Background: an optimization exercise with open tools, aiming at small area. Do not read the settings as production practice.
RTL that was checked went through simulation tests only; none was proved equivalent to the original.
Not every run is shown, and edits may drop behaviour that the tests do not exercise.
The RTL of runs 8 to 11 was laid out without a check of its function.
Power is estimated from default activity; no workload was simulated.

$ cat design/flow/config.mk
export PLATFORM = sky130hd
export DESIGN_NAME = pipelined_complex_mult
export DESIGN_NICKNAME = pipelined_complex_mult
export VERILOG_FILES = /design/flow/design.v
export SDC_FILE = /design/flow/constraint.sdc
export NUM_CORES = 4
export LEC_CHECK = 0
export CAP_MARGIN = 20
export CORE_MARGIN = 2
export CORE_UTILIZATION = 40
export CTS_BUF_LIST = sky130_fd_sc_hd__clkbuf_8
export GPL_TIMING_DRIVEN = 0
export SLEW_MARGIN = 20
export SYNTH_HIERARCHICAL = 1
$ cat design/flow/constraint.sdc
create_clock -name core_clock -period 5.0 [get_ports {clk}]
set_input_delay 1.0000 -clock core_clock [delete_from_list [all_inputs] [get_ports {clk}]]
set_output_delay 1.0000 -clock core_clock [all_outputs]
set_load 0.01 [all_outputs]
$ cat design/flow/design.v
`timescale 1ns / 1ps
module pipelined_complex_mult (
    input clk,                    
    input rst,                    
    input signed [7:0] a,         
    input signed [7:0] b,         
    input signed [7:0] c,         
    input signed [7:0] d,         
    output reg signed [16:0] real_out,  
    output reg signed [16:0] imag_out   
);
reg [7:0] a1, b1, c1, d1, a2, b2, c2, d2;
reg [3:0] c3_one, c3_two, c3_neg, d3_one, d3_two, d3_neg;
reg [7:0] a3, b3;
reg v1, v2;
always @(posedge clk, posedge rst)
begin
    if (rst) begin
        v1 <= 1'b0;
        v2 <= 1'b0;
        a3 <= 8'd0;
        b3 <= 8'd0;
    end else begin
        v1 <= 1'b1;
        v2 <= v1;
        a3 <= a2 & {8{v2}};
        b3 <= b2 & {8{v2}};
    end
end
always @(posedge clk)
begin
    a1 <= a; b1 <= b; c1 <= c; d1 <= d;
    a2 <= a1; b2 <= b1; c2 <= c1; d2 <= d1;
    c3_one[0] <= c2[0] ^ 1'b0;
    c3_two[0] <= (c2[1] ^ c2[0]) & ~(c2[0] ^ 1'b0);
    c3_neg[0] <= c2[1];
    c3_one[1] <= c2[2] ^ c2[1];
    c3_two[1] <= (c2[3] ^ c2[2]) & ~(c2[2] ^ c2[1]);
    c3_neg[1] <= c2[3];
    c3_one[2] <= c2[4] ^ c2[3];
    c3_two[2] <= (c2[5] ^ c2[4]) & ~(c2[4] ^ c2[3]);
    c3_neg[2] <= c2[5];
    c3_one[3] <= c2[6] ^ c2[5];
    c3_two[3] <= (c2[7] ^ c2[6]) & ~(c2[6] ^ c2[5]);
    c3_neg[3] <= c2[7];
    d3_one[0] <= d2[0] ^ 1'b0;
    d3_two[0] <= (d2[1] ^ d2[0]) & ~(d2[0] ^ 1'b0);
    d3_neg[0] <= d2[1];
    d3_one[1] <= d2[2] ^ d2[1];
    d3_two[1] <= (d2[3] ^ d2[2]) & ~(d2[2] ^ d2[1]);
    d3_neg[1] <= d2[3];
    d3_one[2] <= d2[4] ^ d2[3];
    d3_two[2] <= (d2[5] ^ d2[4]) & ~(d2[4] ^ d2[3]);
    d3_neg[2] <= d2[5];
    d3_one[3] <= d2[6] ^ d2[5];
    d3_two[3] <= (d2[7] ^ d2[6]) & ~(d2[6] ^ d2[5]);
    d3_neg[3] <= d2[7];
end
wire re_p1;
cm_bpp0n u_re_p1 (.x(a3[0]), .one(c3_one[0]), .n(c3_neg[0]), .y(re_p1));
wire re_p2;
wire re_p2_t;
cm_ao22 u_re_p2_t (.a(a3[1]), .b(c3_one[0]), .c(a3[0]), .d(c3_two[0]), .y(re_p2_t));
cm_xnor u_re_p2 (.x(re_p2_t), .y(c3_neg[0]), .s(re_p2));
wire re_p3;
wire re_p3_t;
cm_ao22 u_re_p3_t (.a(a3[2]), .b(c3_one[0]), .c(a3[1]), .d(c3_two[0]), .y(re_p3_t));
cm_xnor u_re_p3 (.x(re_p3_t), .y(c3_neg[0]), .s(re_p3));
wire re_p4;
wire re_p4_t;
cm_ao22 u_re_p4_t (.a(a3[3]), .b(c3_one[0]), .c(a3[2]), .d(c3_two[0]), .y(re_p4_t));
cm_xnor u_re_p4 (.x(re_p4_t), .y(c3_neg[0]), .s(re_p4));
wire re_p5;
wire re_p5_t;
cm_ao22 u_re_p5_t (.a(a3[4]), .b(c3_one[0]), .c(a3[3]), .d(c3_two[0]), .y(re_p5_t));
cm_xnor u_re_p5 (.x(re_p5_t), .y(c3_neg[0]), .s(re_p5));
wire re_p6;
wire re_p6_t;
cm_ao22 u_re_p6_t (.a(a3[5]), .b(c3_one[0]), .c(a3[4]), .d(c3_two[0]), .y(re_p6_t));
cm_xnor u_re_p6 (.x(re_p6_t), .y(c3_neg[0]), .s(re_p6));
wire re_p7;
wire re_p7_t;
cm_ao22 u_re_p7_t (.a(a3[6]), .b(c3_one[0]), .c(a3[5]), .d(c3_two[0]), .y(re_p7_t));
cm_xnor u_re_p7 (.x(re_p7_t), .y(c3_neg[0]), .s(re_p7));
wire re_p8;
wire re_p8_t;
cm_ao22 u_re_p8_t (.a(a3[7]), .b(c3_one[0]), .c(a3[6]), .d(c3_two[0]), .y(re_p8_t));
cm_xnor u_re_p8 (.x(re_p8_t), .y(c3_neg[0]), .s(re_p8));
wire re_p9;
wire re_p9_t;
cm_ao22 u_re_p9_t (.a(a3[7]), .b(c3_one[0]), .c(a3[7]), .d(c3_two[0]), .y(re_p9_t));
cm_xor u_re_p9 (.x(re_p9_t), .y(c3_neg[0]), .s(re_p9));
wire re_p10 = ~c3_neg[0];
wire re_p11;
cm_bpp0n u_re_p11 (.x(a3[0]), .one(c3_one[1]), .n(c3_neg[1]), .y(re_p11));
wire re_p12;
wire re_p12_t;
cm_ao22 u_re_p12_t (.a(a3[1]), .b(c3_one[1]), .c(a3[0]), .d(c3_two[1]), .y(re_p12_t));
cm_xnor u_re_p12 (.x(re_p12_t), .y(c3_neg[1]), .s(re_p12));
wire re_p13;
wire re_p13_t;
cm_ao22 u_re_p13_t (.a(a3[2]), .b(c3_one[1]), .c(a3[1]), .d(c3_two[1]), .y(re_p13_t));
cm_xnor u_re_p13 (.x(re_p13_t), .y(c3_neg[1]), .s(re_p13));
wire re_p14;
wire re_p14_t;
cm_ao22 u_re_p14_t (.a(a3[3]), .b(c3_one[1]), .c(a3[2]), .d(c3_two[1]), .y(re_p14_t));
cm_xnor u_re_p14 (.x(re_p14_t), .y(c3_neg[1]), .s(re_p14));
wire re_p15;
wire re_p15_t;
cm_ao22 u_re_p15_t (.a(a3[4]), .b(c3_one[1]), .c(a3[3]), .d(c3_two[1]), .y(re_p15_t));
cm_xnor u_re_p15 (.x(re_p15_t), .y(c3_neg[1]), .s(re_p15));
wire re_p16;
wire re_p16_t;
cm_ao22 u_re_p16_t (.a(a3[5]), .b(c3_one[1]), .c(a3[4]), .d(c3_two[1]), .y(re_p16_t));
cm_xnor u_re_p16 (.x(re_p16_t), .y(c3_neg[1]), .s(re_p16));
wire re_p17;
wire re_p17_t;
cm_ao22 u_re_p17_t (.a(a3[6]), .b(c3_one[1]), .c(a3[5]), .d(c3_two[1]), .y(re_p17_t));
cm_xnor u_re_p17 (.x(re_p17_t), .y(c3_neg[1]), .s(re_p17));
wire re_p18;
wire re_p18_t;
cm_ao22 u_re_p18_t (.a(a3[7]), .b(c3_one[1]), .c(a3[6]), .d(c3_two[1]), .y(re_p18_t));
cm_xnor u_re_p18 (.x(re_p18_t), .y(c3_neg[1]), .s(re_p18));
wire re_p19;
wire re_p19_t;
cm_ao22 u_re_p19_t (.a(a3[7]), .b(c3_one[1]), .c(a3[7]), .d(c3_two[1]), .y(re_p19_t));
cm_xor u_re_p19 (.x(re_p19_t), .y(c3_neg[1]), .s(re_p19));
wire re_p20 = ~c3_neg[1];
wire re_p21;
cm_bpp0n u_re_p21 (.x(a3[0]), .one(c3_one[2]), .n(c3_neg[2]), .y(re_p21));
wire re_p22;
wire re_p22_t;
cm_ao22 u_re_p22_t (.a(a3[1]), .b(c3_one[2]), .c(a3[0]), .d(c3_two[2]), .y(re_p22_t));
cm_xnor u_re_p22 (.x(re_p22_t), .y(c3_neg[2]), .s(re_p22));
wire re_p23;
wire re_p23_t;
cm_ao22 u_re_p23_t (.a(a3[2]), .b(c3_one[2]), .c(a3[1]), .d(c3_two[2]), .y(re_p23_t));
cm_xnor u_re_p23 (.x(re_p23_t), .y(c3_neg[2]), .s(re_p23));
wire re_p24;
wire re_p24_t;
cm_ao22 u_re_p24_t (.a(a3[3]), .b(c3_one[2]), .c(a3[2]), .d(c3_two[2]), .y(re_p24_t));
cm_xnor u_re_p24 (.x(re_p24_t), .y(c3_neg[2]), .s(re_p24));
wire re_p25;
wire re_p25_t;
cm_ao22 u_re_p25_t (.a(a3[4]), .b(c3_one[2]), .c(a3[3]), .d(c3_two[2]), .y(re_p25_t));
cm_xnor u_re_p25 (.x(re_p25_t), .y(c3_neg[2]), .s(re_p25));
wire re_p26;
wire re_p26_t;
cm_ao22 u_re_p26_t (.a(a3[5]), .b(c3_one[2]), .c(a3[4]), .d(c3_two[2]), .y(re_p26_t));
cm_xnor u_re_p26 (.x(re_p26_t), .y(c3_neg[2]), .s(re_p26));
wire re_p27;
wire re_p27_t;
cm_ao22 u_re_p27_t (.a(a3[6]), .b(c3_one[2]), .c(a3[5]), .d(c3_two[2]), .y(re_p27_t));
cm_xnor u_re_p27 (.x(re_p27_t), .y(c3_neg[2]), .s(re_p27));
wire re_p28;
wire re_p28_t;
cm_ao22 u_re_p28_t (.a(a3[7]), .b(c3_one[2]), .c(a3[6]), .d(c3_two[2]), .y(re_p28_t));
cm_xnor u_re_p28 (.x(re_p28_t), .y(c3_neg[2]), .s(re_p28));
wire re_p29;
wire re_p29_t;
cm_ao22 u_re_p29_t (.a(a3[7]), .b(c3_one[2]), .c(a3[7]), .d(c3_two[2]), .y(re_p29_t));
cm_xor u_re_p29 (.x(re_p29_t), .y(c3_neg[2]), .s(re_p29));
wire re_p30 = ~c3_neg[2];
wire re_p31;
cm_bpp0n u_re_p31 (.x(a3[0]), .one(c3_one[3]), .n(c3_neg[3]), .y(re_p31));
wire re_p32;
wire re_p32_t;
cm_ao22 u_re_p32_t (.a(a3[1]), .b(c3_one[3]), .c(a3[0]), .d(c3_two[3]), .y(re_p32_t));
cm_xnor u_re_p32 (.x(re_p32_t), .y(c3_neg[3]), .s(re_p32));
wire re_p33;
wire re_p33_t;
cm_ao22 u_re_p33_t (.a(a3[2]), .b(c3_one[3]), .c(a3[1]), .d(c3_two[3]), .y(re_p33_t));
cm_xnor u_re_p33 (.x(re_p33_t), .y(c3_neg[3]), .s(re_p33));
wire re_p34;
wire re_p34_t;
cm_ao22 u_re_p34_t (.a(a3[3]), .b(c3_one[3]), .c(a3[2]), .d(c3_two[3]), .y(re_p34_t));
cm_xnor u_re_p34 (.x(re_p34_t), .y(c3_neg[3]), .s(re_p34));
wire re_p35;
wire re_p35_t;
cm_ao22 u_re_p35_t (.a(a3[4]), .b(c3_one[3]), .c(a3[3]), .d(c3_two[3]), .y(re_p35_t));
cm_xnor u_re_p35 (.x(re_p35_t), .y(c3_neg[3]), .s(re_p35));
wire re_p36;
wire re_p36_t;
cm_ao22 u_re_p36_t (.a(a3[5]), .b(c3_one[3]), .c(a3[4]), .d(c3_two[3]), .y(re_p36_t));
cm_xnor u_re_p36 (.x(re_p36_t), .y(c3_neg[3]), .s(re_p36));
wire re_p37;
wire re_p37_t;
cm_ao22 u_re_p37_t (.a(a3[6]), .b(c3_one[3]), .c(a3[5]), .d(c3_two[3]), .y(re_p37_t));
cm_xnor u_re_p37 (.x(re_p37_t), .y(c3_neg[3]), .s(re_p37));
wire re_p38;
wire re_p38_t;
cm_ao22 u_re_p38_t (.a(a3[7]), .b(c3_one[3]), .c(a3[6]), .d(c3_two[3]), .y(re_p38_t));
cm_xnor u_re_p38 (.x(re_p38_t), .y(c3_neg[3]), .s(re_p38));
wire re_p39;
wire re_p39_t;
cm_ao22 u_re_p39_t (.a(a3[7]), .b(c3_one[3]), .c(a3[7]), .d(c3_two[3]), .y(re_p39_t));
cm_xor u_re_p39 (.x(re_p39_t), .y(c3_neg[3]), .s(re_p39));
wire re_p40 = ~c3_neg[3];
wire re_p41;
cm_bpp0 u_re_p41 (.x(b3[0]), .one(d3_one[0]), .n(d3_neg[0]), .y(re_p41));
wire re_p42;
wire re_p42_t;
cm_ao22 u_re_p42_t (.a(b3[1]), .b(d3_one[0]), .c(b3[0]), .d(d3_two[0]), .y(re_p42_t));
cm_xor u_re_p42 (.x(re_p42_t), .y(d3_neg[0]), .s(re_p42));
wire re_p43;
wire re_p43_t;
cm_ao22 u_re_p43_t (.a(b3[2]), .b(d3_one[0]), .c(b3[1]), .d(d3_two[0]), .y(re_p43_t));
cm_xor u_re_p43 (.x(re_p43_t), .y(d3_neg[0]), .s(re_p43));
wire re_p44;
wire re_p44_t;
cm_ao22 u_re_p44_t (.a(b3[3]), .b(d3_one[0]), .c(b3[2]), .d(d3_two[0]), .y(re_p44_t));
cm_xor u_re_p44 (.x(re_p44_t), .y(d3_neg[0]), .s(re_p44));
wire re_p45;
wire re_p45_t;
cm_ao22 u_re_p45_t (.a(b3[4]), .b(d3_one[0]), .c(b3[3]), .d(d3_two[0]), .y(re_p45_t));
cm_xor u_re_p45 (.x(re_p45_t), .y(d3_neg[0]), .s(re_p45));
wire re_p46;
wire re_p46_t;
cm_ao22 u_re_p46_t (.a(b3[5]), .b(d3_one[0]), .c(b3[4]), .d(d3_two[0]), .y(re_p46_t));
cm_xor u_re_p46 (.x(re_p46_t), .y(d3_neg[0]), .s(re_p46));
wire re_p47;
wire re_p47_t;
cm_ao22 u_re_p47_t (.a(b3[6]), .b(d3_one[0]), .c(b3[5]), .d(d3_two[0]), .y(re_p47_t));
cm_xor u_re_p47 (.x(re_p47_t), .y(d3_neg[0]), .s(re_p47));
wire re_p48;
wire re_p48_t;
cm_ao22 u_re_p48_t (.a(b3[7]), .b(d3_one[0]), .c(b3[6]), .d(d3_two[0]), .y(re_p48_t));
cm_xor u_re_p48 (.x(re_p48_t), .y(d3_neg[0]), .s(re_p48));
wire re_p49;
wire re_p49_t;
cm_ao22 u_re_p49_t (.a(b3[7]), .b(d3_one[0]), .c(b3[7]), .d(d3_two[0]), .y(re_p49_t));
cm_xnor u_re_p49 (.x(re_p49_t), .y(d3_neg[0]), .s(re_p49));
wire re_p50 = d3_neg[0];
wire re_p51;
cm_bpp0 u_re_p51 (.x(b3[0]), .one(d3_one[1]), .n(d3_neg[1]), .y(re_p51));
wire re_p52;
wire re_p52_t;
cm_ao22 u_re_p52_t (.a(b3[1]), .b(d3_one[1]), .c(b3[0]), .d(d3_two[1]), .y(re_p52_t));
cm_xor u_re_p52 (.x(re_p52_t), .y(d3_neg[1]), .s(re_p52));
wire re_p53;
wire re_p53_t;
cm_ao22 u_re_p53_t (.a(b3[2]), .b(d3_one[1]), .c(b3[1]), .d(d3_two[1]), .y(re_p53_t));
cm_xor u_re_p53 (.x(re_p53_t), .y(d3_neg[1]), .s(re_p53));
wire re_p54;
wire re_p54_t;
cm_ao22 u_re_p54_t (.a(b3[3]), .b(d3_one[1]), .c(b3[2]), .d(d3_two[1]), .y(re_p54_t));
cm_xor u_re_p54 (.x(re_p54_t), .y(d3_neg[1]), .s(re_p54));
wire re_p55;
wire re_p55_t;
cm_ao22 u_re_p55_t (.a(b3[4]), .b(d3_one[1]), .c(b3[3]), .d(d3_two[1]), .y(re_p55_t));
cm_xor u_re_p55 (.x(re_p55_t), .y(d3_neg[1]), .s(re_p55));
wire re_p56;
wire re_p56_t;
cm_ao22 u_re_p56_t (.a(b3[5]), .b(d3_one[1]), .c(b3[4]), .d(d3_two[1]), .y(re_p56_t));
cm_xor u_re_p56 (.x(re_p56_t), .y(d3_neg[1]), .s(re_p56));
wire re_p57;
wire re_p57_t;
cm_ao22 u_re_p57_t (.a(b3[6]), .b(d3_one[1]), .c(b3[5]), .d(d3_two[1]), .y(re_p57_t));
cm_xor u_re_p57 (.x(re_p57_t), .y(d3_neg[1]), .s(re_p57));
wire re_p58;
wire re_p58_t;
cm_ao22 u_re_p58_t (.a(b3[7]), .b(d3_one[1]), .c(b3[6]), .d(d3_two[1]), .y(re_p58_t));
cm_xor u_re_p58 (.x(re_p58_t), .y(d3_neg[1]), .s(re_p58));
wire re_p59;
wire re_p59_t;
cm_ao22 u_re_p59_t (.a(b3[7]), .b(d3_one[1]), .c(b3[7]), .d(d3_two[1]), .y(re_p59_t));
cm_xnor u_re_p59 (.x(re_p59_t), .y(d3_neg[1]), .s(re_p59));
wire re_p60 = d3_neg[1];
wire re_p61;
cm_bpp0 u_re_p61 (.x(b3[0]), .one(d3_one[2]), .n(d3_neg[2]), .y(re_p61));
wire re_p62;
wire re_p62_t;
cm_ao22 u_re_p62_t (.a(b3[1]), .b(d3_one[2]), .c(b3[0]), .d(d3_two[2]), .y(re_p62_t));
cm_xor u_re_p62 (.x(re_p62_t), .y(d3_neg[2]), .s(re_p62));
wire re_p63;
wire re_p63_t;
cm_ao22 u_re_p63_t (.a(b3[2]), .b(d3_one[2]), .c(b3[1]), .d(d3_two[2]), .y(re_p63_t));
cm_xor u_re_p63 (.x(re_p63_t), .y(d3_neg[2]), .s(re_p63));
wire re_p64;
wire re_p64_t;
cm_ao22 u_re_p64_t (.a(b3[3]), .b(d3_one[2]), .c(b3[2]), .d(d3_two[2]), .y(re_p64_t));
cm_xor u_re_p64 (.x(re_p64_t), .y(d3_neg[2]), .s(re_p64));
wire re_p65;
wire re_p65_t;
cm_ao22 u_re_p65_t (.a(b3[4]), .b(d3_one[2]), .c(b3[3]), .d(d3_two[2]), .y(re_p65_t));
cm_xor u_re_p65 (.x(re_p65_t), .y(d3_neg[2]), .s(re_p65));
wire re_p66;
wire re_p66_t;
cm_ao22 u_re_p66_t (.a(b3[5]), .b(d3_one[2]), .c(b3[4]), .d(d3_two[2]), .y(re_p66_t));
cm_xor u_re_p66 (.x(re_p66_t), .y(d3_neg[2]), .s(re_p66));
wire re_p67;
wire re_p67_t;
cm_ao22 u_re_p67_t (.a(b3[6]), .b(d3_one[2]), .c(b3[5]), .d(d3_two[2]), .y(re_p67_t));
cm_xor u_re_p67 (.x(re_p67_t), .y(d3_neg[2]), .s(re_p67));
wire re_p68;
wire re_p68_t;
cm_ao22 u_re_p68_t (.a(b3[7]), .b(d3_one[2]), .c(b3[6]), .d(d3_two[2]), .y(re_p68_t));
cm_xor u_re_p68 (.x(re_p68_t), .y(d3_neg[2]), .s(re_p68));
wire re_p69;
wire re_p69_t;
cm_ao22 u_re_p69_t (.a(b3[7]), .b(d3_one[2]), .c(b3[7]), .d(d3_two[2]), .y(re_p69_t));
cm_xnor u_re_p69 (.x(re_p69_t), .y(d3_neg[2]), .s(re_p69));
wire re_p70 = d3_neg[2];
wire re_p71;
cm_bpp0 u_re_p71 (.x(b3[0]), .one(d3_one[3]), .n(d3_neg[3]), .y(re_p71));
wire re_p72;
wire re_p72_t;
cm_ao22 u_re_p72_t (.a(b3[1]), .b(d3_one[3]), .c(b3[0]), .d(d3_two[3]), .y(re_p72_t));
cm_xor u_re_p72 (.x(re_p72_t), .y(d3_neg[3]), .s(re_p72));
wire re_p73;
wire re_p73_t;
cm_ao22 u_re_p73_t (.a(b3[2]), .b(d3_one[3]), .c(b3[1]), .d(d3_two[3]), .y(re_p73_t));
cm_xor u_re_p73 (.x(re_p73_t), .y(d3_neg[3]), .s(re_p73));
wire re_p74;
wire re_p74_t;
cm_ao22 u_re_p74_t (.a(b3[3]), .b(d3_one[3]), .c(b3[2]), .d(d3_two[3]), .y(re_p74_t));
cm_xor u_re_p74 (.x(re_p74_t), .y(d3_neg[3]), .s(re_p74));
wire re_p75;
wire re_p75_t;
cm_ao22 u_re_p75_t (.a(b3[4]), .b(d3_one[3]), .c(b3[3]), .d(d3_two[3]), .y(re_p75_t));
cm_xor u_re_p75 (.x(re_p75_t), .y(d3_neg[3]), .s(re_p75));
wire re_p76;
wire re_p76_t;
cm_ao22 u_re_p76_t (.a(b3[5]), .b(d3_one[3]), .c(b3[4]), .d(d3_two[3]), .y(re_p76_t));
cm_xor u_re_p76 (.x(re_p76_t), .y(d3_neg[3]), .s(re_p76));
wire re_p77;
wire re_p77_t;
cm_ao22 u_re_p77_t (.a(b3[6]), .b(d3_one[3]), .c(b3[5]), .d(d3_two[3]), .y(re_p77_t));
cm_xor u_re_p77 (.x(re_p77_t), .y(d3_neg[3]), .s(re_p77));
wire re_p78;
wire re_p78_t;
cm_ao22 u_re_p78_t (.a(b3[7]), .b(d3_one[3]), .c(b3[6]), .d(d3_two[3]), .y(re_p78_t));
cm_xor u_re_p78 (.x(re_p78_t), .y(d3_neg[3]), .s(re_p78));
wire re_p79;
wire re_p79_t;
cm_ao22 u_re_p79_t (.a(b3[7]), .b(d3_one[3]), .c(b3[7]), .d(d3_two[3]), .y(re_p79_t));
cm_xnor u_re_p79 (.x(re_p79_t), .y(d3_neg[3]), .s(re_p79));
wire re_p80 = d3_neg[3];
wire re_s81, re_c82;
cm_xnor u_re_s81 (.x(re_p40), .y(re_p80), .s(re_s81));
cm_or u_re_c82 (.x(re_p40), .y(re_p80), .c(re_c82));
wire re_s83, re_c84;
cm_fa u_re_s83 (.x(re_p30), .y(re_p70), .z(re_p5), .s(re_s83), .c(re_c84));
wire re_s85, re_c86;
cm_xnor u_re_s85 (.x(re_p6), .y(re_p14), .s(re_s85));
cm_or u_re_c86 (.x(re_p6), .y(re_p14), .c(re_c86));
wire re_s87, re_c88;
cm_fa u_re_s87 (.x(re_s81), .y(re_p7), .z(re_p15), .s(re_s87), .c(re_c88));
wire re_s89, re_c90;
cm_fa u_re_s89 (.x(re_p23), .y(re_p31), .z(re_p47), .s(re_s89), .c(re_c90));
wire re_s91, re_c92;
cm_fa u_re_s91 (.x(re_c82), .y(re_p8), .z(re_p16), .s(re_s91), .c(re_c92));
wire re_s93, re_c94;
cm_fa u_re_s93 (.x(re_p24), .y(re_p32), .z(re_p48), .s(re_s93), .c(re_c94));
wire re_s95, re_c96;
cm_xnor u_re_s95 (.x(re_p56), .y(re_p64), .s(re_s95));
cm_or u_re_c96 (.x(re_p56), .y(re_p64), .c(re_c96));
wire re_s97, re_c98;
cm_fa u_re_s97 (.x(re_p9), .y(re_p17), .z(re_p25), .s(re_s97), .c(re_c98));
wire re_s99, re_c100;
cm_fa u_re_s99 (.x(re_p33), .y(re_p49), .z(re_p57), .s(re_s99), .c(re_c100));
wire re_s101, re_c102;
cm_xnor u_re_s101 (.x(re_p65), .y(re_p73), .s(re_s101));
cm_or u_re_c102 (.x(re_p65), .y(re_p73), .c(re_c102));
wire re_s103, re_c104;
cm_ha u_re_s103 (.x(re_p18), .y(re_p26), .s(re_s103), .c(re_c104));
wire re_s105, re_c106;
cm_fa u_re_s105 (.x(re_p34), .y(re_p58), .z(re_p66), .s(re_s105), .c(re_c106));
wire re_s107, re_c108;
cm_ha u_re_s107 (.x(re_p19), .y(re_p27), .s(re_s107), .c(re_c108));
wire re_s109, re_c110;
cm_xnor u_re_s109 (.x(re_p35), .y(re_p59), .s(re_s109));
cm_or u_re_c110 (.x(re_p35), .y(re_p59), .c(re_c110));
wire re_s111, re_c112;
cm_fa u_re_s111 (.x(re_p20), .y(re_p60), .z(re_p3), .s(re_s111), .c(re_c112));
wire re_s113, re_c114;
cm_xnor u_re_s113 (.x(re_p4), .y(re_p12), .s(re_s113));
cm_or u_re_c114 (.x(re_p4), .y(re_p12), .c(re_c114));
wire re_s115, re_c116;
cm_fa u_re_s115 (.x(re_p13), .y(re_p21), .z(re_p45), .s(re_s115), .c(re_c116));
wire re_s117, re_c118;
cm_xnor u_re_s117 (.x(re_p53), .y(re_p61), .s(re_s117));
cm_or u_re_c118 (.x(re_p53), .y(re_p61), .c(re_c118));
wire re_s119, re_c120;
cm_fa u_re_s119 (.x(re_p22), .y(re_p46), .z(re_p54), .s(re_s119), .c(re_c120));
wire re_s121, re_c122;
cm_fa u_re_s121 (.x(re_p62), .y(re_s85), .z(re_c84), .s(re_s121), .c(re_c122));
wire re_s123, re_c124;
cm_fa u_re_s123 (.x(re_p55), .y(re_p63), .z(re_p71), .s(re_s123), .c(re_c124));
wire re_s125, re_c126;
cm_fa u_re_s125 (.x(re_c86), .y(re_s87), .z(re_s89), .s(re_s125), .c(re_c126));
wire re_s127, re_c128;
cm_fa u_re_s127 (.x(re_p72), .y(re_s95), .z(re_c88), .s(re_s127), .c(re_c128));
wire re_s129, re_c130;
cm_fa u_re_s129 (.x(re_c90), .y(re_s91), .z(re_s93), .s(re_s129), .c(re_c130));
wire re_s131, re_c132;
cm_fa u_re_s131 (.x(re_s101), .y(re_c96), .z(re_c92), .s(re_s131), .c(re_c132));
wire re_s133, re_c134;
cm_fa u_re_s133 (.x(re_c94), .y(re_s97), .z(re_s99), .s(re_s133), .c(re_c134));
wire re_s135, re_c136;
cm_fa u_re_s135 (.x(re_p74), .y(re_c102), .z(re_s103), .s(re_s135), .c(re_c136));
wire re_s137, re_c138;
cm_fa u_re_s137 (.x(re_c98), .y(re_c100), .z(re_s105), .s(re_s137), .c(re_c138));
wire re_s139, re_c140;
cm_fa u_re_s139 (.x(re_p67), .y(re_p75), .z(re_s109), .s(re_s139), .c(re_c140));
wire re_s141, re_c142;
cm_fa u_re_s141 (.x(re_c104), .y(re_s107), .z(re_c106), .s(re_s141), .c(re_c142));
wire re_s143, re_c144;
cm_fa u_re_s143 (.x(re_p28), .y(re_p36), .z(re_p68), .s(re_s143), .c(re_c144));
wire re_s145, re_c146;
cm_fa u_re_s145 (.x(re_p76), .y(re_c108), .z(re_c110), .s(re_s145), .c(re_c146));
wire re_s147, re_c148;
cm_ha u_re_s147 (.x(re_p29), .y(re_p37), .s(re_s147), .c(re_c148));
wire re_s149, re_c150;
cm_xnor u_re_s149 (.x(re_p69), .y(re_p77), .s(re_s149));
cm_or u_re_c150 (.x(re_p69), .y(re_p77), .c(re_c150));
wire re_s151, re_c152;
cm_xnor u_re_s151 (.x(re_p10), .y(re_p50), .s(re_s151));
cm_or u_re_c152 (.x(re_p10), .y(re_p50), .c(re_c152));
wire re_s153, re_c154;
cm_xnor u_re_s153 (.x(re_p11), .y(re_p43), .s(re_s153));
cm_or u_re_c154 (.x(re_p11), .y(re_p43), .c(re_c154));
wire re_s155, re_c156;
cm_fa u_re_s155 (.x(re_p44), .y(re_p52), .z(re_s113), .s(re_s155), .c(re_c156));
wire re_s157, re_c158;
cm_fa u_re_s157 (.x(re_s117), .y(re_c114), .z(re_s115), .s(re_s157), .c(re_c158));
wire re_s159, re_c160;
cm_fa u_re_s159 (.x(re_c118), .y(re_c116), .z(re_s119), .s(re_s159), .c(re_c160));
wire re_s161, re_c162;
cm_fa u_re_s161 (.x(re_c120), .y(re_s123), .z(re_c122), .s(re_s161), .c(re_c162));
wire re_s163, re_c164;
cm_fa u_re_s163 (.x(re_c124), .y(re_c126), .z(re_s127), .s(re_s163), .c(re_c164));
wire re_s165, re_c166;
cm_fa u_re_s165 (.x(re_c128), .y(re_c130), .z(re_s131), .s(re_s165), .c(re_c166));
wire re_s167, re_c168;
cm_fa u_re_s167 (.x(re_c132), .y(re_s135), .z(re_c134), .s(re_s167), .c(re_c168));
wire re_s169, re_c170;
cm_fa u_re_s169 (.x(re_c136), .y(re_s139), .z(re_c138), .s(re_s169), .c(re_c170));
wire re_s171, re_c172;
cm_fa u_re_s171 (.x(re_s143), .y(re_c140), .z(re_s145), .s(re_s171), .c(re_c172));
wire re_s173, re_c174;
cm_fa u_re_s173 (.x(re_s149), .y(re_s147), .z(re_c144), .s(re_s173), .c(re_c174));
wire re_s175, re_c176;
cm_fa u_re_s175 (.x(re_p38), .y(re_p78), .z(re_c148), .s(re_s175), .c(re_c176));
wire n177 = ~re_p39;
wire re_s178, re_c179;
cm_xnor u_re_s178 (.x(re_s151), .y(re_p1), .s(re_s178));
cm_or u_re_c179 (.x(re_s151), .y(re_p1), .c(re_c179));
wire re_s180, re_c181;
cm_fa u_re_s180 (.x(re_c152), .y(re_p2), .z(re_p42), .s(re_s180), .c(re_c181));
wire re_s182, re_c183;
cm_fa u_re_s182 (.x(re_p51), .y(re_s153), .z(re_s111), .s(re_s182), .c(re_c183));
wire re_s184, re_c185;
cm_fa u_re_s184 (.x(re_c154), .y(re_c112), .z(re_s155), .s(re_s184), .c(re_c185));
wire re_s186, re_c187;
cm_fa u_re_s186 (.x(re_s83), .y(re_c156), .z(re_s157), .s(re_s186), .c(re_c187));
wire re_s188, re_c189;
cm_fa u_re_s188 (.x(re_c158), .y(re_s121), .z(re_s159), .s(re_s188), .c(re_c189));
wire re_s190, re_c191;
cm_fa u_re_s190 (.x(re_c160), .y(re_s125), .z(re_s161), .s(re_s190), .c(re_c191));
wire re_s192, re_c193;
cm_fa u_re_s192 (.x(re_s129), .y(re_c162), .z(re_s163), .s(re_s192), .c(re_c193));
wire re_s194, re_c195;
cm_fa u_re_s194 (.x(re_s133), .y(re_c164), .z(re_s165), .s(re_s194), .c(re_c195));
wire re_s196, re_c197;
cm_fa u_re_s196 (.x(re_s137), .y(re_c166), .z(re_s167), .s(re_s196), .c(re_c197));
wire re_s198, re_c199;
cm_fa u_re_s198 (.x(re_s141), .y(re_c168), .z(re_s169), .s(re_s198), .c(re_c199));
wire re_s200, re_c201;
cm_fa u_re_s200 (.x(re_c142), .y(re_s171), .z(re_c170), .s(re_s200), .c(re_c201));
wire re_s202, re_c203;
cm_fa u_re_s202 (.x(re_c146), .y(re_s173), .z(re_c172), .s(re_s202), .c(re_c203));
wire re_s204, re_c205;
cm_fa u_re_s204 (.x(re_c150), .y(re_s175), .z(re_c174), .s(re_s204), .c(re_c205));
wire re_s206, re_c207;
cm_fa u_re_s206 (.x(re_p79), .y(n177), .z(re_c176), .s(re_s206), .c(re_c207));
wire re_s208, re_c209;
cm_xnor u_re_s208 (.x(re_s178), .y(re_p41), .s(re_s208));
cm_or u_re_c209 (.x(re_s178), .y(re_p41), .c(re_c209));
wire n210 = ~re_s208;
wire re_s211, re_c212;
cm_fa u_re_s211 (.x(re_c179), .y(re_s180), .z(re_c209), .s(re_s211), .c(re_c212));
wire n213 = ~re_s211;
wire re_s214, re_c215;
cm_fa u_re_s214 (.x(re_c181), .y(re_s182), .z(re_c212), .s(re_s214), .c(re_c215));
wire n216 = ~re_s214;
wire re_s217, re_c218;
cm_fa u_re_s217 (.x(re_c183), .y(re_s184), .z(re_c215), .s(re_s217), .c(re_c218));
wire n219 = ~re_s217;
wire re_s220, re_c221;
cm_fa u_re_s220 (.x(re_c185), .y(re_s186), .z(re_c218), .s(re_s220), .c(re_c221));
wire n222 = ~re_s220;
wire re_s223, re_c224;
cm_fa u_re_s223 (.x(re_c187), .y(re_s188), .z(re_c221), .s(re_s223), .c(re_c224));
wire n225 = ~re_s223;
wire re_hp226, re_hg227;
cm_ha u_re_hp226 (.x(re_c189), .y(re_s190), .s(re_hp226), .c(re_hg227));
wire re_hp228, re_hg229;
cm_ha u_re_hp228 (.x(re_c191), .y(re_s192), .s(re_hp228), .c(re_hg229));
wire re_hp230, re_hg231;
cm_ha u_re_hp230 (.x(re_c193), .y(re_s194), .s(re_hp230), .c(re_hg231));
wire re_hp232, re_hg233;
cm_ha u_re_hp232 (.x(re_c195), .y(re_s196), .s(re_hp232), .c(re_hg233));
wire re_hp234, re_hg235;
cm_ha u_re_hp234 (.x(re_c197), .y(re_s198), .s(re_hp234), .c(re_hg235));
wire re_hp236, re_hg237;
cm_ha u_re_hp236 (.x(re_c199), .y(re_s200), .s(re_hp236), .c(re_hg237));
wire re_hp238, re_hg239;
cm_ha u_re_hp238 (.x(re_c201), .y(re_s202), .s(re_hp238), .c(re_hg239));
wire re_hp240, re_hg241;
cm_ha u_re_hp240 (.x(re_c203), .y(re_s204), .s(re_hp240), .c(re_hg241));
wire re_hp242, re_hg243;
cm_ha u_re_hp242 (.x(re_c205), .y(re_s206), .s(re_hp242), .c(re_hg243));
wire re_hp244, re_hg245;
cm_ha u_re_hp244 (.x(re_c207), .y(re_p39), .s(re_hp244), .c(re_hg245));
wire re_g246;
cm_ao u_re_g246 (.a(re_hp226), .b(re_c224), .c(re_hg227), .y(re_g246));
wire re_g247;
cm_ao u_re_g247 (.a(re_hp230), .b(re_hg229), .c(re_hg231), .y(re_g247));
wire re_pp248;
cm_and u_re_pp248 (.a(re_hp230), .b(re_hp228), .y(re_pp248));
wire re_g249;
cm_ao u_re_g249 (.a(re_hp234), .b(re_hg233), .c(re_hg235), .y(re_g249));
wire re_pp250;
cm_and u_re_pp250 (.a(re_hp234), .b(re_hp232), .y(re_pp250));
wire re_g251;
cm_ao u_re_g251 (.a(re_hp238), .b(re_hg237), .c(re_hg239), .y(re_g251));
wire re_pp252;
cm_and u_re_pp252 (.a(re_hp238), .b(re_hp236), .y(re_pp252));
wire re_g253;
cm_ao u_re_g253 (.a(re_hp242), .b(re_hg241), .c(re_hg243), .y(re_g253));
wire re_pp254;
cm_and u_re_pp254 (.a(re_hp242), .b(re_hp240), .y(re_pp254));
wire re_g255;
cm_ao u_re_g255 (.a(re_hp228), .b(re_g246), .c(re_hg229), .y(re_g255));
wire re_g256;
cm_ao u_re_g256 (.a(re_pp248), .b(re_g246), .c(re_g247), .y(re_g256));
wire re_g257;
cm_ao u_re_g257 (.a(re_hp236), .b(re_g249), .c(re_hg237), .y(re_g257));
wire re_pp258;
cm_and u_re_pp258 (.a(re_hp236), .b(re_pp250), .y(re_pp258));
wire re_g259;
cm_ao u_re_g259 (.a(re_pp252), .b(re_g249), .c(re_g251), .y(re_g259));
wire re_pp260;
cm_and u_re_pp260 (.a(re_pp252), .b(re_pp250), .y(re_pp260));
wire re_g261;
cm_ao u_re_g261 (.a(re_hp244), .b(re_g253), .c(re_hg245), .y(re_g261));
wire re_pp262;
cm_and u_re_pp262 (.a(re_hp244), .b(re_pp254), .y(re_pp262));
wire re_g263;
cm_ao u_re_g263 (.a(re_hp232), .b(re_g256), .c(re_hg233), .y(re_g263));
wire re_g264;
cm_ao u_re_g264 (.a(re_pp250), .b(re_g256), .c(re_g249), .y(re_g264));
wire re_g265;
cm_ao u_re_g265 (.a(re_pp258), .b(re_g256), .c(re_g257), .y(re_g265));
wire re_g266;
cm_ao u_re_g266 (.a(re_pp260), .b(re_g256), .c(re_g259), .y(re_g266));
wire re_g267;
cm_ao u_re_g267 (.a(re_hp240), .b(re_g266), .c(re_hg241), .y(re_g267));
wire re_g268;
cm_ao u_re_g268 (.a(re_pp254), .b(re_g266), .c(re_g253), .y(re_g268));
wire re_g269;
cm_ao u_re_g269 (.a(re_pp262), .b(re_g266), .c(re_g261), .y(re_g269));
wire re_x270;
cm_xnor u_re_x270 (.x(re_hp226), .y(re_c224), .s(re_x270));
wire re_x271;
cm_xnor u_re_x271 (.x(re_hp228), .y(re_g246), .s(re_x271));
wire re_x272;
cm_xnor u_re_x272 (.x(re_hp230), .y(re_g255), .s(re_x272));
wire re_x273;
cm_xnor u_re_x273 (.x(re_hp232), .y(re_g256), .s(re_x273));
wire re_x274;
cm_xnor u_re_x274 (.x(re_hp234), .y(re_g263), .s(re_x274));
wire re_x275;
cm_xnor u_re_x275 (.x(re_hp236), .y(re_g264), .s(re_x275));
wire re_x276;
cm_xnor u_re_x276 (.x(re_hp238), .y(re_g265), .s(re_x276));
wire re_x277;
cm_xnor u_re_x277 (.x(re_hp240), .y(re_g266), .s(re_x277));
wire re_x278;
cm_xnor u_re_x278 (.x(re_hp242), .y(re_g267), .s(re_x278));
wire re_x279;
cm_xnor u_re_x279 (.x(re_hp244), .y(re_g268), .s(re_x279));
wire [16:0] re_sum = {re_g269, re_x279, re_x278, re_x277, re_x276, re_x275, re_x274, re_x273, re_x272, re_x271, re_x270, n225, n222, n219, n216, n213, n210};
wire im_p280;
cm_bpp0n u_im_p280 (.x(a3[0]), .one(d3_one[0]), .n(d3_neg[0]), .y(im_p280));
wire im_p281;
wire im_p281_t;
cm_ao22 u_im_p281_t (.a(a3[1]), .b(d3_one[0]), .c(a3[0]), .d(d3_two[0]), .y(im_p281_t));
cm_xnor u_im_p281 (.x(im_p281_t), .y(d3_neg[0]), .s(im_p281));
wire im_p282;
wire im_p282_t;
cm_ao22 u_im_p282_t (.a(a3[2]), .b(d3_one[0]), .c(a3[1]), .d(d3_two[0]), .y(im_p282_t));
cm_xnor u_im_p282 (.x(im_p282_t), .y(d3_neg[0]), .s(im_p282));
wire im_p283;
wire im_p283_t;
cm_ao22 u_im_p283_t (.a(a3[3]), .b(d3_one[0]), .c(a3[2]), .d(d3_two[0]), .y(im_p283_t));
cm_xnor u_im_p283 (.x(im_p283_t), .y(d3_neg[0]), .s(im_p283));
wire im_p284;
wire im_p284_t;
cm_ao22 u_im_p284_t (.a(a3[4]), .b(d3_one[0]), .c(a3[3]), .d(d3_two[0]), .y(im_p284_t));
cm_xnor u_im_p284 (.x(im_p284_t), .y(d3_neg[0]), .s(im_p284));
wire im_p285;
wire im_p285_t;
cm_ao22 u_im_p285_t (.a(a3[5]), .b(d3_one[0]), .c(a3[4]), .d(d3_two[0]), .y(im_p285_t));
cm_xnor u_im_p285 (.x(im_p285_t), .y(d3_neg[0]), .s(im_p285));
wire im_p286;
wire im_p286_t;
cm_ao22 u_im_p286_t (.a(a3[6]), .b(d3_one[0]), .c(a3[5]), .d(d3_two[0]), .y(im_p286_t));
cm_xnor u_im_p286 (.x(im_p286_t), .y(d3_neg[0]), .s(im_p286));
wire im_p287;
wire im_p287_t;
cm_ao22 u_im_p287_t (.a(a3[7]), .b(d3_one[0]), .c(a3[6]), .d(d3_two[0]), .y(im_p287_t));
cm_xnor u_im_p287 (.x(im_p287_t), .y(d3_neg[0]), .s(im_p287));
wire im_p288;
wire im_p288_t;
cm_ao22 u_im_p288_t (.a(a3[7]), .b(d3_one[0]), .c(a3[7]), .d(d3_two[0]), .y(im_p288_t));
cm_xor u_im_p288 (.x(im_p288_t), .y(d3_neg[0]), .s(im_p288));
wire im_p289 = ~d3_neg[0];
wire im_p290;
cm_bpp0n u_im_p290 (.x(a3[0]), .one(d3_one[1]), .n(d3_neg[1]), .y(im_p290));
wire im_p291;
wire im_p291_t;
cm_ao22 u_im_p291_t (.a(a3[1]), .b(d3_one[1]), .c(a3[0]), .d(d3_two[1]), .y(im_p291_t));
cm_xnor u_im_p291 (.x(im_p291_t), .y(d3_neg[1]), .s(im_p291));
wire im_p292;
wire im_p292_t;
cm_ao22 u_im_p292_t (.a(a3[2]), .b(d3_one[1]), .c(a3[1]), .d(d3_two[1]), .y(im_p292_t));
cm_xnor u_im_p292 (.x(im_p292_t), .y(d3_neg[1]), .s(im_p292));
wire im_p293;
wire im_p293_t;
cm_ao22 u_im_p293_t (.a(a3[3]), .b(d3_one[1]), .c(a3[2]), .d(d3_two[1]), .y(im_p293_t));
cm_xnor u_im_p293 (.x(im_p293_t), .y(d3_neg[1]), .s(im_p293));
wire im_p294;
wire im_p294_t;
cm_ao22 u_im_p294_t (.a(a3[4]), .b(d3_one[1]), .c(a3[3]), .d(d3_two[1]), .y(im_p294_t));
cm_xnor u_im_p294 (.x(im_p294_t), .y(d3_neg[1]), .s(im_p294));
wire im_p295;
wire im_p295_t;
cm_ao22 u_im_p295_t (.a(a3[5]), .b(d3_one[1]), .c(a3[4]), .d(d3_two[1]), .y(im_p295_t));
cm_xnor u_im_p295 (.x(im_p295_t), .y(d3_neg[1]), .s(im_p295));
wire im_p296;
wire im_p296_t;
cm_ao22 u_im_p296_t (.a(a3[6]), .b(d3_one[1]), .c(a3[5]), .d(d3_two[1]), .y(im_p296_t));
cm_xnor u_im_p296 (.x(im_p296_t), .y(d3_neg[1]), .s(im_p296));
wire im_p297;
wire im_p297_t;
cm_ao22 u_im_p297_t (.a(a3[7]), .b(d3_one[1]), .c(a3[6]), .d(d3_two[1]), .y(im_p297_t));
cm_xnor u_im_p297 (.x(im_p297_t), .y(d3_neg[1]), .s(im_p297));
wire im_p298;
wire im_p298_t;
cm_ao22 u_im_p298_t (.a(a3[7]), .b(d3_one[1]), .c(a3[7]), .d(d3_two[1]), .y(im_p298_t));
cm_xor u_im_p298 (.x(im_p298_t), .y(d3_neg[1]), .s(im_p298));
wire im_p299 = ~d3_neg[1];
wire im_p300;
cm_bpp0n u_im_p300 (.x(a3[0]), .one(d3_one[2]), .n(d3_neg[2]), .y(im_p300));
wire im_p301;
wire im_p301_t;
cm_ao22 u_im_p301_t (.a(a3[1]), .b(d3_one[2]), .c(a3[0]), .d(d3_two[2]), .y(im_p301_t));
cm_xnor u_im_p301 (.x(im_p301_t), .y(d3_neg[2]), .s(im_p301));
wire im_p302;
wire im_p302_t;
cm_ao22 u_im_p302_t (.a(a3[2]), .b(d3_one[2]), .c(a3[1]), .d(d3_two[2]), .y(im_p302_t));
cm_xnor u_im_p302 (.x(im_p302_t), .y(d3_neg[2]), .s(im_p302));
wire im_p303;
wire im_p303_t;
cm_ao22 u_im_p303_t (.a(a3[3]), .b(d3_one[2]), .c(a3[2]), .d(d3_two[2]), .y(im_p303_t));
cm_xnor u_im_p303 (.x(im_p303_t), .y(d3_neg[2]), .s(im_p303));
wire im_p304;
wire im_p304_t;
cm_ao22 u_im_p304_t (.a(a3[4]), .b(d3_one[2]), .c(a3[3]), .d(d3_two[2]), .y(im_p304_t));
cm_xnor u_im_p304 (.x(im_p304_t), .y(d3_neg[2]), .s(im_p304));
wire im_p305;
wire im_p305_t;
cm_ao22 u_im_p305_t (.a(a3[5]), .b(d3_one[2]), .c(a3[4]), .d(d3_two[2]), .y(im_p305_t));
cm_xnor u_im_p305 (.x(im_p305_t), .y(d3_neg[2]), .s(im_p305));
wire im_p306;
wire im_p306_t;
cm_ao22 u_im_p306_t (.a(a3[6]), .b(d3_one[2]), .c(a3[5]), .d(d3_two[2]), .y(im_p306_t));
cm_xnor u_im_p306 (.x(im_p306_t), .y(d3_neg[2]), .s(im_p306));
wire im_p307;
wire im_p307_t;
cm_ao22 u_im_p307_t (.a(a3[7]), .b(d3_one[2]), .c(a3[6]), .d(d3_two[2]), .y(im_p307_t));
cm_xnor u_im_p307 (.x(im_p307_t), .y(d3_neg[2]), .s(im_p307));
wire im_p308;
wire im_p308_t;
cm_ao22 u_im_p308_t (.a(a3[7]), .b(d3_one[2]), .c(a3[7]), .d(d3_two[2]), .y(im_p308_t));
cm_xor u_im_p308 (.x(im_p308_t), .y(d3_neg[2]), .s(im_p308));
wire im_p309 = ~d3_neg[2];
wire im_p310;
cm_bpp0n u_im_p310 (.x(a3[0]), .one(d3_one[3]), .n(d3_neg[3]), .y(im_p310));
wire im_p311;
wire im_p311_t;
cm_ao22 u_im_p311_t (.a(a3[1]), .b(d3_one[3]), .c(a3[0]), .d(d3_two[3]), .y(im_p311_t));
cm_xnor u_im_p311 (.x(im_p311_t), .y(d3_neg[3]), .s(im_p311));
wire im_p312;
wire im_p312_t;
cm_ao22 u_im_p312_t (.a(a3[2]), .b(d3_one[3]), .c(a3[1]), .d(d3_two[3]), .y(im_p312_t));
cm_xnor u_im_p312 (.x(im_p312_t), .y(d3_neg[3]), .s(im_p312));
wire im_p313;
wire im_p313_t;
cm_ao22 u_im_p313_t (.a(a3[3]), .b(d3_one[3]), .c(a3[2]), .d(d3_two[3]), .y(im_p313_t));
cm_xnor u_im_p313 (.x(im_p313_t), .y(d3_neg[3]), .s(im_p313));
wire im_p314;
wire im_p314_t;
cm_ao22 u_im_p314_t (.a(a3[4]), .b(d3_one[3]), .c(a3[3]), .d(d3_two[3]), .y(im_p314_t));
cm_xnor u_im_p314 (.x(im_p314_t), .y(d3_neg[3]), .s(im_p314));
wire im_p315;
wire im_p315_t;
cm_ao22 u_im_p315_t (.a(a3[5]), .b(d3_one[3]), .c(a3[4]), .d(d3_two[3]), .y(im_p315_t));
cm_xnor u_im_p315 (.x(im_p315_t), .y(d3_neg[3]), .s(im_p315));
wire im_p316;
wire im_p316_t;
cm_ao22 u_im_p316_t (.a(a3[6]), .b(d3_one[3]), .c(a3[5]), .d(d3_two[3]), .y(im_p316_t));
cm_xnor u_im_p316 (.x(im_p316_t), .y(d3_neg[3]), .s(im_p316));
wire im_p317;
wire im_p317_t;
cm_ao22 u_im_p317_t (.a(a3[7]), .b(d3_one[3]), .c(a3[6]), .d(d3_two[3]), .y(im_p317_t));
cm_xnor u_im_p317 (.x(im_p317_t), .y(d3_neg[3]), .s(im_p317));
wire im_p318;
wire im_p318_t;
cm_ao22 u_im_p318_t (.a(a3[7]), .b(d3_one[3]), .c(a3[7]), .d(d3_two[3]), .y(im_p318_t));
cm_xor u_im_p318 (.x(im_p318_t), .y(d3_neg[3]), .s(im_p318));
wire im_p319 = ~d3_neg[3];
wire im_p320;
cm_bpp0n u_im_p320 (.x(b3[0]), .one(c3_one[0]), .n(c3_neg[0]), .y(im_p320));
wire im_p321;
wire im_p321_t;
cm_ao22 u_im_p321_t (.a(b3[1]), .b(c3_one[0]), .c(b3[0]), .d(c3_two[0]), .y(im_p321_t));
cm_xnor u_im_p321 (.x(im_p321_t), .y(c3_neg[0]), .s(im_p321));
wire im_p322;
wire im_p322_t;
cm_ao22 u_im_p322_t (.a(b3[2]), .b(c3_one[0]), .c(b3[1]), .d(c3_two[0]), .y(im_p322_t));
cm_xnor u_im_p322 (.x(im_p322_t), .y(c3_neg[0]), .s(im_p322));
wire im_p323;
wire im_p323_t;
cm_ao22 u_im_p323_t (.a(b3[3]), .b(c3_one[0]), .c(b3[2]), .d(c3_two[0]), .y(im_p323_t));
cm_xnor u_im_p323 (.x(im_p323_t), .y(c3_neg[0]), .s(im_p323));
wire im_p324;
wire im_p324_t;
cm_ao22 u_im_p324_t (.a(b3[4]), .b(c3_one[0]), .c(b3[3]), .d(c3_two[0]), .y(im_p324_t));
cm_xnor u_im_p324 (.x(im_p324_t), .y(c3_neg[0]), .s(im_p324));
wire im_p325;
wire im_p325_t;
cm_ao22 u_im_p325_t (.a(b3[5]), .b(c3_one[0]), .c(b3[4]), .d(c3_two[0]), .y(im_p325_t));
cm_xnor u_im_p325 (.x(im_p325_t), .y(c3_neg[0]), .s(im_p325));
wire im_p326;
wire im_p326_t;
cm_ao22 u_im_p326_t (.a(b3[6]), .b(c3_one[0]), .c(b3[5]), .d(c3_two[0]), .y(im_p326_t));
cm_xnor u_im_p326 (.x(im_p326_t), .y(c3_neg[0]), .s(im_p326));
wire im_p327;
wire im_p327_t;
cm_ao22 u_im_p327_t (.a(b3[7]), .b(c3_one[0]), .c(b3[6]), .d(c3_two[0]), .y(im_p327_t));
cm_xnor u_im_p327 (.x(im_p327_t), .y(c3_neg[0]), .s(im_p327));
wire im_p328;
wire im_p328_t;
cm_ao22 u_im_p328_t (.a(b3[7]), .b(c3_one[0]), .c(b3[7]), .d(c3_two[0]), .y(im_p328_t));
cm_xor u_im_p328 (.x(im_p328_t), .y(c3_neg[0]), .s(im_p328));
wire im_p329 = ~c3_neg[0];
wire im_p330;
cm_bpp0n u_im_p330 (.x(b3[0]), .one(c3_one[1]), .n(c3_neg[1]), .y(im_p330));
wire im_p331;
wire im_p331_t;
cm_ao22 u_im_p331_t (.a(b3[1]), .b(c3_one[1]), .c(b3[0]), .d(c3_two[1]), .y(im_p331_t));
cm_xnor u_im_p331 (.x(im_p331_t), .y(c3_neg[1]), .s(im_p331));
wire im_p332;
wire im_p332_t;
cm_ao22 u_im_p332_t (.a(b3[2]), .b(c3_one[1]), .c(b3[1]), .d(c3_two[1]), .y(im_p332_t));
cm_xnor u_im_p332 (.x(im_p332_t), .y(c3_neg[1]), .s(im_p332));
wire im_p333;
wire im_p333_t;
cm_ao22 u_im_p333_t (.a(b3[3]), .b(c3_one[1]), .c(b3[2]), .d(c3_two[1]), .y(im_p333_t));
cm_xnor u_im_p333 (.x(im_p333_t), .y(c3_neg[1]), .s(im_p333));
wire im_p334;
wire im_p334_t;
cm_ao22 u_im_p334_t (.a(b3[4]), .b(c3_one[1]), .c(b3[3]), .d(c3_two[1]), .y(im_p334_t));
cm_xnor u_im_p334 (.x(im_p334_t), .y(c3_neg[1]), .s(im_p334));
wire im_p335;
wire im_p335_t;
cm_ao22 u_im_p335_t (.a(b3[5]), .b(c3_one[1]), .c(b3[4]), .d(c3_two[1]), .y(im_p335_t));
cm_xnor u_im_p335 (.x(im_p335_t), .y(c3_neg[1]), .s(im_p335));
wire im_p336;
wire im_p336_t;
cm_ao22 u_im_p336_t (.a(b3[6]), .b(c3_one[1]), .c(b3[5]), .d(c3_two[1]), .y(im_p336_t));
cm_xnor u_im_p336 (.x(im_p336_t), .y(c3_neg[1]), .s(im_p336));
wire im_p337;
wire im_p337_t;
cm_ao22 u_im_p337_t (.a(b3[7]), .b(c3_one[1]), .c(b3[6]), .d(c3_two[1]), .y(im_p337_t));
cm_xnor u_im_p337 (.x(im_p337_t), .y(c3_neg[1]), .s(im_p337));
wire im_p338;
wire im_p338_t;
cm_ao22 u_im_p338_t (.a(b3[7]), .b(c3_one[1]), .c(b3[7]), .d(c3_two[1]), .y(im_p338_t));
cm_xor u_im_p338 (.x(im_p338_t), .y(c3_neg[1]), .s(im_p338));
wire im_p339 = ~c3_neg[1];
wire im_p340;
cm_bpp0n u_im_p340 (.x(b3[0]), .one(c3_one[2]), .n(c3_neg[2]), .y(im_p340));
wire im_p341;
wire im_p341_t;
cm_ao22 u_im_p341_t (.a(b3[1]), .b(c3_one[2]), .c(b3[0]), .d(c3_two[2]), .y(im_p341_t));
cm_xnor u_im_p341 (.x(im_p341_t), .y(c3_neg[2]), .s(im_p341));
wire im_p342;
wire im_p342_t;
cm_ao22 u_im_p342_t (.a(b3[2]), .b(c3_one[2]), .c(b3[1]), .d(c3_two[2]), .y(im_p342_t));
cm_xnor u_im_p342 (.x(im_p342_t), .y(c3_neg[2]), .s(im_p342));
wire im_p343;
wire im_p343_t;
cm_ao22 u_im_p343_t (.a(b3[3]), .b(c3_one[2]), .c(b3[2]), .d(c3_two[2]), .y(im_p343_t));
cm_xnor u_im_p343 (.x(im_p343_t), .y(c3_neg[2]), .s(im_p343));
wire im_p344;
wire im_p344_t;
cm_ao22 u_im_p344_t (.a(b3[4]), .b(c3_one[2]), .c(b3[3]), .d(c3_two[2]), .y(im_p344_t));
cm_xnor u_im_p344 (.x(im_p344_t), .y(c3_neg[2]), .s(im_p344));
wire im_p345;
wire im_p345_t;
cm_ao22 u_im_p345_t (.a(b3[5]), .b(c3_one[2]), .c(b3[4]), .d(c3_two[2]), .y(im_p345_t));
cm_xnor u_im_p345 (.x(im_p345_t), .y(c3_neg[2]), .s(im_p345));
wire im_p346;
wire im_p346_t;
cm_ao22 u_im_p346_t (.a(b3[6]), .b(c3_one[2]), .c(b3[5]), .d(c3_two[2]), .y(im_p346_t));
cm_xnor u_im_p346 (.x(im_p346_t), .y(c3_neg[2]), .s(im_p346));
wire im_p347;
wire im_p347_t;
cm_ao22 u_im_p347_t (.a(b3[7]), .b(c3_one[2]), .c(b3[6]), .d(c3_two[2]), .y(im_p347_t));
cm_xnor u_im_p347 (.x(im_p347_t), .y(c3_neg[2]), .s(im_p347));
wire im_p348;
wire im_p348_t;
cm_ao22 u_im_p348_t (.a(b3[7]), .b(c3_one[2]), .c(b3[7]), .d(c3_two[2]), .y(im_p348_t));
cm_xor u_im_p348 (.x(im_p348_t), .y(c3_neg[2]), .s(im_p348));
wire im_p349 = ~c3_neg[2];
wire im_p350;
cm_bpp0n u_im_p350 (.x(b3[0]), .one(c3_one[3]), .n(c3_neg[3]), .y(im_p350));
wire im_p351;
wire im_p351_t;
cm_ao22 u_im_p351_t (.a(b3[1]), .b(c3_one[3]), .c(b3[0]), .d(c3_two[3]), .y(im_p351_t));
cm_xnor u_im_p351 (.x(im_p351_t), .y(c3_neg[3]), .s(im_p351));
wire im_p352;
wire im_p352_t;
cm_ao22 u_im_p352_t (.a(b3[2]), .b(c3_one[3]), .c(b3[1]), .d(c3_two[3]), .y(im_p352_t));
cm_xnor u_im_p352 (.x(im_p352_t), .y(c3_neg[3]), .s(im_p352));
wire im_p353;
wire im_p353_t;
cm_ao22 u_im_p353_t (.a(b3[3]), .b(c3_one[3]), .c(b3[2]), .d(c3_two[3]), .y(im_p353_t));
cm_xnor u_im_p353 (.x(im_p353_t), .y(c3_neg[3]), .s(im_p353));
wire im_p354;
wire im_p354_t;
cm_ao22 u_im_p354_t (.a(b3[4]), .b(c3_one[3]), .c(b3[3]), .d(c3_two[3]), .y(im_p354_t));
cm_xnor u_im_p354 (.x(im_p354_t), .y(c3_neg[3]), .s(im_p354));
wire im_p355;
wire im_p355_t;
cm_ao22 u_im_p355_t (.a(b3[5]), .b(c3_one[3]), .c(b3[4]), .d(c3_two[3]), .y(im_p355_t));
cm_xnor u_im_p355 (.x(im_p355_t), .y(c3_neg[3]), .s(im_p355));
wire im_p356;
wire im_p356_t;
cm_ao22 u_im_p356_t (.a(b3[6]), .b(c3_one[3]), .c(b3[5]), .d(c3_two[3]), .y(im_p356_t));
cm_xnor u_im_p356 (.x(im_p356_t), .y(c3_neg[3]), .s(im_p356));
wire im_p357;
wire im_p357_t;
cm_ao22 u_im_p357_t (.a(b3[7]), .b(c3_one[3]), .c(b3[6]), .d(c3_two[3]), .y(im_p357_t));
cm_xnor u_im_p357 (.x(im_p357_t), .y(c3_neg[3]), .s(im_p357));
wire im_p358;
wire im_p358_t;
cm_ao22 u_im_p358_t (.a(b3[7]), .b(c3_one[3]), .c(b3[7]), .d(c3_two[3]), .y(im_p358_t));
cm_xor u_im_p358 (.x(im_p358_t), .y(c3_neg[3]), .s(im_p358));
wire im_p359 = ~c3_neg[3];
wire im_s360, im_c361;
cm_xnor u_im_s360 (.x(im_p319), .y(im_p359), .s(im_s360));
cm_or u_im_c361 (.x(im_p319), .y(im_p359), .c(im_c361));
wire im_s362, im_c363;
cm_fa u_im_s362 (.x(im_p309), .y(im_p349), .z(im_p284), .s(im_s362), .c(im_c363));
wire im_s364, im_c365;
cm_xnor u_im_s364 (.x(im_p285), .y(im_p293), .s(im_s364));
cm_or u_im_c365 (.x(im_p285), .y(im_p293), .c(im_c365));
wire im_s366, im_c367;
cm_fa u_im_s366 (.x(im_s360), .y(im_p286), .z(im_p294), .s(im_s366), .c(im_c367));
wire im_s368, im_c369;
cm_fa u_im_s368 (.x(im_p302), .y(im_p310), .z(im_p326), .s(im_s368), .c(im_c369));
wire im_s370, im_c371;
cm_fa u_im_s370 (.x(im_c361), .y(im_p287), .z(im_p295), .s(im_s370), .c(im_c371));
wire im_s372, im_c373;
cm_fa u_im_s372 (.x(im_p303), .y(im_p311), .z(im_p327), .s(im_s372), .c(im_c373));
wire im_s374, im_c375;
cm_xnor u_im_s374 (.x(im_p335), .y(im_p343), .s(im_s374));
cm_or u_im_c375 (.x(im_p335), .y(im_p343), .c(im_c375));
wire im_s376, im_c377;
cm_fa u_im_s376 (.x(im_p288), .y(im_p296), .z(im_p304), .s(im_s376), .c(im_c377));
wire im_s378, im_c379;
cm_fa u_im_s378 (.x(im_p312), .y(im_p328), .z(im_p336), .s(im_s378), .c(im_c379));
wire im_s380, im_c381;
cm_xnor u_im_s380 (.x(im_p344), .y(im_p352), .s(im_s380));
cm_or u_im_c381 (.x(im_p344), .y(im_p352), .c(im_c381));
wire im_s382, im_c383;
cm_ha u_im_s382 (.x(im_p297), .y(im_p305), .s(im_s382), .c(im_c383));
wire im_s384, im_c385;
cm_fa u_im_s384 (.x(im_p313), .y(im_p337), .z(im_p345), .s(im_s384), .c(im_c385));
wire im_s386, im_c387;
cm_ha u_im_s386 (.x(im_p298), .y(im_p306), .s(im_s386), .c(im_c387));
wire im_s388, im_c389;
cm_xnor u_im_s388 (.x(im_p314), .y(im_p338), .s(im_s388));
cm_or u_im_c389 (.x(im_p314), .y(im_p338), .c(im_c389));
wire im_s390, im_c391;
cm_fa u_im_s390 (.x(im_p299), .y(im_p339), .z(im_p282), .s(im_s390), .c(im_c391));
wire im_s392, im_c393;
cm_xnor u_im_s392 (.x(im_p283), .y(im_p291), .s(im_s392));
cm_or u_im_c393 (.x(im_p283), .y(im_p291), .c(im_c393));
wire im_s394, im_c395;
cm_fa u_im_s394 (.x(im_p292), .y(im_p300), .z(im_p324), .s(im_s394), .c(im_c395));
wire im_s396, im_c397;
cm_xnor u_im_s396 (.x(im_p332), .y(im_p340), .s(im_s396));
cm_or u_im_c397 (.x(im_p332), .y(im_p340), .c(im_c397));
wire im_s398, im_c399;
cm_fa u_im_s398 (.x(im_p301), .y(im_p325), .z(im_p333), .s(im_s398), .c(im_c399));
wire im_s400, im_c401;
cm_fa u_im_s400 (.x(im_p341), .y(im_s364), .z(im_c363), .s(im_s400), .c(im_c401));
wire im_s402, im_c403;
cm_fa u_im_s402 (.x(im_p334), .y(im_p342), .z(im_p350), .s(im_s402), .c(im_c403));
wire im_s404, im_c405;
cm_fa u_im_s404 (.x(im_c365), .y(im_s366), .z(im_s368), .s(im_s404), .c(im_c405));
wire im_s406, im_c407;
cm_fa u_im_s406 (.x(im_p351), .y(im_s374), .z(im_c367), .s(im_s406), .c(im_c407));
wire im_s408, im_c409;
cm_fa u_im_s408 (.x(im_c369), .y(im_s370), .z(im_s372), .s(im_s408), .c(im_c409));
wire im_s410, im_c411;
cm_fa u_im_s410 (.x(im_s380), .y(im_c375), .z(im_c371), .s(im_s410), .c(im_c411));
wire im_s412, im_c413;
cm_fa u_im_s412 (.x(im_c373), .y(im_s376), .z(im_s378), .s(im_s412), .c(im_c413));
wire im_s414, im_c415;
cm_fa u_im_s414 (.x(im_p353), .y(im_c381), .z(im_s382), .s(im_s414), .c(im_c415));
wire im_s416, im_c417;
cm_fa u_im_s416 (.x(im_c377), .y(im_c379), .z(im_s384), .s(im_s416), .c(im_c417));
wire im_s418, im_c419;
cm_fa u_im_s418 (.x(im_p346), .y(im_p354), .z(im_s388), .s(im_s418), .c(im_c419));
wire im_s420, im_c421;
cm_fa u_im_s420 (.x(im_c383), .y(im_s386), .z(im_c385), .s(im_s420), .c(im_c421));
wire im_s422, im_c423;
cm_fa u_im_s422 (.x(im_p307), .y(im_p315), .z(im_p347), .s(im_s422), .c(im_c423));
wire im_s424, im_c425;
cm_fa u_im_s424 (.x(im_p355), .y(im_c387), .z(im_c389), .s(im_s424), .c(im_c425));
wire im_s426, im_c427;
cm_ha u_im_s426 (.x(im_p308), .y(im_p316), .s(im_s426), .c(im_c427));
wire im_s428, im_c429;
cm_xnor u_im_s428 (.x(im_p348), .y(im_p356), .s(im_s428));
cm_or u_im_c429 (.x(im_p348), .y(im_p356), .c(im_c429));
wire im_s430, im_c431;
cm_xnor u_im_s430 (.x(im_p289), .y(im_p329), .s(im_s430));
cm_or u_im_c431 (.x(im_p289), .y(im_p329), .c(im_c431));
wire im_s432, im_c433;
cm_xnor u_im_s432 (.x(im_p290), .y(im_p322), .s(im_s432));
cm_or u_im_c433 (.x(im_p290), .y(im_p322), .c(im_c433));
wire im_s434, im_c435;
cm_fa u_im_s434 (.x(im_p323), .y(im_p331), .z(im_s392), .s(im_s434), .c(im_c435));
wire im_s436, im_c437;
cm_fa u_im_s436 (.x(im_s396), .y(im_c393), .z(im_s394), .s(im_s436), .c(im_c437));
wire im_s438, im_c439;
cm_fa u_im_s438 (.x(im_c397), .y(im_c395), .z(im_s398), .s(im_s438), .c(im_c439));
wire im_s440, im_c441;
cm_fa u_im_s440 (.x(im_c399), .y(im_s402), .z(im_c401), .s(im_s440), .c(im_c441));
wire im_s442, im_c443;
cm_fa u_im_s442 (.x(im_c403), .y(im_c405), .z(im_s406), .s(im_s442), .c(im_c443));
wire im_s444, im_c445;
cm_fa u_im_s444 (.x(im_c407), .y(im_c409), .z(im_s410), .s(im_s444), .c(im_c445));
wire im_s446, im_c447;
cm_fa u_im_s446 (.x(im_c411), .y(im_s414), .z(im_c413), .s(im_s446), .c(im_c447));
wire im_s448, im_c449;
cm_fa u_im_s448 (.x(im_c415), .y(im_s418), .z(im_c417), .s(im_s448), .c(im_c449));
wire im_s450, im_c451;
cm_fa u_im_s450 (.x(im_s422), .y(im_c419), .z(im_s424), .s(im_s450), .c(im_c451));
wire im_s452, im_c453;
cm_fa u_im_s452 (.x(im_s428), .y(im_s426), .z(im_c423), .s(im_s452), .c(im_c453));
wire im_s454, im_c455;
cm_fa u_im_s454 (.x(im_p317), .y(im_p357), .z(im_c427), .s(im_s454), .c(im_c455));
wire n456 = ~im_p318;
wire im_s457, im_c458;
cm_xnor u_im_s457 (.x(im_s430), .y(im_p280), .s(im_s457));
cm_or u_im_c458 (.x(im_s430), .y(im_p280), .c(im_c458));
wire im_s459, im_c460;
cm_fa u_im_s459 (.x(im_c431), .y(im_p281), .z(im_p321), .s(im_s459), .c(im_c460));
wire im_s461, im_c462;
cm_fa u_im_s461 (.x(im_p330), .y(im_s432), .z(im_s390), .s(im_s461), .c(im_c462));
wire im_s463, im_c464;
cm_fa u_im_s463 (.x(im_c433), .y(im_c391), .z(im_s434), .s(im_s463), .c(im_c464));
wire im_s465, im_c466;
cm_fa u_im_s465 (.x(im_s362), .y(im_c435), .z(im_s436), .s(im_s465), .c(im_c466));
wire im_s467, im_c468;
cm_fa u_im_s467 (.x(im_c437), .y(im_s400), .z(im_s438), .s(im_s467), .c(im_c468));
wire im_s469, im_c470;
cm_fa u_im_s469 (.x(im_c439), .y(im_s404), .z(im_s440), .s(im_s469), .c(im_c470));
wire im_s471, im_c472;
cm_fa u_im_s471 (.x(im_s408), .y(im_c441), .z(im_s442), .s(im_s471), .c(im_c472));
wire im_s473, im_c474;
cm_fa u_im_s473 (.x(im_s412), .y(im_c443), .z(im_s444), .s(im_s473), .c(im_c474));
wire im_s475, im_c476;
cm_fa u_im_s475 (.x(im_s416), .y(im_c445), .z(im_s446), .s(im_s475), .c(im_c476));
wire im_s477, im_c478;
cm_fa u_im_s477 (.x(im_s420), .y(im_c447), .z(im_s448), .s(im_s477), .c(im_c478));
wire im_s479, im_c480;
cm_fa u_im_s479 (.x(im_c421), .y(im_s450), .z(im_c449), .s(im_s479), .c(im_c480));
wire im_s481, im_c482;
cm_fa u_im_s481 (.x(im_c425), .y(im_s452), .z(im_c451), .s(im_s481), .c(im_c482));
wire im_s483, im_c484;
cm_fa u_im_s483 (.x(im_c429), .y(im_s454), .z(im_c453), .s(im_s483), .c(im_c484));
wire im_s485, im_c486;
cm_fa u_im_s485 (.x(im_p358), .y(n456), .z(im_c455), .s(im_s485), .c(im_c486));
wire im_s487, im_c488;
cm_xnor u_im_s487 (.x(im_s457), .y(im_p320), .s(im_s487));
cm_or u_im_c488 (.x(im_s457), .y(im_p320), .c(im_c488));
wire n489 = ~im_s487;
wire im_s490, im_c491;
cm_fa u_im_s490 (.x(im_c458), .y(im_s459), .z(im_c488), .s(im_s490), .c(im_c491));
wire n492 = ~im_s490;
wire im_s493, im_c494;
cm_fa u_im_s493 (.x(im_c460), .y(im_s461), .z(im_c491), .s(im_s493), .c(im_c494));
wire n495 = ~im_s493;
wire im_s496, im_c497;
cm_fa u_im_s496 (.x(im_c462), .y(im_s463), .z(im_c494), .s(im_s496), .c(im_c497));
wire n498 = ~im_s496;
wire im_s499, im_c500;
cm_fa u_im_s499 (.x(im_c464), .y(im_s465), .z(im_c497), .s(im_s499), .c(im_c500));
wire n501 = ~im_s499;
wire im_s502, im_c503;
cm_fa u_im_s502 (.x(im_c466), .y(im_s467), .z(im_c500), .s(im_s502), .c(im_c503));
wire n504 = ~im_s502;
wire im_hp505, im_hg506;
cm_ha u_im_hp505 (.x(im_c468), .y(im_s469), .s(im_hp505), .c(im_hg506));
wire im_hp507, im_hg508;
cm_ha u_im_hp507 (.x(im_c470), .y(im_s471), .s(im_hp507), .c(im_hg508));
wire im_hp509, im_hg510;
cm_ha u_im_hp509 (.x(im_c472), .y(im_s473), .s(im_hp509), .c(im_hg510));
wire im_hp511, im_hg512;
cm_ha u_im_hp511 (.x(im_c474), .y(im_s475), .s(im_hp511), .c(im_hg512));
wire im_hp513, im_hg514;
cm_ha u_im_hp513 (.x(im_c476), .y(im_s477), .s(im_hp513), .c(im_hg514));
wire im_hp515, im_hg516;
cm_ha u_im_hp515 (.x(im_c478), .y(im_s479), .s(im_hp515), .c(im_hg516));
wire im_hp517, im_hg518;
cm_ha u_im_hp517 (.x(im_c480), .y(im_s481), .s(im_hp517), .c(im_hg518));
wire im_hp519, im_hg520;
cm_ha u_im_hp519 (.x(im_c482), .y(im_s483), .s(im_hp519), .c(im_hg520));
wire im_hp521, im_hg522;
cm_ha u_im_hp521 (.x(im_c484), .y(im_s485), .s(im_hp521), .c(im_hg522));
wire im_hp523, im_hg524;
cm_ha u_im_hp523 (.x(im_c486), .y(im_p318), .s(im_hp523), .c(im_hg524));
wire im_g525;
cm_ao u_im_g525 (.a(im_hp505), .b(im_c503), .c(im_hg506), .y(im_g525));
wire im_g526;
cm_ao u_im_g526 (.a(im_hp509), .b(im_hg508), .c(im_hg510), .y(im_g526));
wire im_pp527;
cm_and u_im_pp527 (.a(im_hp509), .b(im_hp507), .y(im_pp527));
wire im_g528;
cm_ao u_im_g528 (.a(im_hp513), .b(im_hg512), .c(im_hg514), .y(im_g528));
wire im_pp529;
cm_and u_im_pp529 (.a(im_hp513), .b(im_hp511), .y(im_pp529));
wire im_g530;
cm_ao u_im_g530 (.a(im_hp517), .b(im_hg516), .c(im_hg518), .y(im_g530));
wire im_pp531;
cm_and u_im_pp531 (.a(im_hp517), .b(im_hp515), .y(im_pp531));
wire im_g532;
cm_ao u_im_g532 (.a(im_hp521), .b(im_hg520), .c(im_hg522), .y(im_g532));
wire im_pp533;
cm_and u_im_pp533 (.a(im_hp521), .b(im_hp519), .y(im_pp533));
wire im_g534;
cm_ao u_im_g534 (.a(im_hp507), .b(im_g525), .c(im_hg508), .y(im_g534));
wire im_g535;
cm_ao u_im_g535 (.a(im_pp527), .b(im_g525), .c(im_g526), .y(im_g535));
wire im_g536;
cm_ao u_im_g536 (.a(im_hp515), .b(im_g528), .c(im_hg516), .y(im_g536));
wire im_pp537;
cm_and u_im_pp537 (.a(im_hp515), .b(im_pp529), .y(im_pp537));
wire im_g538;
cm_ao u_im_g538 (.a(im_pp531), .b(im_g528), .c(im_g530), .y(im_g538));
wire im_pp539;
cm_and u_im_pp539 (.a(im_pp531), .b(im_pp529), .y(im_pp539));
wire im_g540;
cm_ao u_im_g540 (.a(im_hp523), .b(im_g532), .c(im_hg524), .y(im_g540));
wire im_pp541;
cm_and u_im_pp541 (.a(im_hp523), .b(im_pp533), .y(im_pp541));
wire im_g542;
cm_ao u_im_g542 (.a(im_hp511), .b(im_g535), .c(im_hg512), .y(im_g542));
wire im_g543;
cm_ao u_im_g543 (.a(im_pp529), .b(im_g535), .c(im_g528), .y(im_g543));
wire im_g544;
cm_ao u_im_g544 (.a(im_pp537), .b(im_g535), .c(im_g536), .y(im_g544));
wire im_g545;
cm_ao u_im_g545 (.a(im_pp539), .b(im_g535), .c(im_g538), .y(im_g545));
wire im_g546;
cm_ao u_im_g546 (.a(im_hp519), .b(im_g545), .c(im_hg520), .y(im_g546));
wire im_g547;
cm_ao u_im_g547 (.a(im_pp533), .b(im_g545), .c(im_g532), .y(im_g547));
wire im_g548;
cm_ao u_im_g548 (.a(im_pp541), .b(im_g545), .c(im_g540), .y(im_g548));
wire im_x549;
cm_xnor u_im_x549 (.x(im_hp505), .y(im_c503), .s(im_x549));
wire im_x550;
cm_xnor u_im_x550 (.x(im_hp507), .y(im_g525), .s(im_x550));
wire im_x551;
cm_xnor u_im_x551 (.x(im_hp509), .y(im_g534), .s(im_x551));
wire im_x552;
cm_xnor u_im_x552 (.x(im_hp511), .y(im_g535), .s(im_x552));
wire im_x553;
cm_xnor u_im_x553 (.x(im_hp513), .y(im_g542), .s(im_x553));
wire im_x554;
cm_xnor u_im_x554 (.x(im_hp515), .y(im_g543), .s(im_x554));
wire im_x555;
cm_xnor u_im_x555 (.x(im_hp517), .y(im_g544), .s(im_x555));
wire im_x556;
cm_xnor u_im_x556 (.x(im_hp519), .y(im_g545), .s(im_x556));
wire im_x557;
cm_xnor u_im_x557 (.x(im_hp521), .y(im_g546), .s(im_x557));
wire im_x558;
cm_xnor u_im_x558 (.x(im_hp523), .y(im_g547), .s(im_x558));
wire [16:0] im_sum = {im_g548, im_x558, im_x557, im_x556, im_x555, im_x554, im_x553, im_x552, im_x551, im_x550, im_x549, n504, n501, n498, n495, n492, n489};
always @(posedge clk, posedge rst)
begin
    if (rst) begin
        real_out <= 17'd0;
        imag_out <= 17'd0;
    end else begin
        real_out <= re_sum;
        imag_out <= im_sum;
    end
end
endmodule
module cm_fa (input x, input y, input z, output s, output c);
assign s = x ^ y ^ z;
assign c = (x & y) | (x & z) | (y & z);
endmodule
module cm_ha (input x, input y, output s, output c);
assign s = x ^ y;
assign c = x & y;
endmodule
module cm_xor (input x, input y, output s);
assign s = x ^ y;
endmodule
module cm_xnor (input x, input y, output s);
assign s = ~(x ^ y);
endmodule
module cm_or (input x, input y, output c);
assign c = x | y;
endmodule
module cm_ao (input a, input b, input c, output y);
assign y = c | (a & b);
endmodule
module cm_ao22 (input a, input b, input c, input d, output y);
assign y = (a & b) | (c & d);
endmodule
module cm_bpp0 (input x, input one, input n, output y);
assign y = (x & one) ^ n;
endmodule
module cm_bpp0n (input x, input one, input n, output y);
assign y = ~((x & one) ^ n);
endmodule
module cm_and (input a, input b, output y);
assign y = a & b;
endmodule
$ cat design/flow/flow/run.sh
#!/bin/bash
# The standard layout (standard.sh) with one change: the buffers that
# buffer_ports puts on every input and output port are the smallest buffer,
# sky130_fd_sc_hd__buf_1, instead of the cell it picks by default.
# Each tool's full output is in the logs standard.sh writes under orfs/logs;
# this script's own output goes to run.log.
set -e
cd "$(dirname "$0")/.."
export BUFFER_PORTS_ARGS="-buffer_cell sky130_fd_sc_hd__buf_1"
bash standard.sh > run.log 2>&1
$ cat design/flow/standard.sh
#!/bin/bash
# synth_recipe.tcl (not shown) runs the flow's synth.tcl, then flattens the netlist and writes it again
# the make line also repeats each setting of config.mk as NAME=value (left out here)
make -C /OpenROAD-flow-scripts/flow DESIGN_CONFIG=/design/flow/config.mk WORK_HOME=/design/flow/orfs CLKGATE_MAP_FILE= SYNTH_SCRIPT=/design/flow/synth_recipe.tcl "${@:-finish}"
Run 1, nets reached from selected ports:
Scale bar: 50 um.
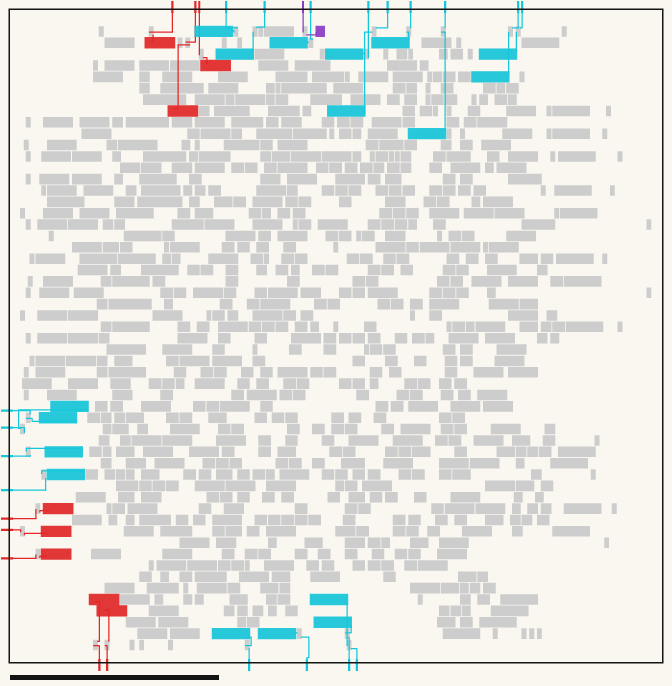
legend:
  `d`:
    color: red
    bits: 8
    direction: input
    edge: 3 north, 3 west, 2 south
    end_cells: 8
    buffers: 8
    wire: 110 um
  `real_out`:
    color: cyan
    bits: 17
    direction: output
    edge: 9 north, 4 west, 4 south
    end_cells: 17
    buffers: 17
    wire: 248 um
  `rst`:
    color: purple
    bits: 1
    direction: input
    edge: north
    end_cells: 1
    buffers: 1
    wire: 8.00 um
I/O pin count: 68
port bufs: 67

Run 1, cell classes on the final placement:
Scale bar: 50 um. Fill, decap, tap and diode cells in gray.
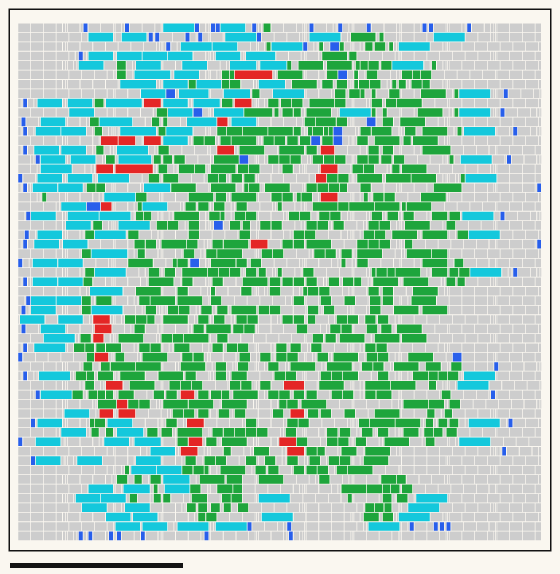
legend:
  flip-flops:
    color: cyan
    cells: 140
    share_of_their_area: 31%
  other buffers and delay cells:
    color: blue
    cells: 80
    share_of_their_area: 3.5%
  all other logic:
    color: green
    cells: 604
    share_of_their_area: 61%
  clock drivers and dummy loads:
    color: red
    cells: 32
    share_of_their_area: 4.3%

Run 1, pin map:
Scale bar: 50 um. Pins as bars across the die edge, other pins in gray.
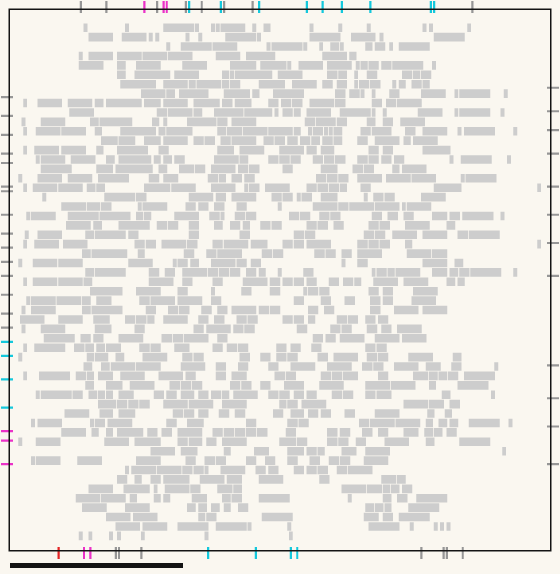
legend:
  `real_out`:
    color: cyan
    pins: 17
    direction: output
    edge: 9 north, 4 west, 4 south
  `clk`:
    color: red
    pins: 1
    direction: input
    edge: south
  `d`:
    color: magenta
    pins: 8
    direction: input
    edge: 3 north, 3 west, 2 south

[run 1: path summary, 6_finish.rpt]
check                                start                endpoint  slack (ns)  cells after the start
setup reg to reg           a3[1]$_DFF_PP0_  imag_out[14]$_DFF_PP0_        0.18                     14
hold reg to reg              d1[7]$_DFF_P_           d2[7]$_DFF_P_        0.33                      0
setup / recovery           a3[1]$_DFF_PP0_  imag_out[14]$_DFF_PP0_        0.18                     14
min in group asynchronous              rst   real_out[4]$_DFF_PP0_        0.64                      2
hold / removal               d1[7]$_DFF_P_           d2[7]$_DFF_P_        0.33                      0
max in group asynchronous              rst         a3[0]$_DFF_PP0_        3.86                      2
[run 1: worst reg2reg max path, stage by stage, from the launching register on]
cell                      delay, ns
sky130_fd_sc_hd__dfrtp_4       0.54
sky130_fd_sc_hd__buf_4         0.18
sky130_fd_sc_hd__a22o_1        0.22
sky130_fd_sc_hd__xnor2_2       0.14
sky130_fd_sc_hd__fa_1          0.54
sky130_fd_sc_hd__fa_1          0.45
sky130_fd_sc_hd__fa_1          0.46
sky130_fd_sc_hd__fa_1          0.43
sky130_fd_sc_hd__fa_2          0.39
sky130_fd_sc_hd__fa_2          0.38
sky130_fd_sc_hd__a21o_1        0.20
sky130_fd_sc_hd__a21o_1        0.24
sky130_fd_sc_hd__a21o_1        0.24
sky130_fd_sc_hd__a21o_1        0.18
sky130_fd_sc_hd__xnor2_1       0.12
[run 1: registers in the layout (all words and copies together) (netlist names)]
name / cells
imag_out: 17
real_out: 17
a1: 8
a2: 8
a3: 8
b1: 8
b2: 8
b3: 8
c1: 8
c2: 8
d1: 8
d2: 8
c3_neg: 4
c3_one: 4
c3_two: 4
d3_neg: 4
d3_one: 4
d3_two: 4
v1: 1
v2: 1
[run 1: per-stage QoR]
stage          setup WS [ns]  power [mW]  hold WS (ns)  TNS [ns]
2_1_floorplan          0.101        5.20         0.310         0
3_3_place_gp          -0.484        6.12         0.312     -4.48
3_5_place_dp          -0.500        6.13         0.312     -4.76
4_1_cts               0.0203        7.22         0.332         0
5_1_grt               0.0102        7.94         0.336         0
6_report               0.184        7.22         0.328         0
[run 1: power by group through the flow]
| stage | Clock (mW) | Combinational, mW | Sequential [mW] |
|---|---|---|---|
| 2_1_floorplan | 0 | 3.56 | 1.64 |
| 3_3_place_gp | 0 | 4.49 | 1.63 |
| 3_5_place_dp | 0 | 4.50 | 1.63 |
| 4_1_cts | 1.04 | 4.57 | 1.60 |
| 5_1_grt | 1.09 | 5.23 | 1.62 |
| 6_report | 1.00 | 4.62 | 1.60 |
[run 1: per-module statistics from Yosys, one instance, submodules excluded, a selection]
| module | copies in the design | flip-flops and latches |
|---|---|---|
| cm_fa | 108 | 0 |
| cm_and | 14 | 0 |
| cm_ao | 34 | 0 |
| cm_ao22 | 128 | 0 |
| cm_bpp0 | 4 | 0 |
| cm_or | 24 | 0 |
[run 1: logic make-up after synthesis]
logic type | Yosys count
XOR/XNOR | 194
AO/OA/AOI/OAI | 168
flip-flops | 140
adder cells (fa/ha/maj) | 134
AND/OR/NAND/NOR | 84
buffers and inverters | 24
other | 1
[run 1: repair_timing]
item	4_1_cts	5_1_grt
buffers inserted	2	10
setup endpoints to repair	17	6
pin swaps	0	2
endpoints found under the hold margin	0	0
gates resized for setup	14	20
[run 1: metal layers]
metal	part of all wire	track usage	vias up	wire length [um]
li1	-	-	2758	-
met5	0	0	-	0
met3	0.044	0.0308	18	899
met4	0.017	0.0668	0	348
met2	0.49	0.298	141	10100
met1	0.45	0.235	2927	9360
[run 1: cell usage after synthesis]
library cell / number
sky130_fd_sc_hd__a21o_1: 34
sky130_fd_sc_hd__xnor2_1: 136
sky130_fd_sc_hd__o22ai_1: 6
sky130_fd_sc_hd__dfrtp_1: 52
sky130_fd_sc_hd__inv_1: 23
sky130_fd_sc_hd__conb_1: 1
sky130_fd_sc_hd__or2_1: 24
sky130_fd_sc_hd__xor2_1: 58
sky130_fd_sc_hd__dfxtp_1: 88
sky130_fd_sc_hd__buf_6: 1
sky130_fd_sc_hd__and2_1: 16
sky130_fd_sc_hd__and2_2: 14
sky130_fd_sc_hd__a22o_1: 128
sky130_fd_sc_hd__nor2b_1: 2
sky130_fd_sc_hd__fa_1: 108
sky130_fd_sc_hd__nand2_1: 22
sky130_fd_sc_hd__ha_1: 26
sky130_fd_sc_hd__nand2b_1: 6
==> impl_table.tex, run 1 <==
\begin{tabular}{lr}
\hline
Metric & Value \\
\hline
\multicolumn{2}{l}{\textbf{Timing}} \\
Slew Limit Headroom & 0.405 \\
Share of the cycle needed by the critical path after routing & 0.963 \\
Final Setup Violations & 0 \\
Peak clock frequency supported by timing & 0.208 GHz \\
Worst Max-Slew Pin Slew & 0.891 ns \\
Total count of hold-check failures in the final report & 0 \\
Final-report max-slew violation count & 0 \\
\multicolumn{2}{l}{\textbf{Critical path}} \\
Crit-path cells & buf\_4 -> a22o\_1 -> xnor2\_2 -> fa\_1 -> fa\_1 -> fa\_1 -> fa\_1 -> fa\_2 -> fa\_2 -> a21o\_1 -> a21o\_1 -> a21o\_1 -> a21o\_1 -> xnor2\_1 \\
Worst path top cell family by delay & adder cells \\
Sort of element at the start of the critical path & flop \\
Required time worst endpoint & 5.34 ns \\
Buffers and inverters on the worst path & 1 \\
Category of the critical setup timing path & flop to flop \\
Critical-path cell with the highest stage delay & sky130\_fd\_sc\_hd\_\_dfrtp\_4 \\
Max FO, Critical Path & 7 \\
Critical path arrival & 5.16 ns \\
Crit path capture type & flop \\
\multicolumn{2}{l}{\textbf{Synth}} \\
Area fraction in compound gates after synthesis & 0.153 \\
Area leader, netlist & sky130\_fd\_sc\_hd\_\_fa\_1 \\
Area share of the largest cell type after synthesis & 0.234 \\
Share of the synthesized netlist area taken by xor and xnor gates & 0.184 \\
Cell count after synthesis & 745 \\
Yosys warning total & 7 \\
Mux share of post-synthesis cell area & 0 \\
Post-Synthesis Mean Instance Area & 12.4 um2 \\
Share of synthesized area occupied by flip-flops and latches & 0.331 \\
Leading post-synthesis cells by cell area & sky130\_fd\_sc\_hd\_\_fa\_1, sky130\_fd\_sc\_hd\_\_dfxtp\_1, sky130\_fd\_sc\_hd\_\_dfrtp\_1 \\
Synth Area in Simple Gates & 0.0527 \\
\multicolumn{2}{l}{\textbf{Finish}} \\
Register area & 0.00311 mm2 \\
Final nets & 1,011 \\
Layout buffering overhead excluding clock cells & 0.0337 \\
Number of non-clock buffers in the layout & 80 \\
Fillers & 2,121 \\
Highest-count cells in the layout ignoring fill and taps & sky130\_fd\_sc\_hd\_\_xnor2\_1, sky130\_fd\_sc\_hd\_\_a22o\_1, sky130\_fd\_sc\_hd\_\_fa\_1 \\
Post-route cell area & 0.0105 mm2 \\
Fraction of area in registers & 0.297 \\
Fraction of area in multi-input gates & 0.585 \\
Clock Buffer Count & 18 \\
Number of inserted diodes & 0 \\
Finished Core Util & 0.463 \\
Number of ordinary inverters in the final layout & 23 \\
Count of placed standard cells in the final layout, fillers left out & 1,141 \\
\multicolumn{2}{l}{\textbf{Power and ir drop}} \\
Internal cell power & 4.28 mW \\
Peak ir drop on the vdd network & 0.582 mV \\
Static leakage & 4.24 nW \\
PD cells & 690 mW/mm2 \\
\multicolumn{2}{l}{\textbf{Placed design}} \\
Total placed cells including tap cells & 1,097 \\
Placer's final routability congestion estimate & 0.799 \\
Placed standard-cell area & 0.00987 mm2 \\
Half-perimeter wire length after detailed placement & 13,100 um \\
\multicolumn{2}{l}{\textbf{Routing}} \\
Antenna violation net count after detailed routing & 0 \\
Pre-Repair DR Iteration Count & 5 \\
Average wire length per cell after detail routing & 18.1 um \\
Detail-routed via count per cell & 5.12 \\
Final Routed Wirelength & 20,700 um \\
\multicolumn{2}{l}{\textbf{Global routing}} \\
Vias in the first global route & 6,107 \\
GRT Total Usage & 0.179 \\
Largest net degree at the start of global routing & 53 \\
Total gr overflow & 0 \\
\multicolumn{2}{l}{\textbf{Status}} \\
Status & complete, no violations \\
\multicolumn{2}{l}{\textbf{Clock network}} \\
Buffer levels on the longest clock path & 2 \\
Post-CTS Hold Buffers & 0 \\
CTS H-tree lvls & 4 \\
Clock sinks & 140 \\
\multicolumn{2}{l}{\textbf{Die}} \\
Number of core rows & 55 \\
Horiz. Die Dim & 156 um \\
Vertical die dimension & 156 um \\
\multicolumn{2}{l}{\textbf{Job}} \\
Max\_cap viols & 0 \\
\hline
\end{tabular}
## Run 2: what changed since run 1
==> design/flow/flow/run.sh (replaced) <==
#!/bin/bash
# The standard layout (standard.sh) with these changes:
#  - buffer_ports puts the smallest buffer, sky130_fd_sc_hd__buf_1, on every
#    input and output port instead of the cell it picks by default;
#  - clock tree synthesis arguments as set below (CTS_ARGS), if any.
# Each tool's full output is in the logs standard.sh writes under orfs/logs;
# this script's own output goes to run.log.
set -e
cd "$(dirname "$0")/.."
export BUFFER_PORTS_ARGS="-buffer_cell sky130_fd_sc_hd__buf_1"
export CTS_ARGS="-sink_clustering_enable -repair_clock_nets -dont_use_dummy_load -buf_list sky130_fd_sc_hd__clkbuf_8"
export REMOVE_ABC_BUFFERS=1
bash standard.sh > run.log 2>&1
--- a/design/flow/config.mk
+++ b/design/flow/config.mk
@@ -7,8 +7,9 @@
 export LEC_CHECK = 0
 export CAP_MARGIN = 20
 export CORE_MARGIN = 2
-export CORE_UTILIZATION = 40
+export CORE_UTILIZATION = 65
 export CTS_BUF_LIST = sky130_fd_sc_hd__clkbuf_8
 export GPL_TIMING_DRIVEN = 0
+export PLACE_DENSITY = 0.75
 export SLEW_MARGIN = 20
 export SYNTH_HIERARCHICAL = 1
Run 2, clock wiring as the flow saved it:
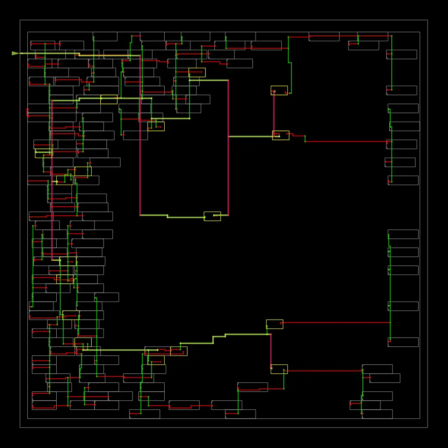
layout sequential cell count: 140
cts bufs inserted: 17
Worst Skew: 0.0219 ns

Run 2, cell classes on the final placement:
Scale bar: 20 um. Fill, decap, tap and diode cells in gray.
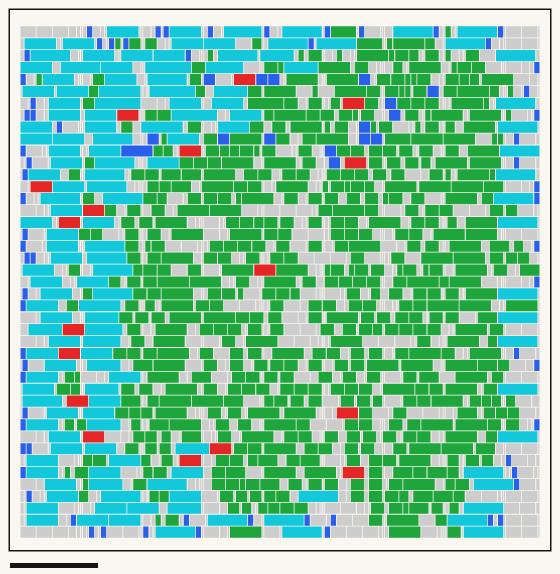
legend:
  all other logic:
    color: green
    cells: 604
    share_of_their_area: 62%
  other buffers and delay cells:
    color: blue
    cells: 83
    share_of_their_area: 3.9%
  flip-flops:
    color: cyan
    cells: 140
    share_of_their_area: 31%
  cells driving clock nets:
    color: red
    cells: 17
    share_of_their_area: 2.4%
Finished Core Util: 0.732
fraction of area in registers: 0.306

==> run 2 against run 1 <==
  * Worst hold slack worse by 0.014 ns
  * Clock power is 35% lower
  * Combinational power hardly changed
  * Critical path type unchanged
==> impl_table.tex, run 2 <==
\begin{tabular}{lr}
\hline
Metric & Value \\
\hline
\multicolumn{2}{l}{\textbf{Synth}} \\
Synth Area in Simple Gates & 0.0527 (unchanged) \\
Leading post-synthesis cells by cell area & sky130\_fd\_sc\_hd\_\_fa\_1, sky130\_fd\_sc\_hd\_\_dfxtp\_1, sky130\_fd\_sc\_hd\_\_dfrtp\_1 \\
Fraction of registers with async set or reset after synthesis & 0.371 (unchanged) \\
Share of synthesized area occupied by flip-flops and latches & 0.331 (unchanged) \\
Most repeated cell in the gate-level netlist after synthesis & sky130\_fd\_sc\_hd\_\_xnor2\_1 \\
Post-Synthesis Mean Instance Area & 12.4 um2 (unchanged) \\
Area leader, netlist & sky130\_fd\_sc\_hd\_\_fa\_1 \\
Area fraction in compound gates after synthesis & 0.153 (unchanged) \\
Most used flip-flop cell after synthesis & sky130\_fd\_sc\_hd\_\_dfxtp\_1 \\
Area share of the largest cell type after synthesis & 0.234 (unchanged) \\
Top cell types by occurrence after synthesis & sky130\_fd\_sc\_hd\_\_xnor2\_1, sky130\_fd\_sc\_hd\_\_a22o\_1, sky130\_fd\_sc\_hd\_\_fa\_1, sky130\_fd\_sc\_hd\_\_dfxtp\_1, sky130\_fd\_sc\_hd\_\_xor2\_1 \\
\multicolumn{2}{l}{\textbf{Clock network}} \\
Clock sinks & 140 (unchanged) \\
CTS H-tree lvls & 4 (unchanged) \\
Buffer levels on the longest clock path & 2 (unchanged) \\
\multicolumn{2}{l}{\textbf{Global routing}} \\
Total gr overflow & 0 (unchanged) \\
Vias in the first global route & 6,194 (+1.4\%) \\
Largest net degree at the start of global routing & 31 (-42\%) \\
\multicolumn{2}{l}{\textbf{Job}} \\
Max\_cap viols & 0 (unchanged) \\
\multicolumn{2}{l}{\textbf{Power and ir drop}} \\
PD cells & 675 mW/mm2 (-2.1\%) \\
Static leakage & 4.17 nW (-1.7\%) \\
\multicolumn{2}{l}{\textbf{Finish}} \\
Final nets & 1,014 (+0.30\%) \\
Fillers & 999 (-53\%) \\
Number of inserted diodes & 0 (unchanged) \\
Post-route cell area & 0.0102 mm2 (-3.0\%) \\
Highest-count cells in the layout ignoring fill and taps & sky130\_fd\_sc\_hd\_\_xnor2\_1, sky130\_fd\_sc\_hd\_\_a22o\_1, sky130\_fd\_sc\_hd\_\_fa\_1 \\
\multicolumn{2}{l}{\textbf{Die}} \\
Vertical die dimension & 123 um (-21\%) \\
Horiz. Die Dim & 123 um (-21\%) \\
I/O pin count & 68 (unchanged) \\
Number of core rows & 43 (-22\%) \\
\multicolumn{2}{l}{\textbf{Timing}} \\
Worst Setup Slack, final & 0.174 ns (-0.0102 ns) \\
Total count of hold-check failures in the final report & 0 (unchanged) \\
Final-report max-slew violation count & 0 (unchanged) \\
Final TNS setup & 0 ns (unchanged) \\
Final Setup Violations & 0 (unchanged) \\
Peak clock frequency supported by timing & 0.207 GHz (-0.21\%) \\
\multicolumn{2}{l}{\textbf{Placed design}} \\
Port bufs & 67 (unchanged) \\
Half-perimeter wire length after detailed placement & 13,300 um (+0.98\%) \\
Pre-CTS worst setup slack & -0.455 ns (+0.0443 ns) \\
Placer's final routability congestion estimate & 0.829 (+3.7\%) \\
\multicolumn{2}{l}{\textbf{Critical path}} \\
Crit path capture type & flop \\
Category of the critical setup timing path & flop to flop \\
Critical path arrival & 5.18 ns (+0.02 ns) \\
Sort of element at the start of the critical path & flop \\
Critical-path cell with the highest stage delay & sky130\_fd\_sc\_hd\_\_fa\_1 \\
\multicolumn{2}{l}{\textbf{Routing}} \\
Pre-Repair DR Iteration Count & 5 (unchanged) \\
Final Routed Wirelength & 20,100 um (-2.9\%) \\
Antenna violation net count after detailed routing & 0 (unchanged) \\
Detail-routed via count per cell & 5.95 (+16\%) \\
\multicolumn{2}{l}{\textbf{Status}} \\
Status & complete, no violations \\
\hline
\end{tabular}
-- run 2: cell counts after synthesis --
Identical to the previous run, type by type.
-- run 2: area by class of cell --
| cell class | count | area, um2 | share of cell area |
|---|---|---|---|
| multi-input cells | 581 | 6120 | 0.602 |
| clock buffers | 17 | 234 | 0.0230 |
| well taps | 180 | 225 | 0.0222 |
| repair buffers | 83 | 384 | 0.0378 |
| inverters | 23 | 86.3 | 0.00850 |
| flip-flops and latches | 140 | 3110 | 0.306 |
-- run 2: worst paths after layout --
kind | from | endpoint | cells after the start
max reg2reg | a3[2]$_DFF_PP0_ | real_out[15]$_DFF_PP0_ | 13
min in group asynchronous | rst | v2$_DFF_PP0_ | 2
min | d1[4]$_DFF_P_ | d2[4]$_DFF_P_ | 0
max in group asynchronous | rst | imag_out[6]$_DFF_PP0_ | 3
min reg2reg | d1[4]$_DFF_P_ | d2[4]$_DFF_P_ | 0
max | a3[2]$_DFF_PP0_ | real_out[15]$_DFF_PP0_ | 13
-- run 2: power breakdown --
group          switching, mW  leakage (nW)  internal, mW
Combinational           2.30          2.68          2.31
Clock                  0.349         0.122         0.298
Sequential             0.180          1.36          1.42
Total                   2.83          4.17          4.03
-- run 2: cells by family (layout without fill, tap and decap cells) --
kind of cell    Yosys count  in the layout
simple gates             84             84
flops                   140            140
compound gates          168            168
xor+xnor                194            194
buf+inv                  24            123
fa+ha+maj               134            134
other cells               1              1
-- run 2: critical path, delay by kind of cell, from the launching register on --
kind	cells	cell delay, ns
adders and majority gates	6	2.71
DFF	1	0.52
AOI/OAI and AO/OA	5	1.19
xor gates and xnor gates	2	0.31
-- run 2: per-layer routing --
layer / share of wire / wire (um) / up-vias / track usage
met5: 0 / 0 / - / 0
met4: 0.014 / 272 / 0 / 0.0973
met3: 0.055 / 1110 / 25 / 0.0503
met2: 0.51 / 10200 / 214 / 0.477
met1: 0.42 / 8460 / 3107 / 0.361
li1: - / - / 2747 / -
-- run 2: per-module statistics from Yosys, one instance, submodules excluded --
module	cells inside	flops+latches	area, um2
cm_and	1	0	6.26
cm_ao	1	0	7.51
cm_xor	1	0	8.76
cm_bpp0	2	0	12.5
cm_bpp0n	2	0	12.5
cm_xnor	1	0	8.76
cm_fa	1	0	20.0
cm_ha	1	0	12.5
cm_ao22	1	0	8.76
cm_or	1	0	6.26
pipelined_complex_mult	207	140	3440
-- run 2: timing repair --
item	4_1_cts	5_1_grt
setup buffers	0	15
gates cloned	0	0
resized for setup	13	18
endpoints found under the setup margin	16	5
-- run 2: per-stage QoR --
stage	hold slack [ns]	total power [mW]	std cells
after CTS	0.316	6.87	1009
after global placement	0.310	5.96	991
after global routing	0.315	7.49	1024
after detailed placement	0.312	6.17	992
final	0.314	6.86	1024
after floorplan	0.310	5.20	744
## Run 3: what changed since run 2
--- a/design/flow/config.mk
+++ b/design/flow/config.mk
@@ -7,9 +7,8 @@
 export LEC_CHECK = 0
 export CAP_MARGIN = 20
 export CORE_MARGIN = 2
-export CORE_UTILIZATION = 65
+export CORE_UTILIZATION = 40
 export CTS_BUF_LIST = sky130_fd_sc_hd__clkbuf_8
 export GPL_TIMING_DRIVEN = 0
-export PLACE_DENSITY = 0.75
 export SLEW_MARGIN = 20
 export SYNTH_HIERARCHICAL = 1
Run 3, the metal 4 layer:
Scale bar: 50 um. Cells faint in the background.
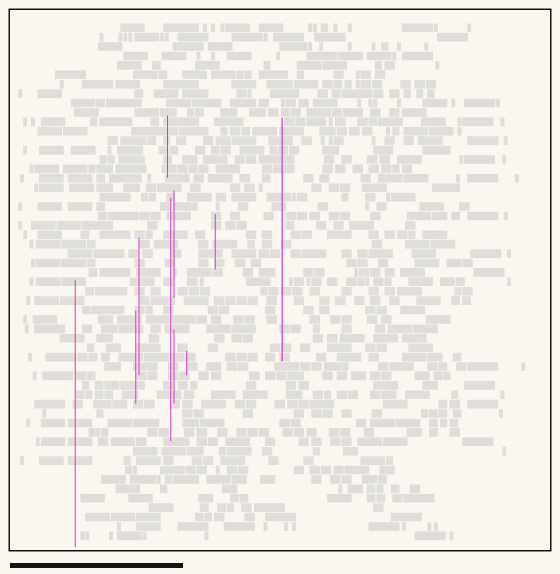
main direction: vertical
nets with wire on the layer: 9
share of all routed wire: 1.9%
Final Routed Wirelength: 20,100 um
number of vias after detailed routing: 5,780

Run 3, pin map:
Scale bar: 50 um. Pins as bars across the die edge, other pins in gray.
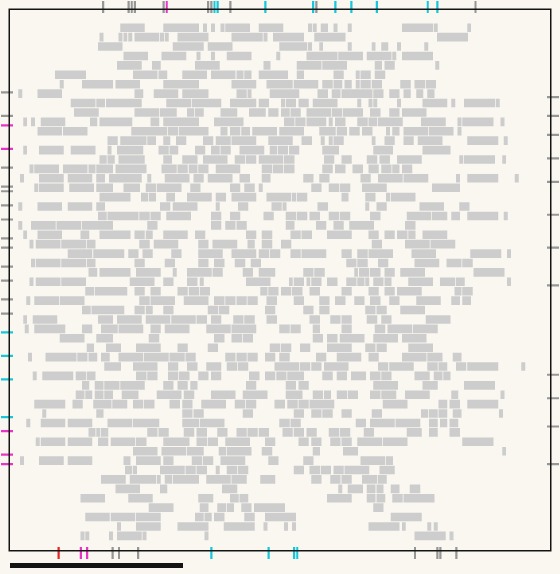
legend:
  `d`:
    color: magenta
    pins: 8
    direction: input
    edge: 5 west, 2 south, 1 north
  `clk`:
    color: red
    pins: 1
    direction: input
    edge: south
  `real_out`:
    color: cyan
    pins: 17
    direction: output
    edge: 9 north, 4 west, 4 south
vertical die dimension: 156 um
Horiz. Die Dim: 156 um

==> run 3 against run 2 <==
  * Still clean
  * Sequential power hardly changed
  * Utilization is 28 points lower
  * Power is 0.82% higher
  * Area after synthesis stayed put
  * Final area is 1.2% higher
  * Critical path type unchanged
  * Critical endpoint is now real_out[14]$_DFF_PP0_
  * Largest cell class unchanged
  * Largest power group unchanged
==> impl_table.tex, run 3 <==
\begin{tabular}{lr}
\hline
Metric & Value \\
\hline
\multicolumn{2}{l}{\textbf{Status}} \\
Status & complete, no violations \\
\multicolumn{2}{l}{\textbf{Timing}} \\
Final-report max-slew violation count & 0 (unchanged) \\
Worst Setup Slack, final & 0.193 ns (+0.0186 ns) \\
Peak clock frequency supported by timing & 0.208 GHz (+0.39\%) \\
Worst Max-Slew Pin Slew & 0.883 ns \\
Final Setup Violations & 0 (unchanged) \\
Final TNS setup & 0 ns (unchanged) \\
Share of the cycle needed by the critical path after routing & 0.961 \\
Worst Skew & 0.0385 ns (+0.0166 ns) \\
Shortest period the worst path allows & 4.81 ns \\
Worst hold slack across all endpoints & 0.310 ns (-0.00425 ns) \\
Total count of hold-check failures in the final report & 0 (unchanged) \\
\multicolumn{2}{l}{\textbf{Clock network}} \\
CTS tree & yes \\
Skew-Pair Late Insertion Delay & 0.45 ns \\
Post-CTS Hold Buffers & 0 \\
Cts bufs inserted & 17 (unchanged) \\
CTS H-tree lvls & 4 (unchanged) \\
Buffer levels on the longest clock path & 2 (unchanged) \\
Clock sinks & 140 (unchanged) \\
Clock transition at the register clock pins on the worst setup and hold paths after CTS & 0.07 ns \\
\multicolumn{2}{l}{\textbf{Power and ir drop}} \\
PD cells & 673 mW/mm2 (-0.34\%) \\
Peak ir drop on the vdd network & 0.532 mV \\
Post-layout power & 6.91 mW (+0.82\%) \\
Static leakage & 4.14 nW (-0.68\%) \\
\multicolumn{2}{l}{\textbf{Synth}} \\
Fraction of registers with async set or reset after synthesis & 0.371 (unchanged) \\
Most used flip-flop cell after synthesis & sky130\_fd\_sc\_hd\_\_dfxtp\_1 \\
Area fraction in compound gates after synthesis & 0.153 (unchanged) \\
Area share of the largest cell type after synthesis & 0.234 (unchanged) \\
Area leader, netlist & sky130\_fd\_sc\_hd\_\_fa\_1 \\
Top cell types by occurrence after synthesis & sky130\_fd\_sc\_hd\_\_xnor2\_1, sky130\_fd\_sc\_hd\_\_a22o\_1, sky130\_fd\_sc\_hd\_\_fa\_1, sky130\_fd\_sc\_hd\_\_dfxtp\_1, sky130\_fd\_sc\_hd\_\_xor2\_1 \\
Post-Synthesis Mean Instance Area & 12.4 um2 (unchanged) \\
Synth Area in Simple Gates & 0.0527 (unchanged) \\
Post-synthesis adder-cell area fraction & 0.269 \\
Post-synth design cell area & 0.00925 mm2 \\
Number of flops mapped to enable cells by yosys & 0 \\
Share of synthesized area occupied by flip-flops and latches & 0.331 (unchanged) \\
Yosys warning total & 7 \\
Most repeated cell in the gate-level netlist after synthesis & sky130\_fd\_sc\_hd\_\_xnor2\_1 \\
Leading post-synthesis cells by cell area & sky130\_fd\_sc\_hd\_\_fa\_1, sky130\_fd\_sc\_hd\_\_dfxtp\_1, sky130\_fd\_sc\_hd\_\_dfrtp\_1 \\
\multicolumn{2}{l}{\textbf{Placed design}} \\
Placer's final routability congestion estimate & 0.805 (-2.9\%) \\
Port bufs & 67 (unchanged) \\
Pre-CTS worst setup slack & -0.515 ns (-0.0596 ns) \\
Half-perimeter wire length after detailed placement & 13,000 um (-2.2\%) \\
\multicolumn{2}{l}{\textbf{Die}} \\
Starting density of the core & 0.409 \\
Number of core rows & 55 (+28\%) \\
I/O pin count & 68 (unchanged) \\
\multicolumn{2}{l}{\textbf{Global routing}} \\
Largest net degree at the start of global routing & 53 (+71\%) \\
Vias in the first global route & 5,924 (-4.4\%) \\
Total gr overflow & 0 (unchanged) \\
Global-route wire length before repair & 32,300 um \\
GRT Total Usage & 0.173 \\
\multicolumn{2}{l}{\textbf{Routing}} \\
Antenna violation net count after detailed routing & 0 (unchanged) \\
Number of design-rule violations left by the first detailed-router iteration & 283 \\
Detail-routed via count per cell & 5.13 (-14\%) \\
Pre-Repair DR Iteration Count & 6 (+1) \\
Number of DRC violations after detailed routing & 0 \\
\multicolumn{2}{l}{\textbf{Critical path}} \\
Crit path capture type & flop \\
Sort of element at the start of the critical path & flop \\
Critical path arrival & 5.11 ns (-0.07 ns) \\
Max FO, Critical Path & 16 \\
Category of the critical setup timing path & flop to flop \\
\multicolumn{2}{l}{\textbf{Finish}} \\
Top flop regs & imag\_out: 17 flops, real\_out: 17 flops \\
Share of cells above drive strength 1 & 0.0916 \\
Number of inserted diodes & 0 (unchanged) \\
Post-route cell area & 0.0103 mm2 (+1.2\%) \\
Highest-count cells in the layout ignoring fill and taps & sky130\_fd\_sc\_hd\_\_xnor2\_1, sky130\_fd\_sc\_hd\_\_a22o\_1, sky130\_fd\_sc\_hd\_\_fa\_1 \\
Final nets & 1,011 (-0.30\%) \\
\multicolumn{2}{l}{\textbf{Job}} \\
Max\_cap viols & 0 (unchanged) \\
\hline
\end{tabular}
-- run 3: cell counts after synthesis --
Identical to the previous run, type by type.
-- run 3: cell families (layout without fill, tap and decap cells) --
family,Yosys count,count (layout)
other,1,1
adders and majority gates,134,134
AOI/OAI and AO/OA,168,168
buffers and inverters,24,120
DFF,140,140
xor gates and xnor gates,194,194
and+or+nand+nor,84,84
-- run 3: path summary, 6_finish.rpt --
check | start | to | slack [ns] | cells after the start
setup / recovery | b3[4]$_DFF_PP0_ | real_out[14]$_DFF_PP0_ | 0.19 | 12
hold / removal | b1[6]$_DFF_P_ | b2[6]$_DFF_P_ | 0.31 | 0
setup reg to reg | b3[4]$_DFF_PP0_ | real_out[14]$_DFF_PP0_ | 0.19 | 12
hold reg to reg | b1[6]$_DFF_P_ | b2[6]$_DFF_P_ | 0.31 | 0
max in group asynchronous | rst | a3[2]$_DFF_PP0_ | 3.85 | 2
min in group asynchronous | rst | v1$_DFF_PP0_ | 0.64 | 2
-- run 3: Yosys stat by module (local to each module, per instance) --
module / flip-flops and latches / cells inside / cell area [um2] / copies in the design
cm_and: 0 / 1 / 6.26 / 14
cm_ao: 0 / 1 / 7.51 / 34
cm_ao22: 0 / 1 / 8.76 / 128
cm_bpp0: 0 / 2 / 12.5 / 4
cm_bpp0n: 0 / 2 / 12.5 / 12
cm_fa: 0 / 1 / 20.0 / 108
cm_ha: 0 / 1 / 12.5 / 26
cm_or: 0 / 1 / 6.26 / 24
cm_xnor: 0 / 1 / 8.76 / 132
cm_xor: 0 / 1 / 8.76 / 40
pipelined_complex_mult: 140 / 207 / 3440 / 1
-- run 3: timing repair --
| action | 4_1_cts | 5_1_grt |
|---|---|---|
| pin swaps | 0 | 1 |
| resized for setup | 16 | 22 |
| endpoints found under the setup margin | 17 | 7 |
| setup buffers | 3 | 10 |
-- run 3: critical path, cell delays in order (launching register included) --
cell,delay [ns]
sky130_fd_sc_hd__dfrtp_1,0.83
sky130_fd_sc_hd__a22o_1,0.27
sky130_fd_sc_hd__xor2_1,0.22
sky130_fd_sc_hd__fa_1,0.47
sky130_fd_sc_hd__fa_1,0.49
sky130_fd_sc_hd__fa_1,0.52
sky130_fd_sc_hd__fa_2,0.43
sky130_fd_sc_hd__fa_1,0.45
sky130_fd_sc_hd__a21o_1,0.22
sky130_fd_sc_hd__a21o_2,0.26
sky130_fd_sc_hd__a21o_4,0.25
sky130_fd_sc_hd__a21o_1,0.17
sky130_fd_sc_hd__xnor2_1,0.11
-- run 3: power by group --
group	switching [mW]	internal, mW
Sequential	0.177	1.42
Combinational	2.25	2.40
Clock	0.369	0.300
-- run 3: stage by stage --
stage               cells  utilization
floorplan             744            -
global route         1126        0.454
global placement     1096        0.435
detailed placement   1096        0.435
finish               1126        0.454
CTS                  1116        0.448
-- run 3: cell type report --
type / instances / area, um2
inverter: 23 / 88.8
fill: 2117 / 12400
timing repair buffer: 80 / 349
multi-input combinational: 581 / 6130
tap: 285 / 357
clock buffer: 17 / 234
sequential: 140 / 3120
-- run 3: routing by layer --
metal / vias up / routed length (um) / part of all wire / global-route usage
li1: 2737 / - / - / -
met1: 2871 / 8900 / 0.44 / 0.225
met2: 151 / 9890 / 0.49 / 0.291
met3: 21 / 889 / 0.044 / 0.0289
met4: 0 / 374 / 0.019 / 0.0594
met5: - / 0 / 0 / 0
## Run 4: what changed since run 3
--- a/design/flow/design.v
+++ b/design/flow/design.v
@@ -340,16 +340,16 @@
 cm_xnor u_re_s81 (.x(re_p40), .y(re_p80), .s(re_s81));
 cm_or u_re_c82 (.x(re_p40), .y(re_p80), .c(re_c82));
 wire re_s83, re_c84;
-cm_fa u_re_s83 (.x(re_p30), .y(re_p70), .z(re_p5), .s(re_s83), .c(re_c84));
+cm_fa u_re_s83 (.x(re_p5), .y(re_p30), .z(re_p70), .s(re_s83), .c(re_c84));
 wire re_s85, re_c86;
 cm_xnor u_re_s85 (.x(re_p6), .y(re_p14), .s(re_s85));
 cm_or u_re_c86 (.x(re_p6), .y(re_p14), .c(re_c86));
 wire re_s87, re_c88;
-cm_fa u_re_s87 (.x(re_s81), .y(re_p7), .z(re_p15), .s(re_s87), .c(re_c88));
+cm_fa u_re_s87 (.x(re_p7), .y(re_p15), .z(re_s81), .s(re_s87), .c(re_c88));
 wire re_s89, re_c90;
 cm_fa u_re_s89 (.x(re_p23), .y(re_p31), .z(re_p47), .s(re_s89), .c(re_c90));
 wire re_s91, re_c92;
-cm_fa u_re_s91 (.x(re_c82), .y(re_p8), .z(re_p16), .s(re_s91), .c(re_c92));
+cm_fa u_re_s91 (.x(re_p8), .y(re_p16), .z(re_c82), .s(re_s91), .c(re_c92));
 wire re_s93, re_c94;
 cm_fa u_re_s93 (.x(re_p24), .y(re_p32), .z(re_p48), .s(re_s93), .c(re_c94));
 wire re_s95, re_c96;
@@ -372,7 +372,7 @@
 cm_xnor u_re_s109 (.x(re_p35), .y(re_p59), .s(re_s109));
 cm_or u_re_c110 (.x(re_p35), .y(re_p59), .c(re_c110));
 wire re_s111, re_c112;
-cm_fa u_re_s111 (.x(re_p20), .y(re_p60), .z(re_p3), .s(re_s111), .c(re_c112));
+cm_fa u_re_s111 (.x(re_p3), .y(re_p20), .z(re_p60), .s(re_s111), .c(re_c112));
 wire re_s113, re_c114;
 cm_xnor u_re_s113 (.x(re_p4), .y(re_p12), .s(re_s113));
 cm_or u_re_c114 (.x(re_p4), .y(re_p12), .c(re_c114));
@@ -384,31 +384,31 @@
 wire re_s119, re_c120;
 cm_fa u_re_s119 (.x(re_p22), .y(re_p46), .z(re_p54), .s(re_s119), .c(re_c120));
 wire re_s121, re_c122;
-cm_fa u_re_s121 (.x(re_p62), .y(re_s85), .z(re_c84), .s(re_s121), .c(re_c122));
+cm_fa u_re_s121 (.x(re_c84), .y(re_s85), .z(re_p62), .s(re_s121), .c(re_c122));
 wire re_s123, re_c124;
 cm_fa u_re_s123 (.x(re_p55), .y(re_p63), .z(re_p71), .s(re_s123), .c(re_c124));
 wire re_s125, re_c126;
-cm_fa u_re_s125 (.x(re_c86), .y(re_s87), .z(re_s89), .s(re_s125), .c(re_c126));
+cm_fa u_re_s125 (.x(re_s87), .y(re_s89), .z(re_c86), .s(re_s125), .c(re_c126));
 wire re_s127, re_c128;
-cm_fa u_re_s127 (.x(re_p72), .y(re_s95), .z(re_c88), .s(re_s127), .c(re_c128));
+cm_fa u_re_s127 (.x(re_c88), .y(re_s95), .z(re_p72), .s(re_s127), .c(re_c128));
 wire re_s129, re_c130;
-cm_fa u_re_s129 (.x(re_c90), .y(re_s91), .z(re_s93), .s(re_s129), .c(re_c130));
+cm_fa u_re_s129 (.x(re_s91), .y(re_s93), .z(re_c90), .s(re_s129), .c(re_c130));
 wire re_s131, re_c132;
-cm_fa u_re_s131 (.x(re_s101), .y(re_c96), .z(re_c92), .s(re_s131), .c(re_c132));
+cm_fa u_re_s131 (.x(re_c92), .y(re_c96), .z(re_s101), .s(re_s131), .c(re_c132));
 wire re_s133, re_c134;
-cm_fa u_re_s133 (.x(re_c94), .y(re_s97), .z(re_s99), .s(re_s133), .c(re_c134));
+cm_fa u_re_s133 (.x(re_s97), .y(re_s99), .z(re_c94), .s(re_s133), .c(re_c134));
 wire re_s135, re_c136;
-cm_fa u_re_s135 (.x(re_p74), .y(re_c102), .z(re_s103), .s(re_s135), .c(re_c136));
+cm_fa u_re_s135 (.x(re_s103), .y(re_c102), .z(re_p74), .s(re_s135), .c(re_c136));
 wire re_s137, re_c138;
-cm_fa u_re_s137 (.x(re_c98), .y(re_c100), .z(re_s105), .s(re_s137), .c(re_c138));
+cm_fa u_re_s137 (.x(re_s105), .y(re_c98), .z(re_c100), .s(re_s137), .c(re_c138));
 wire re_s139, re_c140;
-cm_fa u_re_s139 (.x(re_p67), .y(re_p75), .z(re_s109), .s(re_s139), .c(re_c140));
+cm_fa u_re_s139 (.x(re_s109), .y(re_p67), .z(re_p75), .s(re_s139), .c(re_c140));
 wire re_s141, re_c142;
-cm_fa u_re_s141 (.x(re_c104), .y(re_s107), .z(re_c106), .s(re_s141), .c(re_c142));
+cm_fa u_re_s141 (.x(re_c106), .y(re_s107), .z(re_c104), .s(re_s141), .c(re_c142));
 wire re_s143, re_c144;
 cm_fa u_re_s143 (.x(re_p28), .y(re_p36), .z(re_p68), .s(re_s143), .c(re_c144));
 wire re_s145, re_c146;
-cm_fa u_re_s145 (.x(re_p76), .y(re_c108), .z(re_c110), .s(re_s145), .c(re_c146));
+cm_fa u_re_s145 (.x(re_c108), .y(re_c110), .z(re_p76), .s(re_s145), .c(re_c146));
 wire re_s147, re_c148;
 cm_ha u_re_s147 (.x(re_p29), .y(re_p37), .s(re_s147), .c(re_c148));
 wire re_s149, re_c150;
@@ -421,77 +421,77 @@
 cm_xnor u_re_s153 (.x(re_p11), .y(re_p43), .s(re_s153));
 cm_or u_re_c154 (.x(re_p11), .y(re_p43), .c(re_c154));
 wire re_s155, re_c156;
-cm_fa u_re_s155 (.x(re_p44), .y(re_p52), .z(re_s113), .s(re_s155), .c(re_c156));
+cm_fa u_re_s155 (.x(re_s113), .y(re_p44), .z(re_p52), .s(re_s155), .c(re_c156));
 wire re_s157, re_c158;
-cm_fa u_re_s157 (.x(re_s117), .y(re_c114), .z(re_s115), .s(re_s157), .c(re_c158));
+cm_fa u_re_s157 (.x(re_s115), .y(re_c114), .z(re_s117), .s(re_s157), .c(re_c158));
 wire re_s159, re_c160;
-cm_fa u_re_s159 (.x(re_c118), .y(re_c116), .z(re_s119), .s(re_s159), .c(re_c160));
+cm_fa u_re_s159 (.x(re_s119), .y(re_c116), .z(re_c118), .s(re_s159), .c(re_c160));
 wire re_s161, re_c162;
-cm_fa u_re_s161 (.x(re_c120), .y(re_s123), .z(re_c122), .s(re_s161), .c(re_c162));
+cm_fa u_re_s161 (.x(re_c122), .y(re_s123), .z(re_c120), .s(re_s161), .c(re_c162));
 wire re_s163, re_c164;
-cm_fa u_re_s163 (.x(re_c124), .y(re_c126), .z(re_s127), .s(re_s163), .c(re_c164));
+cm_fa u_re_s163 (.x(re_c126), .y(re_s127), .z(re_c124), .s(re_s163), .c(re_c164));
 wire re_s165, re_c166;
-cm_fa u_re_s165 (.x(re_c128), .y(re_c130), .z(re_s131), .s(re_s165), .c(re_c166));
+cm_fa u_re_s165 (.x(re_c130), .y(re_s131), .z(re_c128), .s(re_s165), .c(re_c166));
 wire re_s167, re_c168;
-cm_fa u_re_s167 (.x(re_c132), .y(re_s135), .z(re_c134), .s(re_s167), .c(re_c168));
+cm_fa u_re_s167 (.x(re_c134), .y(re_c132), .z(re_s135), .s(re_s167), .c(re_c168));
 wire re_s169, re_c170;
-cm_fa u_re_s169 (.x(re_c136), .y(re_s139), .z(re_c138), .s(re_s169), .c(re_c170));
+cm_fa u_re_s169 (.x(re_c138), .y(re_s139), .z(re_c136), .s(re_s169), .c(re_c170));
 wire re_s171, re_c172;
-cm_fa u_re_s171 (.x(re_s143), .y(re_c140), .z(re_s145), .s(re_s171), .c(re_c172));
+cm_fa u_re_s171 (.x(re_s145), .y(re_c140), .z(re_s143), .s(re_s171), .c(re_c172));
 wire re_s173, re_c174;
-cm_fa u_re_s173 (.x(re_s149), .y(re_s147), .z(re_c144), .s(re_s173), .c(re_c174));
+cm_fa u_re_s173 (.x(re_c144), .y(re_s147), .z(re_s149), .s(re_s173), .c(re_c174));
 wire re_s175, re_c176;
-cm_fa u_re_s175 (.x(re_p38), .y(re_p78), .z(re_c148), .s(re_s175), .c(re_c176));
+cm_fa u_re_s175 (.x(re_c148), .y(re_p38), .z(re_p78), .s(re_s175), .c(re_c176));
 wire n177 = ~re_p39;
 wire re_s178, re_c179;
 cm_xnor u_re_s178 (.x(re_s151), .y(re_p1), .s(re_s178));
 cm_or u_re_c179 (.x(re_s151), .y(re_p1), .c(re_c179));
 wire re_s180, re_c181;
-cm_fa u_re_s180 (.x(re_c152), .y(re_p2), .z(re_p42), .s(re_s180), .c(re_c181));
+cm_fa u_re_s180 (.x(re_p2), .y(re_p42), .z(re_c152), .s(re_s180), .c(re_c181));
 wire re_s182, re_c183;
-cm_fa u_re_s182 (.x(re_p51), .y(re_s153), .z(re_s111), .s(re_s182), .c(re_c183));
+cm_fa u_re_s182 (.x(re_s111), .y(re_s153), .z(re_p51), .s(re_s182), .c(re_c183));
 wire re_s184, re_c185;
-cm_fa u_re_s184 (.x(re_c154), .y(re_c112), .z(re_s155), .s(re_s184), .c(re_c185));
+cm_fa u_re_s184 (.x(re_s155), .y(re_c112), .z(re_c154), .s(re_s184), .c(re_c185));
 wire re_s186, re_c187;
-cm_fa u_re_s186 (.x(re_s83), .y(re_c156), .z(re_s157), .s(re_s186), .c(re_c187));
+cm_fa u_re_s186 (.x(re_s157), .y(re_c156), .z(re_s83), .s(re_s186), .c(re_c187));
 wire re_s188, re_c189;
-cm_fa u_re_s188 (.x(re_c158), .y(re_s121), .z(re_s159), .s(re_s188), .c(re_c189));
+cm_fa u_re_s188 (.x(re_s159), .y(re_c158), .z(re_s121), .s(re_s188), .c(re_c189));
 wire re_s190, re_c191;
-cm_fa u_re_s190 (.x(re_c160), .y(re_s125), .z(re_s161), .s(re_s190), .c(re_c191));
+cm_fa u_re_s190 (.x(re_s161), .y(re_s125), .z(re_c160), .s(re_s190), .c(re_c191));
 wire re_s192, re_c193;
-cm_fa u_re_s192 (.x(re_s129), .y(re_c162), .z(re_s163), .s(re_s192), .c(re_c193));
+cm_fa u_re_s192 (.x(re_s163), .y(re_c162), .z(re_s129), .s(re_s192), .c(re_c193));
 wire re_s194, re_c195;
-cm_fa u_re_s194 (.x(re_s133), .y(re_c164), .z(re_s165), .s(re_s194), .c(re_c195));
+cm_fa u_re_s194 (.x(re_s165), .y(re_c164), .z(re_s133), .s(re_s194), .c(re_c195));
 wire re_s196, re_c197;
-cm_fa u_re_s196 (.x(re_s137), .y(re_c166), .z(re_s167), .s(re_s196), .c(re_c197));
+cm_fa u_re_s196 (.x(re_s167), .y(re_c166), .z(re_s137), .s(re_s196), .c(re_c197));
 wire re_s198, re_c199;
-cm_fa u_re_s198 (.x(re_s141), .y(re_c168), .z(re_s169), .s(re_s198), .c(re_c199));
+cm_fa u_re_s198 (.x(re_s169), .y(re_c168), .z(re_s141), .s(re_s198), .c(re_c199));
 wire re_s200, re_c201;
-cm_fa u_re_s200 (.x(re_c142), .y(re_s171), .z(re_c170), .s(re_s200), .c(re_c201));
+cm_fa u_re_s200 (.x(re_c170), .y(re_s171), .z(re_c142), .s(re_s200), .c(re_c201));
 wire re_s202, re_c203;
-cm_fa u_re_s202 (.x(re_c146), .y(re_s173), .z(re_c172), .s(re_s202), .c(re_c203));
+cm_fa u_re_s202 (.x(re_c172), .y(re_s173), .z(re_c146), .s(re_s202), .c(re_c203));
 wire re_s204, re_c205;
-cm_fa u_re_s204 (.x(re_c150), .y(re_s175), .z(re_c174), .s(re_s204), .c(re_c205));
+cm_fa u_re_s204 (.x(re_c174), .y(re_s175), .z(re_c150), .s(re_s204), .c(re_c205));
 wire re_s206, re_c207;
-cm_fa u_re_s206 (.x(re_p79), .y(n177), .z(re_c176), .s(re_s206), .c(re_c207));
+cm_fa u_re_s206 (.x(re_c176), .y(n177), .z(re_p79), .s(re_s206), .c(re_c207));
 wire re_s208, re_c209;
 cm_xnor u_re_s208 (.x(re_s178), .y(re_p41), .s(re_s208));
 cm_or u_re_c209 (.x(re_s178), .y(re_p41), .c(re_c209));
 wire n210 = ~re_s208;
 wire re_s211, re_c212;
-cm_fa u_re_s211 (.x(re_c179), .y(re_s180), .z(re_c209), .s(re_s211), .c(re_c212));
+cm_fa u_re_s211 (.x(re_s180), .y(re_c209), .z(re_c179), .s(re_s211), .c(re_c212));
 wire n213 = ~re_s211;
 wire re_s214, re_c215;
-cm_fa u_re_s214 (.x(re_c181), .y(re_s182), .z(re_c212), .s(re_s214), .c(re_c215));
+cm_fa u_re_s214 (.x(re_s182), .y(re_c212), .z(re_c181), .s(re_s214), .c(re_c215));
 wire n216 = ~re_s214;
 wire re_s217, re_c218;
-cm_fa u_re_s217 (.x(re_c183), .y(re_s184), .z(re_c215), .s(re_s217), .c(re_c218));
+cm_fa u_re_s217 (.x(re_c215), .y(re_s184), .z(re_c183), .s(re_s217), .c(re_c218));
 wire n219 = ~re_s217;
 wire re_s220, re_c221;
-cm_fa u_re_s220 (.x(re_c185), .y(re_s186), .z(re_c218), .s(re_s220), .c(re_c221));
+cm_fa u_re_s220 (.x(re_c218), .y(re_s186), .z(re_c185), .s(re_s220), .c(re_c221));
 wire n222 = ~re_s220;
 wire re_s223, re_c224;
-cm_fa u_re_s223 (.x(re_c187), .y(re_s188), .z(re_c221), .s(re_s223), .c(re_c224));
+cm_fa u_re_s223 (.x(re_c221), .y(re_s188), .z(re_c187), .s(re_s223), .c(re_c224));
 wire n225 = ~re_s223;
 wire re_hp226, re_hg227;
 cm_ha u_re_hp226 (.x(re_c189), .y(re_s190), .s(re_hp226), .c(re_hg227));
@@ -866,16 +866,16 @@
 cm_xnor u_im_s360 (.x(im_p319), .y(im_p359), .s(im_s360));
 cm_or u_im_c361 (.x(im_p319), .y(im_p359), .c(im_c361));
 wire im_s362, im_c363;
-cm_fa u_im_s362 (.x(im_p309), .y(im_p349), .z(im_p284), .s(im_s362), .c(im_c363));
+cm_fa u_im_s362 (.x(im_p284), .y(im_p309), .z(im_p349), .s(im_s362), .c(im_c363));
 wire im_s364, im_c365;
 cm_xnor u_im_s364 (.x(im_p285), .y(im_p293), .s(im_s364));
 cm_or u_im_c365 (.x(im_p285), .y(im_p293), .c(im_c365));
 wire im_s366, im_c367;
-cm_fa u_im_s366 (.x(im_s360), .y(im_p286), .z(im_p294), .s(im_s366), .c(im_c367));
+cm_fa u_im_s366 (.x(im_p286), .y(im_p294), .z(im_s360), .s(im_s366), .c(im_c367));
 wire im_s368, im_c369;
 cm_fa u_im_s368 (.x(im_p302), .y(im_p310), .z(im_p326), .s(im_s368), .c(im_c369));
 wire im_s370, im_c371;
-cm_fa u_im_s370 (.x(im_c361), .y(im_p287), .z(im_p295), .s(im_s370), .c(im_c371));
+cm_fa u_im_s370 (.x(im_p287), .y(im_p295), .z(im_c361), .s(im_s370), .c(im_c371));
 wire im_s372, im_c373;
 cm_fa u_im_s372 (.x(im_p303), .y(im_p311), .z(im_p327), .s(im_s372), .c(im_c373));
 wire im_s374, im_c375;
@@ -898,7 +898,7 @@
 cm_xnor u_im_s388 (.x(im_p314), .y(im_p338), .s(im_s388));
 cm_or u_im_c389 (.x(im_p314), .y(im_p338), .c(im_c389));
 wire im_s390, im_c391;
-cm_fa u_im_s390 (.x(im_p299), .y(im_p339), .z(im_p282), .s(im_s390), .c(im_c391));
+cm_fa u_im_s390 (.x(im_p282), .y(im_p299), .z(im_p339), .s(im_s390), .c(im_c391));
 wire im_s392, im_c393;
 cm_xnor u_im_s392 (.x(im_p283), .y(im_p291), .s(im_s392));
 cm_or u_im_c393 (.x(im_p283), .y(im_p291), .c(im_c393));
@@ -910,31 +910,31 @@
 wire im_s398, im_c399;
 cm_fa u_im_s398 (.x(im_p301), .y(im_p325), .z(im_p333), .s(im_s398), .c(im_c399));
 wire im_s400, im_c401;
-cm_fa u_im_s400 (.x(im_p341), .y(im_s364), .z(im_c363), .s(im_s400), .c(im_c401));
+cm_fa u_im_s400 (.x(im_c363), .y(im_s364), .z(im_p341), .s(im_s400), .c(im_c401));
 wire im_s402, im_c403;
 cm_fa u_im_s402 (.x(im_p334), .y(im_p342), .z(im_p350), .s(im_s402), .c(im_c403));
 wire im_s404, im_c405;
-cm_fa u_im_s404 (.x(im_c365), .y(im_s366), .z(im_s368), .s(im_s404), .c(im_c405));
+cm_fa u_im_s404 (.x(im_s366), .y(im_s368), .z(im_c365), .s(im_s404), .c(im_c405));
 wire im_s406, im_c407;
-cm_fa u_im_s406 (.x(im_p351), .y(im_s374), .z(im_c367), .s(im_s406), .c(im_c407));
+cm_fa u_im_s406 (.x(im_c367), .y(im_s374), .z(im_p351), .s(im_s406), .c(im_c407));
 wire im_s408, im_c409;
-cm_fa u_im_s408 (.x(im_c369), .y(im_s370), .z(im_s372), .s(im_s408), .c(im_c409));
+cm_fa u_im_s408 (.x(im_s370), .y(im_s372), .z(im_c369), .s(im_s408), .c(im_c409));
 wire im_s410, im_c411;
-cm_fa u_im_s410 (.x(im_s380), .y(im_c375), .z(im_c371), .s(im_s410), .c(im_c411));
+cm_fa u_im_s410 (.x(im_c371), .y(im_c375), .z(im_s380), .s(im_s410), .c(im_c411));
 wire im_s412, im_c413;
-cm_fa u_im_s412 (.x(im_c373), .y(im_s376), .z(im_s378), .s(im_s412), .c(im_c413));
+cm_fa u_im_s412 (.x(im_s376), .y(im_s378), .z(im_c373), .s(im_s412), .c(im_c413));
 wire im_s414, im_c415;
-cm_fa u_im_s414 (.x(im_p353), .y(im_c381), .z(im_s382), .s(im_s414), .c(im_c415));
+cm_fa u_im_s414 (.x(im_s382), .y(im_c381), .z(im_p353), .s(im_s414), .c(im_c415));
 wire im_s416, im_c417;
-cm_fa u_im_s416 (.x(im_c377), .y(im_c379), .z(im_s384), .s(im_s416), .c(im_c417));
+cm_fa u_im_s416 (.x(im_s384), .y(im_c377), .z(im_c379), .s(im_s416), .c(im_c417));
 wire im_s418, im_c419;
-cm_fa u_im_s418 (.x(im_p346), .y(im_p354), .z(im_s388), .s(im_s418), .c(im_c419));
+cm_fa u_im_s418 (.x(im_s388), .y(im_p346), .z(im_p354), .s(im_s418), .c(im_c419));
 wire im_s420, im_c421;
-cm_fa u_im_s420 (.x(im_c383), .y(im_s386), .z(im_c385), .s(im_s420), .c(im_c421));
+cm_fa u_im_s420 (.x(im_c385), .y(im_s386), .z(im_c383), .s(im_s420), .c(im_c421));
 wire im_s422, im_c423;
 cm_fa u_im_s422 (.x(im_p307), .y(im_p315), .z(im_p347), .s(im_s422), .c(im_c423));
 wire im_s424, im_c425;
-cm_fa u_im_s424 (.x(im_p355), .y(im_c387), .z(im_c389), .s(im_s424), .c(im_c425));
+cm_fa u_im_s424 (.x(im_c387), .y(im_c389), .z(im_p355), .s(im_s424), .c(im_c425));
 wire im_s426, im_c427;
 cm_ha u_im_s426 (.x(im_p308), .y(im_p316), .s(im_s426), .c(im_c427));
 wire im_s428, im_c429;
@@ -947,77 +947,77 @@
 cm_xnor u_im_s432 (.x(im_p290), .y(im_p322), .s(im_s432));
 cm_or u_im_c433 (.x(im_p290), .y(im_p322), .c(im_c433));
 wire im_s434, im_c435;
-cm_fa u_im_s434 (.x(im_p323), .y(im_p331), .z(im_s392), .s(im_s434), .c(im_c435));
+cm_fa u_im_s434 (.x(im_s392), .y(im_p323), .z(im_p331), .s(im_s434), .c(im_c435));
 wire im_s436, im_c437;
-cm_fa u_im_s436 (.x(im_s396), .y(im_c393), .z(im_s394), .s(im_s436), .c(im_c437));
+cm_fa u_im_s436 (.x(im_s394), .y(im_c393), .z(im_s396), .s(im_s436), .c(im_c437));
 wire im_s438, im_c439;
-cm_fa u_im_s438 (.x(im_c397), .y(im_c395), .z(im_s398), .s(im_s438), .c(im_c439));
+cm_fa u_im_s438 (.x(im_s398), .y(im_c395), .z(im_c397), .s(im_s438), .c(im_c439));
 wire im_s440, im_c441;
-cm_fa u_im_s440 (.x(im_c399), .y(im_s402), .z(im_c401), .s(im_s440), .c(im_c441));
+cm_fa u_im_s440 (.x(im_c401), .y(im_s402), .z(im_c399), .s(im_s440), .c(im_c441));
 wire im_s442, im_c443;
-cm_fa u_im_s442 (.x(im_c403), .y(im_c405), .z(im_s406), .s(im_s442), .c(im_c443));
+cm_fa u_im_s442 (.x(im_c405), .y(im_s406), .z(im_c403), .s(im_s442), .c(im_c443));
 wire im_s444, im_c445;
-cm_fa u_im_s444 (.x(im_c407), .y(im_c409), .z(im_s410), .s(im_s444), .c(im_c445));
+cm_fa u_im_s444 (.x(im_c409), .y(im_s410), .z(im_c407), .s(im_s444), .c(im_c445));
 wire im_s446, im_c447;
-cm_fa u_im_s446 (.x(im_c411), .y(im_s414), .z(im_c413), .s(im_s446), .c(im_c447));
+cm_fa u_im_s446 (.x(im_c413), .y(im_c411), .z(im_s414), .s(im_s446), .c(im_c447));
 wire im_s448, im_c449;
-cm_fa u_im_s448 (.x(im_c415), .y(im_s418), .z(im_c417), .s(im_s448), .c(im_c449));
+cm_fa u_im_s448 (.x(im_c417), .y(im_s418), .z(im_c415), .s(im_s448), .c(im_c449));
 wire im_s450, im_c451;
-cm_fa u_im_s450 (.x(im_s422), .y(im_c419), .z(im_s424), .s(im_s450), .c(im_c451));
+cm_fa u_im_s450 (.x(im_s424), .y(im_c419), .z(im_s422), .s(im_s450), .c(im_c451));
 wire im_s452, im_c453;
-cm_fa u_im_s452 (.x(im_s428), .y(im_s426), .z(im_c423), .s(im_s452), .c(im_c453));
+cm_fa u_im_s452 (.x(im_c423), .y(im_s426), .z(im_s428), .s(im_s452), .c(im_c453));
 wire im_s454, im_c455;
-cm_fa u_im_s454 (.x(im_p317), .y(im_p357), .z(im_c427), .s(im_s454), .c(im_c455));
+cm_fa u_im_s454 (.x(im_c427), .y(im_p317), .z(im_p357), .s(im_s454), .c(im_c455));
 wire n456 = ~im_p318;
 wire im_s457, im_c458;
 cm_xnor u_im_s457 (.x(im_s430), .y(im_p280), .s(im_s457));
 cm_or u_im_c458 (.x(im_s430), .y(im_p280), .c(im_c458));
 wire im_s459, im_c460;
-cm_fa u_im_s459 (.x(im_c431), .y(im_p281), .z(im_p321), .s(im_s459), .c(im_c460));
+cm_fa u_im_s459 (.x(im_p281), .y(im_p321), .z(im_c431), .s(im_s459), .c(im_c460));
 wire im_s461, im_c462;
-cm_fa u_im_s461 (.x(im_p330), .y(im_s432), .z(im_s390), .s(im_s461), .c(im_c462));
+cm_fa u_im_s461 (.x(im_s390), .y(im_s432), .z(im_p330), .s(im_s461), .c(im_c462));
 wire im_s463, im_c464;
-cm_fa u_im_s463 (.x(im_c433), .y(im_c391), .z(im_s434), .s(im_s463), .c(im_c464));
+cm_fa u_im_s463 (.x(im_s434), .y(im_c391), .z(im_c433), .s(im_s463), .c(im_c464));
 wire im_s465, im_c466;
-cm_fa u_im_s465 (.x(im_s362), .y(im_c435), .z(im_s436), .s(im_s465), .c(im_c466));
+cm_fa u_im_s465 (.x(im_s436), .y(im_c435), .z(im_s362), .s(im_s465), .c(im_c466));
 wire im_s467, im_c468;
-cm_fa u_im_s467 (.x(im_c437), .y(im_s400), .z(im_s438), .s(im_s467), .c(im_c468));
+cm_fa u_im_s467 (.x(im_s438), .y(im_c437), .z(im_s400), .s(im_s467), .c(im_c468));
 wire im_s469, im_c470;
-cm_fa u_im_s469 (.x(im_c439), .y(im_s404), .z(im_s440), .s(im_s469), .c(im_c470));
+cm_fa u_im_s469 (.x(im_s440), .y(im_s404), .z(im_c439), .s(im_s469), .c(im_c470));
 wire im_s471, im_c472;
-cm_fa u_im_s471 (.x(im_s408), .y(im_c441), .z(im_s442), .s(im_s471), .c(im_c472));
+cm_fa u_im_s471 (.x(im_s442), .y(im_c441), .z(im_s408), .s(im_s471), .c(im_c472));
 wire im_s473, im_c474;
-cm_fa u_im_s473 (.x(im_s412), .y(im_c443), .z(im_s444), .s(im_s473), .c(im_c474));
+cm_fa u_im_s473 (.x(im_s444), .y(im_c443), .z(im_s412), .s(im_s473), .c(im_c474));
 wire im_s475, im_c476;
-cm_fa u_im_s475 (.x(im_s416), .y(im_c445), .z(im_s446), .s(im_s475), .c(im_c476));
+cm_fa u_im_s475 (.x(im_s446), .y(im_c445), .z(im_s416), .s(im_s475), .c(im_c476));
 wire im_s477, im_c478;
-cm_fa u_im_s477 (.x(im_s420), .y(im_c447), .z(im_s448), .s(im_s477), .c(im_c478));
+cm_fa u_im_s477 (.x(im_s448), .y(im_c447), .z(im_s420), .s(im_s477), .c(im_c478));
 wire im_s479, im_c480;
-cm_fa u_im_s479 (.x(im_c421), .y(im_s450), .z(im_c449), .s(im_s479), .c(im_c480));
+cm_fa u_im_s479 (.x(im_c449), .y(im_s450), .z(im_c421), .s(im_s479), .c(im_c480));
 wire im_s481, im_c482;
-cm_fa u_im_s481 (.x(im_c425), .y(im_s452), .z(im_c451), .s(im_s481), .c(im_c482));
+cm_fa u_im_s481 (.x(im_c451), .y(im_s452), .z(im_c425), .s(im_s481), .c(im_c482));
 wire im_s483, im_c484;
-cm_fa u_im_s483 (.x(im_c429), .y(im_s454), .z(im_c453), .s(im_s483), .c(im_c484));
+cm_fa u_im_s483 (.x(im_c453), .y(im_s454), .z(im_c429), .s(im_s483), .c(im_c484));
 wire im_s485, im_c486;
-cm_fa u_im_s485 (.x(im_p358), .y(n456), .z(im_c455), .s(im_s485), .c(im_c486));
+cm_fa u_im_s485 (.x(im_c455), .y(n456), .z(im_p358), .s(im_s485), .c(im_c486));
 wire im_s487, im_c488;
 cm_xnor u_im_s487 (.x(im_s457), .y(im_p320), .s(im_s487));
 cm_or u_im_c488 (.x(im_s457), .y(im_p320), .c(im_c488));
 wire n489 = ~im_s487;
 wire im_s490, im_c491;
-cm_fa u_im_s490 (.x(im_c458), .y(im_s459), .z(im_c488), .s(im_s490), .c(im_c491));
+cm_fa u_im_s490 (.x(im_s459), .y(im_c488), .z(im_c458), .s(im_s490), .c(im_c491));
 wire n492 = ~im_s490;
 wire im_s493, im_c494;
-cm_fa u_im_s493 (.x(im_c460), .y(im_s461), .z(im_c491), .s(im_s493), .c(im_c494));
+cm_fa u_im_s493 (.x(im_s461), .y(im_c491), .z(im_c460), .s(im_s493), .c(im_c494));
 wire n495 = ~im_s493;
 wire im_s496, im_c497;
-cm_fa u_im_s496 (.x(im_c462), .y(im_s463), .z(im_c494), .s(im_s496), .c(im_c497));
+cm_fa u_im_s496 (.x(im_c494), .y(im_s463), .z(im_c462), .s(im_s496), .c(im_c497));
 wire n498 = ~im_s496;
 wire im_s499, im_c500;
-cm_fa u_im_s499 (.x(im_c464), .y(im_s465), .z(im_c497), .s(im_s499), .c(im_c500));
+cm_fa u_im_s499 (.x(im_c497), .y(im_s465), .z(im_c464), .s(im_s499), .c(im_c500));
 wire n501 = ~im_s499;
 wire im_s502, im_c503;
-cm_fa u_im_s502 (.x(im_c466), .y(im_s467), .z(im_c500), .s(im_s502), .c(im_c503));
+cm_fa u_im_s502 (.x(im_c500), .y(im_s467), .z(im_c466), .s(im_s502), .c(im_c503));
 wire n504 = ~im_s502;
 wire im_hp505, im_hg506;
 cm_ha u_im_hp505 (.x(im_c468), .y(im_s469), .s(im_hp505), .c(im_hg506));
Run 4, the metal 4 layer:
Scale bar: 50 um. Cells faint in the background.
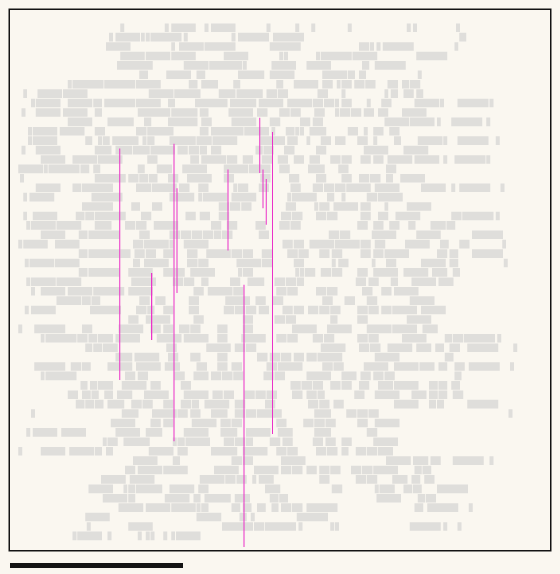
main direction: vertical
nets with wire on the layer: 9
share of all routed wire: 2.1%
number of vias after detailed routing: 5,710
Final Routed Wirelength: 19,900 um

Run 4, nets reached from selected ports:
Scale bar: 50 um.
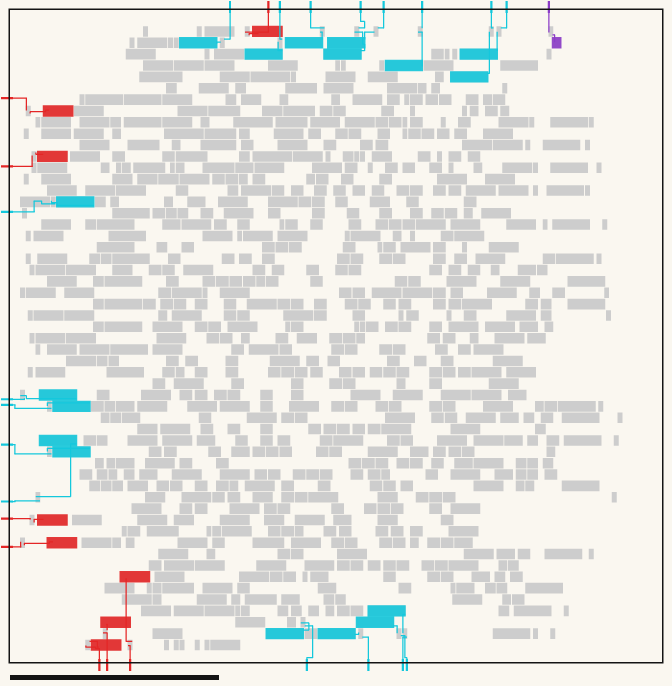
legend:
  `d`:
    color: red
    bits: 8
    direction: input
    edge: 4 west, 3 south, 1 north
    end_cells: 8
    buffers: 8
    wire: 91.5 um
  `real_out`:
    color: cyan
    bits: 17
    direction: output
    edge: 8 north, 5 west, 4 south
    end_cells: 17
    buffers: 17
    wire: 251 um
  `rst`:
    color: purple
    bits: 1
    direction: input
    edge: north
    end_cells: 1
    buffers: 1
    wire: 7.20 um

==> run 4 against run 3 <==
  * Global-route usage increased by 0.22 points
  * Setup slack worse by 0.017 ns
  * Critical endpoint unchanged
  * Utilization decreased by 0.65 points
  * Final cell count shrank 0.98%
  * Clock skew grew 0.0038 ns
  * Die area stayed put
  * Combinational power decreased by 4%
  * Synthesized cell count unchanged
  * Clock power shrank 0.6%
  * Clock-buffer cell count is the same
  * Final area fell by 1.4%
  * Largest power group unchanged
  * Non-clock buffer count down 11
==> impl_table.tex, run 4 <==
\begin{tabular}{lr}
\hline
Metric & Value \\
\hline
\multicolumn{2}{l}{\textbf{Finish}} \\
Highest-count cells in the layout ignoring fill and taps & sky130\_fd\_sc\_hd\_\_xnor2\_1, sky130\_fd\_sc\_hd\_\_a22o\_1, sky130\_fd\_sc\_hd\_\_fa\_1 \\
Leading cell type in the layout, fill and taps excluded & sky130\_fd\_sc\_hd\_\_xnor2\_1 \\
Share of cells above drive strength 1 & 0.0639 (-0.0277) \\
Fillers & 2,124 (+0.33\%) \\
Count of placed standard cells in the final layout, fillers left out & 1,115 (-0.98\%) \\
Final nets & 1,000 (-1.1\%) \\
Number of inserted diodes & 0 (unchanged) \\
Top flop regs & imag\_out: 17 flops, real\_out: 17 flops \\
Finished Core Util & 0.447 (-0.00652) \\
Synthesis-to-finish area growth & 9.48\% \\
\multicolumn{2}{l}{\textbf{Synth}} \\
Area leader, netlist & sky130\_fd\_sc\_hd\_\_fa\_1 \\
Leading post-synthesis cells by cell area & sky130\_fd\_sc\_hd\_\_fa\_1, sky130\_fd\_sc\_hd\_\_dfxtp\_1, sky130\_fd\_sc\_hd\_\_dfrtp\_1 \\
Cell count after synthesis & 745 \\
Area share of the largest cell type after synthesis & 0.234 (unchanged) \\
Post-Synthesis Mean Instance Area & 12.4 um2 (unchanged) \\
Most used flip-flop cell after synthesis & sky130\_fd\_sc\_hd\_\_dfxtp\_1 \\
Number of flops mapped to enable cells by yosys & 0 (unchanged) \\
Top cell types by occurrence after synthesis & sky130\_fd\_sc\_hd\_\_xnor2\_1, sky130\_fd\_sc\_hd\_\_a22o\_1, sky130\_fd\_sc\_hd\_\_fa\_1, sky130\_fd\_sc\_hd\_\_dfxtp\_1, sky130\_fd\_sc\_hd\_\_xor2\_1 \\
Fraction of registers with async set or reset after synthesis & 0.371 (unchanged) \\
Flip-flop and latch count after synthesis & 140 \\
Share of synthesized area occupied by flip-flops and latches & 0.331 (unchanged) \\
Yosys warning total & 7 (unchanged) \\
Post-synth design cell area & 0.00925 mm2 (unchanged) \\
Most repeated cell in the gate-level netlist after synthesis & sky130\_fd\_sc\_hd\_\_xnor2\_1 \\
Unique masters post-synth & 18 \\
\multicolumn{2}{l}{\textbf{Timing}} \\
Worst Skew & 0.0423 ns (+0.00380 ns) \\
Worst Max-Slew Pin Slew & 0.858 ns (-0.0245 ns) \\
Final Setup Violations & 0 (unchanged) \\
Final-report max-slew violation count & 0 (unchanged) \\
Setup repair after global routing missed its margin & no \\
Slew Limit Headroom & 0.428 \\
Share of the cycle needed by the critical path after routing & 0.965 (+0.00346) \\
Total count of hold-check failures in the final report & 0 (unchanged) \\
Final TNS setup & 0 ns (unchanged) \\
Shortest period the worst path allows & 4.82 ns (+0.0173 ns) \\
Peak clock frequency supported by timing & 0.207 GHz (-0.36\%) \\
\multicolumn{2}{l}{\textbf{Critical path}} \\
Worst path top cell family by delay & adder cells \\
Category of the critical setup timing path & flop to flop \\
Beginning of the worst register-to-register path & b3[4]\$\_DFF\_PP0\_ \\
Required time worst endpoint & 5.32 ns \\
Buffers and inverters on the worst path & 0 (unchanged) \\
Delay of the slowest cell on the worst path & 0.82 ns (about the same) \\
Crit-path cells & a22o\_1 -> xor2\_1 -> fa\_1 -> fa\_1 -> fa\_1 -> fa\_1 -> fa\_1 -> a21o\_1 -> a21o\_1 -> a21o\_1 -> a21o\_1 -> xnor2\_1 \\
Critical path arrival & 5.14 ns (+0.03 ns) \\
Worst setup startpoint & b3[4]\$\_DFF\_PP0\_ \\
Crit path capture type & flop \\
Dominant cell type by count on the critical path & sky130\_fd\_sc\_hd\_\_fa\_1 \\
Sort of element at the start of the critical path & flop \\
Critical-path cell with the highest stage delay & sky130\_fd\_sc\_hd\_\_dfrtp\_1 \\
Max FO, Critical Path & 16 (unchanged) \\
\multicolumn{2}{l}{\textbf{Placed design}} \\
Placer's final routability congestion estimate & 0.815 (+1.2\%) \\
Port bufs & 67 (unchanged) \\
Total placed cells including tap cells & 1,096 (unchanged) \\
Half-perimeter wire length after detailed placement & 13,000 um (+0.31\%) \\
\multicolumn{2}{l}{\textbf{Global routing}} \\
Largest net degree at the start of global routing & 53 (unchanged) \\
Antenna violations before repair & 0 \\
Vias in the first global route & 6,030 (+1.8\%) \\
GRT Total Usage & 0.175 (+0.00222) \\
Total gr overflow & 0 (unchanged) \\
Global-route wire length before repair & 32,700 um (+1.3\%) \\
\multicolumn{2}{l}{\textbf{Clock network}} \\
CTS tree & yes \\
Cts bufs inserted & 17 (unchanged) \\
Clock sinks & 140 (unchanged) \\
Clock transition at the register clock pins on the worst setup and hold paths after CTS & 0.08 ns (about the same) \\
Post-CTS Hold Buffers & 0 (unchanged) \\
Buffer levels on the longest clock path & 2 (unchanged) \\
Skew-Pair Late Insertion Delay & 0.46 ns (about the same) \\
CTS H-tree lvls & 4 (unchanged) \\
Cell at the root of the clock tree & sky130\_fd\_sc\_hd\_\_clkbuf\_8 \\
\multicolumn{2}{l}{\textbf{Die}} \\
Vertical die dimension & 156 um (unchanged) \\
Number of core rows & 55 (unchanged) \\
Horiz. Die Dim & 156 um (unchanged) \\
Starting density of the core & 0.409 (unchanged) \\
Core Region & 0.0226 mm2 \\
Total Die Area & 0.0244 mm2 \\
I/O pin count & 68 (unchanged) \\
\multicolumn{2}{l}{\textbf{Power and ir drop}} \\
PD cells & 663 mW/mm2 (-1.4\%) \\
Peak ir drop on the vdd network & 0.544 mV (+2.2\%) \\
Post-layout power & 6.72 mW (-2.8\%) \\
Static leakage & 4.08 nW (-1.4\%) \\
\multicolumn{2}{l}{\textbf{Worst hold path}} \\
Startpoint of the lowest-slack hold path & a1[5]\$\_DFF\_P\_ \\
Kind of path behind the tightest hold check & flop to flop \\
\multicolumn{2}{l}{\textbf{Routing}} \\
Number of DRC violations after detailed routing & 0 (unchanged) \\
Antenna violation net count after detailed routing & 0 (unchanged) \\
Detail-routed via count per cell & 5.12 (-0.24\%) \\
Pre-Repair DR Iteration Count & 4 (-2) \\
Number of design-rule violations left by the first detailed-router iteration & 251 (-11\%) \\
Average wire length per cell after detail routing & 17.9 um \\
\multicolumn{2}{l}{\textbf{Job}} \\
Max\_cap viols & 0 (unchanged) \\
\multicolumn{2}{l}{\textbf{Status}} \\
Status & complete, no violations \\
\hline
\end{tabular}
## run 4: cell counts after synthesis
Identical to the previous run, type by type.
## run 4: timing repair
action                                  CTS  global route
gates resized for setup                   4            13
setup buffers                             0             2
endpoints found under the setup margin   15             6
## run 4: worst paths after layout
| path | end | slack [ns] | depth (start not counted) |
|---|---|---|---|
| worst max-delay path | real_out[14]$_DFF_PP0_ | 0.18 | 12 |
| worst min-delay path | a2[5]$_DFF_P_ | 0.31 | 0 |
| worst max register to register | real_out[14]$_DFF_PP0_ | 0.18 | 12 |
| worst min register to register | a2[5]$_DFF_P_ | 0.31 | 0 |
| max in group asynchronous | b3[1]$_DFF_PP0_ | 3.87 | 2 |
| min in group asynchronous | v1$_DFF_PP0_ | 0.63 | 2 |
## run 4: per-module statistics from Yosys (local to each module, per instance)
module                  copies in the design  cells  flip-flops and latches
cm_bpp0                                    4      2                       0
cm_fa                                    108      1                       0
cm_ao22                                  128      1                       0
cm_ha                                     26      1                       0
pipelined_complex_mult                     1    207                     140
cm_and                                    14      1                       0
cm_ao                                     34      1                       0
cm_xor                                    40      1                       0
cm_or                                     24      1                       0
cm_bpp0n                                  12      2                       0
cm_xnor                                  132      1                       0
## run 4: cells by family (layout without fill, tap and decap cells)
kind of cell    after synthesis  after routing  synth area share
other cells                   1              1          0.000405
xor+xnor                    194            194             0.184
compound gates              168            168             0.153
simple gates                 84             84            0.0527
buf+inv                      24            109            0.0105
fa+ha+maj                   134            134             0.269
flops                       140            140             0.331
## run 4: final cells by class
class | instances | area, um2 | area share
Multi-Input combinational cell | 581 | 6090 | 0.601
Sequential cell | 140 | 3090 | 0.305
Tap cell | 285 | 357 | 0.0352
Timing Repair Buffer | 69 | 267 | 0.0263
Clock buffer | 17 | 234 | 0.0231
Inverter | 23 | 88.8 | 0.00877
## run 4: through the flow
stage	instance area, um2	worst slack (ns)	hold WS (ns)
after floorplan	9240	0.228	0.310
after global placement	9850	-0.415	0.311
after detailed placement	9860	-0.437	0.312
after CTS	10100	0.00477	0.307
after global routing	10100	0.00513	0.319
final	10100	0.176	0.308
## run 4: layer usage
| metal | up-vias | share of wire | global-route usage |
|---|---|---|---|
| li1 | 2720 | - | - |
| met1 | 2821 | 0.44 | 0.229 |
| met2 | 145 | 0.49 | 0.288 |
| met3 | 24 | 0.051 | 0.0308 |
| met4 | 0 | 0.021 | 0.0703 |
| met5 | - | 0 | 0 |
## run 4: where the power goes
| part | internal [mW] | switching (mW) | total, mW | leakage, nW |
|---|---|---|---|---|
| registers | 1.42 | 0.184 | 1.60 | 1.36 |
| clock network | 0.299 | 0.365 | 0.664 | 0.122 |
| logic | 2.26 | 2.19 | 4.45 | 2.60 |
| total | 3.98 | 2.74 | 6.72 | 4.08 |
## Run 5: what changed since run 4
--- a/design/flow/flow/run.sh
+++ b/design/flow/flow/run.sh
@@ -8,6 +8,6 @@
 set -e
 cd "$(dirname "$0")/.."
 export BUFFER_PORTS_ARGS="-buffer_cell sky130_fd_sc_hd__buf_1"
-export CTS_ARGS="-sink_clustering_enable -repair_clock_nets -dont_use_dummy_load -buf_list sky130_fd_sc_hd__clkbuf_8"
+export CTS_ARGS="-sink_clustering_enable -repair_clock_nets -dont_use_dummy_load -buf_list sky130_fd_sc_hd__clkbuf_8 -sink_clustering_size 16 -sink_clustering_max_diameter 120"
 export REMOVE_ABC_BUFFERS=1
 bash standard.sh > run.log 2>&1
Run 5, pin map:
Scale bar: 50 um. Pins as bars across the die edge, other pins in gray.
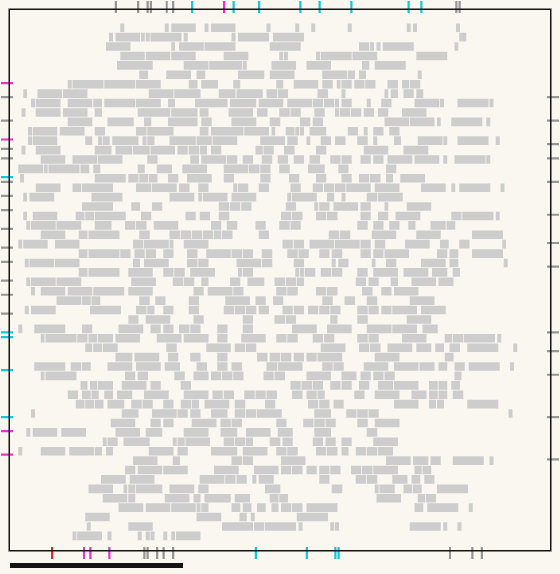
legend:
  `real_out`:
    color: cyan
    pins: 17
    direction: output
    edge: 8 north, 5 west, 4 south
  `clk`:
    color: red
    pins: 1
    direction: input
    edge: south
  `d`:
    color: magenta
    pins: 8
    direction: input
    edge: 4 west, 3 south, 1 north
all pins by edge: 22 west, 17 north, 16 south, 13 east

Run 5, clock wiring as the flow saved it:
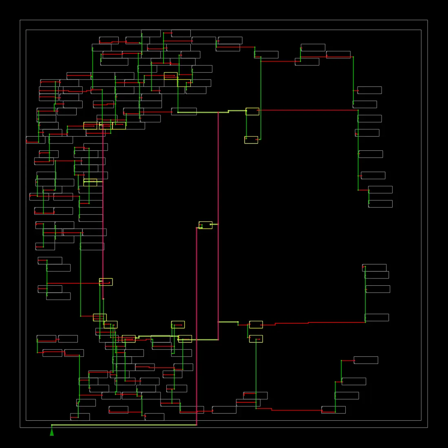
total clock network power: 0.664 mW
clock sinks: 140

==> run 5 against run 4 <==
  * Die area did not move
  * Utilization did not move
  * Still clean
  * Sequential share of layout area did not move
  * Synthesized cell count did not move
  * Non-clock buffer count did not move
  * Critical path type unchanged
  * Largest power group unchanged
  * Routed wire length did not move
==> impl_table.tex, run 5 <==
\begin{tabular}{lr}
\hline
Metric & Value \\
\hline
\multicolumn{2}{l}{\textbf{Die}} \\
Horiz. Die Dim & 156 um (unchanged) \\
Vertical die dimension & 156 um (unchanged) \\
Core Region & 0.0226 mm2 (unchanged) \\
Total Die Area & 0.0244 mm2 (unchanged) \\
I/O pin count & 68 (unchanged) \\
Number of core rows & 55 (unchanged) \\
Starting density of the core & 0.409 (unchanged) \\
\multicolumn{2}{l}{\textbf{Timing}} \\
Slew Limit Headroom & 0.428 (unchanged) \\
Total count of hold-check failures in the final report & 0 (unchanged) \\
Worst Max-Slew Pin Slew & 0.858 ns (unchanged) \\
Worst Skew & 0.0423 ns (unchanged) \\
Share of the cycle needed by the critical path after routing & 0.965 (unchanged) \\
Peak clock frequency supported by timing & 0.207 GHz (unchanged) \\
Final Setup Violations & 0 (unchanged) \\
Shortest period the worst path allows & 4.82 ns (unchanged) \\
Final-report max-slew violation count & 0 (unchanged) \\
Worst Setup Slack, final & 0.176 ns (unchanged) \\
Setup repair after global routing missed its margin & no \\
\multicolumn{2}{l}{\textbf{Status}} \\
Status & complete, no violations \\
\multicolumn{2}{l}{\textbf{Finish}} \\
Fillers & 2,124 (unchanged) \\
Highest-count cells in the layout ignoring fill and taps & sky130\_fd\_sc\_hd\_\_xnor2\_1, sky130\_fd\_sc\_hd\_\_a22o\_1, sky130\_fd\_sc\_hd\_\_fa\_1 \\
Share of cells above drive strength 1 & 0.0639 (unchanged) \\
Number of inserted diodes & 0 (unchanged) \\
Multi-input logic area & 0.00609 mm2 (unchanged) \\
Top flop regs & imag\_out: 17 flops, real\_out: 17 flops \\
Leading cell type in the layout, fill and taps excluded & sky130\_fd\_sc\_hd\_\_xnor2\_1 \\
Synthesis-to-finish area growth & 9.48\% (unchanged) \\
Post-route cell area & 0.0101 mm2 (unchanged) \\
Final nets & 1,000 (unchanged) \\
Register area & 0.00309 mm2 (unchanged) \\
\multicolumn{2}{l}{\textbf{Critical path}} \\
Category of the critical setup timing path & flop to flop \\
Max FO, Critical Path & 16 (unchanged) \\
Critical path arrival & 5.14 ns (about the same) \\
Crit path capture type & flop \\
Sort of element at the start of the critical path & flop \\
Required time worst endpoint & 5.32 ns (about the same) \\
\multicolumn{2}{l}{\textbf{Power and ir drop}} \\
Post-layout power & 6.72 mW (unchanged) \\
Static leakage & 4.08 nW (unchanged) \\
PD cells & 663 mW/mm2 (unchanged) \\
Peak ir drop on the vdd network & 0.544 mV (unchanged) \\
\multicolumn{2}{l}{\textbf{Clock network}} \\
Clock transition at the register clock pins on the worst setup and hold paths after CTS & 0.08 ns (about the same) \\
CTS tree & yes \\
Cts bufs inserted & 17 (unchanged) \\
Post-CTS Hold Buffers & 0 (unchanged) \\
Skew-Pair Late Insertion Delay & 0.46 ns (about the same) \\
Buffer levels on the longest clock path & 2 (unchanged) \\
CTS H-tree lvls & 4 (unchanged) \\
Cell at the root of the clock tree & sky130\_fd\_sc\_hd\_\_clkbuf\_8 \\
\multicolumn{2}{l}{\textbf{Routing}} \\
Final Routed Wirelength & 19,900 um (unchanged) \\
Pre-Repair DR Iteration Count & 4 (unchanged) \\
Number of design-rule violations left by the first detailed-router iteration & 251 (unchanged) \\
Detail-routed via count per cell & 5.12 (unchanged) \\
Antenna violation net count after detailed routing & 0 (unchanged) \\
Number of vias after detailed routing & 5,710 (unchanged) \\
Number of DRC violations after detailed routing & 0 (unchanged) \\
Average wire length per cell after detail routing & 17.9 um (unchanged) \\
\multicolumn{2}{l}{\textbf{Synth}} \\
Cell count after synthesis & 745 (unchanged) \\
Number of flops mapped to enable cells by yosys & 0 (unchanged) \\
Fraction of registers with async set or reset after synthesis & 0.371 (unchanged) \\
Yosys warning total & 7 (unchanged) \\
Top cell types by occurrence after synthesis & sky130\_fd\_sc\_hd\_\_xnor2\_1, sky130\_fd\_sc\_hd\_\_a22o\_1, sky130\_fd\_sc\_hd\_\_fa\_1, sky130\_fd\_sc\_hd\_\_dfxtp\_1, sky130\_fd\_sc\_hd\_\_xor2\_1 \\
Unique masters post-synth & 18 (unchanged) \\
Share of synthesized area occupied by flip-flops and latches & 0.331 (unchanged) \\
Area share of the largest cell type after synthesis & 0.234 (unchanged) \\
Leading post-synthesis cells by cell area & sky130\_fd\_sc\_hd\_\_fa\_1, sky130\_fd\_sc\_hd\_\_dfxtp\_1, sky130\_fd\_sc\_hd\_\_dfrtp\_1 \\
Area leader, netlist & sky130\_fd\_sc\_hd\_\_fa\_1 \\
Flip-flop and latch count after synthesis & 140 (unchanged) \\
Post-Synthesis Mean Instance Area & 12.4 um2 (unchanged) \\
Post-synth design cell area & 0.00925 mm2 (unchanged) \\
Most repeated cell in the gate-level netlist after synthesis & sky130\_fd\_sc\_hd\_\_xnor2\_1 \\
Most used flip-flop cell after synthesis & sky130\_fd\_sc\_hd\_\_dfxtp\_1 \\
\multicolumn{2}{l}{\textbf{Global routing}} \\
GRT Total Usage & 0.175 (unchanged) \\
Global-route wire length before repair & 32,700 um (unchanged) \\
Vias in the first global route & 6,030 (unchanged) \\
Largest net degree at the start of global routing & 53 (unchanged) \\
Antenna violations before repair & 0 (unchanged) \\
Total gr overflow & 0 (unchanged) \\
\multicolumn{2}{l}{\textbf{Worst hold path}} \\
Kind of path behind the tightest hold check & flop to flop \\
\multicolumn{2}{l}{\textbf{Job}} \\
Max\_cap viols & 0 (unchanged) \\
\multicolumn{2}{l}{\textbf{Placed design}} \\
Pre-CTS worst setup slack & -0.437 ns (unchanged) \\
Placed standard-cell area & 0.00986 mm2 (unchanged) \\
Half-perimeter wire length after detailed placement & 13,000 um (unchanged) \\
Placer's final routability congestion estimate & 0.815 (unchanged) \\
Port bufs & 67 (unchanged) \\
\hline
\end{tabular}
## run 5: cell counts after synthesis
No cell type changed its count.
## run 5: repair_timing
action,in CTS,in global routing
setup buffers,0,2
setup endpoints to repair,15,6
gates resized for setup,4,13
## run 5: per-module statistics from Yosys (local to each module, per instance), excerpt
module / flip-flops and latches / cells / cell area [um2]
cm_fa: 0 / 1 / 20.0
cm_bpp0n: 0 / 2 / 12.5
cm_ao22: 0 / 1 / 8.76
cm_bpp0: 0 / 2 / 12.5
cm_ao: 0 / 1 / 7.51
cm_xnor: 0 / 1 / 8.76
cm_ha: 0 / 1 / 12.5
cm_or: 0 / 1 / 6.26
## run 5: path summary, 6_finish.rpt
check | from | end | slack (ns) | depth (start not counted)
max | b3[4]$_DFF_PP0_ | real_out[14]$_DFF_PP0_ | 0.18 | 12
min | a1[5]$_DFF_P_ | a2[5]$_DFF_P_ | 0.31 | 0
max reg2reg | b3[4]$_DFF_PP0_ | real_out[14]$_DFF_PP0_ | 0.18 | 12
min reg2reg | a1[5]$_DFF_P_ | a2[5]$_DFF_P_ | 0.31 | 0
max in group asynchronous | rst | b3[1]$_DFF_PP0_ | 3.87 | 2
min in group asynchronous | rst | v1$_DFF_PP0_ | 0.63 | 2
## run 5: power by group
| part | switching (mW) | internal [mW] | total (mW) |
|---|---|---|---|
| logic | 2.19 | 2.26 | 4.45 |
| clock network | 0.365 | 0.299 | 0.664 |
| registers | 0.184 | 1.42 | 1.60 |
| total | 2.74 | 3.98 | 6.72 |
## run 5: kinds of logic after synthesis
logic type,synth area share
AOI/OAI and AO/OA,0.153
xor gates and xnor gates,0.184
adders and majority gates,0.269
buffers and inverters,0.0105
DFF,0.331
other,0.000405
and+or+nand+nor,0.0527
## run 5: critical path: stages (launching register included)
cell                      delay, ns
sky130_fd_sc_hd__dfrtp_1       0.82
sky130_fd_sc_hd__a22o_1        0.27
sky130_fd_sc_hd__xor2_1        0.22
sky130_fd_sc_hd__fa_1          0.49
sky130_fd_sc_hd__fa_1          0.52
sky130_fd_sc_hd__fa_1          0.45
sky130_fd_sc_hd__fa_1          0.45
sky130_fd_sc_hd__fa_1          0.41
sky130_fd_sc_hd__a21o_1        0.23
sky130_fd_sc_hd__a21o_1        0.26
sky130_fd_sc_hd__a21o_1        0.27
sky130_fd_sc_hd__a21o_1        0.19
sky130_fd_sc_hd__xnor2_1       0.12
## run 5: layout make-up
type                       count  area share
multi-input combinational    581       0.601
tap                          285      0.0352
timing repair buffer          69      0.0263
sequential                   140       0.305
clock buffer                  17      0.0231
inverter                      23     0.00877
## run 5: through the flow
stage	utilization	TNS, ns	instances	hold slack (ns)
after global routing	0.447	0	1115	0.319
after detailed placement	0.435	-3.50	1096	0.312
after global placement	0.435	-3.15	1096	0.311
after floorplan	-	0	744	0.310
after CTS	0.446	0	1113	0.307
final	0.447	0	1115	0.308
## run 5: routing by layer
layer,GRT usage,vias up,routed length (um)
li1,-,2720,-
met1,0.229,2821,8750
met2,0.288,145,9730
met3,0.0308,24,1030
met4,0.0703,0,426
met5,0,-,0
## Run 6: what changed since run 5
--- a/design/flow/flow/run.sh
+++ b/design/flow/flow/run.sh
@@ -8,6 +8,6 @@
 set -e
 cd "$(dirname "$0")/.."
 export BUFFER_PORTS_ARGS="-buffer_cell sky130_fd_sc_hd__buf_1"
-export CTS_ARGS="-sink_clustering_enable -repair_clock_nets -dont_use_dummy_load -buf_list sky130_fd_sc_hd__clkbuf_8 -sink_clustering_size 16 -sink_clustering_max_diameter 120"
+export CTS_ARGS="-sink_clustering_enable -repair_clock_nets -dont_use_dummy_load -buf_list sky130_fd_sc_hd__clkbuf_8 -sink_clustering_size 24 -sink_clustering_max_diameter 120"
 export REMOVE_ABC_BUFFERS=1
 bash standard.sh > run.log 2>&1
Run 6, cell classes on the final placement:
Scale bar: 50 um. Fill, decap, tap and diode cells in gray.
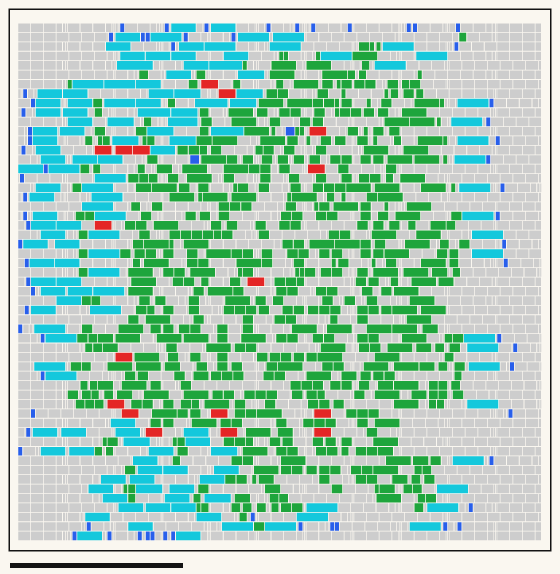
legend:
  other buffers and delay cells:
    color: blue
    cells: 69
    share_of_their_area: 2.7%
  cells driving clock nets:
    color: red
    cells: 17
    share_of_their_area: 2.4%
  all other logic:
    color: green
    cells: 604
    share_of_their_area: 63%
  flip-flops:
    color: cyan
    cells: 140
    share_of_their_area: 32%

==> run 6 against run 5 <==
  * Still clean on timing, DRC and antenna
  * First-iteration DRC count stayed put
  * Final cell count did not move
  * Worst hold slack is the same
  * Setup slack is the same
  * Clock power barely moved
  * Area after synthesis is the same
  * Non-clock buffer count stayed put
  * Critical endpoint unchanged
  * Largest cell class unchanged
==> impl_table.tex, run 6 <==
\begin{tabular}{lr}
\hline
Metric & Value \\
\hline
\multicolumn{2}{l}{\textbf{Die}} \\
Vertical die dimension & 156 um (unchanged) \\
Core Region & 0.0226 mm2 (unchanged) \\
Starting density of the core & 0.409 (unchanged) \\
I/O pin count & 68 (unchanged) \\
Total Die Area & 0.0244 mm2 (unchanged) \\
Number of core rows & 55 (unchanged) \\
\multicolumn{2}{l}{\textbf{Clock network}} \\
Cts bufs inserted & 17 (unchanged) \\
Skew-Pair Late Insertion Delay & 0.46 ns (about the same) \\
Cell at the root of the clock tree & sky130\_fd\_sc\_hd\_\_clkbuf\_8 \\
Post-CTS Hold Buffers & 0 (unchanged) \\
CTS H-tree lvls & 4 (unchanged) \\
\multicolumn{2}{l}{\textbf{Finish}} \\
Top flop regs & imag\_out: 17 flops, real\_out: 17 flops \\
Synthesis-to-finish area growth & 9.48\% (unchanged) \\
Fillers & 2,124 (unchanged) \\
Share of cells above drive strength 1 & 0.0639 (unchanged) \\
Highest-count cells in the layout ignoring fill and taps & sky130\_fd\_sc\_hd\_\_xnor2\_1, sky130\_fd\_sc\_hd\_\_a22o\_1, sky130\_fd\_sc\_hd\_\_fa\_1 \\
Number of inserted diodes & 0 (unchanged) \\
\multicolumn{2}{l}{\textbf{Synth}} \\
Flip-flop and latch count after synthesis & 140 (unchanged) \\
Top cell types by occurrence after synthesis & sky130\_fd\_sc\_hd\_\_xnor2\_1, sky130\_fd\_sc\_hd\_\_a22o\_1, sky130\_fd\_sc\_hd\_\_fa\_1, sky130\_fd\_sc\_hd\_\_dfxtp\_1, sky130\_fd\_sc\_hd\_\_xor2\_1 \\
Yosys warning total & 7 (unchanged) \\
Most used flip-flop cell after synthesis & sky130\_fd\_sc\_hd\_\_dfxtp\_1 \\
Most repeated cell in the gate-level netlist after synthesis & sky130\_fd\_sc\_hd\_\_xnor2\_1 \\
Share of synthesized area occupied by flip-flops and latches & 0.331 (unchanged) \\
Unique masters post-synth & 18 (unchanged) \\
Area share of the largest cell type after synthesis & 0.234 (unchanged) \\
Fraction of registers with async set or reset after synthesis & 0.371 (unchanged) \\
Leading post-synthesis cells by cell area & sky130\_fd\_sc\_hd\_\_fa\_1, sky130\_fd\_sc\_hd\_\_dfxtp\_1, sky130\_fd\_sc\_hd\_\_dfrtp\_1 \\
Number of flops mapped to enable cells by yosys & 0 (unchanged) \\
\multicolumn{2}{l}{\textbf{Power and ir drop}} \\
Static leakage & 4.08 nW (unchanged) \\
Combinational fraction of design power & 0.663 (about the same) \\
Portion of total power attributed to the clock network & 0.099 (about the same) \\
Post-layout power & 6.72 mW (unchanged) \\
Reported net switching power & 2.74 mW (unchanged) \\
Internal cell power & 3.98 mW (unchanged) \\
Peak ir drop on the vdd network & 0.544 mV (unchanged) \\
Switching part of the total power & 0.408 (unchanged) \\
\multicolumn{2}{l}{\textbf{Timing}} \\
Worst hold slack across all endpoints & 0.308 ns (unchanged) \\
Share of the cycle needed by the critical path after routing & 0.965 (unchanged) \\
Worst Max-Slew Pin Slew & 0.858 ns (unchanged) \\
Worst Skew & 0.0423 ns (unchanged) \\
Total count of hold-check failures in the final report & 0 (unchanged) \\
Final Setup Violations & 0 (unchanged) \\
Final-report max-slew violation count & 0 (unchanged) \\
\multicolumn{2}{l}{\textbf{Critical path}} \\
Worst path top cell family by delay & adder cells \\
Critical-path cell with the highest stage delay & sky130\_fd\_sc\_hd\_\_dfrtp\_1 \\
Worst reg-to-reg setup slack & 0.18 ns (about the same) \\
Dominant cell type by count on the critical path & sky130\_fd\_sc\_hd\_\_fa\_1 \\
Max FO, Critical Path & 16 (unchanged) \\
Sort of element at the start of the critical path & flop \\
Critical path arrival & 5.14 ns (about the same) \\
Buffers and inverters on the worst path & 0 (unchanged) \\
Crit path capture type & flop \\
Delay of the slowest cell on the worst path & 0.82 ns (about the same) \\
\multicolumn{2}{l}{\textbf{Global routing}} \\
Antenna violations before repair & 0 (unchanged) \\
GRT Total Usage & 0.175 (unchanged) \\
Vias in the first global route & 6,030 (unchanged) \\
Largest net degree at the start of global routing & 53 (unchanged) \\
Global-route wire length before repair & 32,700 um (unchanged) \\
Total gr overflow & 0 (unchanged) \\
\multicolumn{2}{l}{\textbf{Placed design}} \\
Pre-CTS worst setup slack & -0.437 ns (unchanged) \\
Port bufs & 67 (unchanged) \\
Half-perimeter wire length after detailed placement & 13,000 um (unchanged) \\
\multicolumn{2}{l}{\textbf{Routing}} \\
Detail-routed via count per cell & 5.12 (unchanged) \\
Antenna violation net count after detailed routing & 0 (unchanged) \\
Pre-Repair DR Iteration Count & 4 (unchanged) \\
Final Routed Wirelength & 19,900 um (unchanged) \\
Number of design-rule violations left by the first detailed-router iteration & 251 (unchanged) \\
Average wire length per cell after detail routing & 17.9 um (unchanged) \\
\multicolumn{2}{l}{\textbf{Job}} \\
Max\_cap viols & 0 (unchanged) \\
\multicolumn{2}{l}{\textbf{Status}} \\
Status & complete, no violations \\
\hline
\end{tabular}
## run 6: cell counts after synthesis
No cell type changed its count.
## run 6: cell type report
class	count	area (um2)	area share
multi-input combinational	581	6090	0.601
tap	285	357	0.0352
clock buffer	17	234	0.0231
sequential	140	3090	0.305
timing repair buffer	69	267	0.0263
inverter	23	88.8	0.00877
## run 6: power groups by stage
stage | logic (mW) | registers [mW] | clock network (mW)
2_1_floorplan | 3.53 | 1.64 | 0
3_3_place_gp | 4.44 | 1.63 | 0
3_5_place_dp | 4.47 | 1.62 | 0
6_report | 4.45 | 1.60 | 0.664
4_1_cts | 4.53 | 1.60 | 0.700
5_1_grt | 5.04 | 1.63 | 0.745
## run 6: timing repair
| action | in CTS | in global routing |
|---|---|---|
| setup endpoints to repair | 15 | 6 |
| gates resized for setup | 4 | 13 |
| buffers inserted | 0 | 2 |
## run 6: worst paths after layout
check | from | endpoint
worst min register to register | a1[5]$_DFF_P_ | a2[5]$_DFF_P_
min in group asynchronous | rst | v1$_DFF_PP0_
worst max register to register | b3[4]$_DFF_PP0_ | real_out[14]$_DFF_PP0_
worst min-delay path | a1[5]$_DFF_P_ | a2[5]$_DFF_P_
max in group asynchronous | rst | b3[1]$_DFF_PP0_
worst max-delay path | b3[4]$_DFF_PP0_ | real_out[14]$_DFF_PP0_
## run 6: logic make-up (layout without fill, tap and decap cells)
group / Yosys count / count (layout) / share of synthesized area
AOI/OAI and AO/OA: 168 / 168 / 0.153
xor gates and xnor gates: 194 / 194 / 0.184
other: 1 / 1 / 0.000405
DFF: 140 / 140 / 0.331
buffers and inverters: 24 / 109 / 0.0105
adders and majority gates: 134 / 134 / 0.269
and+or+nand+nor: 84 / 84 / 0.0527
## run 6: routing by layer
metal  vias to the layer above  GRT usage  wire (um)
met5                         -          0          0
met4                         0     0.0703        426
met3                        24     0.0308       1030
met2                       145      0.288       9730
met1                      2821      0.229       8750
li1                       2720          -          -
## run 6: worst reg2reg max path, stage by stage (launching register included)
cell and delay [ns]:
sky130_fd_sc_hd__dfrtp_1 0.82, sky130_fd_sc_hd__a22o_1 0.28, sky130_fd_sc_hd__xor2_1 0.22, sky130_fd_sc_hd__fa_1 0.49, sky130_fd_sc_hd__fa_1 0.52, sky130_fd_sc_hd__fa_1 0.45
sky130_fd_sc_hd__fa_1 0.45, sky130_fd_sc_hd__fa_1 0.41, sky130_fd_sc_hd__a21o_1 0.23, sky130_fd_sc_hd__a21o_1 0.26, sky130_fd_sc_hd__a21o_1 0.27, sky130_fd_sc_hd__a21o_1 0.19
sky130_fd_sc_hd__xnor2_1 0.12
## run 6: through the flow
step                setup TNS, ns  cell area [um2]  utilization  std cells
finish                          0            10100        0.447       1115
global route                    0            10100        0.447       1115
CTS                             0            10100        0.446       1113
detailed placement          -3.50             9860        0.435       1096
global placement            -3.15             9850        0.435       1096
floorplan                       0             9240            -        744
## run 6: modules after synthesis, one instance, submodules excluded, a selection
module / cell area (um2) / cells inside / times used
cm_fa: 20.0 / 1 / 108
cm_bpp0: 12.5 / 2 / 4
cm_xor: 8.76 / 1 / 40
cm_xnor: 8.76 / 1 / 132
cm_ao22: 8.76 / 1 / 128
cm_ao: 7.51 / 1 / 34
cm_or: 6.26 / 1 / 24
cm_and: 6.26 / 1 / 14
## Run 7: what changed since run 6
==> design/flow/flow/run.sh (replaced) <==
#!/bin/bash
# The standard layout (standard.sh), with these ORFS settings changed:
#  - BUFFER_PORTS_ARGS: buffer_ports puts the smallest buffer,
#    sky130_fd_sc_hd__buf_1, on every input and output port instead of the
#    cell it picks by default (every port still gets its buffer);
#  - CTS_ARGS: the standard clock tree synthesis arguments plus
#    -dont_use_dummy_load (no dummy clock loads for balancing);
#  - REMOVE_ABC_BUFFERS: the floorplan step removes the buffers that ABC put
#    into the synthesized netlist and leaves buffering to the resizer.
# Each tool's full output is in the logs standard.sh writes under orfs/logs;
# this script's own output goes to run.log.
set -e
cd "$(dirname "$0")/.."
export BUFFER_PORTS_ARGS="-buffer_cell sky130_fd_sc_hd__buf_1"
export CTS_ARGS="-sink_clustering_enable -repair_clock_nets -dont_use_dummy_load -buf_list sky130_fd_sc_hd__clkbuf_8"
export REMOVE_ABC_BUFFERS=1
bash standard.sh > run.log 2>&1
==> run 7 against run 6 <==
  * Still clean
  * Worst hold slack stayed put
  * Setup slack did not move
  * Via count unchanged
  * Die area stayed put
  * Combinational power is essentially flat
  * Non-clock buffer count unchanged
  * Clock-buffer cell count unchanged
  * Critical path depth unchanged
  * Global-route usage did not move
  * Highest routed layer unchanged
==> impl_table.tex, run 7 <==
\begin{tabular}{lr}
\hline
Metric & Value \\
\hline
\multicolumn{2}{l}{\textbf{Synth}} \\
Number of flops mapped to enable cells by yosys & 0 (unchanged) \\
Unique masters post-synth & 18 (unchanged) \\
Most used flip-flop cell after synthesis & sky130\_fd\_sc\_hd\_\_dfxtp\_1 \\
Leading post-synthesis cells by cell area & sky130\_fd\_sc\_hd\_\_fa\_1, sky130\_fd\_sc\_hd\_\_dfxtp\_1, sky130\_fd\_sc\_hd\_\_dfrtp\_1 \\
Top cell types by occurrence after synthesis & sky130\_fd\_sc\_hd\_\_xnor2\_1, sky130\_fd\_sc\_hd\_\_a22o\_1, sky130\_fd\_sc\_hd\_\_fa\_1, sky130\_fd\_sc\_hd\_\_dfxtp\_1, sky130\_fd\_sc\_hd\_\_xor2\_1 \\
Share of synthesized area occupied by flip-flops and latches & 0.331 (unchanged) \\
\multicolumn{2}{l}{\textbf{Timing}} \\
Share of the cycle needed by the critical path after routing & 0.965 (unchanged) \\
Final-report max-slew violation count & 0 (unchanged) \\
Worst Max-Slew Pin Slew & 0.858 ns (unchanged) \\
Total count of hold-check failures in the final report & 0 (unchanged) \\
Worst Skew & 0.0423 ns (unchanged) \\
Final Setup Violations & 0 (unchanged) \\
\multicolumn{2}{l}{\textbf{Power and ir drop}} \\
Portion of total power attributed to the clock network & 0.099 (about the same) \\
Peak ir drop on the vdd network & 0.544 mV (unchanged) \\
Combinational fraction of design power & 0.663 (about the same) \\
Static leakage & 4.08 nW (unchanged) \\
Internal cell power & 3.98 mW (unchanged) \\
Switching part of the total power & 0.408 (unchanged) \\
\multicolumn{2}{l}{\textbf{Die}} \\
Core Region & 0.0226 mm2 (unchanged) \\
I/O pin count & 68 (unchanged) \\
Vertical die dimension & 156 um (unchanged) \\
Total Die Area & 0.0244 mm2 (unchanged) \\
Starting density of the core & 0.409 (unchanged) \\
\multicolumn{2}{l}{\textbf{Global routing}} \\
Antenna violations before repair & 0 (unchanged) \\
Largest net degree at the start of global routing & 53 (unchanged) \\
Global-route wire length before repair & 32,700 um (unchanged) \\
Vias in the first global route & 6,030 (unchanged) \\
Total gr overflow & 0 (unchanged) \\
GRT Total Usage & 0.175 (unchanged) \\
\multicolumn{2}{l}{\textbf{Finish}} \\
Number of inserted diodes & 0 (unchanged) \\
Post-route cell area & 0.0101 mm2 (unchanged) \\
Highest-count cells in the layout ignoring fill and taps & sky130\_fd\_sc\_hd\_\_xnor2\_1, sky130\_fd\_sc\_hd\_\_a22o\_1, sky130\_fd\_sc\_hd\_\_fa\_1 \\
Top flop regs & imag\_out: 17 flops, real\_out: 17 flops \\
Synthesis-to-finish area growth & 9.48\% (unchanged) \\
Finished Core Util & 0.447 (unchanged) \\
\multicolumn{2}{l}{\textbf{Routing}} \\
Pre-Repair DR Iteration Count & 4 (unchanged) \\
Detail-routed via count per cell & 5.12 (unchanged) \\
Number of design-rule violations left by the first detailed-router iteration & 251 (unchanged) \\
Antenna violation net count after detailed routing & 0 (unchanged) \\
Average wire length per cell after detail routing & 17.9 um (unchanged) \\
Final Routed Wirelength & 19,900 um (unchanged) \\
\multicolumn{2}{l}{\textbf{Critical path}} \\
Worst reg-to-reg setup slack & 0.18 ns (about the same) \\
Max FO, Critical Path & 16 (unchanged) \\
\multicolumn{2}{l}{\textbf{Placed design}} \\
Placed standard-cell area & 0.00986 mm2 (unchanged) \\
Half-perimeter wire length after detailed placement & 13,000 um (unchanged) \\
Pre-CTS worst setup slack & -0.437 ns (unchanged) \\
\multicolumn{2}{l}{\textbf{Clock network}} \\
Cts bufs inserted & 17 (unchanged) \\
Cell at the root of the clock tree & sky130\_fd\_sc\_hd\_\_clkbuf\_8 \\
CTS H-tree lvls & 4 (unchanged) \\
\multicolumn{2}{l}{\textbf{Status}} \\
Status & complete, no violations \\
\hline
\end{tabular}
-- run 7: cell counts after synthesis --
No cell type changed its count.
-- run 7: worst paths after layout --
path	start	to	cells past startpoint
worst min-delay path	a1[5]$_DFF_P_	a2[5]$_DFF_P_	0
worst max-delay path	b3[4]$_DFF_PP0_	real_out[14]$_DFF_PP0_	12
min in group asynchronous	rst	v1$_DFF_PP0_	2
max in group asynchronous	rst	b3[1]$_DFF_PP0_	2
worst min register to register	a1[5]$_DFF_P_	a2[5]$_DFF_P_	0
worst max register to register	b3[4]$_DFF_PP0_	real_out[14]$_DFF_PP0_	12
-- run 7: per-module statistics from Yosys (local to each module, per instance) --
module,cell area (um2),flops+latches
cm_bpp0n,12.5,0
pipelined_complex_mult,3440,140
cm_xor,8.76,0
cm_ao,7.51,0
cm_and,6.26,0
cm_fa,20.0,0
cm_or,6.26,0
cm_ha,12.5,0
cm_xnor,8.76,0
cm_ao22,8.76,0
cm_bpp0,12.5,0
-- run 7: area by class of cell --
cell class / count / area (um2)
Fill cell: 2124 / 12500
Multi-Input combinational cell: 581 / 6090
Sequential cell: 140 / 3090
Tap cell: 285 / 357
Timing Repair Buffer: 69 / 267
Clock buffer: 17 / 234
Inverter: 23 / 88.8
-- run 7: metrics by stage --
stage | setup TNS, ns | cells | power (mW) | hold WS (ns)
3_3_place_gp | -3.15 | 1096 | 6.07 | 0.311
3_5_place_dp | -3.50 | 1096 | 6.10 | 0.312
6_report | 0 | 1115 | 6.72 | 0.308
5_1_grt | 0 | 1115 | 7.41 | 0.319
2_1_floorplan | 0 | 744 | 5.17 | 0.310
4_1_cts | 0 | 1113 | 6.84 | 0.307
-- run 7: per-layer routing --
layer,GRT usage,vias up,share of wire
met2,0.288,145,0.49
met5,0,-,0
met1,0.229,2821,0.44
met3,0.0308,24,0.051
li1,-,2720,-
met4,0.0703,0,0.021
-- run 7: logic make-up (layout without fill, tap and decap cells) --
group	Yosys count	in the layout	synth area share
AO/OA/AOI/OAI	168	168	0.153
XOR/XNOR	194	194	0.184
adder cells (fa/ha/maj)	134	134	0.269
buffers and inverters	24	109	0.0105
flip-flops	140	140	0.331
other	1	1	0.000405
AND/OR/NAND/NOR	84	84	0.0527
-- run 7: critical path, stage by stage (launching register included) --
cell,delay [ns]
sky130_fd_sc_hd__dfrtp_1,0.82
sky130_fd_sc_hd__a22o_1,0.27
sky130_fd_sc_hd__xor2_1,0.22
sky130_fd_sc_hd__fa_1,0.49
sky130_fd_sc_hd__fa_1,0.52
sky130_fd_sc_hd__fa_1,0.45
sky130_fd_sc_hd__fa_1,0.45
sky130_fd_sc_hd__fa_1,0.41
sky130_fd_sc_hd__a21o_1,0.23
sky130_fd_sc_hd__a21o_1,0.26
sky130_fd_sc_hd__a21o_1,0.27
sky130_fd_sc_hd__a21o_1,0.19
sky130_fd_sc_hd__xnor2_1,0.12
-- run 7: timing repair --
action | CTS | global route
gates resized for setup | 4 | 13
hold endpoints to repair | 0 | 0
buffers inserted | 0 | 2
endpoints found under the setup margin | 15 | 6
-- run 7: power groups by stage --
stage	sequential, mW	clock [mW]	combinational (mW)
5_1_grt	1.63	0.745	5.04
2_1_floorplan	1.64	0	3.53
6_report	1.60	0.664	4.45
4_1_cts	1.60	0.700	4.53
3_3_place_gp	1.63	0	4.44
3_5_place_dp	1.62	0	4.47
--- run 8: outline of the changes from run 7 ---
design/flow/design.v: 1153 -> 1125 lines; modules unchanged: 10
  pipelined_complex_mult: edited, 1120 -> 1092 lines
==> design/flow/flow/run.sh (replaced) <==
#!/bin/bash
# The standard layout (standard.sh) with these changes:
#  - buffer_ports puts the smallest buffer, sky130_fd_sc_hd__buf_1, on every
#    input and output port instead of the cell it picks by default;
#  - clock tree synthesis arguments as set below (CTS_ARGS), if any.
# Each tool's full output is in the logs standard.sh writes under orfs/logs;
# this script's own output goes to run.log.
set -e
cd "$(dirname "$0")/.."
export BUFFER_PORTS_ARGS="-buffer_cell sky130_fd_sc_hd__buf_1"
export CTS_ARGS="-sink_clustering_enable -repair_clock_nets -dont_use_dummy_load -buf_list sky130_fd_sc_hd__clkbuf_8"
export REMOVE_ABC_BUFFERS=1
bash standard.sh > run.log 2>&1
Run 8, cell classes on the final placement:
Scale bar: 50 um. Fill, decap, tap and diode cells in gray.
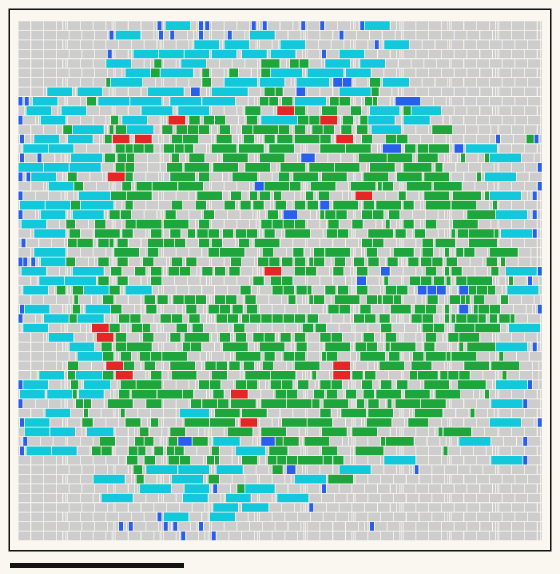
legend:
  cells driving clock nets:
    color: red
    cells: 17
    share_of_their_area: 2.3%
  all other logic:
    color: green
    cells: 592
    share_of_their_area: 62%
  flip-flops:
    color: cyan
    cells: 140
    share_of_their_area: 31%
  other buffers and delay cells:
    color: blue
    cells: 88
    share_of_their_area: 4.4%

Run 8, pin map:
Scale bar: 50 um. Pins as bars across the die edge, other pins in gray.
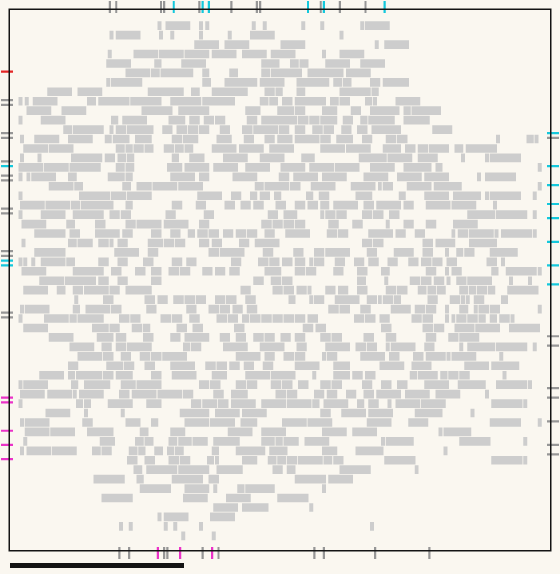
legend:
  `clk`:
    color: red
    pins: 1
    direction: input
    edge: west
  `real_out`:
    color: cyan
    pins: 17
    direction: output
    edge: 8 east, 6 north, 3 west
  `d`:
    color: magenta
    pins: 8
    direction: input
    edge: 5 west, 3 south
all pins by edge: 22 west, 17 north, 16 east, 13 south

==> run 8 against run 7 <==
  * Now fails the layout checks on negative setup slack
  * Clock-buffer cell count unchanged
  * First-iteration DRC count increased by 87%
  * Utilization increased by 1.3 points
  * Sequential cell count unchanged
  * Critical endpoint is now imag_out[16]$_DFF_PP0_
  * Largest power group unchanged
==> impl_table.tex, run 8 <==
\begin{tabular}{lr}
\hline
Metric & Value \\
\hline
\multicolumn{2}{l}{\textbf{Status}} \\
Status & failed layout checks \\
Layout violations & negative setup slack \\
\multicolumn{2}{l}{\textbf{Timing}} \\
Worst Setup Slack, final & -0.00505 ns \\
Worst Max-Slew Pin Slew & 0.891 ns (+0.0325 ns) \\
Final-report max-slew violation count & 0 (unchanged) \\
Share of the cycle needed by the critical path after routing & 1.00 (+0.0361) \\
Peak clock frequency supported by timing & 0.200 GHz \\
Worst Skew & 0.0312 ns (-0.0111 ns) \\
Final Setup Violations & 1 (+1) \\
Total count of hold-check failures in the final report & 0 (unchanged) \\
\multicolumn{2}{l}{\textbf{Critical path}} \\
Delay of the slowest cell on the worst path & 0.55 ns (-0.27 ns) \\
Critical-path cell with the highest stage delay & sky130\_fd\_sc\_hd\_\_dfrtp\_4 \\
Category of the critical setup timing path & flop to flop \\
Required time worst endpoint & 5.34 ns \\
Buffers and inverters on the worst path & 0 (unchanged) \\
Max FO, Critical Path & 6 (-10) \\
Worst path top cell family by delay & adder cells \\
Crit-path cells & a22o\_1 -> xnor2\_2 -> fa\_1 -> fa\_1 -> fa\_2 -> fa\_2 -> fa\_2 -> fa\_2 -> fa\_2 -> fa\_2 -> a21o\_1 -> a21o\_4 -> a21o\_1 -> a21o\_1 \\
Critical path arrival & 5.34 ns \\
Sort of element at the start of the critical path & flop \\
Dominant cell type by count on the critical path & sky130\_fd\_sc\_hd\_\_fa\_2 \\
\multicolumn{2}{l}{\textbf{Synth}} \\
Yosys warning total & 7 \\
Post-synthesis adder-cell area fraction & 0.274 (+0.00547) \\
Mux share of post-synthesis cell area & 0 (unchanged) \\
Top cell types by occurrence after synthesis & sky130\_fd\_sc\_hd\_\_xnor2\_1, sky130\_fd\_sc\_hd\_\_a22o\_1, sky130\_fd\_sc\_hd\_\_fa\_1, sky130\_fd\_sc\_hd\_\_dfxtp\_1, sky130\_fd\_sc\_hd\_\_xor2\_1 \\
Area leader, netlist & sky130\_fd\_sc\_hd\_\_fa\_1 \\
Largest family of logic cells by synthesized area & adder cells \\
Synth Area in Simple Gates & 0.0504 (-0.00230) \\
Leading post-synthesis cells by cell area & sky130\_fd\_sc\_hd\_\_fa\_1, sky130\_fd\_sc\_hd\_\_dfxtp\_1, sky130\_fd\_sc\_hd\_\_dfrtp\_1 \\
Area fraction in compound gates after synthesis & 0.148 (-0.00529) \\
Fraction of registers with async set or reset after synthesis & 0.371 \\
Number of flops mapped to enable cells by yosys & 0 (unchanged) \\
Area share of the largest cell type after synthesis & 0.244 \\
Cell count after synthesis & 733 \\
Post-Synthesis Mean Instance Area & 12.5 um2 \\
Most used flip-flop cell after synthesis & sky130\_fd\_sc\_hd\_\_dfxtp\_1 \\
Share of synthesized area occupied by flip-flops and latches & 0.334 (+0.00271) \\
Share of the synthesized netlist area taken by xor and xnor gates & 0.181 (-0.00232) \\
Unique masters post-synth & 18 (unchanged) \\
\multicolumn{2}{l}{\textbf{Finish}} \\
Final nets & 1,007 \\
Register area & 0.00312 mm2 (+0.97\%) \\
Top flop regs & imag\_out: 17 flops, real\_out: 17 flops \\
Multi-input logic area & 0.00614 mm2 (+0.82\%) \\
Post-route cell area & 0.0104 mm2 (+2.7\%) \\
Leading cell type in the layout, fill and taps excluded & sky130\_fd\_sc\_hd\_\_a22o\_1 \\
Fillers & 2,139 (+0.71\%) \\
Highest-count cells in the layout ignoring fill and taps & sky130\_fd\_sc\_hd\_\_a22o\_1, sky130\_fd\_sc\_hd\_\_xnor2\_1, sky130\_fd\_sc\_hd\_\_fa\_1 \\
Synthesis-to-finish area growth & 13.3\% \\
Number of inserted diodes & 0 (unchanged) \\
\multicolumn{2}{l}{\textbf{Die}} \\
Horiz. Die Dim & 155 um \\
Starting density of the core & 0.407 (-0.00208) \\
Total Die Area & 0.0242 mm2 (-0.79\%) \\
Vertical die dimension & 155 um (-0.40\%) \\
I/O pin count & 68 (unchanged) \\
Core Region & 0.0226 mm2 (-0.30\%) \\
\multicolumn{2}{l}{\textbf{Job}} \\
Max\_cap viols & 0 \\
\multicolumn{2}{l}{\textbf{Placed design}} \\
Half-perimeter wire length after detailed placement & 12,700 um (-2.7\%) \\
Port bufs & 67 \\
Placer's final routability congestion estimate & 0.768 \\
Placed standard-cell area & 0.00978 mm2 (-0.76\%) \\
Pre-CTS worst setup slack & -1.12 ns (-0.682 ns) \\
\multicolumn{2}{l}{\textbf{Clock network}} \\
Cell at the root of the clock tree & sky130\_fd\_sc\_hd\_\_clkbuf\_8 \\
Buffer levels on the longest clock path & 2 \\
CTS tree & yes \\
CTS H-tree lvls & 4 (unchanged) \\
Clock transition at the register clock pins on the worst setup and hold paths after CTS & 0.08 ns \\
Post-CTS Hold Buffers & 0 \\
Clock sinks & 140 \\
Cts bufs inserted & 17 (unchanged) \\
Skew-Pair Late Insertion Delay & 0.44 ns \\
\multicolumn{2}{l}{\textbf{Global routing}} \\
Met1 global-route usage & 0.225 (-0.00412) \\
Largest net degree at the start of global routing & 53 (unchanged) \\
Global-route wire length before repair & 31,600 um (-3.2\%) \\
GRT Total Usage & 0.170 (-0.00447) \\
Most Crowded Layer GR & met2 \\
Met3 GRT Util & 0.0287 (-0.00214) \\
Total gr overflow & 0 (unchanged) \\
Met2 usage & 0.290 (+0.00190) \\
Antenna violations before repair & 0 (unchanged) \\
Vias in the first global route & 6,102 (+1.2\%) \\
\multicolumn{2}{l}{\textbf{Routing}} \\
Pre-Repair DR Iteration Count & 5 (+1) \\
Final Routed Wirelength & 19,600 um (-1.9\%) \\
Detail-routed via count per cell & 5.26 (+2.8\%) \\
Number of vias after detailed routing & 5,907 \\
Antenna violation net count after detailed routing & 0 (unchanged) \\
Number of design-rule violations left by the first detailed-router iteration & 469 (+87\%) \\
Average wire length per cell after detail routing & 17.4 um (-2.5\%) \\
\multicolumn{2}{l}{\textbf{Power and ir drop}} \\
Combinational fraction of design power & 0.663 (about the same) \\
Internal cell power & 4.09 mW (+2.8\%) \\
Peak ir drop on the vdd network & 0.441 mV (-19\%) \\
PD cells & 645 mW/mm2 \\
Portion of total power attributed to the clock network & 0.099 (about the same) \\
Static leakage & 4.16 nW (+2.0\%) \\
Reported net switching power & 2.61 mW \\
Switching part of the total power & 0.390 (-0.0177) \\
Post-layout power & 6.71 mW (-0.16\%) \\
\multicolumn{2}{l}{\textbf{Worst hold path}} \\
Kind of path behind the tightest hold check & flop to flop \\
\hline
\end{tabular}
-- run 8: path summary, 6_finish.rpt --
check	cells after the start	end	start	slack, ns
max	14	imag_out[16]$_DFF_PP0_	a3[2]$_DFF_PP0_	-0.005
min	0	d2[4]$_DFF_P_	d1[4]$_DFF_P_	0.30
max reg2reg	14	imag_out[16]$_DFF_PP0_	a3[2]$_DFF_PP0_	-0.005
min reg2reg	0	d2[4]$_DFF_P_	d1[4]$_DFF_P_	0.30
max in group asynchronous	2	a3[0]$_DFF_PP0_	rst	3.84
min in group asynchronous	2	v1$_DFF_PP0_	rst	0.66
-- run 8: metrics by stage --
step | util | hold WS (ns) | setup TNS [ns] | instances
after detailed placement | 0.433 | 0.312 | -16.82 | 1084
after floorplan | - | 0.310 | -7.18 | 732
after CTS | 0.457 | 0.300 | -0.185 | 1118
after global placement | 0.433 | 0.310 | -16.41 | 1084
final | 0.461 | 0.303 | -0.00505 | 1122
after global routing | 0.461 | 0.311 | -1.15 | 1122
-- run 8: worst reg2reg max path, delay by kind of cell (launching register included) --
| kind | cells | cell delay, ns |
|---|---|---|
| xor gates and xnor gates | 1 | 0.14 |
| adders and majority gates | 8 | 3.19 |
| AOI/OAI and AO/OA | 5 | 1.04 |
| DFF | 1 | 0.55 |
-- run 8: cell type report --
| cell class | instances | share of cell area |
|---|---|---|
| inverter | 27 | 0.00998 |
| tap | 285 | 0.0343 |
| sequential | 140 | 0.300 |
| clock buffer | 17 | 0.0225 |
| multi-input combinational | 565 | 0.590 |
| timing repair buffer | 88 | 0.0427 |
-- run 8: timing repair --
item	4_1_cts	5_1_grt
gates resized for setup	55	11
setup endpoints to repair	20	11
endpoints found under the hold margin	0	0
pin swaps	37	25
buffers inserted	17	4
-- run 8: per-module statistics from Yosys (local to each module, per instance), a selection --
module | cells inside | flip-flops and latches | times used | area, um2
cm_and | 1 | 0 | 10 | 6.26
cm_ao | 1 | 0 | 26 | 7.51
cm_bpp0 | 2 | 0 | 4 | 12.5
cm_bpp0n | 2 | 0 | 12 | 12.5
cm_fa | 1 | 0 | 112 | 20.0
cm_ha | 1 | 0 | 22 | 12.5
cm_or | 1 | 0 | 24 | 6.26
cm_xnor | 1 | 0 | 128 | 8.76
cm_xor | 1 | 0 | 40 | 8.76
pipelined_complex_mult | 211 | 140 | 1 | 3460
-- run 8: per-layer routing --
layer  up-vias  share of wire
li1       2700              -
met1      3011           0.45
met2       176           0.49
met3        20          0.047
met4         0          0.015
met5         -              0
-- run 8: power by group through the flow --
stage | clock, mW | combinational, mW | sequential (mW)
floorplan | 0 | 3.21 | 1.64
global placement | 0 | 3.99 | 1.63
detailed placement | 0 | 4.03 | 1.63
CTS | 0.696 | 4.26 | 1.59
global route | 0.743 | 5.12 | 1.62
finish | 0.666 | 4.45 | 1.59
-- run 8: cells by family (layout without fill, tap and decap cells) --
kind of cell | Yosys count | in the layout
xor gates and xnor gates | 190 | 190
AOI/OAI and AO/OA | 160 | 160
and+or+nand+nor | 80 | 80
adders and majority gates | 134 | 134
other | 1 | 1
DFF | 140 | 140
buffers and inverters | 28 | 132
==> run 9: too many edits to list; what changed since run 8 <==
design/flow/design.v: 1125 -> 1097 lines; modules unchanged: 10
  pipelined_complex_mult: edited, 1092 -> 1064 lines
Run 9, pin map:
Scale bar: 50 um. Pins as bars across the die edge, other pins in gray.
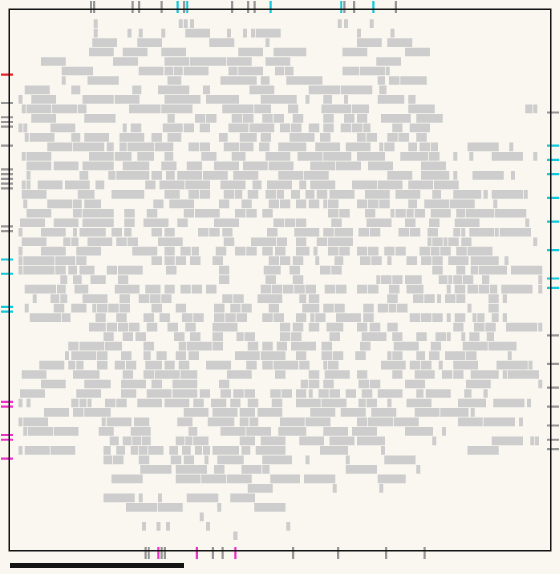
legend:
  `real_out`:
    color: cyan
    pins: 17
    direction: output
    edge: 8 east, 5 north, 4 west
  `clk`:
    color: red
    pins: 1
    direction: input
    edge: west
  `d`:
    color: magenta
    pins: 8
    direction: input
    edge: 5 west, 3 south
all pins by edge: 22 west, 17 north, 16 east, 13 south
Horiz. Die Dim: 155 um
vertical die dimension: 155 um

Run 9, clock wiring as the flow saved it:
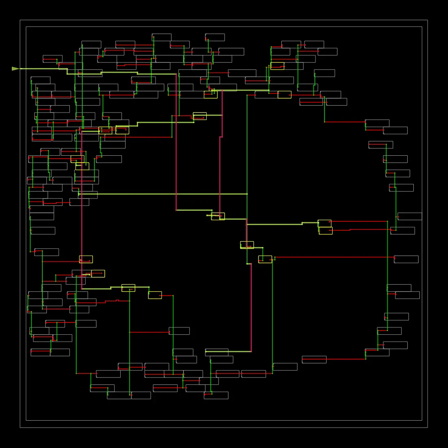
Worst Skew: 0.0370 ns
Clock Buffer Count: 17
Skew-Pair Late Insertion Delay: 0.46 ns
total clock network power: 0.690 mW

==> run 9 against run 8 <==
  * Still fails the layout checks on negative setup slack
  * Setup slack got worse by 0.65 ns
  * Global-route usage grew 0.24 points
  * Worst hold slack improved by 0.0033 ns
  * Synthesized cell count decreased by 1.6%
  * Non-clock buffer count up 7
  * Fmax shrank 11%
  * Final area down 0.29%
  * Sequential share of layout area is 0.087 points higher
  * Critical endpoint is now imag_out[14]$_DFF_PP0_
  * Clock skew increased by 0.0058 ns
==> impl_table.tex, run 9 <==
\begin{tabular}{lr}
\hline
Metric & Value \\
\hline
\multicolumn{2}{l}{\textbf{Synth}} \\
Post-synth design cell area & 0.00910 mm2 \\
Yosys warning total & 7 (unchanged) \\
Share of synthesized area occupied by flip-flops and latches & 0.336 (+0.00275) \\
Post-Synthesis Mean Instance Area & 12.6 um2 (+0.83\%) \\
Leading post-synthesis cells by cell area & sky130\_fd\_sc\_hd\_\_fa\_1, sky130\_fd\_sc\_hd\_\_dfxtp\_1, sky130\_fd\_sc\_hd\_\_dfrtp\_1 \\
Unique masters post-synth & 18 (unchanged) \\
Top cell types by occurrence after synthesis & sky130\_fd\_sc\_hd\_\_a22o\_1, sky130\_fd\_sc\_hd\_\_xnor2\_1, sky130\_fd\_sc\_hd\_\_fa\_1, sky130\_fd\_sc\_hd\_\_dfxtp\_1, sky130\_fd\_sc\_hd\_\_xor2\_1 \\
Most used flip-flop cell after synthesis & sky130\_fd\_sc\_hd\_\_dfxtp\_1 \\
Area leader, netlist & sky130\_fd\_sc\_hd\_\_fa\_1 \\
Number of flops mapped to enable cells by yosys & 0 (unchanged) \\
Flip-flop and latch count after synthesis & 140 \\
Fraction of registers with async set or reset after synthesis & 0.371 (unchanged) \\
Cell count after synthesis & 721 (-1.6\%) \\
Area share of the largest cell type after synthesis & 0.255 (+0.0108) \\
\multicolumn{2}{l}{\textbf{Placed design}} \\
Half-perimeter wire length after detailed placement & 12,300 um (-2.7\%) \\
Total placed cells including tap cells & 1,072 (-1.1\%) \\
Placed standard-cell area & 0.00971 mm2 (-0.75\%) \\
Port bufs & 67 (unchanged) \\
Placer's final routability congestion estimate & 0.771 (+0.35\%) \\
\multicolumn{2}{l}{\textbf{Critical path}} \\
Required time worst endpoint & 5.34 ns (about the same) \\
Category of the critical setup timing path & flop to flop \\
Critical path arrival & 5.99 ns (+0.65 ns) \\
Crit-path cells & a22o\_1 -> xnor2\_2 -> fa\_1 -> fa\_1 -> fa\_2 -> fa\_2 -> fa\_2 -> fa\_2 -> fa\_2 -> fa\_2 -> fa\_2 -> fa\_2 -> a21o\_1 -> a21o\_1 -> a21o\_1 -> xnor2\_2 \\
Sort of element at the start of the critical path & flop \\
Delay of the slowest cell on the worst path & 0.56 ns (about the same) \\
Worst reg-to-reg setup slack & -0.65 ns (-0.65 ns) \\
Critical-path cell with the highest stage delay & sky130\_fd\_sc\_hd\_\_dfrtp\_4 \\
Max FO, Critical Path & 6 (unchanged) \\
Dominant cell type by count on the critical path & sky130\_fd\_sc\_hd\_\_fa\_2 \\
Crit path capture type & flop \\
\multicolumn{2}{l}{\textbf{Clock network}} \\
Buffer levels on the longest clock path & 2 (unchanged) \\
CTS H-tree lvls & 4 (unchanged) \\
Clock sinks & 140 (unchanged) \\
CTS tree & yes \\
Cell at the root of the clock tree & sky130\_fd\_sc\_hd\_\_clkbuf\_8 \\
Cts bufs inserted & 17 (unchanged) \\
Post-CTS Hold Buffers & 0 (unchanged) \\
Clock transition at the register clock pins on the worst setup and hold paths after CTS & 0.10 ns (+0.02 ns) \\
\multicolumn{2}{l}{\textbf{Die}} \\
Starting density of the core & 0.405 (-0.00209) \\
Total Die Area & 0.0240 mm2 (-0.80\%) \\
Number of core rows & 55 \\
I/O pin count & 68 (unchanged) \\
Core Region & 0.0225 mm2 (-0.30\%) \\
\multicolumn{2}{l}{\textbf{Timing}} \\
Setup repair after global routing missed its margin & yes \\
Share of the cycle needed by the critical path after routing & 1.13 (+0.130) \\
Worst hold slack across all endpoints & 0.306 ns (+0.00331 ns) \\
Peak clock frequency supported by timing & 0.177 GHz (-11\%) \\
Worst Max-Slew Pin Slew & 0.879 ns (-0.0117 ns) \\
Final-report max-slew violation count & 0 (unchanged) \\
Worst Setup Slack, final & -0.654 ns (-0.649 ns) \\
Slew Limit Headroom & 0.414 \\
Shortest period the worst path allows & 5.65 ns \\
Final Setup Violations & 16 (+15) \\
Total count of hold-check failures in the final report & 0 (unchanged) \\
\multicolumn{2}{l}{\textbf{Power and ir drop}} \\
Post-layout power & 6.82 mW (+1.6\%) \\
Peak ir drop on the vdd network & 0.543 mV (+23\%) \\
PD cells & 657 mW/mm2 (+1.9\%) \\
Static leakage & 4.13 nW (-0.83\%) \\
\multicolumn{2}{l}{\textbf{Finish}} \\
Count of placed standard cells in the final layout, fillers left out & 1,118 (-0.36\%) \\
Finished Core Util & 0.461 (about the same) \\
Top flop regs & imag\_out: 17 flops, real\_out: 17 flops \\
Final nets & 1,002 (-0.50\%) \\
Leading cell type in the layout, fill and taps excluded & sky130\_fd\_sc\_hd\_\_a22o\_1 \\
Highest-count cells in the layout ignoring fill and taps & sky130\_fd\_sc\_hd\_\_a22o\_1, sky130\_fd\_sc\_hd\_\_xnor2\_1, sky130\_fd\_sc\_hd\_\_fa\_1 \\
Synthesis-to-finish area growth & 14.0\% \\
Share of cells above drive strength 1 & 0.143 \\
Post-route cell area & 0.0104 mm2 (-0.29\%) \\
\multicolumn{2}{l}{\textbf{Routing}} \\
Number of DRC violations after detailed routing & 0 \\
Number of design-rule violations left by the first detailed-router iteration & 380 (-19\%) \\
Average wire length per cell after detail routing & 17.5 um (+0.47\%) \\
Number of vias after detailed routing & 5,803 (-1.8\%) \\
Pre-Repair DR Iteration Count & 5 (unchanged) \\
Detail-routed via count per cell & 5.19 (-1.4\%) \\
Final Routed Wirelength & 19,600 um (+0.11\%) \\
Antenna violation net count after detailed routing & 0 (unchanged) \\
\multicolumn{2}{l}{\textbf{Global routing}} \\
GRT Total Usage & 0.173 (+0.00241) \\
Vias in the first global route & 5,909 (-3.2\%) \\
Total gr overflow & 0 (unchanged) \\
Antenna violations before repair & 0 (unchanged) \\
Largest net degree at the start of global routing & 53 (unchanged) \\
Global-route wire length before repair & 31,800 um (+0.48\%) \\
\multicolumn{2}{l}{\textbf{Status}} \\
Layout violations & negative setup slack \\
Status & failed layout checks \\
\multicolumn{2}{l}{\textbf{Job}} \\
Max\_cap viols & 0 (unchanged) \\
\multicolumn{2}{l}{\textbf{Worst hold path}} \\
Kind of path behind the tightest hold check & flop to flop \\
\hline
\end{tabular}
run 9: path summary, 6_finish.rpt:
check | start | to | depth (start not counted)
max | a3[2]$_DFF_PP0_ | imag_out[14]$_DFF_PP0_ | 16
min | a1[4]$_DFF_P_ | a2[4]$_DFF_P_ | 0
max reg2reg | a3[2]$_DFF_PP0_ | imag_out[14]$_DFF_PP0_ | 16
min reg2reg | a1[4]$_DFF_P_ | a2[4]$_DFF_P_ | 0
max in group asynchronous | rst | b3[1]$_DFF_PP0_ | 2
min in group asynchronous | rst | a3[2]$_DFF_PP0_ | 2
run 9: metal layers:
metal	up-vias	wire length, um	track usage
li1	2660	-	-
met1	2969	8530	0.225
met2	151	9720	0.290
met3	23	976	0.0384
met4	0	349	0.0503
met5	-	0	0
run 9: area by class of cell:
class	instances	area (um2)
Antenna cell	1	2.50
Clock buffer	17	234
Fill cell	2096	12100
Inverter	31	119
Multi-Input combinational cell	549	6050
Sequential cell	140	3120
Tap cell	285	357
Timing Repair Buffer	95	492
run 9: stage by stage:
step | TNS [ns] | setup WS [ns]
2_1_floorplan | -18.62 | -1.37
3_3_place_gp | -27.77 | -1.90
3_5_place_dp | -28.69 | -1.93
4_1_cts | -6.54 | -0.645
5_1_grt | -9.48 | -0.828
6_report | -6.97 | -0.654
run 9: where the power goes:
part	total (mW)	internal [mW]	switching, mW
Clock	0.690	0.300	0.390
Sequential	1.59	1.41	0.176
Combinational	4.54	2.48	2.06
Total	6.82	4.19	2.62
run 9: what timing repair did:
action	4_1_cts	5_1_grt
setup endpoints to repair	20	16
pin swaps	36	10
buffers inserted	18	11
endpoints found under the hold margin	0	0
gates resized for setup	65	9
run 9: worst max-delay path: cells and delay by family, from the launching register on:
kind	cells	cell delay (ns)
compound gates	4	0.90
xor+xnor	2	0.27
fa+ha+maj	10	3.78
flops	1	0.56
run 9: cell families (layout without fill, tap and decap cells):
| family | after synthesis | after routing | synth area share |
|---|---|---|---|
| buffers and inverters | 32 | 143 | 0.0140 |
| flip-flops | 140 | 140 | 0.336 |
| other | 1 | 2 | 0.000412 |
| XOR/XNOR | 186 | 186 | 0.179 |
| AND/OR/NAND/NOR | 76 | 76 | 0.0481 |
| adder cells (fa/ha/maj) | 134 | 134 | 0.280 |
| AO/OA/AOI/OAI | 152 | 152 | 0.142 |
run 9: modules after synthesis, one instance, submodules excluded:
module / cells / flip-flops and latches / cell area [um2] / times used
cm_and: 1 / 0 / 6.26 / 6
cm_ao: 1 / 0 / 7.51 / 18
cm_ao22: 1 / 0 / 8.76 / 128
cm_bpp0: 2 / 0 / 12.5 / 4
cm_bpp0n: 2 / 0 / 12.5 / 12
cm_fa: 1 / 0 / 20.0 / 116
cm_ha: 1 / 0 / 12.5 / 18
cm_or: 1 / 0 / 6.26 / 24
cm_xnor: 1 / 0 / 8.76 / 124
cm_xor: 1 / 0 / 8.76 / 40
pipelined_complex_mult: 215 / 140 / 3470 / 1
## Run 10: large edit since run 9, in outline
design/flow/design.v: 1097 -> 1139 lines; modules unchanged: 10
  pipelined_complex_mult: edited, 1064 -> 1106 lines
==> design/flow/flow/run.sh (replaced) <==
#!/bin/bash
# The standard layout (standard.sh), with these ORFS settings changed:
#  - BUFFER_PORTS_ARGS: buffer_ports puts the smallest buffer,
#    sky130_fd_sc_hd__buf_1, on every input and output port instead of the
#    cell it picks by default (every port still gets its buffer);
#  - CTS_ARGS: the standard clock tree synthesis arguments plus
#    -dont_use_dummy_load (no dummy clock loads for balancing);
#  - REMOVE_ABC_BUFFERS: the floorplan step removes the buffers that ABC put
#    into the synthesized netlist and leaves buffering to the resizer.
# Each tool's full output is in the logs standard.sh writes under orfs/logs;
# this script's own output goes to run.log.
set -e
cd "$(dirname "$0")/.."
export BUFFER_PORTS_ARGS="-buffer_cell sky130_fd_sc_hd__buf_1"
export CTS_ARGS="-sink_clustering_enable -repair_clock_nets -dont_use_dummy_load -buf_list sky130_fd_sc_hd__clkbuf_8"
export REMOVE_ABC_BUFFERS=1
bash standard.sh > run.log 2>&1
Run 10, nets reached from selected ports:
Scale bar: 50 um.
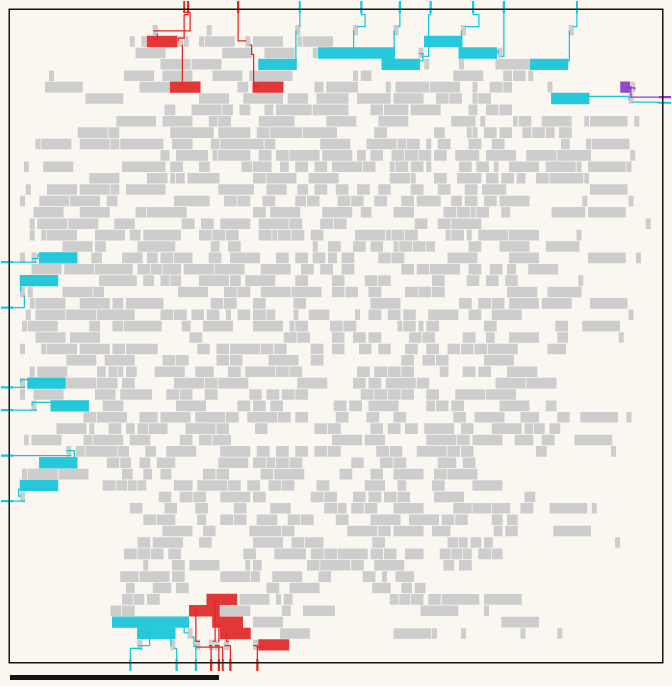
legend:
  `d`:
    color: red
    bits: 8
    direction: input
    edge: 5 south, 3 north
    end_cells: 8
    buffers: 8
    wire: 114 um
  `rst`:
    color: purple
    bits: 1
    direction: input
    edge: east
    end_cells: 1
    buffers: 1
    wire: 11.7 um
  `real_out`:
    color: cyan
    bits: 17
    direction: output
    edge: 7 north, 6 west, 3 south, 1 east
    end_cells: 17
    buffers: 17
    wire: 229 um

Run 10, clock wiring as the flow saved it:
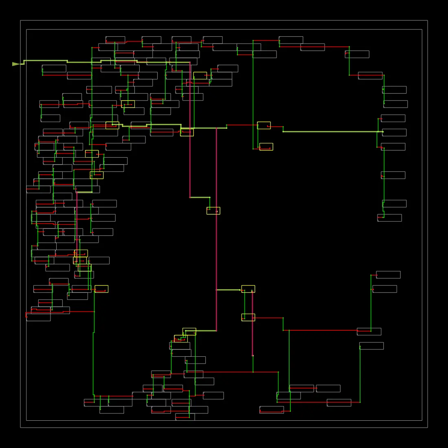
Worst Skew: 0.0321 ns
Skew-Pair Late Insertion Delay: 0.45 ns
total clock network power: 0.671 mW

==> run 10 against run 9 <==
  * The run now finishes clean
  * Sequential cell count unchanged
  * Critical path depth decreased by 2
  * Register-to-register slack improved by 0.84 ns
  * Setup slack improved by 0.84 ns
  * Routed wire length increased by 4.8%
  * Fmax increased by 17%
  * Area after synthesis increased by 1.2%
  * Utilization decreased by 0.72 points
  * Global-route usage increased by 0.54 points
==> impl_table.tex, run 10 <==
\begin{tabular}{lr}
\hline
Metric & Value \\
\hline
\multicolumn{2}{l}{\textbf{Status}} \\
Status & complete, no violations \\
\multicolumn{2}{l}{\textbf{Routing}} \\
Top Layer Used & met4 \\
Routed length on met1 & 9230 um (+8.1\%) \\
Antenna violation net count after detailed routing & 0 (unchanged) \\
Detail-routed via count per cell & 5.22 (+0.56\%) \\
Number of design-rule violations left by the first detailed-router iteration & 280 (-26\%) \\
Number of DRC violations after detailed routing & 0 (unchanged) \\
\multicolumn{2}{l}{\textbf{Die}} \\
Total Die Area & 0.0243 mm2 (+1.2\%) \\
Starting density of the core & 0.407 (+0.00251) \\
Number of core rows & 55 (unchanged) \\
I/O pin count & 68 (unchanged) \\
Horiz. Die Dim & 156 um (+0.60\%) \\
\multicolumn{2}{l}{\textbf{Timing}} \\
Worst Max-Slew Pin Slew & 0.896 ns (+0.0172 ns) \\
Share of the cycle needed by the critical path after routing & 0.963 (-0.167) \\
Final Setup Violations & 0 (-16) \\
Slew Limit Headroom & 0.403 (-0.0115) \\
Total count of hold-check failures in the final report & 0 (unchanged) \\
\multicolumn{2}{l}{\textbf{Power and ir drop}} \\
Portion of total power attributed to the clock network & 0.098 (-0.003) \\
Peak ir drop on the vdd network & 0.429 mV (-21\%) \\
Post-layout power & 6.81 mW (about the same) \\
Share of power burned in registers & 0.234 (about the same) \\
PD cells & 663 mW/mm2 (+0.92\%) \\
\multicolumn{2}{l}{\textbf{Finish}} \\
Final nets & 1,005 (+0.30\%) \\
Highest-count cells in the layout ignoring fill and taps & sky130\_fd\_sc\_hd\_\_xnor2\_1, sky130\_fd\_sc\_hd\_\_a22o\_1, sky130\_fd\_sc\_hd\_\_fa\_1 \\
Number of inserted diodes & 0 (-1) \\
\multicolumn{2}{l}{\textbf{Synth}} \\
Unique masters post-synth & 18 (unchanged) \\
Fraction of registers with async set or reset after synthesis & 0.371 (unchanged) \\
Cell count after synthesis & 739 (+2.5\%) \\
Leading post-synthesis cells by cell area & sky130\_fd\_sc\_hd\_\_fa\_1, sky130\_fd\_sc\_hd\_\_dfxtp\_1, sky130\_fd\_sc\_hd\_\_dfrtp\_1 \\
\multicolumn{2}{l}{\textbf{Global routing}} \\
GRT Total Usage & 0.178 (+0.00543) \\
\multicolumn{2}{l}{\textbf{Placed design}} \\
Port bufs & 67 (unchanged) \\
Placed standard-cell area & 0.00982 mm2 (+1.2\%) \\
\multicolumn{2}{l}{\textbf{Clock network}} \\
CTS tree & yes \\
CTS H-tree lvls & 4 (unchanged) \\
Cell at the root of the clock tree & sky130\_fd\_sc\_hd\_\_clkbuf\_8 \\
\multicolumn{2}{l}{\textbf{Critical path}} \\
Sort of element at the start of the critical path & flop \\
Category of the critical setup timing path & flop to flop \\
Worst setup startpoint & a3[0]\$\_DFF\_PP0\_ \\
Beginning of the worst register-to-register path & a3[0]\$\_DFF\_PP0\_ \\
Max FO, Critical Path & 16 (+10) \\
Crit path capture type & flop \\
\multicolumn{2}{l}{\textbf{Worst hold path}} \\
Startpoint of the lowest-slack hold path & b1[3]\$\_DFF\_P\_ \\
\hline
\end{tabular}
## run 10: path summary, 6_finish.rpt
check	endpoint	slack, ns	cells after the start
worst max-delay path	real_out[15]$_DFF_PP0_	0.18	14
worst min-delay path	b2[3]$_DFF_P_	0.30	0
worst max register to register	real_out[15]$_DFF_PP0_	0.18	14
worst min register to register	b2[3]$_DFF_P_	0.30	0
max in group asynchronous	a3[2]$_DFF_PP0_	3.81	2
min in group asynchronous	v2$_DFF_PP0_	0.66	2
## run 10: Yosys stat by module, one instance, submodules excluded, a selection
module	times used	area [um2]	flops+latches
pipelined_complex_mult	1	3450	140
cm_ha	24	12.5	0
cm_bpp0	4	12.5	0
cm_ao22	128	8.76	0
cm_or	24	6.26	0
cm_and	12	6.26	0
## run 10: repair_timing
action | CTS | global route
endpoints found under the setup margin | 18 | 13
resized for setup | 33 | 15
setup buffers | 10 | 3
gates cloned | 0 | 0
pin swaps | 2 | 8
## run 10: worst max-delay path, stage by stage (launching register included)
cell                      delay (ns)
sky130_fd_sc_hd__dfrtp_2        0.55
sky130_fd_sc_hd__a22o_1         0.26
sky130_fd_sc_hd__xnor2_1        0.18
sky130_fd_sc_hd__fa_1           0.47
sky130_fd_sc_hd__fa_2           0.39
sky130_fd_sc_hd__fa_1           0.44
sky130_fd_sc_hd__fa_2           0.35
sky130_fd_sc_hd__fa_2           0.34
sky130_fd_sc_hd__fa_1           0.38
sky130_fd_sc_hd__fa_2           0.37
sky130_fd_sc_hd__a21o_1         0.23
sky130_fd_sc_hd__a21o_1         0.20
sky130_fd_sc_hd__a21o_1         0.23
sky130_fd_sc_hd__a21o_1         0.18
sky130_fd_sc_hd__xnor2_1        0.12
## run 10: logic make-up (layout without fill, tap and decap cells)
group,count (synthesis),after routing,synth area share
AOI/OAI and AO/OA,164,164,0.150
xor gates and xnor gates,192,192,0.182
adders and majority gates,134,134,0.272
buffers and inverters,26,122,0.0114
DFF,140,140,0.332
other,1,1,0.000407
and+or+nand+nor,82,82,0.0516
## run 10: area by class of cell
class	instances	area share
well taps	285	0.0347
inverters	25	0.00938
multi-input cells	573	0.595
repair buffers	80	0.0340
clock buffers	17	0.0228
flip-flops and latches	140	0.304
## run 10: power by group through the flow
stage                     Sequential, mW  Combinational [mW]  Clock, mW
after floorplan                     1.64                3.36          0
after global placement              1.63                4.30          0
after detailed placement            1.62                4.29          0
after CTS                           1.60                4.49      0.705
after global routing                1.62                5.18      0.754
final                               1.60                4.55      0.671
## run 10: metrics by stage
step                      setup slack, ns  hold WS, ns  setup TNS [ns]  cells
after floorplan                    -0.139        0.310          -0.273    738
after global placement             -0.682        0.311           -7.58   1090
after detailed placement           -0.692        0.312           -7.28   1090
after CTS                        -0.00140        0.291        -0.00140   1117
after global routing             -0.00210        0.297        -0.00210   1120
final                               0.183        0.295               0   1120
## run 10: per-layer routing
metal  vias to the layer above  GRT usage
met5                         -          0
li1                       2707          -
met3                        20     0.0353
met2                       164      0.293
met4                         0     0.0625
met1                      2955      0.235
==> run 11: too many edits to list; what changed since run 10 <==
design/flow/design.v: 1139 -> 1147 lines; modules unchanged: 10
  pipelined_complex_mult: edited, 1106 -> 1114 lines
Run 11, clock wiring as the flow saved it:
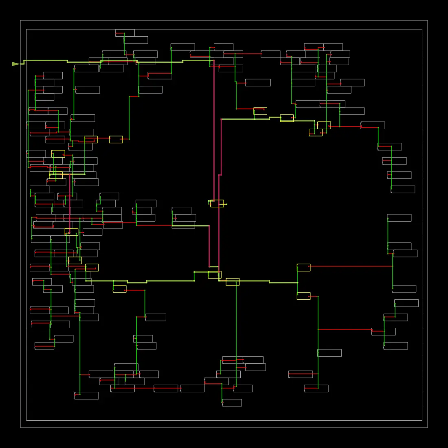
Skew-Pair Late Insertion Delay: 0.44 ns
layout sequential cell count: 139
clock sinks: 139
total clock network power: 0.652 mW

Run 11, the metal 4 layer:
Scale bar: 50 um. Cells faint in the background.
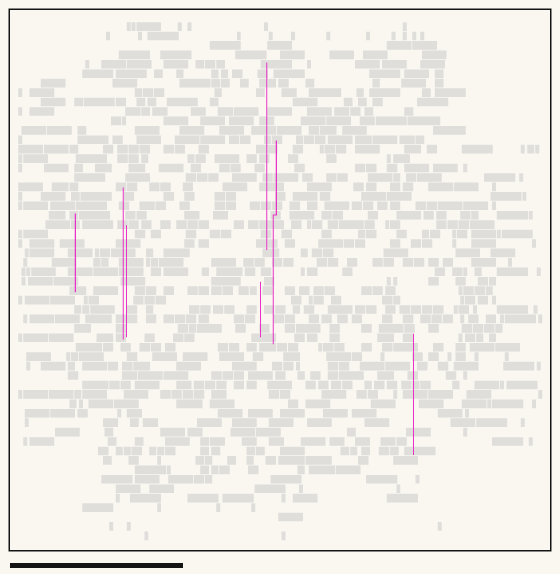
nets with wire on the layer: 6
share of all routed wire: 1.4%
longest straight run: 53.7 um

==> run 11 against run 10 <==
  * Still clean on timing, DRC and antenna
  * Register-to-register slack improved by 0.05 ns
  * Power decreased by 4.9%
  * Critical endpoint is now imag_out[14]$_DFF_PP0_
  * First-iteration DRC count up 13%
==> impl_table.tex, run 11 <==
\begin{tabular}{lr}
\hline
Metric & Value \\
\hline
\multicolumn{2}{l}{\textbf{Placed design}} \\
Placer's final routability congestion estimate & 0.776 \\
Pre-CTS worst setup slack & -0.227 ns (+0.465 ns) \\
Port bufs & 67 (unchanged) \\
\multicolumn{2}{l}{\textbf{Timing}} \\
Worst Setup Slack, final & 0.237 ns (+0.0539 ns) \\
Share of the cycle needed by the critical path after routing & 0.953 (-0.0108) \\
Final Setup Violations & 0 (unchanged) \\
Worst Skew & 0.0398 ns (+0.00769 ns) \\
Worst Max-Slew Pin Slew & 1.10 ns (+0.206 ns) \\
Worst hold slack across all endpoints & 0.301 ns (+0.00621 ns) \\
\multicolumn{2}{l}{\textbf{Critical path}} \\
Worst reg-to-reg setup slack & 0.24 ns (+0.05 ns) \\
Capture point of the worst reg-to-reg path & imag\_out[14]\$\_DFF\_PP0\_ \\
Beginning of the worst register-to-register path & a3[1]\$\_DFF\_PP0\_ \\
Sort of element at the start of the critical path & flop \\
Category of the critical setup timing path & flop to flop \\
Max FO, Critical Path & 16 (unchanged) \\
Crit path capture type & flop \\
\multicolumn{2}{l}{\textbf{Synth}} \\
Leading post-synthesis cells by cell area & sky130\_fd\_sc\_hd\_\_fa\_1, sky130\_fd\_sc\_hd\_\_dfxtp\_1, sky130\_fd\_sc\_hd\_\_dfrtp\_1 \\
Unique masters post-synth & 19 (+1) \\
Cell count after synthesis & 742 (+0.41\%) \\
Fraction of registers with async set or reset after synthesis & 0.367 (-0.00452) \\
\multicolumn{2}{l}{\textbf{Routing}} \\
Number of design-rule violations left by the first detailed-router iteration & 315 (+13\%) \\
Top Layer Used & met4 \\
Number of DRC violations after detailed routing & 0 (unchanged) \\
Average wire length per cell after detail routing & 16.7 um \\
\multicolumn{2}{l}{\textbf{Finish}} \\
Final nets & 993 (-1.2\%) \\
Number of inserted diodes & 0 (unchanged) \\
Highest-count cells in the layout ignoring fill and taps & sky130\_fd\_sc\_hd\_\_xnor2\_1, sky130\_fd\_sc\_hd\_\_a22o\_1, sky130\_fd\_sc\_hd\_\_fa\_1 \\
\multicolumn{2}{l}{\textbf{Power and ir drop}} \\
Peak ir drop on the vdd network & 0.362 mV (-16\%) \\
PD cells & 645 mW/mm2 (-2.8\%) \\
\multicolumn{2}{l}{\textbf{Clock network}} \\
Cts bufs inserted & 17 \\
CTS tree & yes \\
CTS H-tree lvls & 4 (unchanged) \\
Cell at the root of the clock tree & sky130\_fd\_sc\_hd\_\_clkbuf\_8 \\
\multicolumn{2}{l}{\textbf{Die}} \\
I/O pin count & 68 (unchanged) \\
Starting density of the core & 0.407 (about the same) \\
Total Die Area & 0.0243 mm2 (about the same) \\
Number of core rows & 55 (unchanged) \\
\multicolumn{2}{l}{\textbf{Status}} \\
Status & complete, no violations \\
\multicolumn{2}{l}{\textbf{Worst hold path}} \\
Worst hold path cell count & 0 (unchanged) \\
Startpoint of the lowest-slack hold path & b1[1]\$\_DFF\_P\_ \\
\multicolumn{2}{l}{\textbf{Global routing}} \\
GRT Total Usage & 0.161 (-0.0167) \\
\hline
\end{tabular}
## run 11: cell count changes after synthesis, sizes merged
cell / change
xnor2: +2
fa: -2
and2: +1
dfrtp: -1
inv: -2
buf: +1
xor2: +1
a21o: +2
ha: +1
## run 11: modules after synthesis (local to each module, per instance), a selection
module,cells inside,flip-flops and latches,copies in the design
cm_or,1,0,24
cm_fa,1,0,108
cm_ao,1,0,32
cm_ao22,1,0,128
cm_xnor,1,0,132
cm_bpp0n,2,0,12
cm_and,1,0,13
cm_bpp0,2,0,4
cm_ha,1,0,25
## run 11: timing repair
action,CTS,global route
endpoints found under the hold margin,0,0
gates resized for setup,2,8
setup buffers,0,0
endpoints found under the setup margin,10,4
## run 11: worst max-delay path by stage
stage,start,endpoint,slack [ns],cells after the start
floorplan,c3_neg[0]$_DFF_P_,imag_out[15]$_DFF_PP0_,0.23,13
global placement,c3_neg[0]$_DFF_P_,real_out[15]$_DFF_PP0_,-0.23,13
detailed placement,c3_neg[0]$_DFF_P_,real_out[14]$_DFF_PP0_,-0.23,13
CTS,c3_neg[3]$_DFF_P_,real_out[14]$_DFF_PP0_,0.02,12
global route,a3[1]$_DFF_PP0_,real_out[14]$_DFF_PP0_,0.005,13
finish,a3[1]$_DFF_PP0_,imag_out[14]$_DFF_PP0_,0.24,13
## run 11: per-stage QoR
step / instance area [um2] / setup TNS, ns / power, mW / std cells
global route: 10100 / 0 / 7.25 / 1109
global placement: 9800 / -1.07 / 5.88 / 1092
floorplan: 9190 / 0 / 5.13 / 740
finish: 10100 / 0 / 6.48 / 1109
CTS: 10000 / 0 / 6.63 / 1109
detailed placement: 9810 / -1.11 / 5.94 / 1092
## run 11: power breakdown
part	internal [mW]	total, mW	leakage [nW]	switching, mW
registers	1.40	1.59	1.35	0.181
logic	2.21	4.24	2.56	2.03
clock network	0.299	0.652	0.122	0.353
## run 11: kinds of logic (layout without fill, tap and decap cells)
logic type                 count (synthesis)  in the layout  share of synthesized area
and+or+nand+nor                           83             83                     0.0523
other                                      1              1                   0.000407
adders and majority gates                133            133                      0.269
DFF                                      139            139                      0.330
AOI/OAI and AO/OA                        166            166                      0.152
xor gates and xnor gates                 195            195                      0.185
buffers and inverters                     25            107                     0.0114
## run 11: layout make-up
cell class / count / area (um2) / area share
Multi-Input combinational cell: 578 / 6070 / 0.603
Clock buffer: 17 / 234 / 0.0233
Timing Repair Buffer: 67 / 251 / 0.0250
Tap cell: 285 / 357 / 0.0355
Inverter: 23 / 88.8 / 0.00884
Sequential cell: 139 / 3060 / 0.304
## run 11: layer usage
metal	track usage	vias up
li1	-	2691
met1	0.219	2855
met2	0.268	167
met3	0.0278	15
met4	0.0446	0
met5	0	-
## run 11: critical path, stage by stage (launching register included)
cell and delay, ns:
sky130_fd_sc_hd__dfrtp_1 0.79, sky130_fd_sc_hd__a22o_1 0.27, sky130_fd_sc_hd__xnor2_1 0.14, sky130_fd_sc_hd__fa_1 0.45
sky130_fd_sc_hd__fa_1 0.41, sky130_fd_sc_hd__fa_1 0.44, sky130_fd_sc_hd__fa_1 0.39, sky130_fd_sc_hd__fa_1 0.39
sky130_fd_sc_hd__fa_1 0.41, sky130_fd_sc_hd__a21o_1 0.21, sky130_fd_sc_hd__a21o_1 0.24, sky130_fd_sc_hd__a21o_1 0.24
sky130_fd_sc_hd__a21o_1 0.18, sky130_fd_sc_hd__xnor2_1 0.11

[port drivers added, routing unchanged]
Ports are ideal in the flow. The routed layouts listed here were re-timed in OpenROAD. Step 1, drivers: a clkbuf_16 drives clk and a buf_2 each remaining input, both assumed. Step 2 times the ports against the registers' clock, not the clock port: input delays grow and output delays shrink by t, the midpoint of the rising clock arrivals with the driver on. Three values: ideal ports, drivers, drivers and shift; two values: the first two.
run | t (ns) | setup WS [ns] | latest minus earliest clock arrival (ns)
run 1 | 0.487 | 0.184 / 0.184 / 0.184 | 0.013 / 0.013
run 2 | 0.472 | 0.174 / 0.174 / 0.174 | 0.034 / 0.034
run 3 | 0.476 | 0.193 / 0.193 / 0.193 | 0.040 / 0.040
run 4 | 0.480 | 0.176 / 0.176 / 0.176 | 0.043 / 0.044
run 5 | 0.480 | 0.176 / 0.176 / 0.176 | 0.043 / 0.044
run 6 | 0.480 | 0.176 / 0.176 / 0.176 | 0.043 / 0.044
run 7 | 0.480 | 0.176 / 0.176 / 0.176 | 0.043 / 0.044
run 8 | 0.467 | -0.005 / -0.005 / -0.005 | 0.035 / 0.035
run 9 | 0.480 | -0.654 / -0.654 / -0.654 | 0.038 / 0.038
run 10 | 0.471 | 0.183 / 0.183 / 0.183 | 0.042 / 0.042
run 11 | 0.463 | 0.237 / 0.237 / 0.237 | 0.040 / 0.040
